From an optimization exercise on the open Yosys and OpenROAD flow, aimed at small area and a short achievable clock period; shortcuts taken in it are not production practice. At most, simulation tests tie the RTL to the original design; equivalence was not proved. The series may have gaps, and a smaller design here may also do less where the tests do not look. For run 11, only the layout was checked, not whether the RTL still works.

Run 1, final layout:
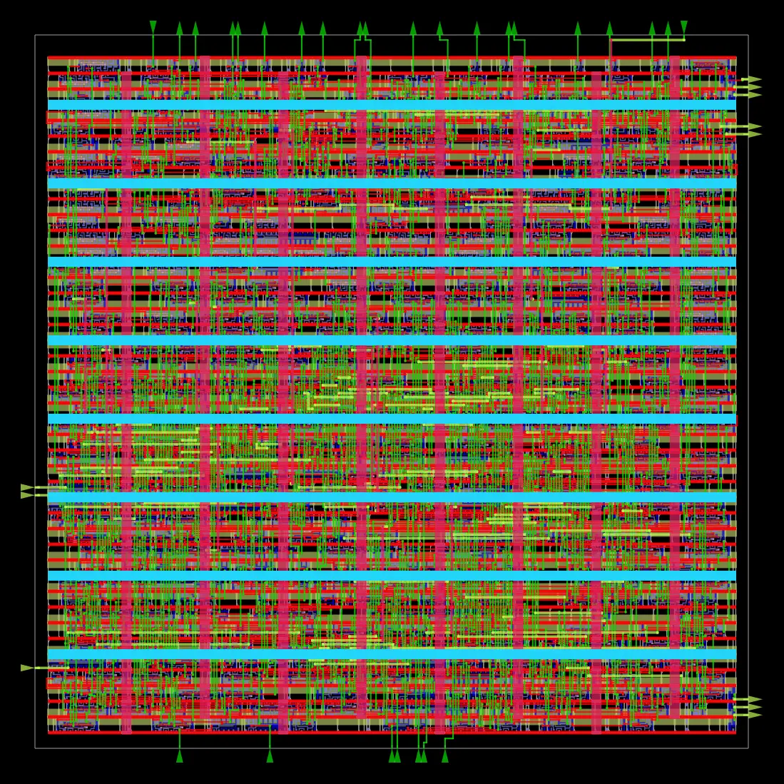
Run 1, local utilization:
The bar under the picture is 20 um long. The die is cut into 12 by 12 equal tiles; white is low, dark blue is high, 0 to 100% covered.
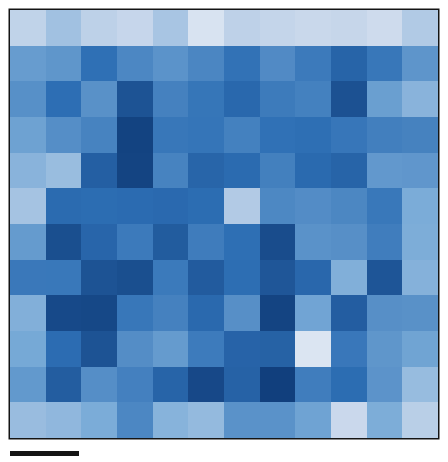
Run 1, cell sizes after repair:
The bar under the picture is 20 um long.
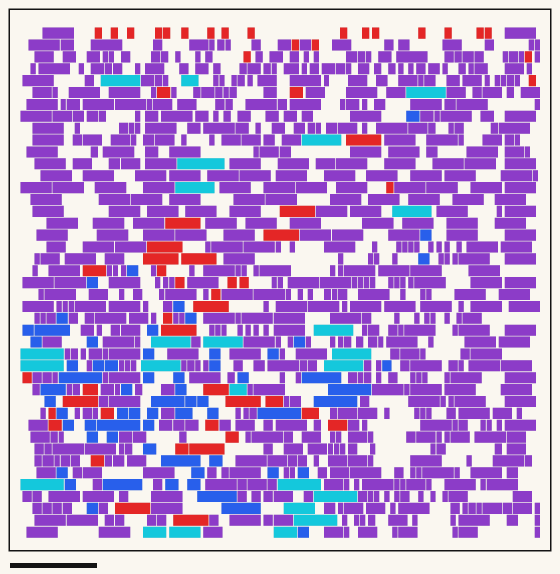
Run 1, signal wires on met2:
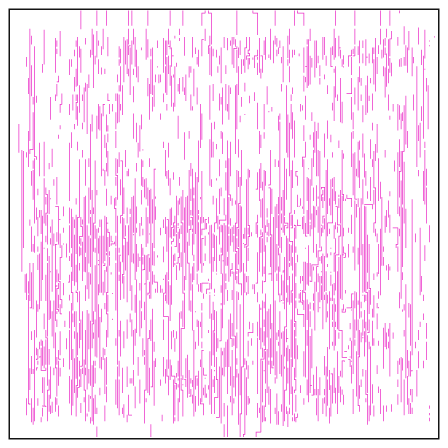
`flow/config.mk`:
```
export PLATFORM = sky130hd
export DESIGN_NAME = ParzenWindow_NP
export DESIGN_NICKNAME = ParzenWindow_NP
export VERILOG_FILES = /design/flow/design.v
export SDC_FILE = /design/flow/constraint.sdc
export NUM_CORES = 4
export LEC_CHECK = 0
export CAP_MARGIN = 60
export CORE_MARGIN = 2
export CORE_UTILIZATION = 60
export SLEW_MARGIN = 60
export SYNTH_HIERARCHICAL = 1
export SYNTH_MINIMUM_KEEP_SIZE = 0
export SETUP_SLACK_MARGIN = 7
export BUFFER_PORTS_ARGS = -buffer_cell sky130_fd_sc_hd__buf_2
```
`flow/constraint.sdc`:
```
create_clock -name core_clock -period 16.0 [get_ports {clk_i}]
set_input_delay 3.2000 -clock core_clock [delete_from_list [all_inputs] [get_ports {clk_i}]]
set_output_delay 3.2000 -clock core_clock [all_outputs]
set_load 0.01 [all_outputs]
```
`flow/design.v`:
```
`default_nettype none
module ParzenWindow_NP (
    input  logic        clk_i,
    input  logic        rst_i,
    input  logic [9:0]  tri_i,
    output logic [25:0] win_o
);
wire [9:0] t = tri_i;
wire sel = |t[9:8];
wire nsel = ~sel;
wire u = ~t[9];
wire t0_n = ~t[0];
wire [19:0] S;
wire clo;
reg [19:0] ra_q, rb_q;
reg  clo_q, k1_q, yen_q;
wire [19:0] Yp;
wire [19:0] Z;
wire p0;
wire p1;
wire p2;
wire p3;
wire p4;
wire p5;
wire p6;
wire p7;
wire p8;
wire p9;
wire p10;
wire p11;
wire p12;
wire p13;
wire p14;
wire p15;
wire p16;
wire p17;
wire p18;
wire p19;
wire p20;
wire p21;
wire p22;
wire p23;
wire p24;
wire p25;
wire p26;
wire p27;
wire p28;
wire p29;
wire p30;
wire p31;
wire p32;
wire p33;
wire p34;
wire p35;
wire p36;
wire p37;
wire p38;
wire p39;
wire p40;
wire p41;
wire p42;
wire p43;
wire p44;
wire s45;
wire c46;
wire s48;
wire c49;
wire s51;
wire c52;
wire s54;
wire c55;
wire s57;
wire c58;
wire s60;
wire c61;
wire s63;
wire c64;
wire s66;
wire c67;
wire s69;
wire c70;
wire s72;
wire c73;
wire s75;
wire c76;
wire s78;
wire c79;
wire s81;
wire c82;
wire s84;
wire c85;
wire s87;
wire c88;
wire s90;
wire c91;
wire s93;
wire c94;
wire s96;
wire c97;
wire s99;
wire c100;
wire s102;
wire c103;
wire s105;
wire c106;
wire s108;
wire c109;
wire s111;
wire c112;
wire s114;
wire c115;
wire s117;
wire c118;
wire s120;
wire c121;
wire s123;
wire c124;
wire s126;
wire c127;
wire g129;
wire p130;
wire g131;
wire p132;
wire g133;
wire p134;
wire g135;
wire p136;
wire g137;
wire p138;
wire g139;
wire p140;
wire g141;
wire p142;
wire g143;
wire p144;
wire g145;
wire p146;
wire g147;
wire p148;
wire g149;
wire p150;
wire g151;
wire p152;
wire g153;
wire p154;
wire g155;
wire p156;
wire g157;
wire p158;
wire g159;
wire p160;
wire G161;
wire Q162;
wire G163;
wire Q164;
wire G165;
wire Q166;
wire G167;
wire Q168;
wire G169;
wire Q170;
wire G171;
wire Q172;
wire G173;
wire Q174;
wire G175;
wire Q176;
wire G177;
wire Q178;
wire G179;
wire Q180;
wire G181;
wire Q182;
wire G183;
wire Q184;
wire G185;
wire Q186;
wire G187;
wire Q188;
wire G189;
wire Q190;
wire G191;
wire G192;
wire G193;
wire G194;
wire G195;
wire Q196;
wire G197;
wire Q198;
wire G199;
wire Q200;
wire G201;
wire Q202;
wire G203;
wire G204;
wire G205;
wire G206;
wire G207;
wire G208;
wire G209;
wire G210;
wire G211;
wire G212;
wire G213;
wire sn214;
wire sn215;
wire sn216;
wire sn217;
wire sn218;
wire sn219;
wire sn220;
wire sn221;
wire sn222;
wire sn223;
wire sn224;
wire sn225;
wire sn226;
wire sn227;
wire sn228;
wire sn229;
wire sn230;
wire sn231;
wire sn232;
wire p233;
wire p234;
wire p235;
wire p236;
wire p237;
wire p238;
wire p239;
wire p240;
wire p241;
wire p242;
wire p243;
wire p244;
wire p245;
wire p246;
wire p247;
wire p248;
wire p249;
wire p250;
wire p251;
wire p252;
wire p253;
wire p254;
wire p255;
wire p256;
wire p257;
wire p258;
wire p259;
wire p260;
wire p261;
wire p262;
wire p263;
wire p264;
wire p265;
wire p266;
wire p267;
wire p268;
wire p269;
wire p270;
wire p271;
wire p272;
wire p273;
wire p274;
wire p275;
wire p276;
wire p277;
wire p278;
wire p279;
wire p280;
wire p281;
wire p282;
wire p283;
wire p284;
wire p285;
wire p286;
wire p287;
wire p288;
wire p289;
wire p290;
wire p291;
wire p292;
wire p293;
wire p294;
wire p295;
wire p296;
wire p297;
wire p298;
wire p299;
wire p300;
wire p301;
wire p302;
wire p303;
wire p304;
wire p305;
wire p306;
wire p307;
wire p308;
wire p309;
wire p310;
wire p311;
wire p312;
wire p313;
wire p314;
wire p315;
wire p316;
wire p317;
wire p318;
wire p319;
wire p320;
wire p321;
wire p322;
wire p323;
wire p324;
wire p325;
wire p326;
wire p327;
wire p328;
wire p329;
wire p330;
wire p331;
wire p332;
wire p333;
wire p334;
wire p335;
wire p336;
wire p337;
wire p338;
wire p339;
wire p340;
wire p341;
wire p342;
wire p343;
wire p344;
wire p345;
wire p346;
wire p347;
wire p348;
wire p349;
wire p350;
wire p351;
wire p352;
wire p353;
wire p354;
wire p355;
wire p356;
wire p357;
wire p358;
wire p359;
wire p360;
wire p361;
wire p362;
wire p363;
wire p364;
wire p365;
wire p366;
wire p367;
wire p368;
wire p369;
wire p370;
wire p371;
wire p372;
wire p373;
wire p374;
wire p375;
wire p376;
wire p377;
wire p378;
wire p379;
wire p380;
wire p381;
wire p382;
wire p383;
wire p384;
wire p385;
wire p386;
wire p387;
wire p388;
wire p389;
wire p390;
wire p391;
wire p392;
wire p393;
wire p394;
wire p395;
wire p396;
wire p397;
wire p398;
wire p399;
wire p400;
wire p401;
wire p402;
wire p403;
wire p404;
wire p405;
wire p406;
wire p407;
wire p408;
wire p409;
wire p410;
wire p411;
wire p412;
wire p413;
wire p414;
wire p415;
wire p416;
wire p417;
wire p418;
wire p419;
wire p420;
wire p421;
wire p422;
wire p423;
wire p424;
wire p425;
wire p426;
wire s427;
wire c428;
wire s429;
wire c430;
wire s432;
wire c433;
wire s435;
wire c436;
wire s438;
wire c439;
wire s441;
wire c442;
wire s444;
wire c445;
wire s447;
wire c448;
wire s450;
wire c451;
wire s453;
wire c454;
wire s456;
wire c457;
wire s459;
wire c460;
wire s462;
wire c463;
wire s465;
wire c466;
wire s468;
wire c469;
wire s471;
wire c472;
wire s474;
wire c475;
wire s477;
wire c478;
wire s480;
wire c481;
wire s483;
wire c484;
wire s486;
wire c487;
wire s489;
wire c490;
wire s492;
wire c493;
wire s495;
wire c496;
wire s498;
wire c499;
wire s501;
wire c502;
wire s504;
wire c505;
wire s507;
wire c508;
wire s510;
wire c511;
wire s513;
wire c514;
wire s516;
wire c517;
wire s519;
wire c520;
wire s522;
wire c523;
wire s525;
wire c526;
wire s528;
wire c529;
wire s531;
wire c532;
wire s534;
wire c535;
wire s537;
wire c538;
wire s540;
wire c541;
wire s543;
wire c544;
wire s546;
wire c547;
wire s549;
wire c550;
wire s552;
wire c553;
wire s555;
wire c556;
wire s558;
wire c559;
wire s561;
wire c562;
wire s564;
wire c565;
wire s567;
wire c568;
wire s570;
wire c571;
wire s573;
wire c574;
wire s576;
wire c577;
wire s579;
wire c580;
wire s582;
wire c583;
wire s585;
wire c586;
wire s588;
wire c589;
wire s591;
wire c592;
wire s594;
wire c595;
wire s597;
wire c598;
wire s600;
wire c601;
wire s603;
wire c604;
wire s606;
wire c607;
wire s609;
wire c610;
wire s612;
wire c613;
wire s615;
wire c616;
wire s618;
wire c619;
wire s621;
wire c622;
wire s624;
wire c625;
wire s627;
wire c628;
wire s630;
wire c631;
wire s633;
wire c634;
wire s636;
wire c637;
wire s639;
wire c640;
wire s642;
wire c643;
wire s645;
wire c646;
wire s648;
wire c649;
wire s651;
wire c652;
wire s654;
wire c655;
wire s657;
wire c658;
wire s660;
wire c661;
wire s663;
wire c664;
wire s665;
wire c666;
wire s668;
wire c669;
wire s670;
wire c671;
wire s673;
wire c674;
wire s675;
wire c676;
wire s678;
wire c679;
wire s681;
wire c682;
wire s684;
wire c685;
wire s687;
wire c688;
wire s690;
wire c691;
wire s693;
wire c694;
wire s696;
wire c697;
wire s699;
wire c700;
wire s702;
wire c703;
wire s705;
wire c706;
wire s708;
wire c709;
wire s711;
wire c712;
wire s714;
wire c715;
wire s717;
wire c718;
wire s720;
wire c721;
wire s723;
wire c724;
wire s726;
wire c727;
wire s729;
wire c730;
wire s732;
wire c733;
wire s735;
wire c736;
wire s738;
wire c739;
wire s741;
wire c742;
wire s744;
wire c745;
wire s747;
wire c748;
wire s750;
wire c751;
wire s753;
wire c754;
wire s756;
wire c757;
wire s759;
wire c760;
wire s762;
wire c763;
wire s765;
wire c766;
wire s768;
wire c769;
wire s771;
wire c772;
wire s774;
wire c775;
wire s777;
wire c778;
wire s780;
wire c781;
wire s783;
wire c784;
wire s786;
wire c787;
wire s788;
wire c789;
wire s791;
wire c792;
wire s794;
wire c795;
wire s797;
wire c798;
wire s800;
wire c801;
wire s803;
wire c804;
wire s806;
wire c807;
wire s809;
wire c810;
wire s812;
wire c813;
wire s815;
wire c816;
wire s818;
wire c819;
wire s821;
wire c822;
wire s824;
wire c825;
wire s827;
wire c828;
wire s830;
wire c831;
wire s833;
wire c834;
wire s836;
wire c837;
wire s839;
wire c840;
wire s842;
wire c843;
wire s845;
wire c846;
wire s848;
wire c849;
wire s851;
wire c852;
wire s854;
wire c855;
wire s857;
wire c858;
wire s860;
wire c861;
wire s862;
wire c863;
wire s864;
wire c865;
wire s867;
wire c868;
wire s870;
wire c871;
wire s873;
wire c874;
wire s876;
wire c877;
wire s879;
wire c880;
wire s882;
wire c883;
wire s885;
wire c886;
wire s888;
wire c889;
wire s891;
wire c892;
wire s894;
wire c895;
wire s897;
wire c898;
wire s900;
wire c901;
wire s903;
wire c904;
wire s906;
wire c907;
wire s909;
wire c910;
wire s912;
wire c913;
wire s915;
wire c916;
wire s918;
wire c919;
wire s921;
wire c922;
wire s924;
wire c925;
wire s927;
wire c928;
wire s930;
wire c931;
wire s933;
wire c934;
wire s936;
wire c937;
wire s939;
wire c940;
wire g942;
wire p943;
wire g944;
wire p945;
wire g946;
wire p947;
wire g948;
wire p949;
wire g950;
wire p951;
wire g952;
wire p953;
wire g954;
wire p955;
wire g956;
wire p957;
wire g958;
wire p959;
wire Q960;
wire G961;
wire Q962;
wire G963;
wire Q964;
wire G965;
wire Q966;
wire G967;
wire Q968;
wire Q969;
wire Q970;
wire G971;
wire Q972;
wire G973;
wire Q974;
wire G975;
wire Q976;
wire G977;
wire Q978;
wire G979;
wire Q980;
wire G981;
wire Q982;
wire G983;
wire Q984;
wire G985;
wire Q986;
wire G987;
wire Q988;
wire G989;
wire Q990;
wire g991;
wire p992;
wire g993;
wire p994;
wire g995;
wire p996;
wire g997;
wire p998;
wire g999;
wire p1000;
wire g1001;
wire p1002;
wire g1003;
wire p1004;
wire g1005;
wire p1006;
wire g1007;
wire p1008;
wire g1009;
wire p1010;
wire g1011;
wire p1012;
wire g1013;
wire p1014;
wire g1015;
wire p1016;
wire g1017;
wire p1018;
wire g1019;
wire p1020;
wire g1021;
wire p1022;
wire g1023;
wire p1024;
wire g1025;
wire p1026;
wire g1027;
wire p1028;
wire g1029;
wire p1030;
wire g1031;
wire G1032;
wire Q1033;
wire G1034;
wire Q1035;
wire G1036;
wire Q1037;
wire G1038;
wire Q1039;
wire G1040;
wire Q1041;
wire G1042;
wire Q1043;
wire G1044;
wire Q1045;
wire G1046;
wire Q1047;
wire G1048;
wire Q1049;
wire G1050;
wire Q1051;
wire G1052;
wire Q1053;
wire G1054;
wire Q1055;
wire G1056;
wire Q1057;
wire G1058;
wire Q1059;
wire G1060;
wire Q1061;
wire G1062;
wire Q1063;
wire G1064;
wire Q1065;
wire G1066;
wire Q1067;
wire G1068;
wire Q1069;
wire G1070;
wire Q1071;
wire G1072;
wire Q1073;
wire G1074;
wire Q1075;
wire G1076;
wire Q1077;
wire G1078;
wire Q1079;
wire G1080;
wire Q1081;
wire G1082;
wire Q1083;
wire G1084;
wire Q1085;
wire G1086;
wire Q1087;
wire G1088;
wire Q1089;
wire G1090;
wire Q1091;
wire G1092;
wire Q1093;
wire G1094;
wire Q1095;
wire G1096;
wire Q1097;
wire y1098;
wire y1099;
wire y1100;
wire y1101;
wire y1102;
wire y1103;
wire y1104;
wire y1105;
wire y1106;
wire y1107;
wire y1108;
wire y1109;
wire y1110;
wire y1111;
wire y1112;
wire y1113;
wire y1114;
wire y1115;
wire y1116;
wire y1117;
wire ny1118;
wire ny1119;
wire ny1120;
wire ny1121;
wire ny1122;
wire ny1123;
wire ny1124;
wire ny1125;
wire ny1126;
wire ny1127;
wire ny1128;
wire ny1129;
wire ny1130;
wire ny1131;
wire ny1132;
wire ny1133;
wire ny1134;
wire ny1135;
wire ny1136;
wire ny1137;
wire g1138;
wire p1139;
wire g1140;
wire p1141;
wire g1142;
wire p1143;
wire g1144;
wire p1145;
wire g1146;
wire p1147;
wire g1148;
wire p1149;
wire g1150;
wire p1151;
wire g1152;
wire p1153;
wire g1154;
wire p1155;
wire g1156;
wire p1157;
wire g1158;
wire p1159;
wire g1160;
wire p1161;
wire g1162;
wire p1163;
wire g1164;
wire p1165;
wire g1166;
wire p1167;
wire g1168;
wire p1169;
wire g1170;
wire p1171;
wire g1172;
wire p1173;
wire g1174;
wire p1175;
wire Q1176;
wire G1177;
wire Q1178;
wire G1179;
wire Q1180;
wire G1181;
wire Q1182;
wire G1183;
wire Q1184;
wire G1185;
wire Q1186;
wire G1187;
wire Q1188;
wire G1189;
wire Q1190;
wire G1191;
wire Q1192;
wire G1193;
wire Q1194;
wire G1195;
wire Q1196;
wire G1197;
wire Q1198;
wire G1199;
wire Q1200;
wire G1201;
wire Q1202;
wire G1203;
wire Q1204;
wire G1205;
wire Q1206;
wire G1207;
wire Q1208;
wire G1209;
wire Q1210;
wire G1211;
wire Q1212;
wire G1213;
wire Q1214;
wire G1215;
wire Q1216;
wire G1217;
wire Q1218;
wire G1219;
wire Q1220;
wire G1221;
wire Q1222;
wire G1223;
wire Q1224;
wire G1225;
wire Q1226;
wire G1227;
wire Q1228;
wire G1229;
wire Q1230;
wire G1231;
wire Q1232;
wire G1233;
wire Q1234;
wire G1235;
wire Q1236;
wire G1237;
wire Q1238;
wire G1239;
wire Q1240;
wire t31241;
wire t31242;
wire t31243;
wire t31244;
wire t31245;
wire t31246;
wire t31247;
wire t31248;
wire t31249;
wire t31250;
wire t31251;
wire t31252;
wire t31253;
wire t31254;
wire t31255;
wire t31256;
wire t31257;
wire t31258;
wire t31259;
assign p0 = t[0] & t[1];
assign p1 = t[0] & t[2];
assign p2 = t[0] & t[3];
assign p3 = t[0] & t[4];
assign p4 = t[0] & t[5];
assign p5 = t[0] & t[6];
assign p6 = t[0] & t[7];
assign p7 = t[0] & t[8];
assign p8 = t[0] & t[9];
assign p9 = t[1] & t[2];
assign p10 = t[1] & t[3];
assign p11 = t[1] & t[4];
assign p12 = t[1] & t[5];
assign p13 = t[1] & t[6];
assign p14 = t[1] & t[7];
assign p15 = t[1] & t[8];
assign p16 = t[1] & t[9];
assign p17 = t[2] & t[3];
assign p18 = t[2] & t[4];
assign p19 = t[2] & t[5];
assign p20 = t[2] & t[6];
assign p21 = t[2] & t[7];
assign p22 = t[2] & t[8];
assign p23 = t[2] & t[9];
assign p24 = t[3] & t[4];
assign p25 = t[3] & t[5];
assign p26 = t[3] & t[6];
assign p27 = t[3] & t[7];
assign p28 = t[3] & t[8];
assign p29 = t[3] & t[9];
assign p30 = t[4] & t[5];
assign p31 = t[4] & t[6];
assign p32 = t[4] & t[7];
assign p33 = t[4] & t[8];
assign p34 = t[4] & t[9];
assign p35 = t[5] & t[6];
assign p36 = t[5] & t[7];
assign p37 = t[5] & t[8];
assign p38 = t[5] & t[9];
assign p39 = t[6] & t[7];
assign p40 = t[6] & t[8];
assign p41 = t[6] & t[9];
assign p42 = t[7] & t[8];
assign p43 = t[7] & t[9];
assign p44 = t[8] & t[9];
pw_ha u47 (.a(p6), .b(p13), .s(s45), .co(c46));
pw_ha u50 (.a(p7), .b(p14), .s(s48), .co(c49));
pw_fa u53 (.a(p8), .b(p15), .c(p21), .s(s51), .co(c52));
pw_ha u56 (.a(p26), .b(p30), .s(s54), .co(c55));
pw_fa u59 (.a(p16), .b(p22), .c(p27), .s(s57), .co(c58));
pw_fa u62 (.a(p23), .b(p28), .c(p32), .s(s60), .co(c61));
pw_ha u65 (.a(p4), .b(p11), .s(s63), .co(c64));
pw_ha u68 (.a(p5), .b(p12), .s(s66), .co(c67));
pw_fa u71 (.a(s45), .b(p19), .c(p24), .s(s69), .co(c70));
pw_fa u74 (.a(s48), .b(p20), .c(p25), .s(s72), .co(c73));
pw_fa u77 (.a(s51), .b(s54), .c(t[5]), .s(s75), .co(c76));
pw_fa u80 (.a(s57), .b(p31), .c(c52), .s(s78), .co(c79));
pw_fa u83 (.a(s60), .b(p35), .c(t[6]), .s(s81), .co(c82));
pw_fa u86 (.a(p29), .b(p33), .c(p36), .s(s84), .co(c85));
pw_fa u89 (.a(p34), .b(p37), .c(p39), .s(s87), .co(c88));
pw_ha u92 (.a(p2), .b(p9), .s(s90), .co(c91));
pw_ha u95 (.a(p3), .b(p10), .s(s93), .co(c94));
pw_fa u98 (.a(s63), .b(p17), .c(t[3]), .s(s96), .co(c97));
pw_fa u101 (.a(s66), .b(p18), .c(c64), .s(s99), .co(c100));
pw_fa u104 (.a(s69), .b(t[4]), .c(c67), .s(s102), .co(c103));
pw_fa u107 (.a(s72), .b(c46), .c(c70), .s(s105), .co(c106));
pw_fa u110 (.a(s75), .b(c49), .c(c73), .s(s108), .co(c109));
pw_fa u113 (.a(s78), .b(c55), .c(c76), .s(s111), .co(c112));
pw_fa u116 (.a(s81), .b(c58), .c(c79), .s(s114), .co(c115));
pw_fa u119 (.a(s84), .b(c61), .c(c82), .s(s117), .co(c118));
pw_fa u122 (.a(s87), .b(t[7]), .c(c85), .s(s120), .co(c121));
pw_fa u125 (.a(p38), .b(p40), .c(c88), .s(s123), .co(c124));
pw_fa u128 (.a(p41), .b(p42), .c(t[8]), .s(s126), .co(c127));
assign g129 = p0 & t[1];
assign p130 = p0 ^ t[1];
assign g131 = s90 & t[2];
assign p132 = s90 ^ t[2];
assign g133 = s93 & c91;
assign p134 = s93 ^ c91;
assign g135 = s96 & c94;
assign p136 = s96 ^ c94;
assign g137 = s99 & c97;
assign p138 = s99 ^ c97;
assign g139 = s102 & c100;
assign p140 = s102 ^ c100;
assign g141 = s105 & c103;
assign p142 = s105 ^ c103;
assign g143 = s108 & c106;
assign p144 = s108 ^ c106;
assign g145 = s111 & c109;
assign p146 = s111 ^ c109;
assign g147 = s114 & c112;
assign p148 = s114 ^ c112;
assign g149 = s117 & c115;
assign p150 = s117 ^ c115;
assign g151 = s120 & c118;
assign p152 = s120 ^ c118;
assign g153 = s123 & c121;
assign p154 = s123 ^ c121;
assign g155 = s126 & c124;
assign p156 = s126 ^ c124;
assign g157 = p43 & c127;
assign p158 = p43 ^ c127;
assign g159 = p44 & t[9];
assign p160 = p44 ^ t[9];
assign G161 = p1 & g129;
assign Q162 = p1 & p130;
assign G163 = g133 | (p134 & g131);
assign Q164 = p134 & p132;
assign G165 = g137 | (p138 & g135);
assign Q166 = p138 & p136;
assign G167 = g141 | (p142 & g139);
assign Q168 = p142 & p140;
assign G169 = g145 | (p146 & g143);
assign Q170 = p146 & p144;
assign G171 = g149 | (p150 & g147);
assign Q172 = p150 & p148;
assign G173 = g153 | (p154 & g151);
assign Q174 = p154 & p152;
assign G175 = g157 | (p158 & g155);
assign Q176 = p158 & p156;
assign G177 = g135 | (p136 & G163);
assign Q178 = p136 & Q164;
assign G179 = G165 | (Q166 & G163);
assign Q180 = Q166 & Q164;
assign G181 = g143 | (p144 & G167);
assign Q182 = p144 & Q168;
assign G183 = G169 | (Q170 & G167);
assign Q184 = Q170 & Q168;
assign G185 = g151 | (p152 & G171);
assign Q186 = p152 & Q172;
assign G187 = G173 | (Q174 & G171);
assign Q188 = Q174 & Q172;
assign G189 = g159 | (p160 & G175);
assign Q190 = p160 & Q176;
assign G191 = g131 | (p132 & G161);
assign G192 = G163 | (Q164 & G161);
assign G193 = G177 | (Q178 & G161);
assign G194 = G179 | (Q180 & G161);
assign G195 = g147 | (p148 & G183);
assign Q196 = p148 & Q184;
assign G197 = G171 | (Q172 & G183);
assign Q198 = Q172 & Q184;
assign G199 = G185 | (Q186 & G183);
assign Q200 = Q186 & Q184;
assign G201 = G187 | (Q188 & G183);
assign Q202 = Q188 & Q184;
assign G203 = g139 | (p140 & G194);
assign G204 = G167 | (Q168 & G194);
assign G205 = G181 | (Q182 & G194);
assign G206 = G183 | (Q184 & G194);
assign G207 = G195 | (Q196 & G194);
assign G208 = G197 | (Q198 & G194);
assign G209 = G199 | (Q200 & G194);
assign G210 = G201 | (Q202 & G194);
assign G211 = g155 | (p156 & G210);
assign G212 = G175 | (Q176 & G210);
assign G213 = G189 | (Q190 & G210);
assign sn214 = 1'b0 ^ 1'b0;
assign sn215 = p130 ^ 1'b0;
assign sn216 = p1 ^ g129;
assign sn217 = p132 ^ G161;
assign sn218 = p134 ^ G191;
assign sn219 = p136 ^ G192;
assign sn220 = p138 ^ G193;
assign sn221 = p140 ^ G194;
assign sn222 = p142 ^ G203;
assign sn223 = p144 ^ G204;
assign sn224 = p146 ^ G205;
assign sn225 = p148 ^ G206;
assign sn226 = p150 ^ G207;
assign sn227 = p152 ^ G208;
assign sn228 = p154 ^ G209;
assign sn229 = p156 ^ G210;
assign sn230 = p158 ^ G211;
assign sn231 = p160 ^ G212;
assign sn232 = 1'b0 ^ G213;
assign S[2] = sn215;
assign S[3] = sn216;
assign S[4] = sn217;
assign S[5] = sn218;
assign S[6] = sn219;
assign S[7] = sn220;
assign S[8] = sn221;
assign S[9] = sn222;
assign S[10] = sn223;
assign S[11] = sn224;
assign S[12] = sn225;
assign S[13] = sn226;
assign S[14] = sn227;
assign S[15] = sn228;
assign S[16] = sn229;
assign S[17] = sn230;
assign S[18] = sn231 | nsel;
assign S[19] = sn232 | nsel;
assign p233 = ~(t[0] & t[0]);
assign p234 = ~(S[2] & t[0]);
assign p235 = ~(S[3] & t[0]);
assign p236 = ~(S[4] & t[0]);
assign p237 = ~(S[5] & t[0]);
assign p238 = ~(S[6] & t[0]);
assign p239 = ~(S[7] & t[0]);
assign p240 = ~(S[8] & t[0]);
assign p241 = ~(S[9] & t[0]);
assign p242 = ~(S[10] & t[0]);
assign p243 = ~(S[11] & t[0]);
assign p244 = ~(S[12] & t[0]);
assign p245 = ~(S[13] & t[0]);
assign p246 = ~(S[14] & t[0]);
assign p247 = ~(S[15] & t[0]);
assign p248 = ~(S[16] & t[0]);
assign p249 = ~(S[17] & t[0]);
assign p250 = ~(S[18] & t[0]);
assign p251 = ~(S[19] & t[0]);
assign p252 = ~(t[0] & t[1]);
assign p253 = ~(S[2] & t[1]);
assign p254 = ~(S[3] & t[1]);
assign p255 = ~(S[4] & t[1]);
assign p256 = ~(S[5] & t[1]);
assign p257 = ~(S[6] & t[1]);
assign p258 = ~(S[7] & t[1]);
assign p259 = ~(S[8] & t[1]);
assign p260 = ~(S[9] & t[1]);
assign p261 = ~(S[10] & t[1]);
assign p262 = ~(S[11] & t[1]);
assign p263 = ~(S[12] & t[1]);
assign p264 = ~(S[13] & t[1]);
assign p265 = ~(S[14] & t[1]);
assign p266 = ~(S[15] & t[1]);
assign p267 = ~(S[16] & t[1]);
assign p268 = ~(S[17] & t[1]);
assign p269 = ~(S[18] & t[1]);
assign p270 = ~(S[19] & t[1]);
assign p271 = ~(t[0] & t[2]);
assign p272 = ~(S[2] & t[2]);
assign p273 = ~(S[3] & t[2]);
assign p274 = ~(S[4] & t[2]);
assign p275 = ~(S[5] & t[2]);
assign p276 = ~(S[6] & t[2]);
assign p277 = ~(S[7] & t[2]);
assign p278 = ~(S[8] & t[2]);
assign p279 = ~(S[9] & t[2]);
assign p280 = ~(S[10] & t[2]);
assign p281 = ~(S[11] & t[2]);
assign p282 = ~(S[12] & t[2]);
assign p283 = ~(S[13] & t[2]);
assign p284 = ~(S[14] & t[2]);
assign p285 = ~(S[15] & t[2]);
assign p286 = ~(S[16] & t[2]);
assign p287 = ~(S[17] & t[2]);
assign p288 = ~(S[18] & t[2]);
assign p289 = ~(S[19] & t[2]);
assign p290 = ~(t[0] & t[3]);
assign p291 = ~(S[2] & t[3]);
assign p292 = ~(S[3] & t[3]);
assign p293 = ~(S[4] & t[3]);
assign p294 = ~(S[5] & t[3]);
assign p295 = ~(S[6] & t[3]);
assign p296 = ~(S[7] & t[3]);
assign p297 = ~(S[8] & t[3]);
assign p298 = ~(S[9] & t[3]);
assign p299 = ~(S[10] & t[3]);
assign p300 = ~(S[11] & t[3]);
assign p301 = ~(S[12] & t[3]);
assign p302 = ~(S[13] & t[3]);
assign p303 = ~(S[14] & t[3]);
assign p304 = ~(S[15] & t[3]);
assign p305 = ~(S[16] & t[3]);
assign p306 = ~(S[17] & t[3]);
assign p307 = ~(S[18] & t[3]);
assign p308 = ~(S[19] & t[3]);
assign p309 = ~(t[0] & t[4]);
assign p310 = ~(S[2] & t[4]);
assign p311 = ~(S[3] & t[4]);
assign p312 = ~(S[4] & t[4]);
assign p313 = ~(S[5] & t[4]);
assign p314 = ~(S[6] & t[4]);
assign p315 = ~(S[7] & t[4]);
assign p316 = ~(S[8] & t[4]);
assign p317 = ~(S[9] & t[4]);
assign p318 = ~(S[10] & t[4]);
assign p319 = ~(S[11] & t[4]);
assign p320 = ~(S[12] & t[4]);
assign p321 = ~(S[13] & t[4]);
assign p322 = ~(S[14] & t[4]);
assign p323 = ~(S[15] & t[4]);
assign p324 = ~(S[16] & t[4]);
assign p325 = ~(S[17] & t[4]);
assign p326 = ~(S[18] & t[4]);
assign p327 = ~(S[19] & t[4]);
assign p328 = ~(t[0] & t[5]);
assign p329 = ~(S[2] & t[5]);
assign p330 = ~(S[3] & t[5]);
assign p331 = ~(S[4] & t[5]);
assign p332 = ~(S[5] & t[5]);
assign p333 = ~(S[6] & t[5]);
assign p334 = ~(S[7] & t[5]);
assign p335 = ~(S[8] & t[5]);
assign p336 = ~(S[9] & t[5]);
assign p337 = ~(S[10] & t[5]);
assign p338 = ~(S[11] & t[5]);
assign p339 = ~(S[12] & t[5]);
assign p340 = ~(S[13] & t[5]);
assign p341 = ~(S[14] & t[5]);
assign p342 = ~(S[15] & t[5]);
assign p343 = ~(S[16] & t[5]);
assign p344 = ~(S[17] & t[5]);
assign p345 = ~(S[18] & t[5]);
assign p346 = ~(S[19] & t[5]);
assign p347 = ~(t[0] & t[6]);
assign p348 = ~(S[2] & t[6]);
assign p349 = ~(S[3] & t[6]);
assign p350 = ~(S[4] & t[6]);
assign p351 = ~(S[5] & t[6]);
assign p352 = ~(S[6] & t[6]);
assign p353 = ~(S[7] & t[6]);
assign p354 = ~(S[8] & t[6]);
assign p355 = ~(S[9] & t[6]);
assign p356 = ~(S[10] & t[6]);
assign p357 = ~(S[11] & t[6]);
assign p358 = ~(S[12] & t[6]);
assign p359 = ~(S[13] & t[6]);
assign p360 = ~(S[14] & t[6]);
assign p361 = ~(S[15] & t[6]);
assign p362 = ~(S[16] & t[6]);
assign p363 = ~(S[17] & t[6]);
assign p364 = ~(S[18] & t[6]);
assign p365 = ~(S[19] & t[6]);
assign p366 = ~(t[0] & t[7]);
assign p367 = ~(S[2] & t[7]);
assign p368 = ~(S[3] & t[7]);
assign p369 = ~(S[4] & t[7]);
assign p370 = ~(S[5] & t[7]);
assign p371 = ~(S[6] & t[7]);
assign p372 = ~(S[7] & t[7]);
assign p373 = ~(S[8] & t[7]);
assign p374 = ~(S[9] & t[7]);
assign p375 = ~(S[10] & t[7]);
assign p376 = ~(S[11] & t[7]);
assign p377 = ~(S[12] & t[7]);
assign p378 = ~(S[13] & t[7]);
assign p379 = ~(S[14] & t[7]);
assign p380 = ~(S[15] & t[7]);
assign p381 = ~(S[16] & t[7]);
assign p382 = ~(S[17] & t[7]);
assign p383 = ~(S[18] & t[7]);
assign p384 = ~(S[19] & t[7]);
assign p385 = ~((t[8] & t[0]));
assign p386 = ~((t[8] & S[2]) | (nsel & ~t[0]));
assign p387 = ~((t[8] & S[3]) | nsel);
assign p388 = ~((t[8] & S[4]) | (nsel & ~S[2]));
assign p389 = ~((t[8] & S[5]) | (nsel & ~S[3]));
assign p390 = ~((t[8] & S[6]) | (nsel & ~S[4]));
assign p391 = ~((t[8] & S[7]) | (nsel & ~S[5]));
assign p392 = ~((t[8] & S[8]) | (nsel & ~S[6]));
assign p393 = ~((t[8] & S[9]) | (nsel & ~S[7]));
assign p394 = ~((t[8] & S[10]) | (nsel & ~S[8]));
assign p395 = ~((t[8] & S[11]) | (nsel & ~S[9]));
assign p396 = ~((t[8] & S[12]) | (nsel & ~S[10]));
assign p397 = ~((t[8] & S[13]) | (nsel & ~S[11]));
assign p398 = ~((t[8] & S[14]) | (nsel & ~S[12]));
assign p399 = ~((t[8] & S[15]) | (nsel & ~S[13]));
assign p400 = ~((t[8] & S[16]) | (nsel & ~S[14]));
assign p401 = ~((t[8] & S[17]) | (nsel & ~S[15]));
assign p402 = ~((t[8] & S[18]) | (nsel & ~S[16]));
assign p403 = ~((t[8] & S[19]) | (nsel & ~S[17]));
assign p404 = ~((nsel & ~S[18]));
assign p405 = ~((nsel & ~S[19]));
assign p406 = ~(nsel);
assign p407 = u & t[0];
assign p408 = u & S[2];
assign p409 = u & S[3];
assign p410 = u & S[4];
assign p411 = u & S[5];
assign p412 = u & S[6];
assign p413 = u & S[7];
assign p414 = u & S[8];
assign p415 = u & S[9];
assign p416 = u & S[10];
assign p417 = u & S[11];
assign p418 = u & S[12];
assign p419 = u & S[13];
assign p420 = u & S[14];
assign p421 = u & S[15];
assign p422 = u & S[16];
assign p423 = u & S[17];
assign p424 = u & S[18];
assign p425 = u & S[19];
assign p426 = ~(nsel & t[0]);
assign s427 = ~(p241 ^ p259);
assign c428 = p241 | p259;
pw_fa u431 (.a(p242), .b(p260), .c(p278), .s(s429), .co(c430));
pw_ha u434 (.a(p296), .b(p314), .s(s432), .co(c433));
pw_fa u437 (.a(p243), .b(p261), .c(p279), .s(s435), .co(c436));
pw_fa u440 (.a(p297), .b(p315), .c(p333), .s(s438), .co(c439));
pw_fa u443 (.a(p244), .b(p262), .c(p280), .s(s441), .co(c442));
pw_fa u446 (.a(p298), .b(p316), .c(p334), .s(s444), .co(c445));
pw_fa u449 (.a(p245), .b(p263), .c(p281), .s(s447), .co(c448));
pw_fa u452 (.a(p299), .b(p317), .c(p335), .s(s450), .co(c451));
pw_fa u455 (.a(p246), .b(p264), .c(p282), .s(s453), .co(c454));
pw_fa u458 (.a(p300), .b(p318), .c(p336), .s(s456), .co(c457));
pw_fa u461 (.a(p247), .b(p265), .c(p283), .s(s459), .co(c460));
pw_fa u464 (.a(p301), .b(p319), .c(p337), .s(s462), .co(c463));
pw_fa u467 (.a(p248), .b(p266), .c(p284), .s(s465), .co(c466));
pw_fa u470 (.a(p302), .b(p320), .c(p338), .s(s468), .co(c469));
pw_fa u473 (.a(p249), .b(p267), .c(p285), .s(s471), .co(c472));
pw_fa u476 (.a(p303), .b(p321), .c(p339), .s(s474), .co(c475));
pw_fa u479 (.a(p250), .b(p268), .c(p286), .s(s477), .co(c478));
pw_fa u482 (.a(p304), .b(p322), .c(p340), .s(s480), .co(c481));
pw_fa u485 (.a(p251), .b(p269), .c(p287), .s(s483), .co(c484));
pw_fa u488 (.a(p305), .b(p323), .c(p341), .s(s486), .co(c487));
pw_fa u491 (.a(p270), .b(p288), .c(p306), .s(s489), .co(c490));
pw_ha u494 (.a(p324), .b(p342), .s(s492), .co(c493));
pw_ha u497 (.a(p289), .b(p307), .s(s495), .co(c496));
pw_ha u500 (.a(p238), .b(p256), .s(s498), .co(c499));
pw_fa u503 (.a(p239), .b(p257), .c(p275), .s(s501), .co(c502));
pw_ha u506 (.a(p293), .b(p311), .s(s504), .co(c505));
pw_fa u509 (.a(p240), .b(p258), .c(p276), .s(s507), .co(c508));
pw_fa u512 (.a(p294), .b(p312), .c(p330), .s(s510), .co(c511));
pw_ha u515 (.a(p348), .b(p385), .s(s513), .co(c514));
pw_fa u518 (.a(s427), .b(p277), .c(p295), .s(s516), .co(c517));
pw_fa u521 (.a(p313), .b(p331), .c(p349), .s(s519), .co(c520));
pw_fa u524 (.a(p367), .b(p407), .c(t0_n), .s(s522), .co(c523));
pw_fa u527 (.a(s429), .b(s432), .c(p332), .s(s525), .co(c526));
pw_fa u530 (.a(p350), .b(p368), .c(p386), .s(s528), .co(c529));
pw_fa u533 (.a(sel), .b(p426), .c(c428), .s(s531), .co(c532));
pw_fa u536 (.a(s435), .b(s438), .c(p351), .s(s534), .co(c535));
pw_fa u539 (.a(p369), .b(p387), .c(p408), .s(s537), .co(c538));
pw_fa u542 (.a(sel), .b(c430), .c(c433), .s(s540), .co(c541));
pw_fa u545 (.a(s441), .b(s444), .c(p352), .s(s543), .co(c544));
pw_fa u548 (.a(p370), .b(p388), .c(p409), .s(s546), .co(c547));
pw_fa u551 (.a(sel), .b(c436), .c(c439), .s(s549), .co(c550));
pw_fa u554 (.a(s447), .b(s450), .c(p353), .s(s552), .co(c553));
pw_fa u557 (.a(p371), .b(p389), .c(p410), .s(s555), .co(c556));
pw_fa u560 (.a(sel), .b(c442), .c(c445), .s(s558), .co(c559));
pw_fa u563 (.a(s453), .b(s456), .c(p354), .s(s561), .co(c562));
pw_fa u566 (.a(p372), .b(p390), .c(p411), .s(s564), .co(c565));
pw_fa u569 (.a(sel), .b(c448), .c(c451), .s(s567), .co(c568));
pw_fa u572 (.a(s459), .b(s462), .c(p355), .s(s570), .co(c571));
pw_fa u575 (.a(p373), .b(p391), .c(p412), .s(s573), .co(c574));
pw_fa u578 (.a(sel), .b(c454), .c(c457), .s(s576), .co(c577));
pw_fa u581 (.a(s465), .b(s468), .c(p356), .s(s579), .co(c580));
pw_fa u584 (.a(p374), .b(p392), .c(p413), .s(s582), .co(c583));
pw_fa u587 (.a(sel), .b(c460), .c(c463), .s(s585), .co(c586));
pw_fa u590 (.a(s471), .b(s474), .c(p357), .s(s588), .co(c589));
pw_fa u593 (.a(p375), .b(p393), .c(p414), .s(s591), .co(c592));
pw_fa u596 (.a(sel), .b(c466), .c(c469), .s(s594), .co(c595));
pw_fa u599 (.a(s477), .b(s480), .c(p358), .s(s597), .co(c598));
pw_fa u602 (.a(p376), .b(p394), .c(p415), .s(s600), .co(c601));
pw_fa u605 (.a(sel), .b(c472), .c(c475), .s(s603), .co(c604));
pw_fa u608 (.a(s483), .b(s486), .c(p359), .s(s606), .co(c607));
pw_fa u611 (.a(p377), .b(p395), .c(p416), .s(s609), .co(c610));
pw_fa u614 (.a(sel), .b(c478), .c(c481), .s(s612), .co(c613));
pw_fa u617 (.a(s489), .b(s492), .c(p360), .s(s615), .co(c616));
pw_fa u620 (.a(p378), .b(p396), .c(p417), .s(s618), .co(c619));
pw_fa u623 (.a(nsel), .b(c484), .c(c487), .s(s621), .co(c622));
pw_fa u626 (.a(s495), .b(p325), .c(p343), .s(s624), .co(c625));
pw_fa u629 (.a(p361), .b(p379), .c(p397), .s(s627), .co(c628));
pw_fa u632 (.a(p418), .b(c490), .c(c493), .s(s630), .co(c631));
pw_fa u635 (.a(p308), .b(p326), .c(p344), .s(s633), .co(c634));
pw_fa u638 (.a(p362), .b(p380), .c(p398), .s(s636), .co(c637));
pw_ha u641 (.a(p419), .b(c496), .s(s639), .co(c640));
pw_fa u644 (.a(p327), .b(p345), .c(p363), .s(s642), .co(c643));
pw_ha u647 (.a(p381), .b(p399), .s(s645), .co(c646));
pw_ha u650 (.a(p346), .b(p364), .s(s648), .co(c649));
pw_ha u653 (.a(p236), .b(p254), .s(s651), .co(c652));
pw_fa u656 (.a(p237), .b(p255), .c(p273), .s(s654), .co(c655));
pw_ha u659 (.a(p291), .b(p328), .s(s657), .co(c658));
pw_fa u662 (.a(s498), .b(p274), .c(p292), .s(s660), .co(c661));
assign s663 = ~(p310 ^ p347);
assign c664 = p310 | p347;
pw_fa u667 (.a(s501), .b(s504), .c(p329), .s(s665), .co(c666));
assign s668 = ~(p366 ^ c499);
assign c669 = p366 | c499;
pw_fa u672 (.a(s507), .b(s510), .c(s513), .s(s670), .co(c671));
assign s673 = ~(c502 ^ c505);
assign c674 = c502 | c505;
pw_fa u677 (.a(s516), .b(s519), .c(s522), .s(s675), .co(c676));
pw_fa u680 (.a(c508), .b(c511), .c(c514), .s(s678), .co(c679));
pw_fa u683 (.a(s525), .b(s528), .c(s531), .s(s681), .co(c682));
pw_fa u686 (.a(c517), .b(c520), .c(c523), .s(s684), .co(c685));
pw_fa u689 (.a(s534), .b(s537), .c(s540), .s(s687), .co(c688));
pw_fa u692 (.a(c526), .b(c529), .c(c532), .s(s690), .co(c691));
pw_fa u695 (.a(s543), .b(s546), .c(s549), .s(s693), .co(c694));
pw_fa u698 (.a(c535), .b(c538), .c(c541), .s(s696), .co(c697));
pw_fa u701 (.a(s552), .b(s555), .c(s558), .s(s699), .co(c700));
pw_fa u704 (.a(c544), .b(c547), .c(c550), .s(s702), .co(c703));
pw_fa u707 (.a(s561), .b(s564), .c(s567), .s(s705), .co(c706));
pw_fa u710 (.a(c553), .b(c556), .c(c559), .s(s708), .co(c709));
pw_fa u713 (.a(s570), .b(s573), .c(s576), .s(s711), .co(c712));
pw_fa u716 (.a(c562), .b(c565), .c(c568), .s(s714), .co(c715));
pw_fa u719 (.a(s579), .b(s582), .c(s585), .s(s717), .co(c718));
pw_fa u722 (.a(c571), .b(c574), .c(c577), .s(s720), .co(c721));
pw_fa u725 (.a(s588), .b(s591), .c(s594), .s(s723), .co(c724));
pw_fa u728 (.a(c580), .b(c583), .c(c586), .s(s726), .co(c727));
pw_fa u731 (.a(s597), .b(s600), .c(s603), .s(s729), .co(c730));
pw_fa u734 (.a(c589), .b(c592), .c(c595), .s(s732), .co(c733));
pw_fa u737 (.a(s606), .b(s609), .c(s612), .s(s735), .co(c736));
pw_fa u740 (.a(c598), .b(c601), .c(c604), .s(s738), .co(c739));
pw_fa u743 (.a(s615), .b(s618), .c(s621), .s(s741), .co(c742));
pw_fa u746 (.a(c607), .b(c610), .c(c613), .s(s744), .co(c745));
pw_fa u749 (.a(s624), .b(s627), .c(s630), .s(s747), .co(c748));
pw_fa u752 (.a(c616), .b(c619), .c(c622), .s(s750), .co(c751));
pw_fa u755 (.a(s633), .b(s636), .c(s639), .s(s753), .co(c754));
pw_fa u758 (.a(c625), .b(c628), .c(c631), .s(s756), .co(c757));
pw_fa u761 (.a(s642), .b(s645), .c(p420), .s(s759), .co(c760));
pw_fa u764 (.a(c634), .b(c637), .c(c640), .s(s762), .co(c763));
pw_fa u767 (.a(s648), .b(p382), .c(p400), .s(s765), .co(c766));
pw_fa u770 (.a(p421), .b(c643), .c(c646), .s(s768), .co(c769));
pw_fa u773 (.a(p365), .b(p383), .c(p401), .s(s771), .co(c772));
pw_ha u776 (.a(p422), .b(c649), .s(s774), .co(c775));
pw_fa u779 (.a(p384), .b(p402), .c(p423), .s(s777), .co(c778));
pw_ha u782 (.a(p235), .b(p253), .s(s780), .co(c781));
pw_fa u785 (.a(s651), .b(p272), .c(p309), .s(s783), .co(c784));
assign s786 = ~(s654 ^ s657);
assign c787 = s654 | s657;
pw_fa u790 (.a(s660), .b(s663), .c(c655), .s(s788), .co(c789));
pw_fa u793 (.a(s665), .b(s668), .c(c661), .s(s791), .co(c792));
pw_fa u796 (.a(s670), .b(s673), .c(c666), .s(s794), .co(c795));
pw_fa u799 (.a(s675), .b(s678), .c(c671), .s(s797), .co(c798));
pw_fa u802 (.a(s681), .b(s684), .c(c676), .s(s800), .co(c801));
pw_fa u805 (.a(s687), .b(s690), .c(c682), .s(s803), .co(c804));
pw_fa u808 (.a(s693), .b(s696), .c(c688), .s(s806), .co(c807));
pw_fa u811 (.a(s699), .b(s702), .c(c694), .s(s809), .co(c810));
pw_fa u814 (.a(s705), .b(s708), .c(c700), .s(s812), .co(c813));
pw_fa u817 (.a(s711), .b(s714), .c(c706), .s(s815), .co(c816));
pw_fa u820 (.a(s717), .b(s720), .c(c712), .s(s818), .co(c819));
pw_fa u823 (.a(s723), .b(s726), .c(c718), .s(s821), .co(c822));
pw_fa u826 (.a(s729), .b(s732), .c(c724), .s(s824), .co(c825));
pw_fa u829 (.a(s735), .b(s738), .c(c730), .s(s827), .co(c828));
pw_fa u832 (.a(s741), .b(s744), .c(c736), .s(s830), .co(c831));
pw_fa u835 (.a(s747), .b(s750), .c(c742), .s(s833), .co(c834));
pw_fa u838 (.a(s753), .b(s756), .c(c748), .s(s836), .co(c837));
pw_fa u841 (.a(s759), .b(s762), .c(c754), .s(s839), .co(c840));
pw_fa u844 (.a(s765), .b(s768), .c(c760), .s(s842), .co(c843));
pw_fa u847 (.a(s771), .b(s774), .c(c766), .s(s845), .co(c846));
pw_fa u850 (.a(s777), .b(sel), .c(c772), .s(s848), .co(c849));
pw_ha u853 (.a(p403), .b(p424), .s(s851), .co(c852));
pw_ha u856 (.a(p404), .b(p425), .s(s854), .co(c855));
pw_ha u859 (.a(p234), .b(p271), .s(s857), .co(c858));
assign s860 = ~(s780 ^ p290);
assign c861 = s780 | p290;
assign s862 = ~(s783 ^ c781);
assign c863 = s783 | c781;
pw_fa u866 (.a(s786), .b(c652), .c(c784), .s(s864), .co(c865));
pw_fa u869 (.a(s788), .b(c658), .c(c787), .s(s867), .co(c868));
pw_fa u872 (.a(s791), .b(c664), .c(c789), .s(s870), .co(c871));
pw_fa u875 (.a(s794), .b(c669), .c(c792), .s(s873), .co(c874));
pw_fa u878 (.a(s797), .b(c674), .c(c795), .s(s876), .co(c877));
pw_fa u881 (.a(s800), .b(c679), .c(c798), .s(s879), .co(c880));
pw_fa u884 (.a(s803), .b(c685), .c(c801), .s(s882), .co(c883));
pw_fa u887 (.a(s806), .b(c691), .c(c804), .s(s885), .co(c886));
pw_fa u890 (.a(s809), .b(c697), .c(c807), .s(s888), .co(c889));
pw_fa u893 (.a(s812), .b(c703), .c(c810), .s(s891), .co(c892));
pw_fa u896 (.a(s815), .b(c709), .c(c813), .s(s894), .co(c895));
pw_fa u899 (.a(s818), .b(c715), .c(c816), .s(s897), .co(c898));
pw_fa u902 (.a(s821), .b(c721), .c(c819), .s(s900), .co(c901));
pw_fa u905 (.a(s824), .b(c727), .c(c822), .s(s903), .co(c904));
pw_fa u908 (.a(s827), .b(c733), .c(c825), .s(s906), .co(c907));
pw_fa u911 (.a(s830), .b(c739), .c(c828), .s(s909), .co(c910));
pw_fa u914 (.a(s833), .b(c745), .c(c831), .s(s912), .co(c913));
pw_fa u917 (.a(s836), .b(c751), .c(c834), .s(s915), .co(c916));
pw_fa u920 (.a(s839), .b(c757), .c(c837), .s(s918), .co(c919));
pw_fa u923 (.a(s842), .b(c763), .c(c840), .s(s921), .co(c922));
pw_fa u926 (.a(s845), .b(c769), .c(c843), .s(s924), .co(c925));
pw_fa u929 (.a(s848), .b(c775), .c(c846), .s(s927), .co(c928));
pw_fa u932 (.a(s851), .b(c778), .c(c849), .s(s930), .co(c931));
pw_fa u935 (.a(s854), .b(nsel), .c(c852), .s(s933), .co(c934));
pw_fa u938 (.a(p405), .b(nsel), .c(c855), .s(s936), .co(c937));
pw_ha u941 (.a(p406), .b(sel), .s(s939), .co(c940));
assign g942 = s857 & 1'b1;
assign p943 = s857 ^ 1'b1;
assign g944 = s860 & c858;
assign p945 = s860 ^ c858;
assign g946 = s862 & c861;
assign p947 = s862 ^ c861;
assign g948 = s864 & c863;
assign p949 = s864 ^ c863;
assign g950 = s867 & c865;
assign p951 = s867 ^ c865;
assign g952 = s870 & c868;
assign p953 = s870 ^ c868;
assign g954 = s873 & c871;
assign p955 = s873 ^ c871;
assign g956 = s876 & c874;
assign p957 = s876 ^ c874;
assign g958 = s879 & c877;
assign p959 = s879 ^ c877;
assign Q960 = p252 & p233;
assign G961 = g944 | (p945 & g942);
assign Q962 = p945 & p943;
assign G963 = g948 | (p949 & g946);
assign Q964 = p949 & p947;
assign G965 = g952 | (p953 & g950);
assign Q966 = p953 & p951;
assign G967 = g956 | (p957 & g954);
assign Q968 = p957 & p955;
assign Q969 = p943 & Q960;
assign Q970 = Q962 & Q960;
assign G971 = g950 | (p951 & G963);
assign Q972 = p951 & Q964;
assign G973 = G965 | (Q966 & G963);
assign Q974 = Q966 & Q964;
assign G975 = g958 | (p959 & G967);
assign Q976 = p959 & Q968;
assign G977 = g946 | (p947 & G961);
assign Q978 = p947 & Q970;
assign G979 = G963 | (Q964 & G961);
assign Q980 = Q964 & Q970;
assign G981 = G971 | (Q972 & G961);
assign Q982 = Q972 & Q970;
assign G983 = G973 | (Q974 & G961);
assign Q984 = Q974 & Q970;
assign G985 = g954 | (p955 & G983);
assign Q986 = p955 & Q984;
assign G987 = G967 | (Q968 & G983);
assign Q988 = Q968 & Q984;
assign G989 = G975 | (Q976 & G983);
assign Q990 = Q976 & Q984;
assign clo = G989;
assign g991 = ra_q[0] & rb_q[0];
assign p992 = ra_q[0] ^ rb_q[0];
assign g993 = ra_q[1] & rb_q[1];
assign p994 = ra_q[1] ^ rb_q[1];
assign g995 = ra_q[2] & rb_q[2];
assign p996 = ra_q[2] ^ rb_q[2];
assign g997 = ra_q[3] & rb_q[3];
assign p998 = ra_q[3] ^ rb_q[3];
assign g999 = ra_q[4] & rb_q[4];
assign p1000 = ra_q[4] ^ rb_q[4];
assign g1001 = ra_q[5] & rb_q[5];
assign p1002 = ra_q[5] ^ rb_q[5];
assign g1003 = ra_q[6] & rb_q[6];
assign p1004 = ra_q[6] ^ rb_q[6];
assign g1005 = ra_q[7] & rb_q[7];
assign p1006 = ra_q[7] ^ rb_q[7];
assign g1007 = ra_q[8] & rb_q[8];
assign p1008 = ra_q[8] ^ rb_q[8];
assign g1009 = ra_q[9] & rb_q[9];
assign p1010 = ra_q[9] ^ rb_q[9];
assign g1011 = ra_q[10] & rb_q[10];
assign p1012 = ra_q[10] ^ rb_q[10];
assign g1013 = ra_q[11] & rb_q[11];
assign p1014 = ra_q[11] ^ rb_q[11];
assign g1015 = ra_q[12] & rb_q[12];
assign p1016 = ra_q[12] ^ rb_q[12];
assign g1017 = ra_q[13] & rb_q[13];
assign p1018 = ra_q[13] ^ rb_q[13];
assign g1019 = ra_q[14] & rb_q[14];
assign p1020 = ra_q[14] ^ rb_q[14];
assign g1021 = ra_q[15] & rb_q[15];
assign p1022 = ra_q[15] ^ rb_q[15];
assign g1023 = ra_q[16] & rb_q[16];
assign p1024 = ra_q[16] ^ rb_q[16];
assign g1025 = ra_q[17] & rb_q[17];
assign p1026 = ra_q[17] ^ rb_q[17];
assign g1027 = ra_q[18] & rb_q[18];
assign p1028 = ra_q[18] ^ rb_q[18];
assign g1029 = ra_q[19] & rb_q[19];
assign p1030 = ra_q[19] ^ rb_q[19];
assign g1031 = g991 | (p992 & clo_q);
assign G1032 = g993 | (p994 & g1031);
assign Q1033 = p994 & p992;
assign G1034 = g997 | (p998 & g995);
assign Q1035 = p998 & p996;
assign G1036 = g1001 | (p1002 & g999);
assign Q1037 = p1002 & p1000;
assign G1038 = g1005 | (p1006 & g1003);
assign Q1039 = p1006 & p1004;
assign G1040 = g1009 | (p1010 & g1007);
assign Q1041 = p1010 & p1008;
assign G1042 = g1013 | (p1014 & g1011);
assign Q1043 = p1014 & p1012;
assign G1044 = g1017 | (p1018 & g1015);
assign Q1045 = p1018 & p1016;
assign G1046 = g1021 | (p1022 & g1019);
assign Q1047 = p1022 & p1020;
assign G1048 = g1025 | (p1026 & g1023);
assign Q1049 = p1026 & p1024;
assign G1050 = g1029 | (p1030 & g1027);
assign Q1051 = p1030 & p1028;
assign G1052 = G1034 | (Q1035 & G1032);
assign Q1053 = Q1035 & Q1033;
assign G1054 = G1038 | (Q1039 & G1036);
assign Q1055 = Q1039 & Q1037;
assign G1056 = G1042 | (Q1043 & G1040);
assign Q1057 = Q1043 & Q1041;
assign G1058 = G1046 | (Q1047 & G1044);
assign Q1059 = Q1047 & Q1045;
assign G1060 = G1050 | (Q1051 & G1048);
assign Q1061 = Q1051 & Q1049;
assign G1062 = G1054 | (Q1055 & G1052);
assign Q1063 = Q1055 & Q1053;
assign G1064 = G1058 | (Q1059 & G1056);
assign Q1065 = Q1059 & Q1057;
assign G1066 = G1064 | (Q1065 & G1062);
assign Q1067 = Q1065 & Q1063;
assign G1068 = G1056 | (Q1057 & G1062);
assign Q1069 = Q1057 & Q1063;
assign G1070 = G1060 | (Q1061 & G1066);
assign Q1071 = Q1061 & Q1067;
assign G1072 = G1036 | (Q1037 & G1052);
assign Q1073 = Q1037 & Q1053;
assign G1074 = G1040 | (Q1041 & G1062);
assign Q1075 = Q1041 & Q1063;
assign G1076 = G1044 | (Q1045 & G1068);
assign Q1077 = Q1045 & Q1069;
assign G1078 = G1048 | (Q1049 & G1066);
assign Q1079 = Q1049 & Q1067;
assign G1080 = g995 | (p996 & G1032);
assign Q1081 = p996 & Q1033;
assign G1082 = g999 | (p1000 & G1052);
assign Q1083 = p1000 & Q1053;
assign G1084 = g1003 | (p1004 & G1072);
assign Q1085 = p1004 & Q1073;
assign G1086 = g1007 | (p1008 & G1062);
assign Q1087 = p1008 & Q1063;
assign G1088 = g1011 | (p1012 & G1074);
assign Q1089 = p1012 & Q1075;
assign G1090 = g1015 | (p1016 & G1068);
assign Q1091 = p1016 & Q1069;
assign G1092 = g1019 | (p1020 & G1076);
assign Q1093 = p1020 & Q1077;
assign G1094 = g1023 | (p1024 & G1066);
assign Q1095 = p1024 & Q1067;
assign G1096 = g1027 | (p1028 & G1078);
assign Q1097 = p1028 & Q1079;
assign y1098 = p992 ^ clo_q;
assign y1099 = p994 ^ g1031;
assign y1100 = p996 ^ G1032;
assign y1101 = p998 ^ G1080;
assign y1102 = p1000 ^ G1052;
assign y1103 = p1002 ^ G1082;
assign y1104 = p1004 ^ G1072;
assign y1105 = p1006 ^ G1084;
assign y1106 = p1008 ^ G1062;
assign y1107 = p1010 ^ G1086;
assign y1108 = p1012 ^ G1074;
assign y1109 = p1014 ^ G1088;
assign y1110 = p1016 ^ G1068;
assign y1111 = p1018 ^ G1090;
assign y1112 = p1020 ^ G1076;
assign y1113 = p1022 ^ G1092;
assign y1114 = p1024 ^ G1066;
assign y1115 = p1026 ^ G1094;
assign y1116 = p1028 ^ G1078;
assign y1117 = p1030 ^ G1096;
assign Yp[0] = y1098;
assign Yp[1] = y1099;
assign Yp[2] = y1100;
assign Yp[3] = y1101;
assign Yp[4] = y1102;
assign Yp[5] = y1103;
assign Yp[6] = y1104;
assign Yp[7] = y1105;
assign Yp[8] = y1106;
assign Yp[9] = y1107;
assign Yp[10] = y1108;
assign Yp[11] = y1109;
assign Yp[12] = y1110;
assign Yp[13] = y1111;
assign Yp[14] = y1112;
assign Yp[15] = y1113;
assign Yp[16] = y1114;
assign Yp[17] = y1115;
assign Yp[18] = y1116;
assign Yp[19] = y1117;
assign ny1118 = ~Yp[0];
assign ny1119 = ~Yp[1];
assign ny1120 = ~Yp[2];
assign ny1121 = ~Yp[3];
assign ny1122 = ~Yp[4];
assign ny1123 = ~Yp[5];
assign ny1124 = ~Yp[6];
assign ny1125 = ~Yp[7];
assign ny1126 = ~Yp[8];
assign ny1127 = ~Yp[9];
assign ny1128 = ~Yp[10];
assign ny1129 = ~Yp[11];
assign ny1130 = ~Yp[12];
assign ny1131 = ~Yp[13];
assign ny1132 = ~Yp[14];
assign ny1133 = ~Yp[15];
assign ny1134 = ~Yp[16];
assign ny1135 = ~Yp[17];
assign ny1136 = ~Yp[18];
assign ny1137 = ~Yp[19];
assign g1138 = ny1119 & ny1118;
assign p1139 = ny1119 ^ ny1118;
assign g1140 = ny1120 & ny1119;
assign p1141 = ny1120 ^ ny1119;
assign g1142 = ny1121 & ny1120;
assign p1143 = ny1121 ^ ny1120;
assign g1144 = ny1122 & ny1121;
assign p1145 = ny1122 ^ ny1121;
assign g1146 = ny1123 & ny1122;
assign p1147 = ny1123 ^ ny1122;
assign g1148 = ny1124 & ny1123;
assign p1149 = ny1124 ^ ny1123;
assign g1150 = ny1125 & ny1124;
assign p1151 = ny1125 ^ ny1124;
assign g1152 = ny1126 & ny1125;
assign p1153 = ny1126 ^ ny1125;
assign g1154 = ny1127 & ny1126;
assign p1155 = ny1127 ^ ny1126;
assign g1156 = ny1128 & ny1127;
assign p1157 = ny1128 ^ ny1127;
assign g1158 = ny1129 & ny1128;
assign p1159 = ny1129 ^ ny1128;
assign g1160 = ny1130 & ny1129;
assign p1161 = ny1130 ^ ny1129;
assign g1162 = ny1131 & ny1130;
assign p1163 = ny1131 ^ ny1130;
assign g1164 = ny1132 & ny1131;
assign p1165 = ny1132 ^ ny1131;
assign g1166 = ny1133 & ny1132;
assign p1167 = ny1133 ^ ny1132;
assign g1168 = ny1134 & ny1133;
assign p1169 = ny1134 ^ ny1133;
assign g1170 = ny1135 & ny1134;
assign p1171 = ny1135 ^ ny1134;
assign g1172 = ny1136 & ny1135;
assign p1173 = ny1136 ^ ny1135;
assign g1174 = ny1137 & ny1136;
assign p1175 = ny1137 ^ ny1136;
assign Q1176 = p1139 & ny1118;
assign G1177 = g1142 | (p1143 & g1140);
assign Q1178 = p1143 & p1141;
assign G1179 = g1146 | (p1147 & g1144);
assign Q1180 = p1147 & p1145;
assign G1181 = g1150 | (p1151 & g1148);
assign Q1182 = p1151 & p1149;
assign G1183 = g1154 | (p1155 & g1152);
assign Q1184 = p1155 & p1153;
assign G1185 = g1158 | (p1159 & g1156);
assign Q1186 = p1159 & p1157;
assign G1187 = g1162 | (p1163 & g1160);
assign Q1188 = p1163 & p1161;
assign G1189 = g1166 | (p1167 & g1164);
assign Q1190 = p1167 & p1165;
assign G1191 = g1170 | (p1171 & g1168);
assign Q1192 = p1171 & p1169;
assign G1193 = g1174 | (p1175 & g1172);
assign Q1194 = p1175 & p1173;
assign G1195 = G1177 | (Q1178 & g1138);
assign Q1196 = Q1178 & Q1176;
assign G1197 = G1181 | (Q1182 & G1179);
assign Q1198 = Q1182 & Q1180;
assign G1199 = G1185 | (Q1186 & G1183);
assign Q1200 = Q1186 & Q1184;
assign G1201 = G1189 | (Q1190 & G1187);
assign Q1202 = Q1190 & Q1188;
assign G1203 = G1193 | (Q1194 & G1191);
assign Q1204 = Q1194 & Q1192;
assign G1205 = G1197 | (Q1198 & G1195);
assign Q1206 = Q1198 & Q1196;
assign G1207 = G1201 | (Q1202 & G1199);
assign Q1208 = Q1202 & Q1200;
assign G1209 = G1207 | (Q1208 & G1205);
assign Q1210 = Q1208 & Q1206;
assign G1211 = G1199 | (Q1200 & G1205);
assign Q1212 = Q1200 & Q1206;
assign G1213 = G1203 | (Q1204 & G1209);
assign Q1214 = Q1204 & Q1210;
assign G1215 = G1179 | (Q1180 & G1195);
assign Q1216 = Q1180 & Q1196;
assign G1217 = G1183 | (Q1184 & G1205);
assign Q1218 = Q1184 & Q1206;
assign G1219 = G1187 | (Q1188 & G1211);
assign Q1220 = Q1188 & Q1212;
assign G1221 = G1191 | (Q1192 & G1209);
assign Q1222 = Q1192 & Q1210;
assign G1223 = g1140 | (p1141 & g1138);
assign Q1224 = p1141 & Q1176;
assign G1225 = g1144 | (p1145 & G1195);
assign Q1226 = p1145 & Q1196;
assign G1227 = g1148 | (p1149 & G1215);
assign Q1228 = p1149 & Q1216;
assign G1229 = g1152 | (p1153 & G1205);
assign Q1230 = p1153 & Q1206;
assign G1231 = g1156 | (p1157 & G1217);
assign Q1232 = p1157 & Q1218;
assign G1233 = g1160 | (p1161 & G1211);
assign Q1234 = p1161 & Q1212;
assign G1235 = g1164 | (p1165 & G1219);
assign Q1236 = p1165 & Q1220;
assign G1237 = g1168 | (p1169 & G1209);
assign Q1238 = p1169 & Q1210;
assign G1239 = g1172 | (p1173 & G1221);
assign Q1240 = p1173 & Q1222;
assign t31241 = p1139 ^ 1'b0;
assign t31242 = p1141 ^ g1138;
assign t31243 = p1143 ^ G1223;
assign t31244 = p1145 ^ G1195;
assign t31245 = p1147 ^ G1225;
assign t31246 = p1149 ^ G1215;
assign t31247 = p1151 ^ G1227;
assign t31248 = p1153 ^ G1205;
assign t31249 = p1155 ^ G1229;
assign t31250 = p1157 ^ G1217;
assign t31251 = p1159 ^ G1231;
assign t31252 = p1161 ^ G1211;
assign t31253 = p1163 ^ G1233;
assign t31254 = p1165 ^ G1219;
assign t31255 = p1167 ^ G1235;
assign t31256 = p1169 ^ G1209;
assign t31257 = p1171 ^ G1237;
assign t31258 = p1173 ^ G1221;
assign t31259 = p1175 ^ G1239;
assign Z[0] = (k1_q & ny1118) | (yen_q & Yp[0]);
assign Z[1] = (k1_q & t31241) | (yen_q & Yp[1]);
assign Z[2] = (k1_q & t31242) | (yen_q & Yp[2]);
assign Z[3] = (k1_q & t31243) | (yen_q & Yp[3]);
assign Z[4] = (k1_q & t31244) | (yen_q & Yp[4]);
assign Z[5] = (k1_q & t31245) | (yen_q & Yp[5]);
assign Z[6] = (k1_q & t31246) | (yen_q & Yp[6]);
assign Z[7] = (k1_q & t31247) | (yen_q & Yp[7]);
assign Z[8] = (k1_q & t31248) | (yen_q & Yp[8]);
assign Z[9] = (k1_q & t31249) | (yen_q & Yp[9]);
assign Z[10] = (k1_q & t31250) | (yen_q & Yp[10]);
assign Z[11] = (k1_q & t31251) | (yen_q & Yp[11]);
assign Z[12] = (k1_q & t31252) | (yen_q & Yp[12]);
assign Z[13] = (k1_q & t31253) | (yen_q & Yp[13]);
assign Z[14] = (k1_q & t31254) | (yen_q & Yp[14]);
assign Z[15] = (k1_q & t31255) | (yen_q & Yp[15]);
assign Z[16] = (k1_q & t31256) | (yen_q & Yp[16]);
assign Z[17] = (k1_q & t31257) | (yen_q & Yp[17]);
assign Z[18] = (k1_q & t31258) | (yen_q & Yp[18]);
assign Z[19] = (k1_q & t31259) | (yen_q & Yp[19]);
always_ff @(posedge clk_i) begin
    if (!rst_i) begin
        k1_q <= 1'b0;
        yen_q <= 1'b0;
    end else begin
        k1_q <= sel;
        yen_q <= nsel;
    end
    clo_q <= clo;
    ra_q[0] <= s882;
    rb_q[0] <= c880;
    ra_q[1] <= s885;
    rb_q[1] <= c883;
    ra_q[2] <= s888;
    rb_q[2] <= c886;
    ra_q[3] <= s891;
    rb_q[3] <= c889;
    ra_q[4] <= s894;
    rb_q[4] <= c892;
    ra_q[5] <= s897;
    rb_q[5] <= c895;
    ra_q[6] <= s900;
    rb_q[6] <= c898;
    ra_q[7] <= s903;
    rb_q[7] <= c901;
    ra_q[8] <= s906;
    rb_q[8] <= c904;
    ra_q[9] <= s909;
    rb_q[9] <= c907;
    ra_q[10] <= s912;
    rb_q[10] <= c910;
    ra_q[11] <= s915;
    rb_q[11] <= c913;
    ra_q[12] <= s918;
    rb_q[12] <= c916;
    ra_q[13] <= s921;
    rb_q[13] <= c919;
    ra_q[14] <= s924;
    rb_q[14] <= c922;
    ra_q[15] <= s927;
    rb_q[15] <= c925;
    ra_q[16] <= s930;
    rb_q[16] <= c928;
    ra_q[17] <= s933;
    rb_q[17] <= c931;
    ra_q[18] <= s936;
    rb_q[18] <= c934;
    ra_q[19] <= s939;
    rb_q[19] <= c937;
end
assign win_o = {5'b0, Z, 1'b0};
endmodule
module pw_fa(input wire a, input wire b, input wire c, output wire s, output wire co);
assign s = a ^ b ^ c;
assign co = (a & b) | (a & c) | (b & c);
endmodule
module pw_ha(input wire a, input wire b, output wire s, output wire co);
assign s = a ^ b;
assign co = a & b;
endmodule
```
`flow/flow/run.sh`:
```
#!/bin/bash
# Layout flow: the standard flow (standard.sh, unchanged, including its
# synthesis) with two extra ORFS settings appended to the work copy of config.mk:
#  - a larger setup-slack target for OpenROAD's timing repair, so the resizer
#    keeps sizing/buffering critical paths past the default target;
set -euo pipefail
MARGIN=${PW_SETUP_MARGIN:-7}
{
  echo "export SETUP_SLACK_MARGIN = ${MARGIN}"
  echo "export BUFFER_PORTS_ARGS = -buffer_cell sky130_fd_sc_hd__buf_2"
} >> config.mk
bash standard.sh > flow_standard.log 2>&1
```
`flow/standard.sh`:
```
#!/bin/bash
# synth_recipe.tcl (not shown) runs the flow's synth.tcl, then flattens the netlist and writes it again
# the make line also repeats each setting of config.mk as NAME=value (left out here)
make -C /OpenROAD-flow-scripts/flow DESIGN_CONFIG=/design/flow/config.mk WORK_HOME=/design/flow/orfs CLKGATE_MAP_FILE= SYNTH_SCRIPT=/design/flow/synth_recipe.tcl "${@:-finish}"
```
==> flow_summary.json, run 1 <==
{
  "max_slew.worst_pin.slew_ns": 0.541,
  "critPathKind": "input port to register",
  "ys.flop_type": "dfxtp_1",
  "clock_area_frac": 0.0171,
  "cts_tree": "built",
  "cp_max_fo": 28,
  "syn_area_sq_um": 8580,
  "finalHoldViolations": 0,
  "period_share": 0.557,
  "drt-met1-wl_mm": 7.95,
  "rsz0062_at_grt": "true",
  "seq_cell_count": 43,
  "synth.distinct_cells": 47,
  "syn_inst": 867,
  "synth_mux_area_frac": 0.00117,
  "drt_iter0_markers": 360,
  "setup_ws_ns": 7.08,
  "drive_above_1_share": 0.160,
  "synthToLayoutAreaGrowth_pct": 15.3,
  "top_usage_layer": "met2",
  "place_ws_ns": 6.08,
  "maxSlewHeadroom": 0.639,
  "num_antenna_cells": 0,
  "cp_data_required_time_ns": 16.16,
  "hold_path_depth": 2,
  "netlist.top_cell.by_area": "fa_1",
  "htreeDepth": 2,
  "crit_path_end": "clo_q$_DFF_P_",
  "synth.top_cell.area_share": 0.448,
  "cts.sinks": 43,
  "cpMostUsedCell": "fa_1",
  "grt_max_degree": 34,
  "fmax_ghz": 0.112,
  "viasPerCell": 5.78,
  "ys_seq_elements": 43,
  "final_cell_mix": "178 x fa_1, 146 x nand2_1, 80 x ha_1, 71 x inv_1, 43 x dfxtp_1",
  "seq_share": 0.0870,
  "hp-class": "input port to register",
  "antenna_found_initial": 0,
  "ant_nets": 0,
  "slowest_delay_ns": 0.58,
  "fillers": 1069,
  "min_period_ns": 8.92,
  "cts_root_buf": "clkbuf_16",
  "crit_arrival_ns": 9.08,
  "gp_congestion": 0.846,
  "postPlaceCellArea_sq_um": 8960,
  "start_kind": "input port",
  "drc": 0,
  "nNetsFinal": 1200,
  "synth_edf_count": 0,
  "buffer_area_frac": 0.0853,
  "dr_wl_met3_mm": 1.08,
  "grt_pass1_wl_mm": 31.2,
  "dp.cells": 1040,
  "synthXorXnorAreaFrac": 0.0386,
  "dominant_cells": "multi-input combinational cells",
  "postCtsHoldBufs": 0,
  "globalRouteMet1Util": 0.333,
  "multi_input_area_sq_um": 7510,
  "path_cells": "buf_12, nand2_1, inv_1, ha_1, fa_1, ha_4, o21ai_1, o21bai_2, a21oi_1, fa_2, inv_4, nand2_1, fa_1, fa_1, fa_1, fa_1, fa_1, ha_1, a21oi_1, o21ai_1",
  "clock_path_buffers": 2,
  "path_clk_slew_ns": 0.06,
  "grt.overflow.total": 0,
  "path_buf_inv": 3,
  "ys_seq_area_frac": 0.100,
  "synth.top_cells.by_area": "fa_1 45%, ha_1 12%, dfxtp_1 10%",
  "row_count": 43,
  "slowest_stage": "fa_1",
  "final_cells": 1092,
  "cts_setup_buffers": 9,
  "synth_most_common_cell": "fa_1",
  "buffers": 83,
  "cts_resized": 27,
  "top_regs": "ra_q x20, rb_q x20",
  "drv_slew": 0,
  "track_usage": 0.265,
  "stdcell_area_sq_um": 9900,
  "multi_input_cells": 704,
  "cp.depth": 20,
  "min_from": "rst_i",
  "route.met2.wl_mm": 10.0,
  "yosys-top-cells-count": "192 x fa_1, 153 x nand2_1, 85 x ha_1",
  "tap_cells": 180,
  "async_reset_ff_frac": 0,
  "cts_buffers": 5,
  "post_drt_wl_per_cell_um": 17.8,
  "cap_viol_max_count": 0,
  "io_buffers": 31,
  "holdPathEnd": "k1_q$_SDFF_PN0_",
  "nClkBuffers": 5,
  "setup_tns_ns": 0,
  "grt_util_met3": 0.0417,
  "register_area_sq_um": 861,
  "post-dp-hpwl_mm": 14.5,
  "setup_viol": 0,
  "setup.worst_path.start": "tri_i[5]",
  "whs_ns": 3.14,
  "multi_input_area_share": 0.759,
  "synth_top_family_by_area": "adder cells",
  "status": "finished clean",
  "synthSimpleGateAreaFrac": 0.143,
  "path_delay_family": "adder cells",
  "yosysWarnings": 7,
  "grt_pass1_vias": 6597,
  "crit_path_end_kind": "register",
  "layout_commonest_cell": "fa_1",
  "syn_area_per_cell_sq_um": 9.90,
  "drt_first_pass_iters": 5,
  "synth_compound_gate_area_share": 0.0837,
  "synth_adder_area_share": 0.573,
  "top_layer": "met4",
  "inv_count": 74
}
Notes on 'final layout' above:
Die Width: 124 um
Final Util: 0.710
I/O pins: 38
Die ar.: 15300 sq um
drt total wl: 19.5 mm

Notes on 'local utilization' above:
mean over tiles: 63%
fullest tile: 94%
tiles over 75% full: 30%
CORE AREA: 13900 sq um
initial core utilization: 0.616

Notes on 'cell sizes after repair' above:
[_6 and larger] cyan | cells: 24
[_0 and _1 cells] purple | cells: 766
[_3 and _4 cells] blue | cells: 64
[_2 cells] red | cells: 58

Notes on 'signal wires on met2' above:
wire length on this layer: 10000 um
main direction: vertical
share of all routed wire: 51%
longest straight run: 44.9 um
GR Util met2: 0.477
DR vias: 6307

Run 1, gate families picked out:
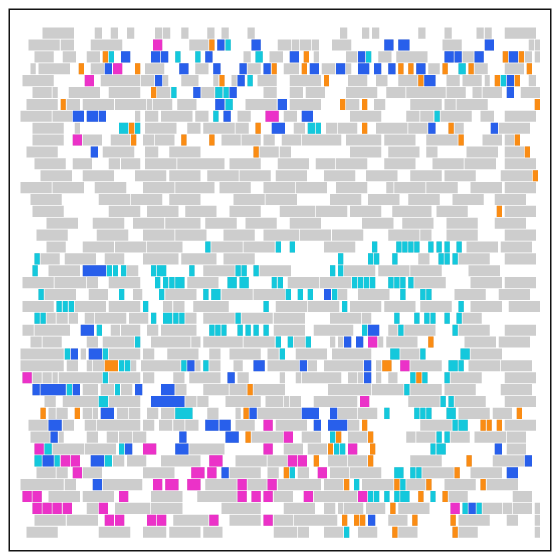

## Run 2: files that changed since run 1, shown whole
==> flow/design.v <==
`default_nettype none
module ParzenWindow_NP (
    input  logic        clk_i,
    input  logic        rst_i,
    input  logic [9:0]  tri_i,
    output logic [25:0] win_o
);
wire [9:0] t = tri_i;
wire sel = |t[9:8];
wire nsel = ~sel;
wire u = ~t[9];
wire t0_n = ~t[0];
wire [19:0] S;
wire clo;
reg [19:0] ra_q, rb_q;
reg  clo_q, k1_q, yen_q;
wire [19:0] Yp;
wire [19:0] Z;
wire p0;
wire p1;
wire p2;
wire p3;
wire p4;
wire p5;
wire p6;
wire p7;
wire p8;
wire p9;
wire p10;
wire p11;
wire p12;
wire p13;
wire p14;
wire p15;
wire p16;
wire p17;
wire p18;
wire p19;
wire p20;
wire p21;
wire p22;
wire p23;
wire p24;
wire p25;
wire p26;
wire p27;
wire p28;
wire p29;
wire p30;
wire p31;
wire p32;
wire p33;
wire p34;
wire p35;
wire p36;
wire p37;
wire p38;
wire p39;
wire p40;
wire p41;
wire p42;
wire p43;
wire p44;
wire s45;
wire c46;
wire s48;
wire c49;
wire s51;
wire c52;
wire s54;
wire c55;
wire s57;
wire c58;
wire s60;
wire c61;
wire s63;
wire c64;
wire s66;
wire c67;
wire s69;
wire c70;
wire s72;
wire c73;
wire s75;
wire c76;
wire s78;
wire c79;
wire s81;
wire c82;
wire s84;
wire c85;
wire s87;
wire c88;
wire s90;
wire c91;
wire s93;
wire c94;
wire s96;
wire c97;
wire s99;
wire c100;
wire s102;
wire c103;
wire s105;
wire c106;
wire s108;
wire c109;
wire s111;
wire c112;
wire s114;
wire c115;
wire s117;
wire c118;
wire s120;
wire c121;
wire s123;
wire c124;
wire s126;
wire c127;
wire sg129;
wire sp130;
wire sg131;
wire sp132;
wire sg133;
wire sp134;
wire sg135;
wire sp136;
wire sg137;
wire sp138;
wire sg139;
wire sp140;
wire sg141;
wire sp142;
wire sg143;
wire sp144;
wire sg145;
wire sp146;
wire sg147;
wire sp148;
wire sg149;
wire sp150;
wire sg151;
wire sp152;
wire sg153;
wire sp154;
wire sg155;
wire sp156;
wire sg157;
wire sp158;
wire sg159;
wire sp160;
wire sG161;
wire sP162;
wire sG163;
wire sP164;
wire sG165;
wire sP166;
wire sG167;
wire sP168;
wire sG169;
wire sP170;
wire sG171;
wire sP172;
wire sG173;
wire sP174;
wire sG175;
wire sP176;
wire sG177;
wire sP178;
wire sG179;
wire sP180;
wire sG181;
wire sP182;
wire sG183;
wire sP184;
wire sG185;
wire sP186;
wire sG187;
wire sP188;
wire sG189;
wire sP190;
wire sG191;
wire sP192;
wire sG193;
wire sP194;
wire sG195;
wire sG196;
wire sG197;
wire sG198;
wire sG199;
wire sP200;
wire sG201;
wire sP202;
wire sG203;
wire sP204;
wire sG205;
wire sP206;
wire sG207;
wire sG208;
wire sG209;
wire sG210;
wire sG211;
wire sG212;
wire sG213;
wire sG214;
wire sG215;
wire sG216;
wire sG217;
wire sG218;
wire ss219;
wire ss221;
wire ss223;
wire ss225;
wire ss227;
wire ss229;
wire ss231;
wire ss233;
wire ss235;
wire ss237;
wire ss239;
wire ss241;
wire ss243;
wire ss245;
wire ss247;
wire ss249;
wire ss251;
wire p253;
wire p254;
wire p255;
wire p256;
wire p257;
wire p258;
wire p259;
wire p260;
wire p261;
wire p262;
wire p263;
wire p264;
wire p265;
wire p266;
wire p267;
wire p268;
wire p269;
wire p270;
wire p271;
wire p272;
wire p273;
wire p274;
wire p275;
wire p276;
wire p277;
wire p278;
wire p279;
wire p280;
wire p281;
wire p282;
wire p283;
wire p284;
wire p285;
wire p286;
wire p287;
wire p288;
wire p289;
wire p290;
wire p291;
wire p292;
wire p293;
wire p294;
wire p295;
wire p296;
wire p297;
wire p298;
wire p299;
wire p300;
wire p301;
wire p302;
wire p303;
wire p304;
wire p305;
wire p306;
wire p307;
wire p308;
wire p309;
wire p310;
wire p311;
wire p312;
wire p313;
wire p314;
wire p315;
wire p316;
wire p317;
wire p318;
wire p319;
wire p320;
wire p321;
wire p322;
wire p323;
wire p324;
wire p325;
wire p326;
wire p327;
wire p328;
wire p329;
wire p330;
wire p331;
wire p332;
wire p333;
wire p334;
wire p335;
wire p336;
wire p337;
wire p338;
wire p339;
wire p340;
wire p341;
wire p342;
wire p343;
wire p344;
wire p345;
wire p346;
wire p347;
wire p348;
wire p349;
wire p350;
wire p351;
wire p352;
wire p353;
wire p354;
wire p355;
wire p356;
wire p357;
wire p358;
wire p359;
wire p360;
wire p361;
wire p362;
wire p363;
wire p364;
wire p365;
wire p366;
wire p367;
wire p368;
wire p369;
wire p370;
wire p371;
wire p372;
wire p373;
wire p374;
wire p375;
wire p376;
wire p377;
wire p378;
wire p379;
wire p380;
wire p381;
wire p382;
wire p383;
wire p384;
wire p385;
wire p386;
wire p387;
wire p388;
wire p389;
wire p390;
wire p391;
wire p392;
wire p393;
wire p394;
wire p395;
wire p396;
wire p397;
wire p398;
wire p399;
wire p400;
wire p401;
wire p402;
wire p403;
wire p404;
wire p405;
wire p406;
wire p407;
wire p408;
wire p409;
wire p410;
wire p411;
wire p412;
wire p413;
wire p414;
wire p415;
wire p416;
wire p417;
wire p418;
wire p419;
wire p420;
wire p421;
wire p422;
wire p423;
wire p424;
wire p425;
wire p426;
wire p427;
wire p428;
wire p429;
wire p430;
wire p431;
wire p432;
wire p433;
wire p434;
wire p435;
wire p436;
wire p437;
wire p438;
wire p439;
wire p440;
wire p441;
wire p442;
wire p443;
wire p444;
wire p445;
wire p446;
wire s447;
wire c448;
wire s449;
wire c450;
wire s452;
wire c453;
wire s455;
wire c456;
wire s458;
wire c459;
wire s461;
wire c462;
wire s464;
wire c465;
wire s467;
wire c468;
wire s470;
wire c471;
wire s473;
wire c474;
wire s476;
wire c477;
wire s479;
wire c480;
wire s482;
wire c483;
wire s485;
wire c486;
wire s488;
wire c489;
wire s491;
wire c492;
wire s494;
wire c495;
wire s497;
wire c498;
wire s500;
wire c501;
wire s503;
wire c504;
wire s506;
wire c507;
wire s509;
wire c510;
wire s512;
wire c513;
wire s515;
wire c516;
wire s518;
wire c519;
wire s521;
wire c522;
wire s524;
wire c525;
wire s527;
wire c528;
wire s530;
wire c531;
wire s533;
wire c534;
wire s536;
wire c537;
wire s539;
wire c540;
wire s542;
wire c543;
wire s545;
wire c546;
wire s548;
wire c549;
wire s551;
wire c552;
wire s554;
wire c555;
wire s557;
wire c558;
wire s560;
wire c561;
wire s563;
wire c564;
wire s566;
wire c567;
wire s569;
wire c570;
wire s572;
wire c573;
wire s575;
wire c576;
wire s578;
wire c579;
wire s581;
wire c582;
wire s584;
wire c585;
wire s587;
wire c588;
wire s590;
wire c591;
wire s593;
wire c594;
wire s596;
wire c597;
wire s599;
wire c600;
wire s602;
wire c603;
wire s605;
wire c606;
wire s608;
wire c609;
wire s611;
wire c612;
wire s614;
wire c615;
wire s617;
wire c618;
wire s620;
wire c621;
wire s623;
wire c624;
wire s626;
wire c627;
wire s629;
wire c630;
wire s632;
wire c633;
wire s635;
wire c636;
wire s638;
wire c639;
wire s641;
wire c642;
wire s644;
wire c645;
wire s647;
wire c648;
wire s650;
wire c651;
wire s653;
wire c654;
wire s656;
wire c657;
wire s659;
wire c660;
wire s662;
wire c663;
wire s665;
wire c666;
wire s668;
wire c669;
wire s671;
wire c672;
wire s674;
wire c675;
wire s677;
wire c678;
wire s680;
wire c681;
wire s683;
wire c684;
wire s685;
wire c686;
wire s688;
wire c689;
wire s690;
wire c691;
wire s693;
wire c694;
wire s695;
wire c696;
wire s698;
wire c699;
wire s701;
wire c702;
wire s704;
wire c705;
wire s707;
wire c708;
wire s710;
wire c711;
wire s713;
wire c714;
wire s716;
wire c717;
wire s719;
wire c720;
wire s722;
wire c723;
wire s725;
wire c726;
wire s728;
wire c729;
wire s731;
wire c732;
wire s734;
wire c735;
wire s737;
wire c738;
wire s740;
wire c741;
wire s743;
wire c744;
wire s746;
wire c747;
wire s749;
wire c750;
wire s752;
wire c753;
wire s755;
wire c756;
wire s758;
wire c759;
wire s761;
wire c762;
wire s764;
wire c765;
wire s767;
wire c768;
wire s770;
wire c771;
wire s773;
wire c774;
wire s776;
wire c777;
wire s779;
wire c780;
wire s782;
wire c783;
wire s785;
wire c786;
wire s788;
wire c789;
wire s791;
wire c792;
wire s794;
wire c795;
wire s797;
wire c798;
wire s800;
wire c801;
wire s803;
wire c804;
wire s806;
wire c807;
wire s808;
wire c809;
wire s811;
wire c812;
wire s814;
wire c815;
wire s817;
wire c818;
wire s820;
wire c821;
wire s823;
wire c824;
wire s826;
wire c827;
wire s829;
wire c830;
wire s832;
wire c833;
wire s835;
wire c836;
wire s838;
wire c839;
wire s841;
wire c842;
wire s844;
wire c845;
wire s847;
wire c848;
wire s850;
wire c851;
wire s853;
wire c854;
wire s856;
wire c857;
wire s859;
wire c860;
wire s862;
wire c863;
wire s865;
wire c866;
wire s868;
wire c869;
wire s871;
wire c872;
wire s874;
wire c875;
wire s877;
wire c878;
wire s880;
wire c881;
wire s882;
wire c883;
wire s884;
wire c885;
wire s887;
wire c888;
wire s890;
wire c891;
wire s893;
wire c894;
wire s896;
wire c897;
wire s899;
wire c900;
wire s902;
wire c903;
wire s905;
wire c906;
wire s908;
wire c909;
wire s911;
wire c912;
wire s914;
wire c915;
wire s917;
wire c918;
wire s920;
wire c921;
wire s923;
wire c924;
wire s926;
wire c927;
wire s929;
wire c930;
wire s932;
wire c933;
wire s935;
wire c936;
wire s938;
wire c939;
wire s941;
wire c942;
wire s944;
wire c945;
wire s947;
wire c948;
wire s950;
wire c951;
wire s953;
wire c954;
wire s956;
wire c957;
wire s959;
wire c960;
wire g962;
wire p963;
wire g964;
wire p965;
wire g966;
wire p967;
wire g968;
wire p969;
wire g970;
wire p971;
wire g972;
wire p973;
wire g974;
wire p975;
wire g976;
wire p977;
wire g978;
wire p979;
wire Q980;
wire G981;
wire Q982;
wire G983;
wire Q984;
wire G985;
wire Q986;
wire G987;
wire Q988;
wire Q989;
wire Q990;
wire G991;
wire Q992;
wire G993;
wire Q994;
wire G995;
wire Q996;
wire G997;
wire Q998;
wire G999;
wire Q1000;
wire G1001;
wire Q1002;
wire G1003;
wire Q1004;
wire G1005;
wire Q1006;
wire G1007;
wire Q1008;
wire G1009;
wire Q1010;
wire g1011;
wire p1012;
wire g1013;
wire p1014;
wire g1015;
wire p1016;
wire g1017;
wire p1018;
wire g1019;
wire p1020;
wire g1021;
wire p1022;
wire g1023;
wire p1024;
wire g1025;
wire p1026;
wire g1027;
wire p1028;
wire g1029;
wire p1030;
wire g1031;
wire p1032;
wire g1033;
wire p1034;
wire g1035;
wire p1036;
wire g1037;
wire p1038;
wire g1039;
wire p1040;
wire g1041;
wire p1042;
wire g1043;
wire p1044;
wire g1045;
wire p1046;
wire g1047;
wire p1048;
wire g1049;
wire p1050;
wire g1051;
wire G1052;
wire Q1053;
wire G1054;
wire Q1055;
wire G1056;
wire Q1057;
wire G1058;
wire Q1059;
wire G1060;
wire Q1061;
wire G1062;
wire Q1063;
wire G1064;
wire Q1065;
wire G1066;
wire Q1067;
wire G1068;
wire Q1069;
wire G1070;
wire Q1071;
wire G1072;
wire Q1073;
wire G1074;
wire Q1075;
wire G1076;
wire Q1077;
wire G1078;
wire Q1079;
wire G1080;
wire Q1081;
wire G1082;
wire Q1083;
wire G1084;
wire Q1085;
wire G1086;
wire Q1087;
wire G1088;
wire Q1089;
wire G1090;
wire Q1091;
wire G1092;
wire Q1093;
wire G1094;
wire Q1095;
wire G1096;
wire Q1097;
wire G1098;
wire Q1099;
wire G1100;
wire Q1101;
wire G1102;
wire Q1103;
wire G1104;
wire Q1105;
wire G1106;
wire Q1107;
wire G1108;
wire Q1109;
wire G1110;
wire Q1111;
wire G1112;
wire Q1113;
wire G1114;
wire Q1115;
wire G1116;
wire Q1117;
wire y1118;
wire y1119;
wire y1120;
wire y1121;
wire y1122;
wire y1123;
wire y1124;
wire y1125;
wire y1126;
wire y1127;
wire y1128;
wire y1129;
wire y1130;
wire y1131;
wire y1132;
wire y1133;
wire y1134;
wire y1135;
wire y1136;
wire y1137;
wire ny1138;
wire ny1139;
wire ny1140;
wire ny1141;
wire ny1142;
wire ny1143;
wire ny1144;
wire ny1145;
wire ny1146;
wire ny1147;
wire ny1148;
wire ny1149;
wire ny1150;
wire ny1151;
wire ny1152;
wire ny1153;
wire ny1154;
wire ny1155;
wire ny1156;
wire ny1157;
wire g1158;
wire p1159;
wire g1160;
wire p1161;
wire g1162;
wire p1163;
wire g1164;
wire p1165;
wire g1166;
wire p1167;
wire g1168;
wire p1169;
wire g1170;
wire p1171;
wire g1172;
wire p1173;
wire g1174;
wire p1175;
wire g1176;
wire p1177;
wire g1178;
wire p1179;
wire g1180;
wire p1181;
wire g1182;
wire p1183;
wire g1184;
wire p1185;
wire g1186;
wire p1187;
wire g1188;
wire p1189;
wire g1190;
wire p1191;
wire g1192;
wire p1193;
wire g1194;
wire p1195;
wire Q1196;
wire G1197;
wire Q1198;
wire G1199;
wire Q1200;
wire G1201;
wire Q1202;
wire G1203;
wire Q1204;
wire G1205;
wire Q1206;
wire G1207;
wire Q1208;
wire G1209;
wire Q1210;
wire G1211;
wire Q1212;
wire G1213;
wire Q1214;
wire G1215;
wire Q1216;
wire G1217;
wire Q1218;
wire G1219;
wire Q1220;
wire G1221;
wire Q1222;
wire G1223;
wire Q1224;
wire G1225;
wire Q1226;
wire G1227;
wire Q1228;
wire G1229;
wire Q1230;
wire G1231;
wire Q1232;
wire G1233;
wire Q1234;
wire G1235;
wire Q1236;
wire G1237;
wire Q1238;
wire G1239;
wire Q1240;
wire G1241;
wire Q1242;
wire G1243;
wire Q1244;
wire G1245;
wire Q1246;
wire G1247;
wire Q1248;
wire G1249;
wire Q1250;
wire G1251;
wire Q1252;
wire G1253;
wire Q1254;
wire G1255;
wire Q1256;
wire G1257;
wire Q1258;
wire G1259;
wire Q1260;
wire t31261;
wire t31262;
wire t31263;
wire t31264;
wire t31265;
wire t31266;
wire t31267;
wire t31268;
wire t31269;
wire t31270;
wire t31271;
wire t31272;
wire t31273;
wire t31274;
wire t31275;
wire t31276;
wire t31277;
wire t31278;
wire t31279;
assign p0 = t[0] & t[1];
assign p1 = t[0] & t[2];
assign p2 = t[0] & t[3];
assign p3 = t[0] & t[4];
assign p4 = t[0] & t[5];
assign p5 = t[0] & t[6];
assign p6 = t[0] & t[7];
assign p7 = t[0] & t[8];
assign p8 = t[0] & t[9];
assign p9 = t[1] & t[2];
assign p10 = t[1] & t[3];
assign p11 = t[1] & t[4];
assign p12 = t[1] & t[5];
assign p13 = t[1] & t[6];
assign p14 = t[1] & t[7];
assign p15 = t[1] & t[8];
assign p16 = t[1] & t[9];
assign p17 = t[2] & t[3];
assign p18 = t[2] & t[4];
assign p19 = t[2] & t[5];
assign p20 = t[2] & t[6];
assign p21 = t[2] & t[7];
assign p22 = t[2] & t[8];
assign p23 = t[2] & t[9];
assign p24 = t[3] & t[4];
assign p25 = t[3] & t[5];
assign p26 = t[3] & t[6];
assign p27 = t[3] & t[7];
assign p28 = t[3] & t[8];
assign p29 = t[3] & t[9];
assign p30 = t[4] & t[5];
assign p31 = t[4] & t[6];
assign p32 = t[4] & t[7];
assign p33 = t[4] & t[8];
assign p34 = t[4] & t[9];
assign p35 = t[5] & t[6];
assign p36 = t[5] & t[7];
assign p37 = t[5] & t[8];
assign p38 = t[5] & t[9];
assign p39 = t[6] & t[7];
assign p40 = t[6] & t[8];
assign p41 = t[6] & t[9];
assign p42 = t[7] & t[8];
assign p43 = t[7] & t[9];
assign p44 = t[8] & t[9];
pw_ha u47 (.a(p6), .b(p13), .s(s45), .co(c46));
pw_ha u50 (.a(p7), .b(p14), .s(s48), .co(c49));
pw_fa u53 (.a(p8), .b(p15), .c(p21), .s(s51), .co(c52));
pw_ha u56 (.a(p26), .b(p30), .s(s54), .co(c55));
pw_fa u59 (.a(p16), .b(p22), .c(p27), .s(s57), .co(c58));
pw_fa u62 (.a(p23), .b(p28), .c(p32), .s(s60), .co(c61));
pw_ha u65 (.a(p4), .b(p11), .s(s63), .co(c64));
pw_ha u68 (.a(p5), .b(p12), .s(s66), .co(c67));
pw_fa u71 (.a(s45), .b(p19), .c(p24), .s(s69), .co(c70));
pw_fa u74 (.a(s48), .b(p20), .c(p25), .s(s72), .co(c73));
pw_fa u77 (.a(s51), .b(s54), .c(t[5]), .s(s75), .co(c76));
pw_fa u80 (.a(s57), .b(p31), .c(c52), .s(s78), .co(c79));
pw_fa u83 (.a(s60), .b(p35), .c(t[6]), .s(s81), .co(c82));
pw_fa u86 (.a(p29), .b(p33), .c(p36), .s(s84), .co(c85));
pw_fa u89 (.a(p34), .b(p37), .c(p39), .s(s87), .co(c88));
pw_ha u92 (.a(p2), .b(p9), .s(s90), .co(c91));
pw_ha u95 (.a(p3), .b(p10), .s(s93), .co(c94));
pw_fa u98 (.a(s63), .b(p17), .c(t[3]), .s(s96), .co(c97));
pw_fa u101 (.a(s66), .b(p18), .c(c64), .s(s99), .co(c100));
pw_fa u104 (.a(s69), .b(t[4]), .c(c67), .s(s102), .co(c103));
pw_fa u107 (.a(s72), .b(c46), .c(c70), .s(s105), .co(c106));
pw_fa u110 (.a(s75), .b(c49), .c(c73), .s(s108), .co(c109));
pw_fa u113 (.a(s78), .b(c55), .c(c76), .s(s111), .co(c112));
pw_fa u116 (.a(s81), .b(c58), .c(c79), .s(s114), .co(c115));
pw_fa u119 (.a(s84), .b(c61), .c(c82), .s(s117), .co(c118));
pw_fa u122 (.a(s87), .b(t[7]), .c(c85), .s(s120), .co(c121));
pw_fa u125 (.a(p38), .b(p40), .c(c88), .s(s123), .co(c124));
pw_fa u128 (.a(p41), .b(p42), .c(t[8]), .s(s126), .co(c127));
assign sg129 = p0 & t[1];
assign sp130 = p0 ^ t[1];
assign sg131 = s90 & t[2];
assign sp132 = s90 ^ t[2];
assign sg133 = s93 & c91;
assign sp134 = s93 ^ c91;
assign sg135 = s96 & c94;
assign sp136 = s96 ^ c94;
assign sg137 = s99 & c97;
assign sp138 = s99 ^ c97;
assign sg139 = s102 & c100;
assign sp140 = s102 ^ c100;
assign sg141 = s105 & c103;
assign sp142 = s105 ^ c103;
assign sg143 = s108 & c106;
assign sp144 = s108 ^ c106;
assign sg145 = s111 & c109;
assign sp146 = s111 ^ c109;
assign sg147 = s114 & c112;
assign sp148 = s114 ^ c112;
assign sg149 = s117 & c115;
assign sp150 = s117 ^ c115;
assign sg151 = s120 & c118;
assign sp152 = s120 ^ c118;
assign sg153 = s123 & c121;
assign sp154 = s123 ^ c121;
assign sg155 = s126 & c124;
assign sp156 = s126 ^ c124;
assign sg157 = p43 & c127;
assign sp158 = p43 ^ c127;
assign sg159 = p44 & t[9];
assign sp160 = p44 ^ t[9];
assign sG161 = 1'b0 | (p1 & sg129);
assign sP162 = p1 & sp130;
assign sG163 = sg133 | (sp134 & sg131);
assign sP164 = sp134 & sp132;
assign sG165 = sg137 | (sp138 & sg135);
assign sP166 = sp138 & sp136;
assign sG167 = sg141 | (sp142 & sg139);
assign sP168 = sp142 & sp140;
assign sG169 = sg145 | (sp146 & sg143);
assign sP170 = sp146 & sp144;
assign sG171 = sg149 | (sp150 & sg147);
assign sP172 = sp150 & sp148;
assign sG173 = sg153 | (sp154 & sg151);
assign sP174 = sp154 & sp152;
assign sG175 = sg157 | (sp158 & sg155);
assign sP176 = sp158 & sp156;
assign sG177 = 1'b0 | (1'b0 & sg159);
assign sP178 = 1'b0 & sp160;
assign sG179 = sg135 | (sp136 & sG163);
assign sP180 = sp136 & sP164;
assign sG181 = sG165 | (sP166 & sG163);
assign sP182 = sP166 & sP164;
assign sG183 = sg143 | (sp144 & sG167);
assign sP184 = sp144 & sP168;
assign sG185 = sG169 | (sP170 & sG167);
assign sP186 = sP170 & sP168;
assign sG187 = sg151 | (sp152 & sG171);
assign sP188 = sp152 & sP172;
assign sG189 = sG173 | (sP174 & sG171);
assign sP190 = sP174 & sP172;
assign sG191 = sg159 | (sp160 & sG175);
assign sP192 = sp160 & sP176;
assign sG193 = sG177 | (sP178 & sG175);
assign sP194 = sP178 & sP176;
assign sG195 = sg131 | (sp132 & sG161);
assign sG196 = sG163 | (sP164 & sG161);
assign sG197 = sG179 | (sP180 & sG161);
assign sG198 = sG181 | (sP182 & sG161);
assign sG199 = sg147 | (sp148 & sG185);
assign sP200 = sp148 & sP186;
assign sG201 = sG171 | (sP172 & sG185);
assign sP202 = sP172 & sP186;
assign sG203 = sG187 | (sP188 & sG185);
assign sP204 = sP188 & sP186;
assign sG205 = sG189 | (sP190 & sG185);
assign sP206 = sP190 & sP186;
assign sG207 = sg139 | (sp140 & sG198);
assign sG208 = sG167 | (sP168 & sG198);
assign sG209 = sG183 | (sP184 & sG198);
assign sG210 = sG185 | (sP186 & sG198);
assign sG211 = sG199 | (sP200 & sG198);
assign sG212 = sG201 | (sP202 & sG198);
assign sG213 = sG203 | (sP204 & sG198);
assign sG214 = sG205 | (sP206 & sG198);
assign sG215 = sg155 | (sp156 & sG214);
assign sG216 = sG175 | (sP176 & sG214);
assign sG217 = sG191 | (sP192 & sG214);
assign sG218 = sG193 | (sP194 & sG214);
pw_xor2 u220 (.a(p1), .b(sg129), .y(ss219));
pw_xor2 u222 (.a(sp132), .b(sG161), .y(ss221));
pw_xor2 u224 (.a(sp134), .b(sG195), .y(ss223));
pw_xor2 u226 (.a(sp136), .b(sG196), .y(ss225));
pw_xor2 u228 (.a(sp138), .b(sG197), .y(ss227));
pw_xor2 u230 (.a(sp140), .b(sG198), .y(ss229));
pw_xor2 u232 (.a(sp142), .b(sG207), .y(ss231));
pw_xor2 u234 (.a(sp144), .b(sG208), .y(ss233));
pw_xor2 u236 (.a(sp146), .b(sG209), .y(ss235));
pw_xor2 u238 (.a(sp148), .b(sG210), .y(ss237));
pw_xor2 u240 (.a(sp150), .b(sG211), .y(ss239));
pw_xor2 u242 (.a(sp152), .b(sG212), .y(ss241));
pw_xor2 u244 (.a(sp154), .b(sG213), .y(ss243));
pw_xor2 u246 (.a(sp156), .b(sG214), .y(ss245));
pw_xor2 u248 (.a(sp158), .b(sG215), .y(ss247));
pw_xor2 u250 (.a(sp160), .b(sG216), .y(ss249));
pw_xor2 u252 (.a(1'b0), .b(sG217), .y(ss251));
assign S[2] = sp130;
assign S[3] = ss219;
assign S[4] = ss221;
assign S[5] = ss223;
assign S[6] = ss225;
assign S[7] = ss227;
assign S[8] = ss229;
assign S[9] = ss231;
assign S[10] = ss233;
assign S[11] = ss235;
assign S[12] = ss237;
assign S[13] = ss239;
assign S[14] = ss241;
assign S[15] = ss243;
assign S[16] = ss245;
assign S[17] = ss247;
assign S[18] = ss249 | nsel;
assign S[19] = ss251 | nsel;
assign p253 = ~(t[0] & t[0]);
assign p254 = ~(S[2] & t[0]);
assign p255 = ~(S[3] & t[0]);
assign p256 = ~(S[4] & t[0]);
assign p257 = ~(S[5] & t[0]);
assign p258 = ~(S[6] & t[0]);
assign p259 = ~(S[7] & t[0]);
assign p260 = ~(S[8] & t[0]);
assign p261 = ~(S[9] & t[0]);
assign p262 = ~(S[10] & t[0]);
assign p263 = ~(S[11] & t[0]);
assign p264 = ~(S[12] & t[0]);
assign p265 = ~(S[13] & t[0]);
assign p266 = ~(S[14] & t[0]);
assign p267 = ~(S[15] & t[0]);
assign p268 = ~(S[16] & t[0]);
assign p269 = ~(S[17] & t[0]);
assign p270 = ~(S[18] & t[0]);
assign p271 = ~(S[19] & t[0]);
assign p272 = ~(t[0] & t[1]);
assign p273 = ~(S[2] & t[1]);
assign p274 = ~(S[3] & t[1]);
assign p275 = ~(S[4] & t[1]);
assign p276 = ~(S[5] & t[1]);
assign p277 = ~(S[6] & t[1]);
assign p278 = ~(S[7] & t[1]);
assign p279 = ~(S[8] & t[1]);
assign p280 = ~(S[9] & t[1]);
assign p281 = ~(S[10] & t[1]);
assign p282 = ~(S[11] & t[1]);
assign p283 = ~(S[12] & t[1]);
assign p284 = ~(S[13] & t[1]);
assign p285 = ~(S[14] & t[1]);
assign p286 = ~(S[15] & t[1]);
assign p287 = ~(S[16] & t[1]);
assign p288 = ~(S[17] & t[1]);
assign p289 = ~(S[18] & t[1]);
assign p290 = ~(S[19] & t[1]);
assign p291 = ~(t[0] & t[2]);
assign p292 = ~(S[2] & t[2]);
assign p293 = ~(S[3] & t[2]);
assign p294 = ~(S[4] & t[2]);
assign p295 = ~(S[5] & t[2]);
assign p296 = ~(S[6] & t[2]);
assign p297 = ~(S[7] & t[2]);
assign p298 = ~(S[8] & t[2]);
assign p299 = ~(S[9] & t[2]);
assign p300 = ~(S[10] & t[2]);
assign p301 = ~(S[11] & t[2]);
assign p302 = ~(S[12] & t[2]);
assign p303 = ~(S[13] & t[2]);
assign p304 = ~(S[14] & t[2]);
assign p305 = ~(S[15] & t[2]);
assign p306 = ~(S[16] & t[2]);
assign p307 = ~(S[17] & t[2]);
assign p308 = ~(S[18] & t[2]);
assign p309 = ~(S[19] & t[2]);
assign p310 = ~(t[0] & t[3]);
assign p311 = ~(S[2] & t[3]);
assign p312 = ~(S[3] & t[3]);
assign p313 = ~(S[4] & t[3]);
assign p314 = ~(S[5] & t[3]);
assign p315 = ~(S[6] & t[3]);
assign p316 = ~(S[7] & t[3]);
assign p317 = ~(S[8] & t[3]);
assign p318 = ~(S[9] & t[3]);
assign p319 = ~(S[10] & t[3]);
assign p320 = ~(S[11] & t[3]);
assign p321 = ~(S[12] & t[3]);
assign p322 = ~(S[13] & t[3]);
assign p323 = ~(S[14] & t[3]);
assign p324 = ~(S[15] & t[3]);
assign p325 = ~(S[16] & t[3]);
assign p326 = ~(S[17] & t[3]);
assign p327 = ~(S[18] & t[3]);
assign p328 = ~(S[19] & t[3]);
assign p329 = ~(t[0] & t[4]);
assign p330 = ~(S[2] & t[4]);
assign p331 = ~(S[3] & t[4]);
assign p332 = ~(S[4] & t[4]);
assign p333 = ~(S[5] & t[4]);
assign p334 = ~(S[6] & t[4]);
assign p335 = ~(S[7] & t[4]);
assign p336 = ~(S[8] & t[4]);
assign p337 = ~(S[9] & t[4]);
assign p338 = ~(S[10] & t[4]);
assign p339 = ~(S[11] & t[4]);
assign p340 = ~(S[12] & t[4]);
assign p341 = ~(S[13] & t[4]);
assign p342 = ~(S[14] & t[4]);
assign p343 = ~(S[15] & t[4]);
assign p344 = ~(S[16] & t[4]);
assign p345 = ~(S[17] & t[4]);
assign p346 = ~(S[18] & t[4]);
assign p347 = ~(S[19] & t[4]);
assign p348 = ~(t[0] & t[5]);
assign p349 = ~(S[2] & t[5]);
assign p350 = ~(S[3] & t[5]);
assign p351 = ~(S[4] & t[5]);
assign p352 = ~(S[5] & t[5]);
assign p353 = ~(S[6] & t[5]);
assign p354 = ~(S[7] & t[5]);
assign p355 = ~(S[8] & t[5]);
assign p356 = ~(S[9] & t[5]);
assign p357 = ~(S[10] & t[5]);
assign p358 = ~(S[11] & t[5]);
assign p359 = ~(S[12] & t[5]);
assign p360 = ~(S[13] & t[5]);
assign p361 = ~(S[14] & t[5]);
assign p362 = ~(S[15] & t[5]);
assign p363 = ~(S[16] & t[5]);
assign p364 = ~(S[17] & t[5]);
assign p365 = ~(S[18] & t[5]);
assign p366 = ~(S[19] & t[5]);
assign p367 = ~(t[0] & t[6]);
assign p368 = ~(S[2] & t[6]);
assign p369 = ~(S[3] & t[6]);
assign p370 = ~(S[4] & t[6]);
assign p371 = ~(S[5] & t[6]);
assign p372 = ~(S[6] & t[6]);
assign p373 = ~(S[7] & t[6]);
assign p374 = ~(S[8] & t[6]);
assign p375 = ~(S[9] & t[6]);
assign p376 = ~(S[10] & t[6]);
assign p377 = ~(S[11] & t[6]);
assign p378 = ~(S[12] & t[6]);
assign p379 = ~(S[13] & t[6]);
assign p380 = ~(S[14] & t[6]);
assign p381 = ~(S[15] & t[6]);
assign p382 = ~(S[16] & t[6]);
assign p383 = ~(S[17] & t[6]);
assign p384 = ~(S[18] & t[6]);
assign p385 = ~(S[19] & t[6]);
assign p386 = ~(t[0] & t[7]);
assign p387 = ~(S[2] & t[7]);
assign p388 = ~(S[3] & t[7]);
assign p389 = ~(S[4] & t[7]);
assign p390 = ~(S[5] & t[7]);
assign p391 = ~(S[6] & t[7]);
assign p392 = ~(S[7] & t[7]);
assign p393 = ~(S[8] & t[7]);
assign p394 = ~(S[9] & t[7]);
assign p395 = ~(S[10] & t[7]);
assign p396 = ~(S[11] & t[7]);
assign p397 = ~(S[12] & t[7]);
assign p398 = ~(S[13] & t[7]);
assign p399 = ~(S[14] & t[7]);
assign p400 = ~(S[15] & t[7]);
assign p401 = ~(S[16] & t[7]);
assign p402 = ~(S[17] & t[7]);
assign p403 = ~(S[18] & t[7]);
assign p404 = ~(S[19] & t[7]);
assign p405 = ~((t[8] & t[0]));
assign p406 = ~((t[8] & S[2]) | (nsel & ~t[0]));
assign p407 = ~((t[8] & S[3]) | nsel);
assign p408 = ~((t[8] & S[4]) | (nsel & ~S[2]));
assign p409 = ~((t[8] & S[5]) | (nsel & ~S[3]));
assign p410 = ~((t[8] & S[6]) | (nsel & ~S[4]));
assign p411 = ~((t[8] & S[7]) | (nsel & ~S[5]));
assign p412 = ~((t[8] & S[8]) | (nsel & ~S[6]));
assign p413 = ~((t[8] & S[9]) | (nsel & ~S[7]));
assign p414 = ~((t[8] & S[10]) | (nsel & ~S[8]));
assign p415 = ~((t[8] & S[11]) | (nsel & ~S[9]));
assign p416 = ~((t[8] & S[12]) | (nsel & ~S[10]));
assign p417 = ~((t[8] & S[13]) | (nsel & ~S[11]));
assign p418 = ~((t[8] & S[14]) | (nsel & ~S[12]));
assign p419 = ~((t[8] & S[15]) | (nsel & ~S[13]));
assign p420 = ~((t[8] & S[16]) | (nsel & ~S[14]));
assign p421 = ~((t[8] & S[17]) | (nsel & ~S[15]));
assign p422 = ~((t[8] & S[18]) | (nsel & ~S[16]));
assign p423 = ~((t[8] & S[19]) | (nsel & ~S[17]));
assign p424 = ~((nsel & ~S[18]));
assign p425 = ~((nsel & ~S[19]));
assign p426 = ~(nsel);
assign p427 = u & t[0];
assign p428 = u & S[2];
assign p429 = u & S[3];
assign p430 = u & S[4];
assign p431 = u & S[5];
assign p432 = u & S[6];
assign p433 = u & S[7];
assign p434 = u & S[8];
assign p435 = u & S[9];
assign p436 = u & S[10];
assign p437 = u & S[11];
assign p438 = u & S[12];
assign p439 = u & S[13];
assign p440 = u & S[14];
assign p441 = u & S[15];
assign p442 = u & S[16];
assign p443 = u & S[17];
assign p444 = u & S[18];
assign p445 = u & S[19];
assign p446 = ~(nsel & t[0]);
assign s447 = ~(p261 ^ p279);
assign c448 = p261 | p279;
pw_fa u451 (.a(p262), .b(p280), .c(p298), .s(s449), .co(c450));
pw_ha u454 (.a(p316), .b(p334), .s(s452), .co(c453));
pw_fa u457 (.a(p263), .b(p281), .c(p299), .s(s455), .co(c456));
pw_fa u460 (.a(p317), .b(p335), .c(p353), .s(s458), .co(c459));
pw_fa u463 (.a(p264), .b(p282), .c(p300), .s(s461), .co(c462));
pw_fa u466 (.a(p318), .b(p336), .c(p354), .s(s464), .co(c465));
pw_fa u469 (.a(p265), .b(p283), .c(p301), .s(s467), .co(c468));
pw_fa u472 (.a(p319), .b(p337), .c(p355), .s(s470), .co(c471));
pw_fa u475 (.a(p266), .b(p284), .c(p302), .s(s473), .co(c474));
pw_fa u478 (.a(p320), .b(p338), .c(p356), .s(s476), .co(c477));
pw_fa u481 (.a(p267), .b(p285), .c(p303), .s(s479), .co(c480));
pw_fa u484 (.a(p321), .b(p339), .c(p357), .s(s482), .co(c483));
pw_fa u487 (.a(p268), .b(p286), .c(p304), .s(s485), .co(c486));
pw_fa u490 (.a(p322), .b(p340), .c(p358), .s(s488), .co(c489));
pw_fa u493 (.a(p269), .b(p287), .c(p305), .s(s491), .co(c492));
pw_fa u496 (.a(p323), .b(p341), .c(p359), .s(s494), .co(c495));
pw_fa u499 (.a(p270), .b(p288), .c(p306), .s(s497), .co(c498));
pw_fa u502 (.a(p324), .b(p342), .c(p360), .s(s500), .co(c501));
pw_fa u505 (.a(p271), .b(p289), .c(p307), .s(s503), .co(c504));
pw_fa u508 (.a(p325), .b(p343), .c(p361), .s(s506), .co(c507));
pw_fa u511 (.a(p290), .b(p308), .c(p326), .s(s509), .co(c510));
pw_ha u514 (.a(p344), .b(p362), .s(s512), .co(c513));
pw_ha u517 (.a(p309), .b(p327), .s(s515), .co(c516));
pw_ha u520 (.a(p258), .b(p276), .s(s518), .co(c519));
pw_fa u523 (.a(p259), .b(p277), .c(p295), .s(s521), .co(c522));
pw_ha u526 (.a(p313), .b(p331), .s(s524), .co(c525));
pw_fa u529 (.a(p260), .b(p278), .c(p296), .s(s527), .co(c528));
pw_fa u532 (.a(p314), .b(p332), .c(p350), .s(s530), .co(c531));
pw_ha u535 (.a(p368), .b(p405), .s(s533), .co(c534));
pw_fa u538 (.a(s447), .b(p297), .c(p315), .s(s536), .co(c537));
pw_fa u541 (.a(p333), .b(p351), .c(p369), .s(s539), .co(c540));
pw_fa u544 (.a(p387), .b(p427), .c(t0_n), .s(s542), .co(c543));
pw_fa u547 (.a(s449), .b(s452), .c(p352), .s(s545), .co(c546));
pw_fa u550 (.a(p370), .b(p388), .c(p406), .s(s548), .co(c549));
pw_fa u553 (.a(sel), .b(p446), .c(c448), .s(s551), .co(c552));
pw_fa u556 (.a(s455), .b(s458), .c(p371), .s(s554), .co(c555));
pw_fa u559 (.a(p389), .b(p407), .c(p428), .s(s557), .co(c558));
pw_fa u562 (.a(sel), .b(c450), .c(c453), .s(s560), .co(c561));
pw_fa u565 (.a(s461), .b(s464), .c(p372), .s(s563), .co(c564));
pw_fa u568 (.a(p390), .b(p408), .c(p429), .s(s566), .co(c567));
pw_fa u571 (.a(sel), .b(c456), .c(c459), .s(s569), .co(c570));
pw_fa u574 (.a(s467), .b(s470), .c(p373), .s(s572), .co(c573));
pw_fa u577 (.a(p391), .b(p409), .c(p430), .s(s575), .co(c576));
pw_fa u580 (.a(sel), .b(c462), .c(c465), .s(s578), .co(c579));
pw_fa u583 (.a(s473), .b(s476), .c(p374), .s(s581), .co(c582));
pw_fa u586 (.a(p392), .b(p410), .c(p431), .s(s584), .co(c585));
pw_fa u589 (.a(sel), .b(c468), .c(c471), .s(s587), .co(c588));
pw_fa u592 (.a(s479), .b(s482), .c(p375), .s(s590), .co(c591));
pw_fa u595 (.a(p393), .b(p411), .c(p432), .s(s593), .co(c594));
pw_fa u598 (.a(sel), .b(c474), .c(c477), .s(s596), .co(c597));
pw_fa u601 (.a(s485), .b(s488), .c(p376), .s(s599), .co(c600));
pw_fa u604 (.a(p394), .b(p412), .c(p433), .s(s602), .co(c603));
pw_fa u607 (.a(sel), .b(c480), .c(c483), .s(s605), .co(c606));
pw_fa u610 (.a(s491), .b(s494), .c(p377), .s(s608), .co(c609));
pw_fa u613 (.a(p395), .b(p413), .c(p434), .s(s611), .co(c612));
pw_fa u616 (.a(sel), .b(c486), .c(c489), .s(s614), .co(c615));
pw_fa u619 (.a(s497), .b(s500), .c(p378), .s(s617), .co(c618));
pw_fa u622 (.a(p396), .b(p414), .c(p435), .s(s620), .co(c621));
pw_fa u625 (.a(sel), .b(c492), .c(c495), .s(s623), .co(c624));
pw_fa u628 (.a(s503), .b(s506), .c(p379), .s(s626), .co(c627));
pw_fa u631 (.a(p397), .b(p415), .c(p436), .s(s629), .co(c630));
pw_fa u634 (.a(sel), .b(c498), .c(c501), .s(s632), .co(c633));
pw_fa u637 (.a(s509), .b(s512), .c(p380), .s(s635), .co(c636));
pw_fa u640 (.a(p398), .b(p416), .c(p437), .s(s638), .co(c639));
pw_fa u643 (.a(nsel), .b(c504), .c(c507), .s(s641), .co(c642));
pw_fa u646 (.a(s515), .b(p345), .c(p363), .s(s644), .co(c645));
pw_fa u649 (.a(p381), .b(p399), .c(p417), .s(s647), .co(c648));
pw_fa u652 (.a(p438), .b(c510), .c(c513), .s(s650), .co(c651));
pw_fa u655 (.a(p328), .b(p346), .c(p364), .s(s653), .co(c654));
pw_fa u658 (.a(p382), .b(p400), .c(p418), .s(s656), .co(c657));
pw_ha u661 (.a(p439), .b(c516), .s(s659), .co(c660));
pw_fa u664 (.a(p347), .b(p365), .c(p383), .s(s662), .co(c663));
pw_ha u667 (.a(p401), .b(p419), .s(s665), .co(c666));
pw_ha u670 (.a(p366), .b(p384), .s(s668), .co(c669));
pw_ha u673 (.a(p256), .b(p274), .s(s671), .co(c672));
pw_fa u676 (.a(p257), .b(p275), .c(p293), .s(s674), .co(c675));
pw_ha u679 (.a(p311), .b(p348), .s(s677), .co(c678));
pw_fa u682 (.a(s518), .b(p294), .c(p312), .s(s680), .co(c681));
assign s683 = ~(p330 ^ p367);
assign c684 = p330 | p367;
pw_fa u687 (.a(s521), .b(s524), .c(p349), .s(s685), .co(c686));
assign s688 = ~(p386 ^ c519);
assign c689 = p386 | c519;
pw_fa u692 (.a(s527), .b(s530), .c(s533), .s(s690), .co(c691));
assign s693 = ~(c522 ^ c525);
assign c694 = c522 | c525;
pw_fa u697 (.a(s536), .b(s539), .c(s542), .s(s695), .co(c696));
pw_fa u700 (.a(c528), .b(c531), .c(c534), .s(s698), .co(c699));
pw_fa u703 (.a(s545), .b(s548), .c(s551), .s(s701), .co(c702));
pw_fa u706 (.a(c537), .b(c540), .c(c543), .s(s704), .co(c705));
pw_fa u709 (.a(s554), .b(s557), .c(s560), .s(s707), .co(c708));
pw_fa u712 (.a(c546), .b(c549), .c(c552), .s(s710), .co(c711));
pw_fa u715 (.a(s563), .b(s566), .c(s569), .s(s713), .co(c714));
pw_fa u718 (.a(c555), .b(c558), .c(c561), .s(s716), .co(c717));
pw_fa u721 (.a(s572), .b(s575), .c(s578), .s(s719), .co(c720));
pw_fa u724 (.a(c564), .b(c567), .c(c570), .s(s722), .co(c723));
pw_fa u727 (.a(s581), .b(s584), .c(s587), .s(s725), .co(c726));
pw_fa u730 (.a(c573), .b(c576), .c(c579), .s(s728), .co(c729));
pw_fa u733 (.a(s590), .b(s593), .c(s596), .s(s731), .co(c732));
pw_fa u736 (.a(c582), .b(c585), .c(c588), .s(s734), .co(c735));
pw_fa u739 (.a(s599), .b(s602), .c(s605), .s(s737), .co(c738));
pw_fa u742 (.a(c591), .b(c594), .c(c597), .s(s740), .co(c741));
pw_fa u745 (.a(s608), .b(s611), .c(s614), .s(s743), .co(c744));
pw_fa u748 (.a(c600), .b(c603), .c(c606), .s(s746), .co(c747));
pw_fa u751 (.a(s617), .b(s620), .c(s623), .s(s749), .co(c750));
pw_fa u754 (.a(c609), .b(c612), .c(c615), .s(s752), .co(c753));
pw_fa u757 (.a(s626), .b(s629), .c(s632), .s(s755), .co(c756));
pw_fa u760 (.a(c618), .b(c621), .c(c624), .s(s758), .co(c759));
pw_fa u763 (.a(s635), .b(s638), .c(s641), .s(s761), .co(c762));
pw_fa u766 (.a(c627), .b(c630), .c(c633), .s(s764), .co(c765));
pw_fa u769 (.a(s644), .b(s647), .c(s650), .s(s767), .co(c768));
pw_fa u772 (.a(c636), .b(c639), .c(c642), .s(s770), .co(c771));
pw_fa u775 (.a(s653), .b(s656), .c(s659), .s(s773), .co(c774));
pw_fa u778 (.a(c645), .b(c648), .c(c651), .s(s776), .co(c777));
pw_fa u781 (.a(s662), .b(s665), .c(p440), .s(s779), .co(c780));
pw_fa u784 (.a(c654), .b(c657), .c(c660), .s(s782), .co(c783));
pw_fa u787 (.a(s668), .b(p402), .c(p420), .s(s785), .co(c786));
pw_fa u790 (.a(p441), .b(c663), .c(c666), .s(s788), .co(c789));
pw_fa u793 (.a(p385), .b(p403), .c(p421), .s(s791), .co(c792));
pw_ha u796 (.a(p442), .b(c669), .s(s794), .co(c795));
pw_fa u799 (.a(p404), .b(p422), .c(p443), .s(s797), .co(c798));
pw_ha u802 (.a(p255), .b(p273), .s(s800), .co(c801));
pw_fa u805 (.a(s671), .b(p292), .c(p329), .s(s803), .co(c804));
assign s806 = ~(s674 ^ s677);
assign c807 = s674 | s677;
pw_fa u810 (.a(s680), .b(s683), .c(c675), .s(s808), .co(c809));
pw_fa u813 (.a(s685), .b(s688), .c(c681), .s(s811), .co(c812));
pw_fa u816 (.a(s690), .b(s693), .c(c686), .s(s814), .co(c815));
pw_fa u819 (.a(s695), .b(s698), .c(c691), .s(s817), .co(c818));
pw_fa u822 (.a(s701), .b(s704), .c(c696), .s(s820), .co(c821));
pw_fa u825 (.a(s707), .b(s710), .c(c702), .s(s823), .co(c824));
pw_fa u828 (.a(s713), .b(s716), .c(c708), .s(s826), .co(c827));
pw_fa u831 (.a(s719), .b(s722), .c(c714), .s(s829), .co(c830));
pw_fa u834 (.a(s725), .b(s728), .c(c720), .s(s832), .co(c833));
pw_fa u837 (.a(s731), .b(s734), .c(c726), .s(s835), .co(c836));
pw_fa u840 (.a(s737), .b(s740), .c(c732), .s(s838), .co(c839));
pw_fa u843 (.a(s743), .b(s746), .c(c738), .s(s841), .co(c842));
pw_fa u846 (.a(s749), .b(s752), .c(c744), .s(s844), .co(c845));
pw_fa u849 (.a(s755), .b(s758), .c(c750), .s(s847), .co(c848));
pw_fa u852 (.a(s761), .b(s764), .c(c756), .s(s850), .co(c851));
pw_fa u855 (.a(s767), .b(s770), .c(c762), .s(s853), .co(c854));
pw_fa u858 (.a(s773), .b(s776), .c(c768), .s(s856), .co(c857));
pw_fa u861 (.a(s779), .b(s782), .c(c774), .s(s859), .co(c860));
pw_fa u864 (.a(s785), .b(s788), .c(c780), .s(s862), .co(c863));
pw_fa u867 (.a(s791), .b(s794), .c(c786), .s(s865), .co(c866));
pw_fa u870 (.a(s797), .b(sel), .c(c792), .s(s868), .co(c869));
pw_ha u873 (.a(p423), .b(p444), .s(s871), .co(c872));
pw_ha u876 (.a(p424), .b(p445), .s(s874), .co(c875));
pw_ha u879 (.a(p254), .b(p291), .s(s877), .co(c878));
assign s880 = ~(s800 ^ p310);
assign c881 = s800 | p310;
assign s882 = ~(s803 ^ c801);
assign c883 = s803 | c801;
pw_fa u886 (.a(s806), .b(c672), .c(c804), .s(s884), .co(c885));
pw_fa u889 (.a(s808), .b(c678), .c(c807), .s(s887), .co(c888));
pw_fa u892 (.a(s811), .b(c684), .c(c809), .s(s890), .co(c891));
pw_fa u895 (.a(s814), .b(c689), .c(c812), .s(s893), .co(c894));
pw_fa u898 (.a(s817), .b(c694), .c(c815), .s(s896), .co(c897));
pw_fa u901 (.a(s820), .b(c699), .c(c818), .s(s899), .co(c900));
pw_fa u904 (.a(s823), .b(c705), .c(c821), .s(s902), .co(c903));
pw_fa u907 (.a(s826), .b(c711), .c(c824), .s(s905), .co(c906));
pw_fa u910 (.a(s829), .b(c717), .c(c827), .s(s908), .co(c909));
pw_fa u913 (.a(s832), .b(c723), .c(c830), .s(s911), .co(c912));
pw_fa u916 (.a(s835), .b(c729), .c(c833), .s(s914), .co(c915));
pw_fa u919 (.a(s838), .b(c735), .c(c836), .s(s917), .co(c918));
pw_fa u922 (.a(s841), .b(c741), .c(c839), .s(s920), .co(c921));
pw_fa u925 (.a(s844), .b(c747), .c(c842), .s(s923), .co(c924));
pw_fa u928 (.a(s847), .b(c753), .c(c845), .s(s926), .co(c927));
pw_fa u931 (.a(s850), .b(c759), .c(c848), .s(s929), .co(c930));
pw_fa u934 (.a(s853), .b(c765), .c(c851), .s(s932), .co(c933));
pw_fa u937 (.a(s856), .b(c771), .c(c854), .s(s935), .co(c936));
pw_fa u940 (.a(s859), .b(c777), .c(c857), .s(s938), .co(c939));
pw_fa u943 (.a(s862), .b(c783), .c(c860), .s(s941), .co(c942));
pw_fa u946 (.a(s865), .b(c789), .c(c863), .s(s944), .co(c945));
pw_fa u949 (.a(s868), .b(c795), .c(c866), .s(s947), .co(c948));
pw_fa u952 (.a(s871), .b(c798), .c(c869), .s(s950), .co(c951));
pw_fa u955 (.a(s874), .b(nsel), .c(c872), .s(s953), .co(c954));
pw_fa u958 (.a(p425), .b(nsel), .c(c875), .s(s956), .co(c957));
pw_ha u961 (.a(p426), .b(sel), .s(s959), .co(c960));
assign g962 = s877 & 1'b1;
assign p963 = s877 ^ 1'b1;
assign g964 = s880 & c878;
assign p965 = s880 ^ c878;
assign g966 = s882 & c881;
assign p967 = s882 ^ c881;
assign g968 = s884 & c883;
assign p969 = s884 ^ c883;
assign g970 = s887 & c885;
assign p971 = s887 ^ c885;
assign g972 = s890 & c888;
assign p973 = s890 ^ c888;
assign g974 = s893 & c891;
assign p975 = s893 ^ c891;
assign g976 = s896 & c894;
assign p977 = s896 ^ c894;
assign g978 = s899 & c897;
assign p979 = s899 ^ c897;
assign Q980 = p272 & p253;
assign G981 = g964 | (p965 & g962);
assign Q982 = p965 & p963;
assign G983 = g968 | (p969 & g966);
assign Q984 = p969 & p967;
assign G985 = g972 | (p973 & g970);
assign Q986 = p973 & p971;
assign G987 = g976 | (p977 & g974);
assign Q988 = p977 & p975;
assign Q989 = p963 & Q980;
assign Q990 = Q982 & Q980;
assign G991 = g970 | (p971 & G983);
assign Q992 = p971 & Q984;
assign G993 = G985 | (Q986 & G983);
assign Q994 = Q986 & Q984;
assign G995 = g978 | (p979 & G987);
assign Q996 = p979 & Q988;
assign G997 = g966 | (p967 & G981);
assign Q998 = p967 & Q990;
assign G999 = G983 | (Q984 & G981);
assign Q1000 = Q984 & Q990;
assign G1001 = G991 | (Q992 & G981);
assign Q1002 = Q992 & Q990;
assign G1003 = G993 | (Q994 & G981);
assign Q1004 = Q994 & Q990;
assign G1005 = g974 | (p975 & G1003);
assign Q1006 = p975 & Q1004;
assign G1007 = G987 | (Q988 & G1003);
assign Q1008 = Q988 & Q1004;
assign G1009 = G995 | (Q996 & G1003);
assign Q1010 = Q996 & Q1004;
assign clo = G1009;
assign g1011 = ra_q[0] & rb_q[0];
assign p1012 = ra_q[0] ^ rb_q[0];
assign g1013 = ra_q[1] & rb_q[1];
assign p1014 = ra_q[1] ^ rb_q[1];
assign g1015 = ra_q[2] & rb_q[2];
assign p1016 = ra_q[2] ^ rb_q[2];
assign g1017 = ra_q[3] & rb_q[3];
assign p1018 = ra_q[3] ^ rb_q[3];
assign g1019 = ra_q[4] & rb_q[4];
assign p1020 = ra_q[4] ^ rb_q[4];
assign g1021 = ra_q[5] & rb_q[5];
assign p1022 = ra_q[5] ^ rb_q[5];
assign g1023 = ra_q[6] & rb_q[6];
assign p1024 = ra_q[6] ^ rb_q[6];
assign g1025 = ra_q[7] & rb_q[7];
assign p1026 = ra_q[7] ^ rb_q[7];
assign g1027 = ra_q[8] & rb_q[8];
assign p1028 = ra_q[8] ^ rb_q[8];
assign g1029 = ra_q[9] & rb_q[9];
assign p1030 = ra_q[9] ^ rb_q[9];
assign g1031 = ra_q[10] & rb_q[10];
assign p1032 = ra_q[10] ^ rb_q[10];
assign g1033 = ra_q[11] & rb_q[11];
assign p1034 = ra_q[11] ^ rb_q[11];
assign g1035 = ra_q[12] & rb_q[12];
assign p1036 = ra_q[12] ^ rb_q[12];
assign g1037 = ra_q[13] & rb_q[13];
assign p1038 = ra_q[13] ^ rb_q[13];
assign g1039 = ra_q[14] & rb_q[14];
assign p1040 = ra_q[14] ^ rb_q[14];
assign g1041 = ra_q[15] & rb_q[15];
assign p1042 = ra_q[15] ^ rb_q[15];
assign g1043 = ra_q[16] & rb_q[16];
assign p1044 = ra_q[16] ^ rb_q[16];
assign g1045 = ra_q[17] & rb_q[17];
assign p1046 = ra_q[17] ^ rb_q[17];
assign g1047 = ra_q[18] & rb_q[18];
assign p1048 = ra_q[18] ^ rb_q[18];
assign g1049 = ra_q[19] & rb_q[19];
assign p1050 = ra_q[19] ^ rb_q[19];
assign g1051 = g1011 | (p1012 & clo_q);
assign G1052 = g1013 | (p1014 & g1051);
assign Q1053 = p1014 & p1012;
assign G1054 = g1017 | (p1018 & g1015);
assign Q1055 = p1018 & p1016;
assign G1056 = g1021 | (p1022 & g1019);
assign Q1057 = p1022 & p1020;
assign G1058 = g1025 | (p1026 & g1023);
assign Q1059 = p1026 & p1024;
assign G1060 = g1029 | (p1030 & g1027);
assign Q1061 = p1030 & p1028;
assign G1062 = g1033 | (p1034 & g1031);
assign Q1063 = p1034 & p1032;
assign G1064 = g1037 | (p1038 & g1035);
assign Q1065 = p1038 & p1036;
assign G1066 = g1041 | (p1042 & g1039);
assign Q1067 = p1042 & p1040;
assign G1068 = g1045 | (p1046 & g1043);
assign Q1069 = p1046 & p1044;
assign G1070 = g1049 | (p1050 & g1047);
assign Q1071 = p1050 & p1048;
assign G1072 = G1054 | (Q1055 & G1052);
assign Q1073 = Q1055 & Q1053;
assign G1074 = G1058 | (Q1059 & G1056);
assign Q1075 = Q1059 & Q1057;
assign G1076 = G1062 | (Q1063 & G1060);
assign Q1077 = Q1063 & Q1061;
assign G1078 = G1066 | (Q1067 & G1064);
assign Q1079 = Q1067 & Q1065;
assign G1080 = G1070 | (Q1071 & G1068);
assign Q1081 = Q1071 & Q1069;
assign G1082 = G1074 | (Q1075 & G1072);
assign Q1083 = Q1075 & Q1073;
assign G1084 = G1078 | (Q1079 & G1076);
assign Q1085 = Q1079 & Q1077;
assign G1086 = G1084 | (Q1085 & G1082);
assign Q1087 = Q1085 & Q1083;
assign G1088 = G1076 | (Q1077 & G1082);
assign Q1089 = Q1077 & Q1083;
assign G1090 = G1080 | (Q1081 & G1086);
assign Q1091 = Q1081 & Q1087;
assign G1092 = G1056 | (Q1057 & G1072);
assign Q1093 = Q1057 & Q1073;
assign G1094 = G1060 | (Q1061 & G1082);
assign Q1095 = Q1061 & Q1083;
assign G1096 = G1064 | (Q1065 & G1088);
assign Q1097 = Q1065 & Q1089;
assign G1098 = G1068 | (Q1069 & G1086);
assign Q1099 = Q1069 & Q1087;
assign G1100 = g1015 | (p1016 & G1052);
assign Q1101 = p1016 & Q1053;
assign G1102 = g1019 | (p1020 & G1072);
assign Q1103 = p1020 & Q1073;
assign G1104 = g1023 | (p1024 & G1092);
assign Q1105 = p1024 & Q1093;
assign G1106 = g1027 | (p1028 & G1082);
assign Q1107 = p1028 & Q1083;
assign G1108 = g1031 | (p1032 & G1094);
assign Q1109 = p1032 & Q1095;
assign G1110 = g1035 | (p1036 & G1088);
assign Q1111 = p1036 & Q1089;
assign G1112 = g1039 | (p1040 & G1096);
assign Q1113 = p1040 & Q1097;
assign G1114 = g1043 | (p1044 & G1086);
assign Q1115 = p1044 & Q1087;
assign G1116 = g1047 | (p1048 & G1098);
assign Q1117 = p1048 & Q1099;
assign y1118 = p1012 ^ clo_q;
assign y1119 = p1014 ^ g1051;
assign y1120 = p1016 ^ G1052;
assign y1121 = p1018 ^ G1100;
assign y1122 = p1020 ^ G1072;
assign y1123 = p1022 ^ G1102;
assign y1124 = p1024 ^ G1092;
assign y1125 = p1026 ^ G1104;
assign y1126 = p1028 ^ G1082;
assign y1127 = p1030 ^ G1106;
assign y1128 = p1032 ^ G1094;
assign y1129 = p1034 ^ G1108;
assign y1130 = p1036 ^ G1088;
assign y1131 = p1038 ^ G1110;
assign y1132 = p1040 ^ G1096;
assign y1133 = p1042 ^ G1112;
assign y1134 = p1044 ^ G1086;
assign y1135 = p1046 ^ G1114;
assign y1136 = p1048 ^ G1098;
assign y1137 = p1050 ^ G1116;
assign Yp[0] = y1118;
assign Yp[1] = y1119;
assign Yp[2] = y1120;
assign Yp[3] = y1121;
assign Yp[4] = y1122;
assign Yp[5] = y1123;
assign Yp[6] = y1124;
assign Yp[7] = y1125;
assign Yp[8] = y1126;
assign Yp[9] = y1127;
assign Yp[10] = y1128;
assign Yp[11] = y1129;
assign Yp[12] = y1130;
assign Yp[13] = y1131;
assign Yp[14] = y1132;
assign Yp[15] = y1133;
assign Yp[16] = y1134;
assign Yp[17] = y1135;
assign Yp[18] = y1136;
assign Yp[19] = y1137;
assign ny1138 = ~Yp[0];
assign ny1139 = ~Yp[1];
assign ny1140 = ~Yp[2];
assign ny1141 = ~Yp[3];
assign ny1142 = ~Yp[4];
assign ny1143 = ~Yp[5];
assign ny1144 = ~Yp[6];
assign ny1145 = ~Yp[7];
assign ny1146 = ~Yp[8];
assign ny1147 = ~Yp[9];
assign ny1148 = ~Yp[10];
assign ny1149 = ~Yp[11];
assign ny1150 = ~Yp[12];
assign ny1151 = ~Yp[13];
assign ny1152 = ~Yp[14];
assign ny1153 = ~Yp[15];
assign ny1154 = ~Yp[16];
assign ny1155 = ~Yp[17];
assign ny1156 = ~Yp[18];
assign ny1157 = ~Yp[19];
assign g1158 = ny1139 & ny1138;
assign p1159 = ny1139 ^ ny1138;
assign g1160 = ny1140 & ny1139;
assign p1161 = ny1140 ^ ny1139;
assign g1162 = ny1141 & ny1140;
assign p1163 = ny1141 ^ ny1140;
assign g1164 = ny1142 & ny1141;
assign p1165 = ny1142 ^ ny1141;
assign g1166 = ny1143 & ny1142;
assign p1167 = ny1143 ^ ny1142;
assign g1168 = ny1144 & ny1143;
assign p1169 = ny1144 ^ ny1143;
assign g1170 = ny1145 & ny1144;
assign p1171 = ny1145 ^ ny1144;
assign g1172 = ny1146 & ny1145;
assign p1173 = ny1146 ^ ny1145;
assign g1174 = ny1147 & ny1146;
assign p1175 = ny1147 ^ ny1146;
assign g1176 = ny1148 & ny1147;
assign p1177 = ny1148 ^ ny1147;
assign g1178 = ny1149 & ny1148;
assign p1179 = ny1149 ^ ny1148;
assign g1180 = ny1150 & ny1149;
assign p1181 = ny1150 ^ ny1149;
assign g1182 = ny1151 & ny1150;
assign p1183 = ny1151 ^ ny1150;
assign g1184 = ny1152 & ny1151;
assign p1185 = ny1152 ^ ny1151;
assign g1186 = ny1153 & ny1152;
assign p1187 = ny1153 ^ ny1152;
assign g1188 = ny1154 & ny1153;
assign p1189 = ny1154 ^ ny1153;
assign g1190 = ny1155 & ny1154;
assign p1191 = ny1155 ^ ny1154;
assign g1192 = ny1156 & ny1155;
assign p1193 = ny1156 ^ ny1155;
assign g1194 = ny1157 & ny1156;
assign p1195 = ny1157 ^ ny1156;
assign Q1196 = p1159 & ny1138;
assign G1197 = g1162 | (p1163 & g1160);
assign Q1198 = p1163 & p1161;
assign G1199 = g1166 | (p1167 & g1164);
assign Q1200 = p1167 & p1165;
assign G1201 = g1170 | (p1171 & g1168);
assign Q1202 = p1171 & p1169;
assign G1203 = g1174 | (p1175 & g1172);
assign Q1204 = p1175 & p1173;
assign G1205 = g1178 | (p1179 & g1176);
assign Q1206 = p1179 & p1177;
assign G1207 = g1182 | (p1183 & g1180);
assign Q1208 = p1183 & p1181;
assign G1209 = g1186 | (p1187 & g1184);
assign Q1210 = p1187 & p1185;
assign G1211 = g1190 | (p1191 & g1188);
assign Q1212 = p1191 & p1189;
assign G1213 = g1194 | (p1195 & g1192);
assign Q1214 = p1195 & p1193;
assign G1215 = G1197 | (Q1198 & g1158);
assign Q1216 = Q1198 & Q1196;
assign G1217 = G1201 | (Q1202 & G1199);
assign Q1218 = Q1202 & Q1200;
assign G1219 = G1205 | (Q1206 & G1203);
assign Q1220 = Q1206 & Q1204;
assign G1221 = G1209 | (Q1210 & G1207);
assign Q1222 = Q1210 & Q1208;
assign G1223 = G1213 | (Q1214 & G1211);
assign Q1224 = Q1214 & Q1212;
assign G1225 = G1217 | (Q1218 & G1215);
assign Q1226 = Q1218 & Q1216;
assign G1227 = G1221 | (Q1222 & G1219);
assign Q1228 = Q1222 & Q1220;
assign G1229 = G1227 | (Q1228 & G1225);
assign Q1230 = Q1228 & Q1226;
assign G1231 = G1219 | (Q1220 & G1225);
assign Q1232 = Q1220 & Q1226;
assign G1233 = G1223 | (Q1224 & G1229);
assign Q1234 = Q1224 & Q1230;
assign G1235 = G1199 | (Q1200 & G1215);
assign Q1236 = Q1200 & Q1216;
assign G1237 = G1203 | (Q1204 & G1225);
assign Q1238 = Q1204 & Q1226;
assign G1239 = G1207 | (Q1208 & G1231);
assign Q1240 = Q1208 & Q1232;
assign G1241 = G1211 | (Q1212 & G1229);
assign Q1242 = Q1212 & Q1230;
assign G1243 = g1160 | (p1161 & g1158);
assign Q1244 = p1161 & Q1196;
assign G1245 = g1164 | (p1165 & G1215);
assign Q1246 = p1165 & Q1216;
assign G1247 = g1168 | (p1169 & G1235);
assign Q1248 = p1169 & Q1236;
assign G1249 = g1172 | (p1173 & G1225);
assign Q1250 = p1173 & Q1226;
assign G1251 = g1176 | (p1177 & G1237);
assign Q1252 = p1177 & Q1238;
assign G1253 = g1180 | (p1181 & G1231);
assign Q1254 = p1181 & Q1232;
assign G1255 = g1184 | (p1185 & G1239);
assign Q1256 = p1185 & Q1240;
assign G1257 = g1188 | (p1189 & G1229);
assign Q1258 = p1189 & Q1230;
assign G1259 = g1192 | (p1193 & G1241);
assign Q1260 = p1193 & Q1242;
assign t31261 = p1159 ^ 1'b0;
assign t31262 = p1161 ^ g1158;
assign t31263 = p1163 ^ G1243;
assign t31264 = p1165 ^ G1215;
assign t31265 = p1167 ^ G1245;
assign t31266 = p1169 ^ G1235;
assign t31267 = p1171 ^ G1247;
assign t31268 = p1173 ^ G1225;
assign t31269 = p1175 ^ G1249;
assign t31270 = p1177 ^ G1237;
assign t31271 = p1179 ^ G1251;
assign t31272 = p1181 ^ G1231;
assign t31273 = p1183 ^ G1253;
assign t31274 = p1185 ^ G1239;
assign t31275 = p1187 ^ G1255;
assign t31276 = p1189 ^ G1229;
assign t31277 = p1191 ^ G1257;
assign t31278 = p1193 ^ G1241;
assign t31279 = p1195 ^ G1259;
assign Z[0] = (k1_q & ny1138) | (yen_q & Yp[0]);
assign Z[1] = (k1_q & t31261) | (yen_q & Yp[1]);
assign Z[2] = (k1_q & t31262) | (yen_q & Yp[2]);
assign Z[3] = (k1_q & t31263) | (yen_q & Yp[3]);
assign Z[4] = (k1_q & t31264) | (yen_q & Yp[4]);
assign Z[5] = (k1_q & t31265) | (yen_q & Yp[5]);
assign Z[6] = (k1_q & t31266) | (yen_q & Yp[6]);
assign Z[7] = (k1_q & t31267) | (yen_q & Yp[7]);
assign Z[8] = (k1_q & t31268) | (yen_q & Yp[8]);
assign Z[9] = (k1_q & t31269) | (yen_q & Yp[9]);
assign Z[10] = (k1_q & t31270) | (yen_q & Yp[10]);
assign Z[11] = (k1_q & t31271) | (yen_q & Yp[11]);
assign Z[12] = (k1_q & t31272) | (yen_q & Yp[12]);
assign Z[13] = (k1_q & t31273) | (yen_q & Yp[13]);
assign Z[14] = (k1_q & t31274) | (yen_q & Yp[14]);
assign Z[15] = (k1_q & t31275) | (yen_q & Yp[15]);
assign Z[16] = (k1_q & t31276) | (yen_q & Yp[16]);
assign Z[17] = (k1_q & t31277) | (yen_q & Yp[17]);
assign Z[18] = (k1_q & t31278) | (yen_q & Yp[18]);
assign Z[19] = (k1_q & t31279) | (yen_q & Yp[19]);
always_ff @(posedge clk_i) begin
    if (!rst_i) begin
        k1_q <= 1'b0;
        yen_q <= 1'b0;
    end else begin
        k1_q <= sel;
        yen_q <= nsel;
    end
    clo_q <= clo;
    ra_q[0] <= s902;
    rb_q[0] <= c900;
    ra_q[1] <= s905;
    rb_q[1] <= c903;
    ra_q[2] <= s908;
    rb_q[2] <= c906;
    ra_q[3] <= s911;
    rb_q[3] <= c909;
    ra_q[4] <= s914;
    rb_q[4] <= c912;
    ra_q[5] <= s917;
    rb_q[5] <= c915;
    ra_q[6] <= s920;
    rb_q[6] <= c918;
    ra_q[7] <= s923;
    rb_q[7] <= c921;
    ra_q[8] <= s926;
    rb_q[8] <= c924;
    ra_q[9] <= s929;
    rb_q[9] <= c927;
    ra_q[10] <= s932;
    rb_q[10] <= c930;
    ra_q[11] <= s935;
    rb_q[11] <= c933;
    ra_q[12] <= s938;
    rb_q[12] <= c936;
    ra_q[13] <= s941;
    rb_q[13] <= c939;
    ra_q[14] <= s944;
    rb_q[14] <= c942;
    ra_q[15] <= s947;
    rb_q[15] <= c945;
    ra_q[16] <= s950;
    rb_q[16] <= c948;
    ra_q[17] <= s953;
    rb_q[17] <= c951;
    ra_q[18] <= s956;
    rb_q[18] <= c954;
    ra_q[19] <= s959;
    rb_q[19] <= c957;
end
assign win_o = {5'b0, Z, 1'b0};
endmodule
module pw_fa(input wire a, input wire b, input wire c, output wire s, output wire co);
assign s = a ^ b ^ c;
assign co = (a & b) | (a & c) | (b & c);
endmodule
module pw_ha(input wire a, input wire b, output wire s, output wire co);
assign s = a ^ b;
assign co = a & b;
endmodule
module pw_xor2(input wire a, input wire b, output wire y);
assign y = a ^ b;
endmodule
==> flow/flow/run.sh <==
#!/bin/bash
# Layout flow: the standard flow (standard.sh, unchanged, including its
# synthesis) with two extra ORFS settings appended to the work copy of config.mk:
#  - a larger setup-slack target for OpenROAD's timing repair, so the resizer
#    keeps sizing/buffering critical paths past the default target;
set -euo pipefail
MARGIN=${PW_SETUP_MARGIN:-6.5}
{
  echo "export SETUP_SLACK_MARGIN = ${MARGIN}"
  echo "export BUFFER_PORTS_ARGS = -buffer_cell sky130_fd_sc_hd__buf_2"
} >> config.mk
bash standard.sh > flow_standard.log 2>&1
==> flow/config.mk <==
export PLATFORM = sky130hd
export DESIGN_NAME = ParzenWindow_NP
export DESIGN_NICKNAME = ParzenWindow_NP
export VERILOG_FILES = /design/flow/design.v
export SDC_FILE = /design/flow/constraint.sdc
export NUM_CORES = 4
export LEC_CHECK = 0
export ABC_AREA = 1
export CAP_MARGIN = 60
export CORE_MARGIN = 2
export CORE_UTILIZATION = 60
export CTS_BUF_LIST = sky130_fd_sc_hd__clkbuf_8
export SLEW_MARGIN = 60
export SYNTH_HIERARCHICAL = 1
export SYNTH_MINIMUM_KEEP_SIZE = 0
export SETUP_SLACK_MARGIN = 6.5
export BUFFER_PORTS_ARGS = -buffer_cell sky130_fd_sc_hd__buf_2
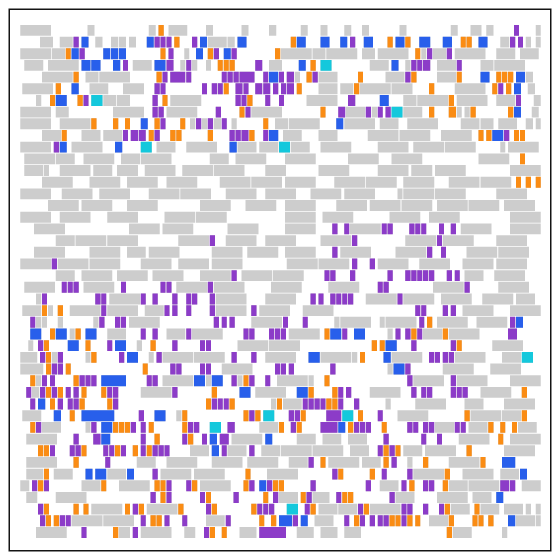
Run 2: gate families picked out
[inverting AOI/OAI gates] blue | cells: 77 | where: widely spread
[inverters] orange | cells: 193 | where: widely spread
[NAND gates] purple | cells: 343 | where: widely spread
[AND-OR and OR-AND gates] cyan | cells: 10

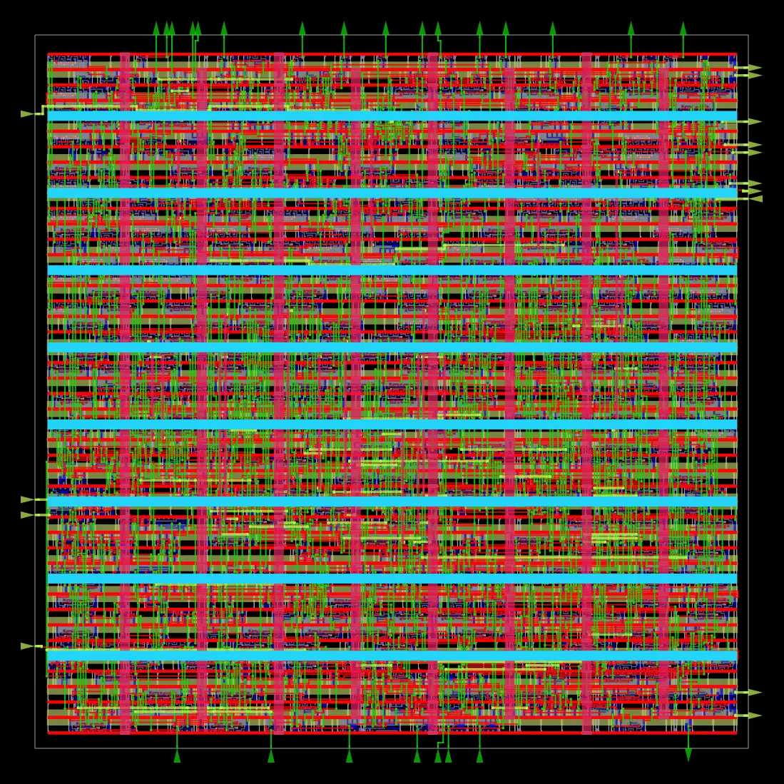
Run 2: final layout
Final Util: 0.635
Die Width: 126 um

==> run 2 against run 1 <==
  * Core utilization fell by 7.5 points
  * First-iteration DRC count increased by 5.8%
  * Routed wire length fell by 9.3%
  * Setup slack worse by 0.15 ns
  * Largest cell class unchanged
  * Synthesized area increased by 3.7%
  * Maximum frequency fell by 1.7%
  * Still clean
  * Sequential share of layout area up 0.63 points
  * Highest routed layer unchanged
  * Non-clock buffer count is 50 lower
==> flow_summary.json, run 2 <==
{
  "seq_cell_count": 43,
  "hp-class": "input port to register",
  "stdcell_area_sq_um": 9230,
  "path_cells": "buf_6, nand2_1, inv_1, fa_1, fa_1, fa_1, ha_1, a21oi_1, o21bai_1, a21oi_1, o211ai_4, nand2_1, nand2_1, inv_1, nand2_1, nand2_1, nand2_1, fa_1, fa_1, fa_1, fa_1, fa_1",
  "whs_ns": 3.14,
  "dominant_cells": "multi-input combinational cells",
  "drt_first_pass_iters": 5,
  "multi_input_area_sq_um": 7110,
  "cts_resized": 5,
  "crit_path_end_kind": "register",
  "nNetsFinal": 1335,
  "postCtsHoldBufs": 0,
  "synth_most_common_cell": "nand2_1",
  "path_delay_family": "adder cells",
  "dp.cells": 1226,
  "met2_usage": 0.438,
  "synth_mux_area_frac": 0,
  "clock_path_buffers": 2,
  "viasPerCell": 5.27,
  "synth_compound_gate_area_share": 0.0630,
  "setup_viol": 0,
  "tap_cells": 184,
  "grt_pass1_vias": 6776,
  "ys_seq_area_frac": 0.0967,
  "cpMostUsedCell": "fa_1",
  "place_ws_ns": 6.10,
  "top_regs": "ra_q x20, rb_q x20",
  "crit_arrival_ns": 9.24,
  "synth_adder_area_share": 0.543,
  "multi_input_area_share": 0.771,
  "dieArea_sq_um": 15800,
  "cp_data_required_time_ns": 16.17,
  "clock_area_frac": 0.00786,
  "cts_tree": "built",
  "drive_above_1_share": 0.0486,
  "vias": 6500,
  "nClkBuffers": 5,
  "synthXorXnorAreaFrac": 0.0157,
  "antenna_found_initial": 0,
  "gp_congestion": 0.847,
  "final_cells": 1233,
  "row_count": 44,
  "num_antenna_cells": 0,
  "status": "finished clean",
  "globalRouteMet1Util": 0.331,
  "holdPathEnd": "yen_q$_SDFF_PN0_",
  "io_buffers": 31,
  "drc": 0,
  "slowest_stage": "fa_1",
  "buffers": 33,
  "fmax_ghz": 0.110,
  "synthToLayoutAreaGrowth_pct": 3.73,
  "cts_setup_buffers": 0,
  "ios": 38,
  "cp_max_fo": 28,
  "slowest_delay_ns": 0.53,
  "drt_iter0_markers": 381,
  "routed_wl_mm": 17.7,
  "grt_util_met3": 0.0302,
  "syn_inst": 1057,
  "yosys-top-cells-count": "320 x nand2_1, 190 x inv_1, 189 x fa_1",
  "grt_pass1_wl_mm": 31.8,
  "period_share": 0.567,
  "layout_commonest_cell": "nand2_1",
  "track_usage": 0.248
}
Run 2, local utilization:
The bar under the picture is 50 um long. The die is cut into 13 by 13 equal tiles; white is low, dark blue is high, 0 to 100% covered.
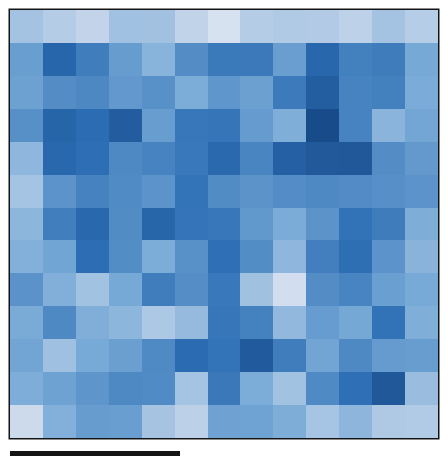

==> inputs of run 3 (changes only) <==
--- a/flow/config.mk
+++ b/flow/config.mk
@@ -5,11 +5,9 @@
 export SDC_FILE = /design/flow/constraint.sdc
 export NUM_CORES = 4
 export LEC_CHECK = 0
-export ABC_AREA = 1
 export CAP_MARGIN = 60
 export CORE_MARGIN = 2
 export CORE_UTILIZATION = 60
-export CTS_BUF_LIST = sky130_fd_sc_hd__clkbuf_8
 export SLEW_MARGIN = 60
 export SYNTH_HIERARCHICAL = 1
 export SYNTH_MINIMUM_KEEP_SIZE = 0
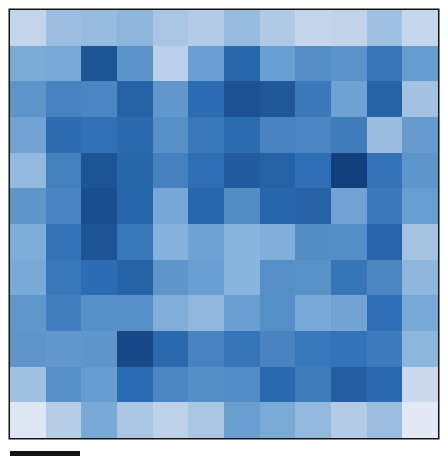
Run 3: local utilization
The bar under the picture is 20 um long. The die is cut into 12 by 12 equal tiles; white is low, dark blue is high, 0 to 100% covered.
fullest tile: 94%
tiles over 75% full: 22%
mean over tiles: 59%

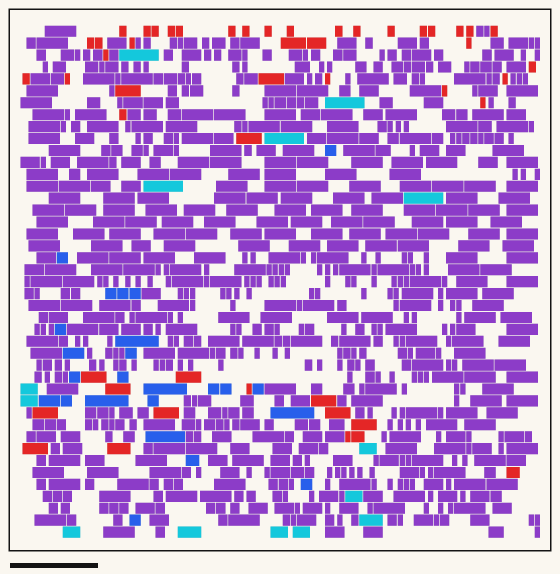
Run 3: cell sizes after repair
The bar under the picture is 20 um long.
[_0 and _1 cells] purple | cells: 782
[_2 cells] red | cells: 49
[_3 and _4 cells] blue | cells: 24
[_6 and larger] cyan | cells: 14
cell area after layout: 9180 sq um
worst setup margin: 6.72 ns

==> run 3 against run 2 <==
  * Highest routed layer unchanged
  * Final area shrank 0.54%
  * Synthesized area fell by 4.3%
  * Routed wire length decreased by 2.2%
  * Critical endpoint is now ra_q[7]$_DFF_P_
  * Sequential cell count unchanged
  * Die area decreased by 4.1%
==> flow_summary.json, run 3 <==
{
  "status": "finished clean",
  "synth.top_cells.by_area": "fa_1 44%, ha_1 12%, dfxtp_1 10%",
  "drt_first_pass_iters": 4,
  "synthSimpleGateAreaFrac": 0.144,
  "drv_slew": 0,
  "antenna_found_initial": 0,
  "place_ws_ns": 5.82,
  "fp.dieW_um": 123,
  "route.met2.wl_mm": 8.82,
  "final_cell_mix": "189 x fa_1, 158 x nand2_1, 82 x ha_1, 56 x inv_1, 46 x and2_1",
  "dp.cells": 1032,
  "period_share": 0.580,
  "register_area_sq_um": 861,
  "holdPathEnd": "yen_q$_SDFF_PN0_",
  "min_period_ns": 9.28,
  "met2_usage": 0.431,
  "row_count": 43,
  "synth_compound_gate_area_share": 0.0820,
  "fin_util": 0.661,
  "yosys-top-cells-count": "189 x fa_1, 158 x nand2_1, 84 x ha_1",
  "htreeDepth": 2,
  "synth_adder_area_share": 0.569,
  "finalHoldViolations": 0,
  "nClkBuffers": 6,
  "async_reset_ff_frac": 0,
  "fmax_ghz": 0.108,
  "synth_top_family_by_area": "adder cells",
  "post_drt_wl_per_cell_um": 16.5,
  "multi_input_area_share": 0.804,
  "dr_wl_met3_um": 606,
  "layout_commonest_cell": "fa_1",
  "path_cells": "buf_8, and2_1, fa_1, fa_1, fa_1, ha_1, nand3_1, nor2_1, a211o_1, a21o_1, a21o_1, xor2_2, nand2b_4, nand2_1, fa_1, fa_1, fa_1, fa_1, fa_1",
  "drc": 0,
  "cts_setup_buffers": 0,
  "synth_edf_count": 0,
  "gp_congestion": 0.859,
  "post-dp-hpwl_mm": 14.0,
  "path_delay_family": "adder cells",
  "buffer_area_frac": 0.0356,
  "hp-class": "input port to register",
  "ys.flop_type": "dfxtp_1",
  "crit_arrival_ns": 9.44,
  "grt_max_degree": 33,
  "drt-met1-wl_mm": 7.46,
  "io_buffers": 31,
  "cts_resized": 17,
  "critPathKind": "input port to register",
  "multi_input_area_sq_um": 7380,
  "path_buf_inv": 1,
  "seq_share": 0.0938,
  "vias": 5923,
  "cpMostUsedCell": "fa_1",
  "inv_count": 66,
  "globalRouteMet1Util": 0.336,
  "viasPerCell": 5.65,
  "ys_seq_area_frac": 0.101
}
Run 3, final layout:
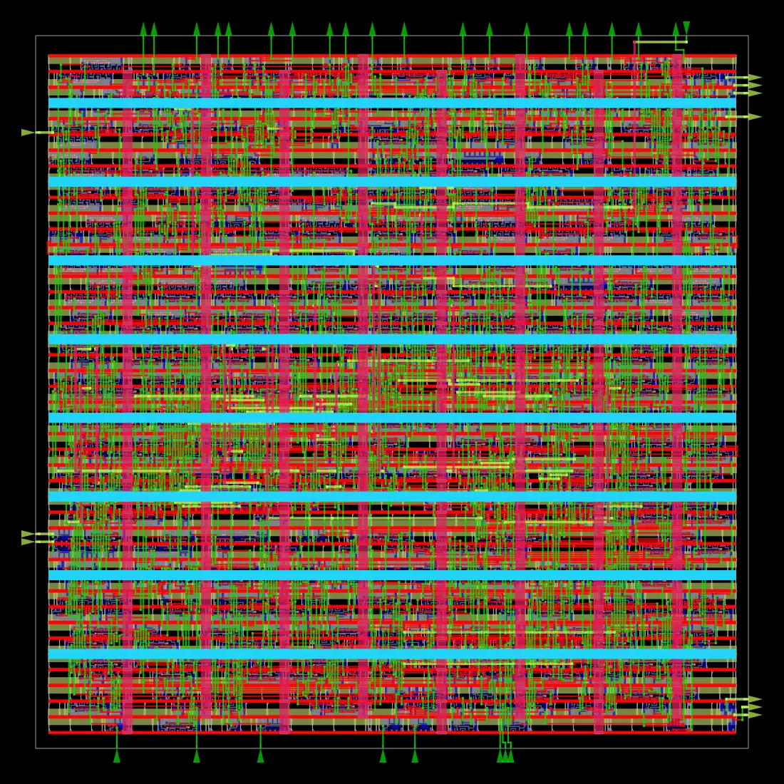

==> inputs of run 4 (changes only) <==
--- a/flow/flow/run.sh
+++ b/flow/flow/run.sh
@@ -4,7 +4,7 @@
 #  - a larger setup-slack target for OpenROAD's timing repair, so the resizer
 #    keeps sizing/buffering critical paths past the default target;
 set -euo pipefail
-MARGIN=${PW_SETUP_MARGIN:-6.5}
+MARGIN=${PW_SETUP_MARGIN:-6.25}
 {
   echo "export SETUP_SLACK_MARGIN = ${MARGIN}"
   echo "export BUFFER_PORTS_ARGS = -buffer_cell sky130_fd_sc_hd__buf_2"
--- a/flow/config.mk
+++ b/flow/config.mk
@@ -11,5 +11,5 @@
 export SLEW_MARGIN = 60
 export SYNTH_HIERARCHICAL = 1
 export SYNTH_MINIMUM_KEEP_SIZE = 0
-export SETUP_SLACK_MARGIN = 6.5
+export SETUP_SLACK_MARGIN = 6.25
 export BUFFER_PORTS_ARGS = -buffer_cell sky130_fd_sc_hd__buf_2
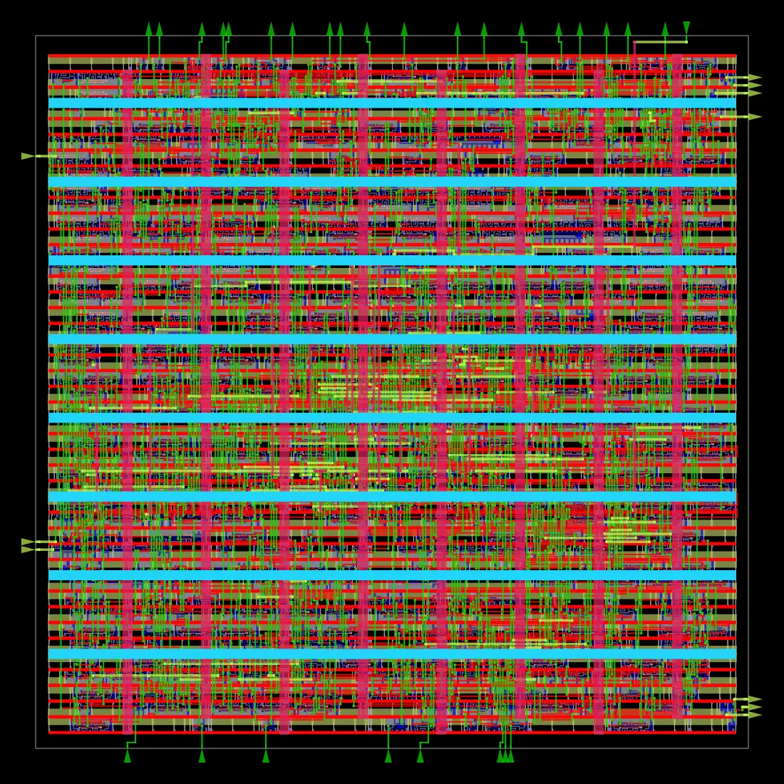
Run 4: final layout
cell area after layout: 9140 sq um
drt total wl: 17.3 mm

==> run 4 against run 3 <==
  * Still clean on timing, DRC and antenna
  * Final area shrank 0.46%
  * First-iteration DRC count grew 20%
  * Maximum frequency is 1.7% lower
  * Routed wire length is 0.11% lower
  * Core utilization fell by 0.31 points
  * Setup slack worse by 0.16 ns
  * Via count down 0.47%
  * Sequential cell count unchanged
  * Synthesized cell count did not move
  * Synthesized area did not move
  * Die area unchanged
==> flow_summary.json, run 4 <==
{
  "seq_cell_count": 43,
  "top_regs": "ra_q x20, rb_q x20",
  "synth_edf_count": 0,
  "drive_above_1_share": 0.0894,
  "multi_input_cells": 707,
  "layout_commonest_cell": "fa_1",
  "synth.distinct_cells": 44,
  "cpMostUsedCell": "fa_1",
  "crit_arrival_ns": 9.62,
  "final_cell_mix": "189 x fa_1, 158 x nand2_1, 82 x ha_1, 56 x inv_1, 47 x and2_1",
  "drv_slew": 0,
  "buffer_area_frac": 0.0283,
  "ys_seq_elements": 43,
  "maxSlewHeadroom": 0.620,
  "path_clk_slew_ns": 0.06,
  "gp_congestion": 0.865,
  "synth_adder_area_share": 0.569,
  "tap_cells": 180,
  "synthXorXnorAreaFrac": 0.0460,
  "post_drt_wl_per_cell_um": 16.6,
  "grt.overflow.total": 0,
  "place_ws_ns": 5.78,
  "dominant_cells": "multi-input combinational cells",
  "cts_buffers": 5,
  "rsz0062_at_grt": "false",
  "route.met2.wl_mm": 8.84,
  "slowest_delay_ns": 0.57,
  "period_share": 0.590,
  "cts_resized": 8,
  "ios": 38,
  "cts_root_buf": "clkbuf_16",
  "synth_compound_gate_area_share": 0.0820,
  "synth_most_common_cell": "fa_1",
  "path_buf_inv": 2,
  "cap_viol_max_count": 0,
  "drt-met1-wl_mm": 7.07,
  "cp_data_required_time_ns": 16.17,
  "drc": 0,
  "status": "finished clean",
  "min_from": "rst_i",
  "slowest_stage": "fa_1",
  "cts_setup_buffers": 0,
  "ys.flop_type": "dfxtp_1",
  "async_reset_ff_frac": 0,
  "synth.top_cells.by_area": "fa_1 44%, ha_1 12%, dfxtp_1 10%",
  "syn_area_sq_um": 8520,
  "ant_nets": 0,
  "hp-class": "input port to register",
  "synthToLayoutAreaGrowth_pct": 7.27,
  "core-area_sq_um": 13900,
  "max_slew.worst_pin.slew_ns": 0.569,
  "start_kind": "input port",
  "syn_area_per_cell_sq_um": 9.83,
  "postCtsHoldBufs": 0,
  "netlist.top_cell.by_area": "fa_1",
  "multi_input_area_sq_um": 7390,
  "nClkBuffers": 7,
  "buffers": 37,
  "register_area_sq_um": 861,
  "start_util": 0.614,
  "fillers": 1140,
  "synthSimpleGateAreaFrac": 0.144,
  "clock_area_frac": 0.0175,
  "fmax_ghz": 0.106,
  "crit_path_end": "ra_q[2]$_DFF_P_",
  "cts.sinks": 43,
  "globalRouteMet1Util": 0.327,
  "track_usage": 0.258,
  "clock_path_buffers": 2,
  "viasPerCell": 5.66,
  "nNetsFinal": 1145,
  "grt_pass1_vias": 6437,
  "grt_max_degree": 33,
  "whs_ns": 3.12,
  "drt_iter0_markers": 349,
  "dp.cells": 1032,
  "final_cells": 1041,
  "seq_share": 0.0942,
  "antenna_found_initial": 0,
  "setup_tns_ns": 0,
  "grt_util_met3": 0.0323,
  "setup.worst_path.start": "tri_i[0]",
  "num_antenna_cells": 0,
  "critPathKind": "input port to register",
  "row_count": 43,
  "syn_inst": 867,
  "cp_max_fo": 30,
  "fp.dieW_um": 123
}
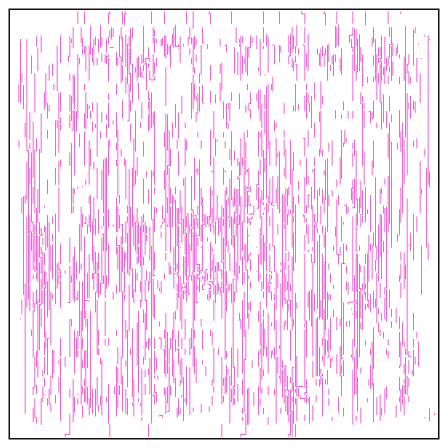
Run 4: signal wires on met2
wire length on this layer: 8840 um
longest straight run: 51.0 um
GR Util met2: 0.456
DR vias: 5895

Run 4, local utilization:
The bar under the picture is 20 um long. The die is cut into 12 by 12 equal tiles; white is low, dark blue is high, 0 to 100% covered.
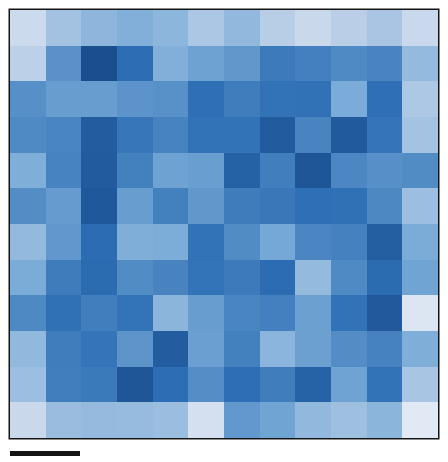

==> inputs of run 5 (changes only) <==
--- a/flow/flow/run.sh
+++ b/flow/flow/run.sh
@@ -4,7 +4,7 @@
 #  - a larger setup-slack target for OpenROAD's timing repair, so the resizer
 #    keeps sizing/buffering critical paths past the default target;
 set -euo pipefail
-MARGIN=${PW_SETUP_MARGIN:-6.25}
+MARGIN=${PW_SETUP_MARGIN:-6.75}
 {
   echo "export SETUP_SLACK_MARGIN = ${MARGIN}"
   echo "export BUFFER_PORTS_ARGS = -buffer_cell sky130_fd_sc_hd__buf_2"
--- a/flow/config.mk
+++ b/flow/config.mk
@@ -11,5 +11,5 @@
 export SLEW_MARGIN = 60
 export SYNTH_HIERARCHICAL = 1
 export SYNTH_MINIMUM_KEEP_SIZE = 0
-export SETUP_SLACK_MARGIN = 6.25
+export SETUP_SLACK_MARGIN = 6.75
 export BUFFER_PORTS_ARGS = -buffer_cell sky130_fd_sc_hd__buf_2
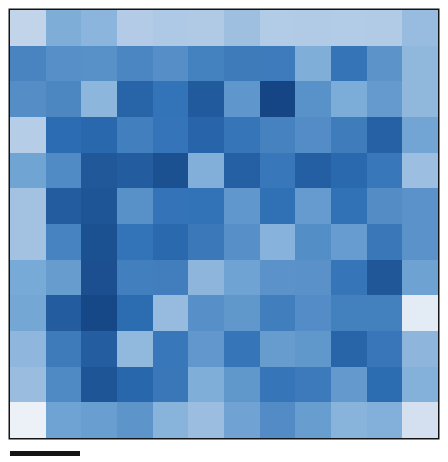
Run 5: local utilization
The bar under the picture is 20 um long. The die is cut into 12 by 12 equal tiles; white is low, dark blue is high, 0 to 100% covered.
mean over tiles: 60%
tiles over 75% full: 19%
fullest tile: 92%

==> run 5 against run 4 <==
  * Count of clock-buffer cells in the layout decreased by 1
  * First-iteration DRC count increased by 17%
  * Core utilization increased by 1.6 points
  * Cell count increased by 1.4%
  * Routed wire length increased by 2.4%
  * Setup slack improved by 0.38 ns
  * Global-route usage increased by 0.15 points
  * Maximum frequency increased by 4.2%
  * Final area increased by 2.4%
  * Hold slack improved by 0.013 ns
  * Critical path type unchanged
  * Critical endpoint is now ra_q[9]$_DFF_P_
==> flow_summary.json, run 5 <==
{
  "status": "finished clean",
  "slowest_stage": "fa_2",
  "final_cells": 1056,
  "dominant_cells": "multi-input combinational cells",
  "tap_cells": 180,
  "setup_tns_ns": 0,
  "min_from": "rst_i",
  "route.met2.wl_mm": 8.95,
  "globalRouteMet1Util": 0.348,
  "seq_share": 0.0920,
  "fin_util": 0.674,
  "hold_path_depth": 2,
  "setup_viol": 0,
  "nClkBuffers": 6,
  "met2_usage": 0.452,
  "top_usage_layer": "met2",
  "place_ws_ns": 5.99,
  "critPathKind": "input port to register",
  "grt_pass1_wl_mm": 30.6,
  "multi_input_area_sq_um": 7430,
  "viasPerCell": 5.63,
  "postPlaceCellArea_sq_um": 8840,
  "drc": 0,
  "setup_ws_ns": 6.93,
  "start_util": 0.614,
  "top_layer": "met4",
  "start_kind": "input port",
  "register_area_sq_um": 861,
  "post-dp-hpwl_mm": 13.9,
  "synth.top_cells.by_area": "fa_1 44%, ha_1 12%, dfxtp_1 10%",
  "track_usage": 0.259,
  "layout_commonest_cell": "fa_1",
  "top_regs": "ra_q x20, rb_q x20",
  "crit_arrival_ns": 9.23,
  "gp_congestion": 0.842,
  "cap_viol_max_count": 0,
  "synthToLayoutAreaGrowth_pct": 9.85,
  "period_share": 0.567,
  "ys_seq_elements": 43,
  "syn_area_per_cell_sq_um": 9.83,
  "async_reset_ff_frac": 0,
  "multi_input_cells": 707,
  "min_period_ns": 9.07,
  "synth_edf_count": 0,
  "inv_count": 66,
  "grt_pass1_vias": 6418,
  "path_buf_inv": 1,
  "grt_util_met3": 0.0401,
  "max_slew.worst_pin.slew_ns": 0.559,
  "row_count": 43,
  "ios": 38,
  "seq_cell_count": 43,
  "synth_top_family_by_area": "adder cells",
  "stdcell_area_sq_um": 9360,
  "synth.top_cell.area_share": 0.444,
  "path_cells": "buf_6, and2_1, fa_1, fa_1, fa_1, ha_4, a21oi_2, o21ai_1, a211o_1, a21o_1, a21o_1, o21a_1, xor2_1, nand2b_4, nand2_2, fa_1, fa_2, fa_2, fa_1, fa_1",
  "maxSlewHeadroom": 0.627,
  "antenna_found_initial": 0,
  "drt_iter0_markers": 407,
  "fp.dieW_um": 123,
  "slowest_delay_ns": 0.55,
  "hp-class": "input port to register",
  "postCtsHoldBufs": 0,
  "cpMostUsedCell": "fa_1",
  "drive_above_1_share": 0.115,
  "dp.cells": 1033,
  "cts_root_buf": "clkbuf_16",
  "synth_compound_gate_area_share": 0.0820,
  "path_clk_slew_ns": 0.06,
  "cts_buffers": 5,
  "synth_adder_area_share": 0.569,
  "synthXorXnorAreaFrac": 0.0460,
  "cts.sinks": 43,
  "syn_inst": 867,
  "vias": 5943,
  "whs_ns": 3.13,
  "core-area_sq_um": 13900,
  "cp_data_required_time_ns": 16.17,
  "path_delay_family": "adder cells",
  "dr_wl_met3_um": 876,
  "clock_path_buffers": 2,
  "grt_max_degree": 33,
  "yosysWarnings": 7,
  "drt-met1-wl_mm": 7.58,
  "synth_most_common_cell": "fa_1",
  "ys_seq_area_frac": 0.101,
  "nNetsFinal": 1160,
  "cts_setup_buffers": 3,
  "cts_resized": 27,
  "netlist.top_cell.by_area": "fa_1",
  "clock_area_frac": 0.0190,
  "synthSimpleGateAreaFrac": 0.144,
  "crit_path_end_kind": "register"
}
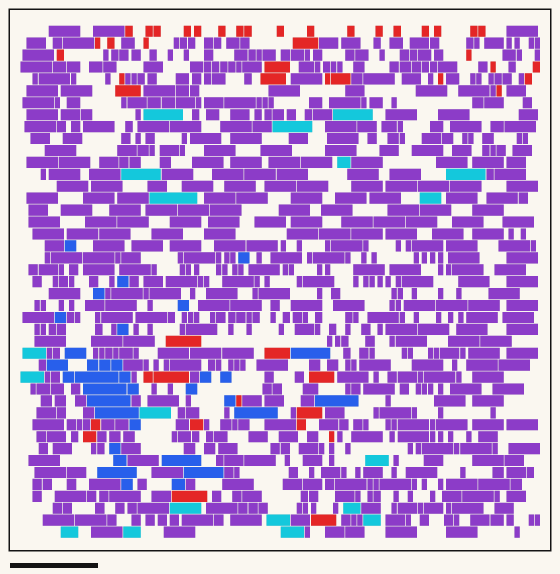
Run 5: cell sizes after repair
The bar under the picture is 20 um long.
[_6 and larger] cyan | cells: 19
[_0 and _1 cells] purple | cells: 775
[_3 and _4 cells] blue | cells: 34
[_2 cells] red | cells: 48

Run 5, gate families picked out:
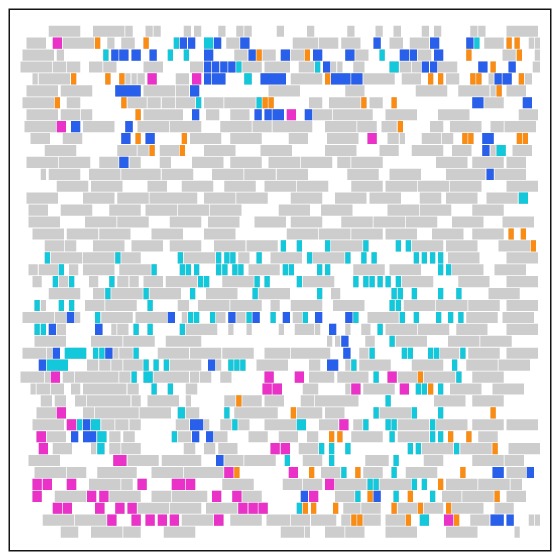

==> inputs of run 6 (changes only) <==
--- a/flow/config.mk
+++ b/flow/config.mk
@@ -8,6 +8,7 @@
 export CAP_MARGIN = 60
 export CORE_MARGIN = 2
 export CORE_UTILIZATION = 60
+export CTS_BUF_LIST = sky130_fd_sc_hd__clkbuf_4 sky130_fd_sc_hd__clkbuf_8
 export SLEW_MARGIN = 60
 export SYNTH_HIERARCHICAL = 1
 export SYNTH_MINIMUM_KEEP_SIZE = 0
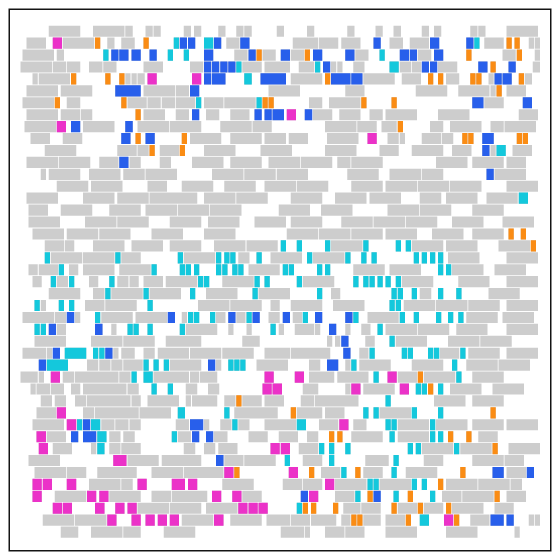
Run 6: gate families picked out
[NAND gates] cyan | cells: 169
[AND and OR gates] magenta | cells: 52
[inverting AOI/OAI gates] blue | cells: 82 | where: widely spread
[inverters] orange | cells: 66 | where: widely spread
multi-input gate share of the layout cell area: 0.798
most common cell after layout, fill and taps aside: fa_1

==> run 6 against run 5 <==
  * Synthesized area unchanged
  * Via count up 0.25%
  * Die area unchanged
  * First-iteration DRC count down 11%
  * Largest cell class unchanged
  * Still clean
  * Setup slack better by 0.013 ns
  * Critical path type unchanged
  * Critical endpoint unchanged
==> flow_summary.json, run 6 <==
{
  "path_delay_family": "adder cells",
  "grt_pass1_wl_mm": 30.5,
  "drt_iter0_markers": 364,
  "synth_compound_gate_area_share": 0.0820,
  "met2_usage": 0.453,
  "hold_path_depth": 2,
  "final_cells": 1058,
  "final_cell_mix": "186 x fa_1, 155 x nand2_1, 80 x ha_1, 56 x inv_1, 45 x and2_1",
  "whs_ns": 3.11,
  "multi_input_cells": 707,
  "netlist.top_cell.by_area": "fa_1",
  "gp_congestion": 0.842,
  "maxSlewHeadroom": 0.613,
  "clock_area_frac": 0.0130,
  "ys.flop_type": "dfxtp_1",
  "syn_inst": 867,
  "yosys-top-cells-count": "189 x fa_1, 158 x nand2_1, 84 x ha_1",
  "synth_top_family_by_area": "adder cells",
  "fin_util": 0.672,
  "track_usage": 0.258,
  "setup_viol": 0,
  "path_clk_slew_ns": 0.09,
  "drive_above_1_share": 0.120,
  "nNetsFinal": 1162,
  "drc": 0,
  "setup.worst_path.start": "tri_i[0]",
  "stdcell_area_sq_um": 9330,
  "top_layer": "met4",
  "path_cells": "buf_8, and2_1, fa_1, fa_2, fa_1, ha_4, nand3_1, nor2_1, a211o_1, a21o_1, a21o_1, o21a_1, xor2_1, nand2b_4, nand2_2, fa_1, fa_2, fa_2, fa_1, fa_1",
  "crit_arrival_ns": 9.24,
  "status": "finished clean",
  "viasPerCell": 5.63,
  "buffer_area_frac": 0.0465,
  "post-dp-hpwl_mm": 13.9,
  "synth_most_common_cell": "fa_1",
  "drt_first_pass_iters": 5,
  "synth.distinct_cells": 44,
  "finalHoldViolations": 0,
  "clock_path_buffers": 2,
  "cp.depth": 20,
  "grt.overflow.total": 0,
  "row_count": 43,
  "ys_seq_area_frac": 0.101,
  "htreeDepth": 2,
  "synthXorXnorAreaFrac": 0.0460,
  "holdPathEnd": "k1_q$_SDFF_PN0_",
  "route.met2.wl_mm": 8.89,
  "seq_cell_count": 43,
  "antenna_found_initial": 0,
  "multi_input_area_sq_um": 7440,
  "syn_area_per_cell_sq_um": 9.83,
  "min_from": "rst_i",
  "min_period_ns": 9.05,
  "ys_seq_elements": 43,
  "syn_area_sq_um": 8520,
  "cts_root_buf": "clkbuf_8",
  "cts.sinks": 43,
  "seq_share": 0.0922,
  "vias": 5958,
  "synth.top_cell.area_share": 0.444,
  "slowest_stage": "fa_2"
}
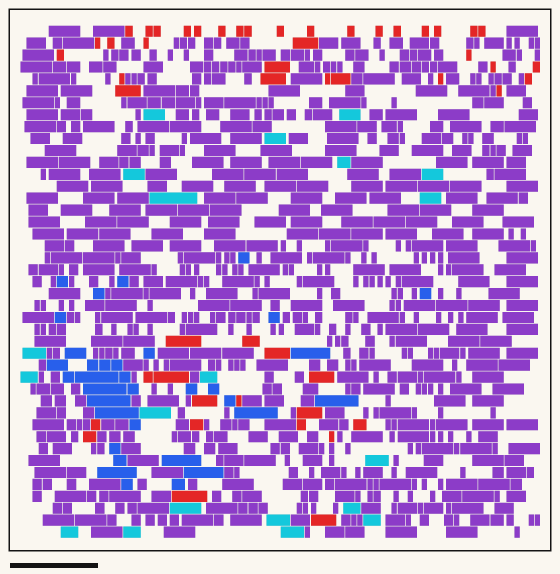
Run 6: cell sizes after repair
The bar under the picture is 20 um long.
[_0 and _1 cells] purple | cells: 773
[_3 and _4 cells] blue | cells: 34
[_2 cells] red | cells: 51
[_6 and larger] cyan | cells: 20

==> inputs of run 7 (changes only) <==
--- a/flow/config.mk
+++ b/flow/config.mk
@@ -8,7 +8,7 @@
 export CAP_MARGIN = 60
 export CORE_MARGIN = 2
 export CORE_UTILIZATION = 60
-export CTS_BUF_LIST = sky130_fd_sc_hd__clkbuf_4 sky130_fd_sc_hd__clkbuf_8
+export CTS_BUF_LIST = sky130_fd_sc_hd__clkbuf_8
 export SLEW_MARGIN = 60
 export SYNTH_HIERARCHICAL = 1
 export SYNTH_MINIMUM_KEEP_SIZE = 0
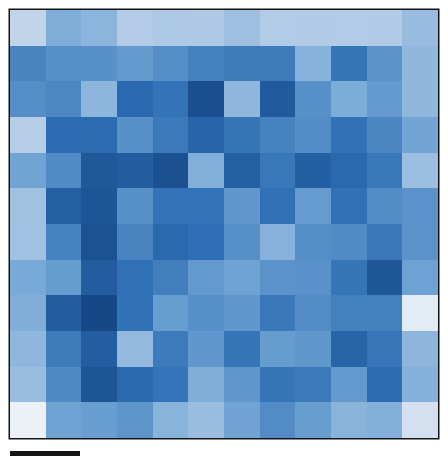
Run 7: local utilization
The bar under the picture is 20 um long. The die is cut into 12 by 12 equal tiles; white is low, dark blue is high, 0 to 100% covered.
fullest tile: 91%
tiles over 75% full: 17%
mean over tiles: 60%
CORE AREA: 13900 sq um
initial core utilization: 0.614
Final Util: 0.672

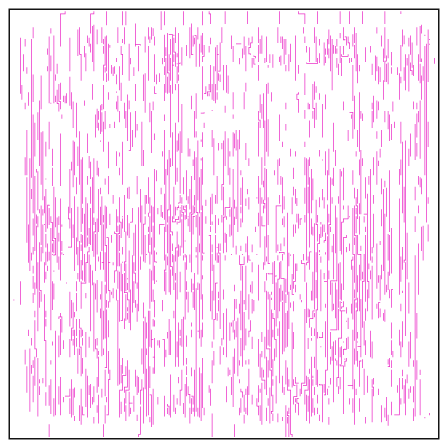
Run 7: signal wires on met2
longest straight run: 51.3 um
nets with wire on the layer: 1016
main direction: vertical

==> run 7 against run 6 <==
  * Hold slack is the same
  * Routed wire length is the same
  * Maximum frequency is the same
  * Highest routed layer unchanged
  * Sequential share of layout area is the same
==> flow_summary.json, run 7 <==
{
  "htreeDepth": 2,
  "holdPathEnd": "k1_q$_SDFF_PN0_",
  "gp_congestion": 0.842,
  "rsz0062_at_grt": "true",
  "met2_usage": 0.453,
  "dp.cells": 1033,
  "start_kind": "input port",
  "setup_viol": 0,
  "ant_nets": 0,
  "post-dp-hpwl_mm": 13.9,
  "cp_data_required_time_ns": 16.19,
  "top_layer": "met4",
  "path_buf_inv": 1,
  "seq_share": 0.0922,
  "synth_top_family_by_area": "adder cells",
  "place_ws_ns": 5.99,
  "post_drt_wl_per_cell_um": 16.8,
  "cts_root_buf": "clkbuf_8",
  "multi_input_area_sq_um": 7440,
  "setup_ws_ns": 6.95,
  "tap_cells": 180,
  "nNetsFinal": 1162,
  "synth.distinct_cells": 44,
  "crit_path_end": "ra_q[9]$_DFF_P_",
  "postPlaceCellArea_sq_um": 8840,
  "buffer_area_frac": 0.0465,
  "drive_above_1_share": 0.120,
  "syn_area_per_cell_sq_um": 9.83,
  "path_clk_slew_ns": 0.09,
  "postCtsHoldBufs": 0,
  "synth.top_cells.by_area": "fa_1 44%, ha_1 12%, dfxtp_1 10%",
  "crit_arrival_ns": 9.24,
  "synth_compound_gate_area_share": 0.0820,
  "nClkBuffers": 6,
  "grt_max_degree": 33,
  "dieArea_sq_um": 15200,
  "finalHoldViolations": 0,
  "ys_seq_elements": 43,
  "grt_pass1_wl_mm": 30.5,
  "cp_max_fo": 30,
  "synthXorXnorAreaFrac": 0.0460,
  "drt_iter0_markers": 364,
  "slowest_delay_ns": 0.59,
  "register_area_sq_um": 861,
  "status": "finished clean",
  "syn_inst": 867,
  "ys_seq_area_frac": 0.101,
  "grt_pass1_vias": 6446,
  "critPathKind": "input port to register",
  "globalRouteMet1Util": 0.345,
  "multi_input_cells": 707,
  "netlist.top_cell.by_area": "fa_1",
  "seq_cell_count": 43,
  "max_slew.worst_pin.slew_ns": 0.581,
  "grt_util_met3": 0.0369,
  "fp.dieW_um": 123,
  "period_share": 0.566,
  "cts_tree": "built",
  "clock_area_frac": 0.0130,
  "cts_resized": 25,
  "top_usage_layer": "met2",
  "dr_wl_met3_um": 731,
  "setup.worst_path.start": "tri_i[0]",
  "path_cells": "buf_8, and2_1, fa_1, fa_2, fa_1, ha_4, nand3_1, nor2_1, a211o_1, a21o_1, a21o_1, o21a_1, xor2_1, nand2b_4, nand2_2, fa_1, fa_2, fa_2, fa_1, fa_1",
  "synth_mux_area_frac": 0,
  "maxSlewHeadroom": 0.613,
  "routed_wl_mm": 17.8,
  "setup_tns_ns": 0,
  "whs_ns": 3.11,
  "syn_area_sq_um": 8520,
  "hp-class": "input port to register",
  "io_buffers": 31,
  "cap_viol_max_count": 0,
  "yosysWarnings": 7,
  "clock_path_buffers": 2,
  "multi_input_area_share": 0.798,
  "viasPerCell": 5.63,
  "inv_count": 66,
  "ys.flop_type": "dfxtp_1",
  "cts_setup_buffers": 2,
  "cp.depth": 20,
  "drt-met1-wl_mm": 7.81,
  "ios": 38,
  "top_regs": "ra_q x20, rb_q x20",
  "row_count": 43,
  "drt_first_pass_iters": 5,
  "buffers": 54
}
Run 7, final layout:
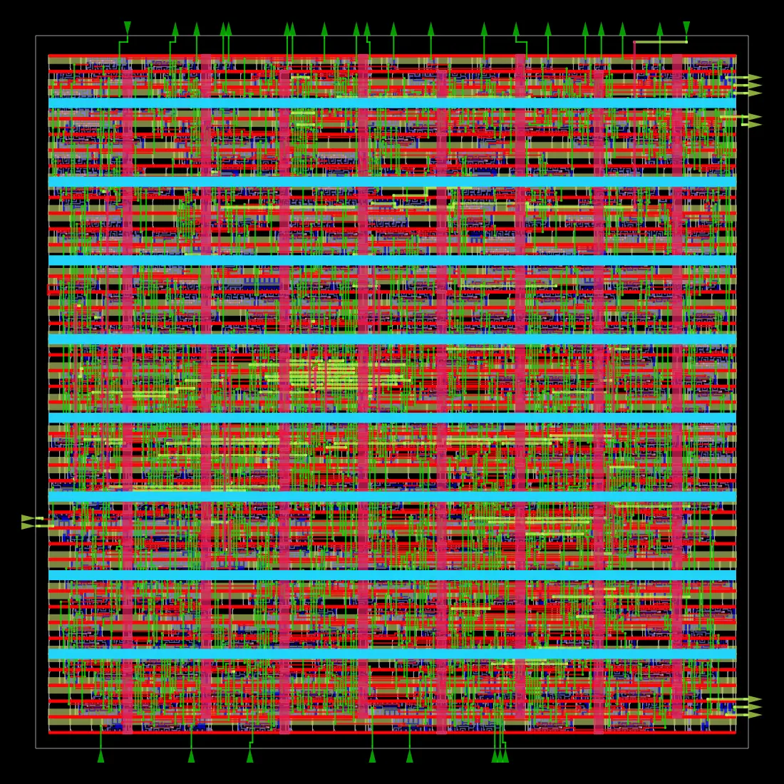

==> inputs of run 8 (changes only) <==
--- a/flow/config.mk
+++ b/flow/config.mk
@@ -5,6 +5,7 @@
 export SDC_FILE = /design/flow/constraint.sdc
 export NUM_CORES = 4
 export LEC_CHECK = 0
+export ABC_AREA = 1
 export CAP_MARGIN = 60
 export CORE_MARGIN = 2
 export CORE_UTILIZATION = 60
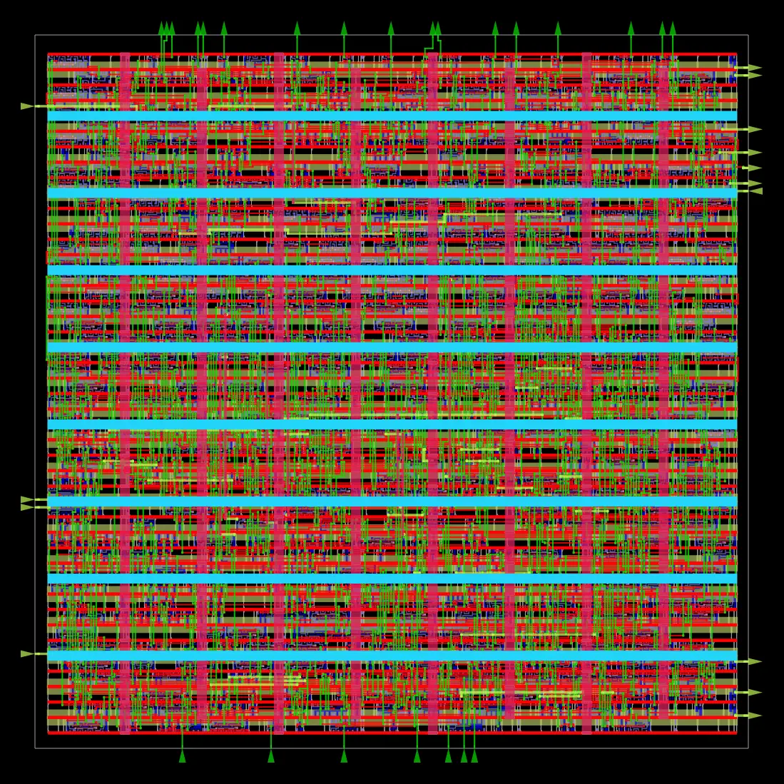
Run 8: final layout
Die H: 126 um
cell area after layout: 9350 sq um
cell row count: 44

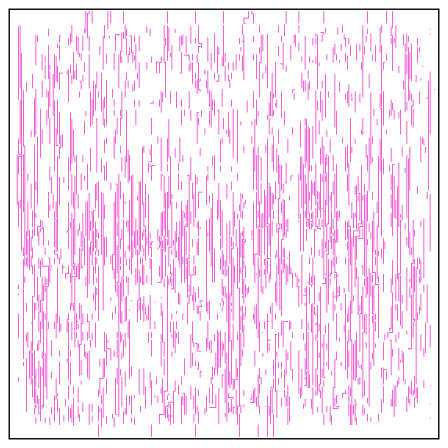
Run 8: signal wires on met2
longest straight run: 40.5 um
share of all routed wire: 50%

==> run 8 against run 7 <==
  * Routed wire length is 0.14% higher
  * Global-route usage is 0.63 points lower
  * Setup slack better by 0.12 ns
  * Synthesized cell count is 22% higher
  * Maximum frequency is 1.3% higher
==> flow_summary.json, run 8 <==
{
  "drc": 0,
  "status": "finished clean",
  "whs_ns": 3.14,
  "gp_congestion": 0.850,
  "num_antenna_cells": 0,
  "place_ws_ns": 6.15,
  "synthXorXnorAreaFrac": 0.0157,
  "tap_cells": 184,
  "seq_cell_count": 43,
  "cap_viol_max_count": 0,
  "buffers": 34,
  "dr_wl_met3_um": 440,
  "synth_mux_area_frac": 0,
  "cts_root_buf": "clkbuf_8",
  "register_area_sq_um": 861,
  "multi_input_area_share": 0.765,
  "layout_commonest_cell": "nand2_1",
  "rsz0062_at_grt": "true",
  "multi_input_cells": 774,
  "cts_buffers": 5,
  "path_clk_slew_ns": 0.08,
  "holdPathEnd": "yen_q$_SDFF_PN0_",
  "ios": 38,
  "nNetsFinal": 1336,
  "grt_max_degree": 31,
  "setup_ws_ns": 7.06,
  "cts_resized": 14,
  "ys_seq_elements": 43,
  "clock_path_buffers": 2,
  "setup_viol": 0,
  "cts.sinks": 43,
  "dominant_cells": "multi-input combinational cells",
  "hp-class": "input port to register",
  "finalHoldViolations": 0,
  "synth_most_common_cell": "nand2_1",
  "cp_data_required_time_ns": 16.24,
  "synthSimpleGateAreaFrac": 0.171,
  "slowest_stage": "fa_1",
  "crit_path_end_kind": "register",
  "cts_setup_buffers": 0,
  "top_layer": "met4",
  "yosys-top-cells-count": "320 x nand2_1, 190 x inv_1, 189 x fa_1",
  "routed_wl_mm": 17.8,
  "dieArea_sq_um": 15800,
  "drt_first_pass_iters": 5,
  "crit_path_end": "ra_q[9]$_DFF_P_",
  "track_usage": 0.252,
  "postPlaceCellArea_sq_um": 9080,
  "crit_arrival_ns": 9.18,
  "clock_area_frac": 0.0107,
  "post-dp-hpwl_mm": 14.3,
  "slowest_delay_ns": 0.54,
  "synth_top_family_by_area": "adder cells",
  "fmax_ghz": 0.112,
  "post_drt_wl_per_cell_um": 14.4,
  "min_period_ns": 8.94,
  "dp.cells": 1226,
  "final_cells": 1236,
  "synth_compound_gate_area_share": 0.0630,
  "met2_usage": 0.441,
  "cp.depth": 24,
  "multi_input_area_sq_um": 7160,
  "drv_slew": 0,
  "hold_path_depth": 3,
  "synth.distinct_cells": 37,
  "top_regs": "ra_q x20, rb_q x20",
  "grt.overflow.total": 0,
  "cpMostUsedCell": "fa_1",
  "buffer_area_frac": 0.0301,
  "synth_adder_area_share": 0.543,
  "io_buffers": 31,
  "synthToLayoutAreaGrowth_pct": 5.10
}
Run 8, local utilization:
The bar under the picture is 50 um long. The die is cut into 13 by 13 equal tiles; white is low, dark blue is high, 0 to 100% covered.
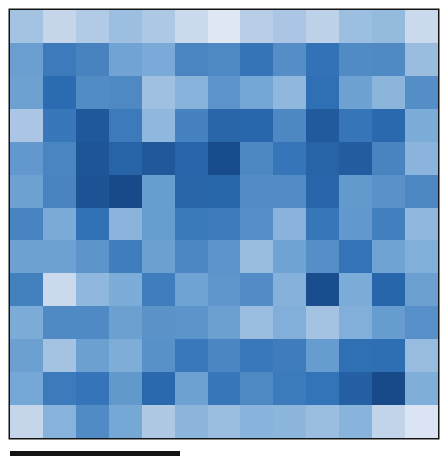

==> inputs of run 9 (changes only) <==
--- a/flow/flow/run.sh
+++ b/flow/flow/run.sh
@@ -4,7 +4,7 @@
 #  - a larger setup-slack target for OpenROAD's timing repair, so the resizer
 #    keeps sizing/buffering critical paths past the default target;
 set -euo pipefail
-MARGIN=${PW_SETUP_MARGIN:-6.75}
+MARGIN=${PW_SETUP_MARGIN:-7}
 {
   echo "export SETUP_SLACK_MARGIN = ${MARGIN}"
   echo "export BUFFER_PORTS_ARGS = -buffer_cell sky130_fd_sc_hd__buf_2"
--- a/flow/config.mk
+++ b/flow/config.mk
@@ -5,7 +5,6 @@
 export SDC_FILE = /design/flow/constraint.sdc
 export NUM_CORES = 4
 export LEC_CHECK = 0
-export ABC_AREA = 1
 export CAP_MARGIN = 60
 export CORE_MARGIN = 2
 export CORE_UTILIZATION = 60
@@ -13,5 +12,5 @@
 export SLEW_MARGIN = 60
 export SYNTH_HIERARCHICAL = 1
 export SYNTH_MINIMUM_KEEP_SIZE = 0
-export SETUP_SLACK_MARGIN = 6.75
+export SETUP_SLACK_MARGIN = 7
 export BUFFER_PORTS_ARGS = -buffer_cell sky130_fd_sc_hd__buf_2
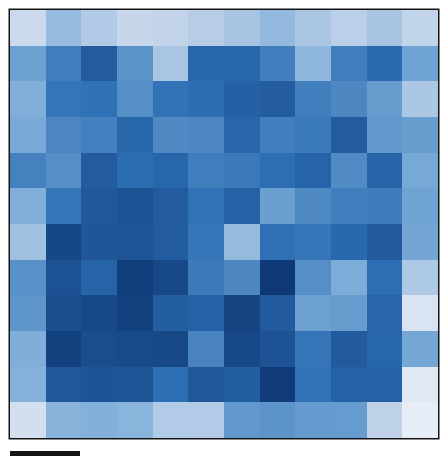
Run 9: local utilization
The bar under the picture is 20 um long. The die is cut into 12 by 12 equal tiles; white is low, dark blue is high, 0 to 100% covered.
mean over tiles: 65%
tiles over 75% full: 40%
fullest tile: 96%

==> run 9 against run 8 <==
  * Still clean on timing, DRC and antenna
  * Sequential cell count is the same
  * Setup slack got worse by 0.15 ns
  * Final area rose by 7.3%
  * Die area fell by 4.1%
  * Critical path type unchanged
  * Critical endpoint is now ra_q[7]$_DFF_P_
==> flow_summary.json, run 9 <==
{
  "status": "finished clean",
  "rsz0062_at_grt": "true",
  "multi_input_area_sq_um": 7640,
  "drt-met1-wl_mm": 7.50,
  "crit_path_end_kind": "register",
  "grt_pass1_vias": 6643,
  "num_antenna_cells": 0,
  "start_util": 0.614,
  "top_regs": "ra_q x20, rb_q x20",
  "max_slew.worst_pin.slew_ns": 0.503,
  "fmax_ghz": 0.110,
  "grt.overflow.total": 0,
  "yosysWarnings": 7,
  "hold_path_depth": 2,
  "whs_ns": 3.10,
  "synth_most_common_cell": "fa_1",
  "drv_slew": 0,
  "setup.worst_path.start": "tri_i[2]",
  "ys_seq_elements": 43,
  "cp.depth": 19,
  "cp_data_required_time_ns": 16.17,
  "fillers": 1006,
  "synth.distinct_cells": 44,
  "grt_util_met3": 0.0567,
  "row_count": 43,
  "path_cells": "buf_16, and2_4, fa_1, fa_1, fa_1, ha_4, a21oi_2, o21ai_1, a211o_2, a21o_1, a21o_1, xor2_1, nand2b_4, nand2_2, fa_1, fa_1, fa_1, fa_1, fa_1",
  "route.met2.wl_mm": 9.83,
  "seq_share": 0.0858,
  "maxSlewHeadroom": 0.656,
  "drc": 0,
  "die_y_um": 123,
  "antenna_found_initial": 0,
  "cts.sinks": 43,
  "clock_area_frac": 0.0102,
  "start_kind": "input port",
  "buffer_area_frac": 0.0950,
  "cpMostUsedCell": "fa_1",
  "cts_setup_buffers": 11,
  "synth_top_family_by_area": "adder cells",
  "layout_commonest_cell": "fa_1",
  "finalHoldViolations": 0,
  "cts_tree": "built",
  "nClkBuffers": 5,
  "yosys-top-cells-count": "189 x fa_1, 158 x nand2_1, 84 x ha_1",
  "final_cell_mix": "171 x fa_1, 150 x nand2_1, 76 x ha_1, 57 x inv_1, 44 x buf_4",
  "globalRouteMet1Util": 0.350,
  "path_buf_inv": 1,
  "tap_cells": 180,
  "top_layer": "met4",
  "postCtsHoldBufs": 0,
  "register_area_sq_um": 861,
  "core-area_sq_um": 13900,
  "ios": 38,
  "cap_viol_max_count": 0,
  "multi_input_cells": 708,
  "holdPathEnd": "k1_q$_SDFF_PN0_",
  "hp-class": "input port to register",
  "post_drt_wl_per_cell_um": 17.5,
  "path_delay_family": "adder cells",
  "synth.top_cell.area_share": 0.444,
  "synth_edf_count": 0,
  "period_share": 0.568,
  "cts_buffers": 5,
  "grt_pass1_wl_mm": 31.8,
  "synth_compound_gate_area_share": 0.0820,
  "slowest_delay_ns": 0.60,
  "grt_max_degree": 34,
  "synth_mux_area_frac": 0,
  "dieArea_sq_um": 15200,
  "synthToLayoutAreaGrowth_pct": 17.8,
  "syn_inst": 867,
  "top_usage_layer": "met2",
  "buffers": 87,
  "drt_first_pass_iters": 5,
  "clock_path_buffers": 2,
  "setup_ws_ns": 6.91,
  "dp.cells": 1033,
  "ys.flop_type": "dfxtp_1",
  "htreeDepth": 2,
  "fin_util": 0.723,
  "multi_input_area_share": 0.762,
  "netlist.top_cell.by_area": "fa_1",
  "cts_resized": 61,
  "syn_area_sq_um": 8520,
  "io_buffers": 31,
  "crit_path_end": "ra_q[7]$_DFF_P_",
  "drt_iter0_markers": 343,
  "cp_max_fo": 8,
  "dominant_cells": "multi-input combinational cells",
  "syn_area_per_cell_sq_um": 9.83,
  "inv_count": 66,
  "synthXorXnorAreaFrac": 0.0460,
  "ant_nets": 0,
  "nNetsFinal": 1196,
  "crit_arrival_ns": 9.26,
  "final_cells": 1091,
  "slowest_stage": "fa_1",
  "dr_wl_met3_mm": 1.33,
  "viasPerCell": 5.73,
  "cts_root_buf": "clkbuf_8",
  "synth.top_cells.by_area": "fa_1 44%, ha_1 12%, dfxtp_1 10%",
  "min_period_ns": 9.09,
  "path_clk_slew_ns": 0.08,
  "synthSimpleGateAreaFrac": 0.144,
  "setup_tns_ns": 0,
  "min_from": "rst_i",
  "synth_adder_area_share": 0.569,
  "critPathKind": "input port to register",
  "fp.dieW_um": 123,
  "ys_seq_area_frac": 0.101,
  "post-dp-hpwl_mm": 14.1,
  "place_ws_ns": 6.05,
  "postPlaceCellArea_sq_um": 8910,
  "drive_above_1_share": 0.186,
  "track_usage": 0.273,
  "seq_cell_count": 43
}
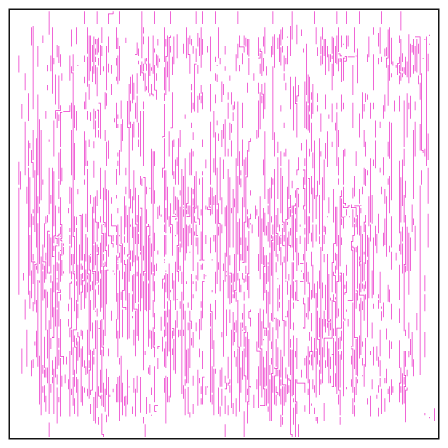
Run 9: signal wires on met2
main direction: vertical
share of all routed wire: 51%
nets with wire on the layer: 1066
wire length on this layer: 9830 um
longest straight run: 54.4 um
drt total wl: 19.1 mm
GR Util met2: 0.481
DR vias: 6247

Run 9, cell sizes after repair:
The bar under the picture is 20 um long.
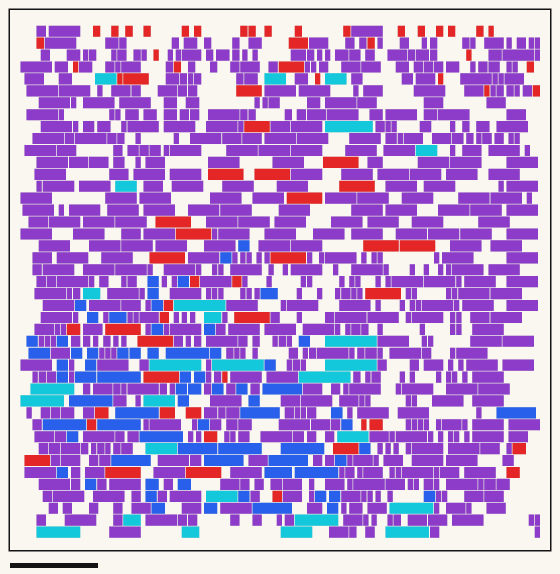

==> inputs of run 10 (changes only) <==
--- a/flow/config.mk
+++ b/flow/config.mk
@@ -5,6 +5,7 @@
 export SDC_FILE = /design/flow/constraint.sdc
 export NUM_CORES = 4
 export LEC_CHECK = 0
+export ABC_AREA = 1
 export CAP_MARGIN = 60
 export CORE_MARGIN = 2
 export CORE_UTILIZATION = 60
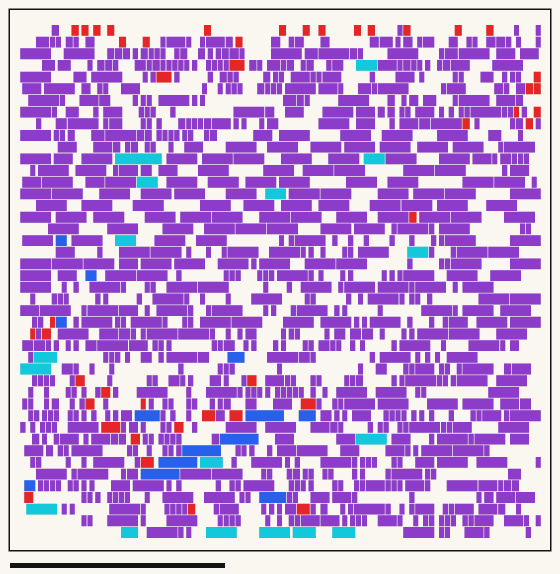
Run 10: cell sizes after repair
The bar under the picture is 50 um long.
[_0 and _1 cells] purple | cells: 980
[_6 and larger] cyan | cells: 17
[_3 and _4 cells] blue | cells: 13
[_2 cells] red | cells: 44
cell area after layout: 9450 sq um
worst setup margin: 7.16 ns
Area growth syn-to-layout: 6.17%

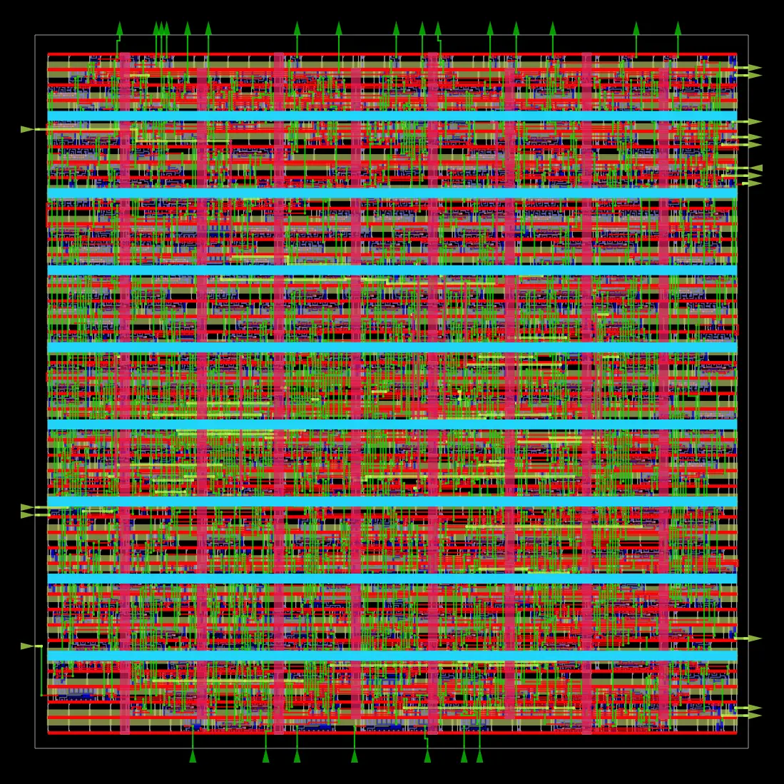
Run 10: final layout
Final Instance Count excl. Fillers: 1238
Die ar.: 15800 sq um

==> run 10 against run 9 <==
  * Routed wire length is 6.7% lower
  * Synthesized area increased by 4.5%
  * Die area grew 4.3%
==> flow_summary.json, run 10 <==
{
  "status": "finished clean",
  "tap_cells": 184,
  "register_area_sq_um": 861,
  "fp.dieW_um": 126,
  "grt.overflow.total": 0,
  "top_layer": "met4",
  "synth_adder_area_share": 0.543,
  "post-dp-hpwl_mm": 14.3,
  "htreeDepth": 2,
  "globalRouteMet1Util": 0.329,
  "cp.depth": 23,
  "antenna_found_initial": 0,
  "ys.flop_type": "dfxtp_1",
  "drt_first_pass_iters": 5,
  "viasPerCell": 5.21,
  "cts_tree": "built",
  "hold_path_depth": 3,
  "place_ws_ns": 6.26,
  "met2_usage": 0.444,
  "slowest_delay_ns": 0.57,
  "cts_buffers": 5,
  "yosysWarnings": 7,
  "ios": 38,
  "ant_nets": 0,
  "start_util": 0.612,
  "io_buffers": 31,
  "synth_edf_count": 0,
  "seq_share": 0.0911,
  "drive_above_1_share": 0.0702,
  "dr_wl_met3_um": 582,
  "holdPathEnd": "yen_q$_SDFF_PN0_",
  "async_reset_ff_frac": 0,
  "gp_congestion": 0.839,
  "cts.sinks": 43,
  "top_usage_layer": "met2",
  "cp_data_required_time_ns": 16.19,
  "cp_max_fo": 30,
  "synth_mux_area_frac": 0,
  "routed_wl_mm": 17.8,
  "dominant_cells": "multi-input combinational cells",
  "nNetsFinal": 1338,
  "postCtsHoldBufs": 0,
  "rsz0062_at_grt": "true",
  "drt_iter0_markers": 331,
  "yosys-top-cells-count": "320 x nand2_1, 190 x inv_1, 189 x fa_1",
  "grt_pass1_vias": 6817,
  "seq_cell_count": 43,
  "path_cells": "buf_8, nand2_1, inv_1, fa_1, fa_1, fa_1, ha_4, nand2_1, o21ai_2, inv_1, o211ai_2, nand2_1, nand2_1, nand2_1, nand2_1, nor2_1, inv_2, nand2_1, fa_1, fa_1, fa_1, fa_1, fa_1",
  "fin_util": 0.650,
  "syn_inst": 1057,
  "finalHoldViolations": 0,
  "crit_path_end": "ra_q[8]$_DFF_P_",
  "synth.top_cell.area_share": 0.425,
  "synth.distinct_cells": 37,
  "drc": 0,
  "critPathKind": "input port to register",
  "fillers": 1295,
  "buffers": 36,
  "setup.worst_path.start": "tri_i[9]",
  "synthXorXnorAreaFrac": 0.0157,
  "cts_setup_buffers": 0,
  "period_share": 0.553,
  "min_period_ns": 8.84,
  "nClkBuffers": 6,
  "path_clk_slew_ns": 0.08,
  "grt_util_met3": 0.0280,
  "grt_pass1_wl_mm": 31.6,
  "ys_seq_elements": 43,
  "netlist.top_cell.by_area": "fa_1",
  "slowest_stage": "fa_1",
  "post_drt_wl_per_cell_um": 14.4,
  "synthSimpleGateAreaFrac": 0.171,
  "die_y_um": 126,
  "crit_path_end_kind": "register",
  "dp.cells": 1227,
  "start_kind": "input port",
  "final_cell_mix": "313 x nand2_1, 189 x fa_1, 187 x inv_1, 79 x ha_1, 43 x dfxtp_1",
  "top_regs": "ra_q x20, rb_q x20",
  "setup_tns_ns": 0,
  "setup_viol": 0,
  "multi_input_cells": 774,
  "synth_compound_gate_area_share": 0.0630,
  "fmax_ghz": 0.113,
  "crit_arrival_ns": 9.03,
  "synth_most_common_cell": "nand2_1",
  "multi_input_area_sq_um": 7200,
  "cts_resized": 17,
  "path_buf_inv": 4,
  "clock_area_frac": 0.0124,
  "core-area_sq_um": 14500,
  "postPlaceCellArea_sq_um": 9140,
  "ys_seq_area_frac": 0.0967,
  "synth_top_family_by_area": "adder cells",
  "grt_max_degree": 31,
  "inv_count": 193,
  "route.met2.wl_mm": 9.06,
  "row_count": 44,
  "whs_ns": 3.13,
  "synth.top_cells.by_area": "fa_1 43%, nand2_1 13%, ha_1 12%",
  "hp-class": "input port to register",
  "drt-met1-wl_mm": 7.91,
  "clock_path_buffers": 2
}
Run 10, signal wires on met2:
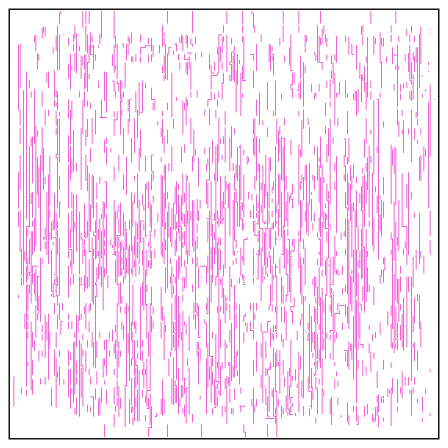

--- run 11: outline of the changes from run 10 ---
flow/design.v: 2081 -> 2077 lines; modules unchanged: 3
  ParzenWindow_NP: edited, 2069 -> 2065 lines
--- a/flow/flow/run.sh
+++ b/flow/flow/run.sh
@@ -5,5 +5,5 @@
 #    keeps sizing/buffering critical paths past the default target;
 set -euo pipefail
-MARGIN=${PW_SETUP_MARGIN:-7}
+MARGIN=${PW_SETUP_MARGIN:-6.75}
 {
   echo "export SETUP_SLACK_MARGIN = ${MARGIN}"
--- a/flow/config.mk
+++ b/flow/config.mk
@@ -14,4 +14,4 @@
 export SYNTH_HIERARCHICAL = 1
 export SYNTH_MINIMUM_KEEP_SIZE = 0
-export SETUP_SLACK_MARGIN = 7
+export SETUP_SLACK_MARGIN = 6.75
 export BUFFER_PORTS_ARGS = -buffer_cell sky130_fd_sc_hd__buf_2
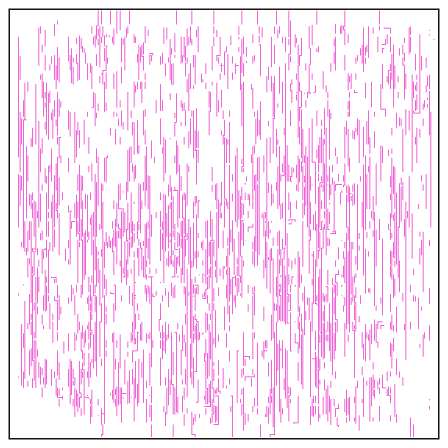
Run 11: signal wires on met2
share of all routed wire: 50%
nets with wire on the layer: 1076
longest straight run: 53.7 um
wire length on this layer: 8990 um
drt total wl: 17.9 mm
DR vias: 6506

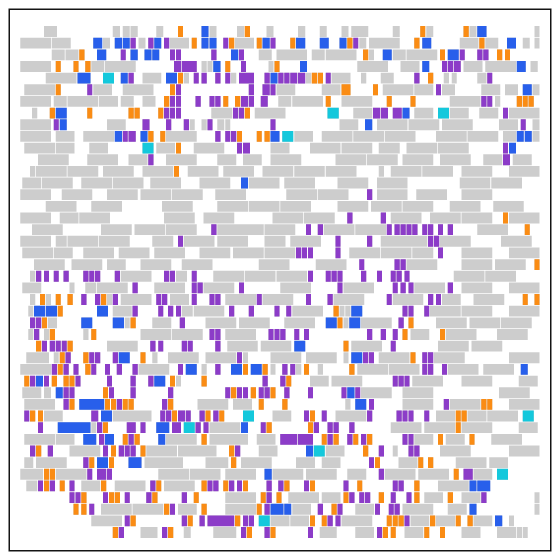
Run 11: gate families picked out
[NAND gates] purple | cells: 339 | where: widely spread
[inverting AOI/OAI gates] blue | cells: 79 | where: widely spread
[AND-OR and OR-AND gates] cyan | cells: 11 | where: widely spread
[inverters] orange | cells: 186 | where: widely spread

==> run 11 against run 10 <==
  * Count of clock-buffer cells in the layout down 1
  * Core utilization up 0.34 points
  * Cell count down 0.32%
  * Maximum frequency down 1.3%
  * Synthesized cell count down 0.57%
  * Die area up 0.45%
  * Critical path depth down 2
  * Critical path type unchanged
==> flow_summary.json, run 11 <==
{
  "status": "finished clean",
  "dieArea_sq_um": 15900,
  "period_share": 0.560,
  "yosysWarnings": 7,
  "cpMostUsedCell": "fa_1",
  "cts_buffers": 5,
  "syn_area_sq_um": 8940,
  "top_layer": "met4",
  "synth_edf_count": 0,
  "postCtsHoldBufs": 0,
  "crit_arrival_ns": 9.23,
  "clock_area_frac": 0.0140,
  "dominant_cells": "multi-input combinational cells",
  "globalRouteMet1Util": 0.336,
  "cts_setup_buffers": 0,
  "async_reset_ff_frac": 0,
  "drt_first_pass_iters": 5,
  "nClkBuffers": 5,
  "final_cells": 1234,
  "cts_tree": "built",
  "synthSimpleGateAreaFrac": 0.168,
  "io_buffers": 31,
  "inv_count": 186,
  "dp.cells": 1221,
  "tap_cells": 184,
  "ios": 38,
  "cts_resized": 15,
  "antenna_found_initial": 0,
  "seq_cell_count": 47,
  "clock_path_buffers": 2,
  "stdcell_area_sq_um": 9500,
  "core-area_sq_um": 14500,
  "fin_util": 0.654,
  "whs_ns": 3.11,
  "path_clk_slew_ns": 0.09,
  "setup_viol": 0,
  "synth.top_cells.by_area": "fa_1 42%, nand2_1 13%, ha_1 12%",
  "setup_ws_ns": 7.04,
  "grt_util_met3": 0.0331,
  "post-dp-hpwl_mm": 14.3,
  "gp_congestion": 0.830,
  "multi_input_area_share": 0.755,
  "synth_compound_gate_area_share": 0.0644,
  "drt-met1-wl_mm": 8.04,
  "rsz0062_at_grt": "true",
  "top_usage_layer": "met2",
  "seq_share": 0.0991,
  "synth.distinct_cells": 36,
  "row_count": 44,
  "multi_input_cells": 771,
  "htreeDepth": 2,
  "fp.dieW_um": 126,
  "crit_path_end": "ra_q[6]$_DFF_P_",
  "cp.depth": 21,
  "path_cells": "buf_8, nand2_1, inv_1, fa_1, fa_1, fa_1, ha_4, nand4_1, nor2_1, nand2_1, o211ai_4, nand2_1, nand2_1, nand2_1, nand2_1, nand2_1, fa_1, fa_1, fa_1, fa_1, fa_1",
  "grt.overflow.total": 0,
  "holdPathEnd": "k1_q$_SDFF_PN0_",
  "route.met2.wl_mm": 8.99,
  "setup_tns_ns": 0,
  "dr_wl_met3_um": 634,
  "grt_max_degree": 31,
  "synthXorXnorAreaFrac": 0.0157,
  "place_ws_ns": 6.16,
  "start_kind": "input port",
  "multi_input_area_sq_um": 7170,
  "synth_adder_area_share": 0.541,
  "max_slew.worst_pin.slew_ns": 0.506,
  "drc": 0,
  "fillers": 1265,
  "syn_inst": 1051,
  "min_period_ns": 8.96,
  "critPathKind": "input port to register",
  "drt_iter0_markers": 340,
  "drive_above_1_share": 0.0657,
  "slowest_delay_ns": 0.54,
  "met2_usage": 0.441,
  "viasPerCell": 5.27,
  "drv_slew": 0,
  "start_util": 0.615,
  "buffers": 38,
  "ant_nets": 0,
  "netlist.top_cell.by_area": "fa_1",
  "cts.sinks": 47,
  "crit_path_end_kind": "register",
  "syn_area_per_cell_sq_um": 8.51,
  "ys.flop_type": "dfxtp_1",
  "synth.top_cell.area_share": 0.423,
  "synthToLayoutAreaGrowth_pct": 6.24,
  "track_usage": 0.249,
  "cts_root_buf": "clkbuf_8",
  "fmax_ghz": 0.112,
  "synth_mux_area_frac": 0,
  "top_regs": "ra_q x20, rb_q x20",
  "ys_seq_area_frac": 0.105,
  "nNetsFinal": 1334,
  "min_from": "rst_i",
  "hold_path_depth": 3,
  "register_area_sq_um": 941,
  "hp-class": "input port to register",
  "maxSlewHeadroom": 0.659,
  "synth_top_family_by_area": "adder cells",
  "grt_pass1_vias": 6824,
  "post_drt_wl_per_cell_um": 14.5,
  "die_y_um": 126,
  "path_delay_family": "adder cells",
  "yosys-top-cells-count": "316 x nand2_1, 189 x fa_1, 183 x inv_1",
  "grt_pass1_wl_mm": 32.0,
  "slowest_stage": "fa_1",
  "num_antenna_cells": 0,
  "synth_most_common_cell": "nand2_1",
  "setup.worst_path.start": "tri_i[1]",
  "buffer_area_frac": 0.0339,
  "cap_viol_max_count": 0,
  "ys_seq_elements": 47,
  "cp_max_fo": 28,
  "path_buf_inv": 2,
  "postPlaceCellArea_sq_um": 9150,
  "final_cell_mix": "314 x nand2_1, 189 x fa_1, 181 x inv_1, 80 x ha_1, 47 x dfxtp_1",
  "finalHoldViolations": 0,
  "cp_data_required_time_ns": 16.27
}

-- separate check: timing with driven ports --
How much do the figures lean on ideal ports? The routed layouts below were timed once more, with nothing changed but the port constraints.
Step 1 (the two cells are an assumption about what drives the block):
set clk [get_ports {clk_i}]
set_driving_cell -lib_cell sky130_fd_sc_hd__clkbuf_16 $clk
set_driving_cell -lib_cell sky130_fd_sc_hd__buf_2 [delete_from_list [all_inputs] $clk]
Step 2 times the ports against the registers' clock, not the clock port: input delays grow and output delays shrink by t, the midpoint of the rising clock arrivals with the driver on.
Slacks: no drivers / after step 1 / after step 2; pairs: no drivers / after step 1.
run | t, ns | slack for setup (ns) | worst setup path after step 2 | clock arrival spread, ns | slew at the worst register clock pin (ns)
run 1 | 0.319 | 7.082 / 7.043 / 6.724 | input to register | 0.008 / 0.008 | 0.06 / 0.06
run 2 | 0.328 | 6.931 / 6.928 / 6.601 | input to register | 0.011 / 0.011 | 0.08 / 0.08
run 3 | 0.320 | 6.717 / 6.713 / 6.393 | input to register | 0.006 / 0.006 | 0.06 / 0.06
run 4 | 0.326 | 6.554 / 6.568 / 6.242 | input to register | 0.010 / 0.010 | 0.06 / 0.06
run 5 | 0.318 | 6.933 / 6.928 / 6.610 | input to register | 0.007 / 0.007 | 0.06 / 0.06
run 6 | 0.327 | 6.946 / 6.929 / 6.602 | input to register | 0.012 / 0.012 | 0.09 / 0.09
run 7 | 0.327 | 6.946 / 6.929 / 6.602 | input to register | 0.012 / 0.012 | 0.09 / 0.09
run 8 | 0.325 | 7.061 / 7.044 / 6.719 | input to register | 0.007 / 0.007 | 0.08 / 0.08
run 9 | 0.328 | 6.909 / 6.844 / 6.517 | input to register | 0.012 / 0.013 | 0.08 / 0.08
run 10 | 0.336 | 7.157 / 7.136 / 6.800 | input to register | 0.004 / 0.004 | 0.08 / 0.08
run 11 | 0.348 | 7.037 / 7.024 / 6.675 | input to register | 0.007 / 0.007 | 0.09 / 0.09
After both steps setup and hold are still met in every run listed. For run 9, which loses most, drivers alone change the setup slack by -0.065 ns; drivers and shift together by -0.392 ns.
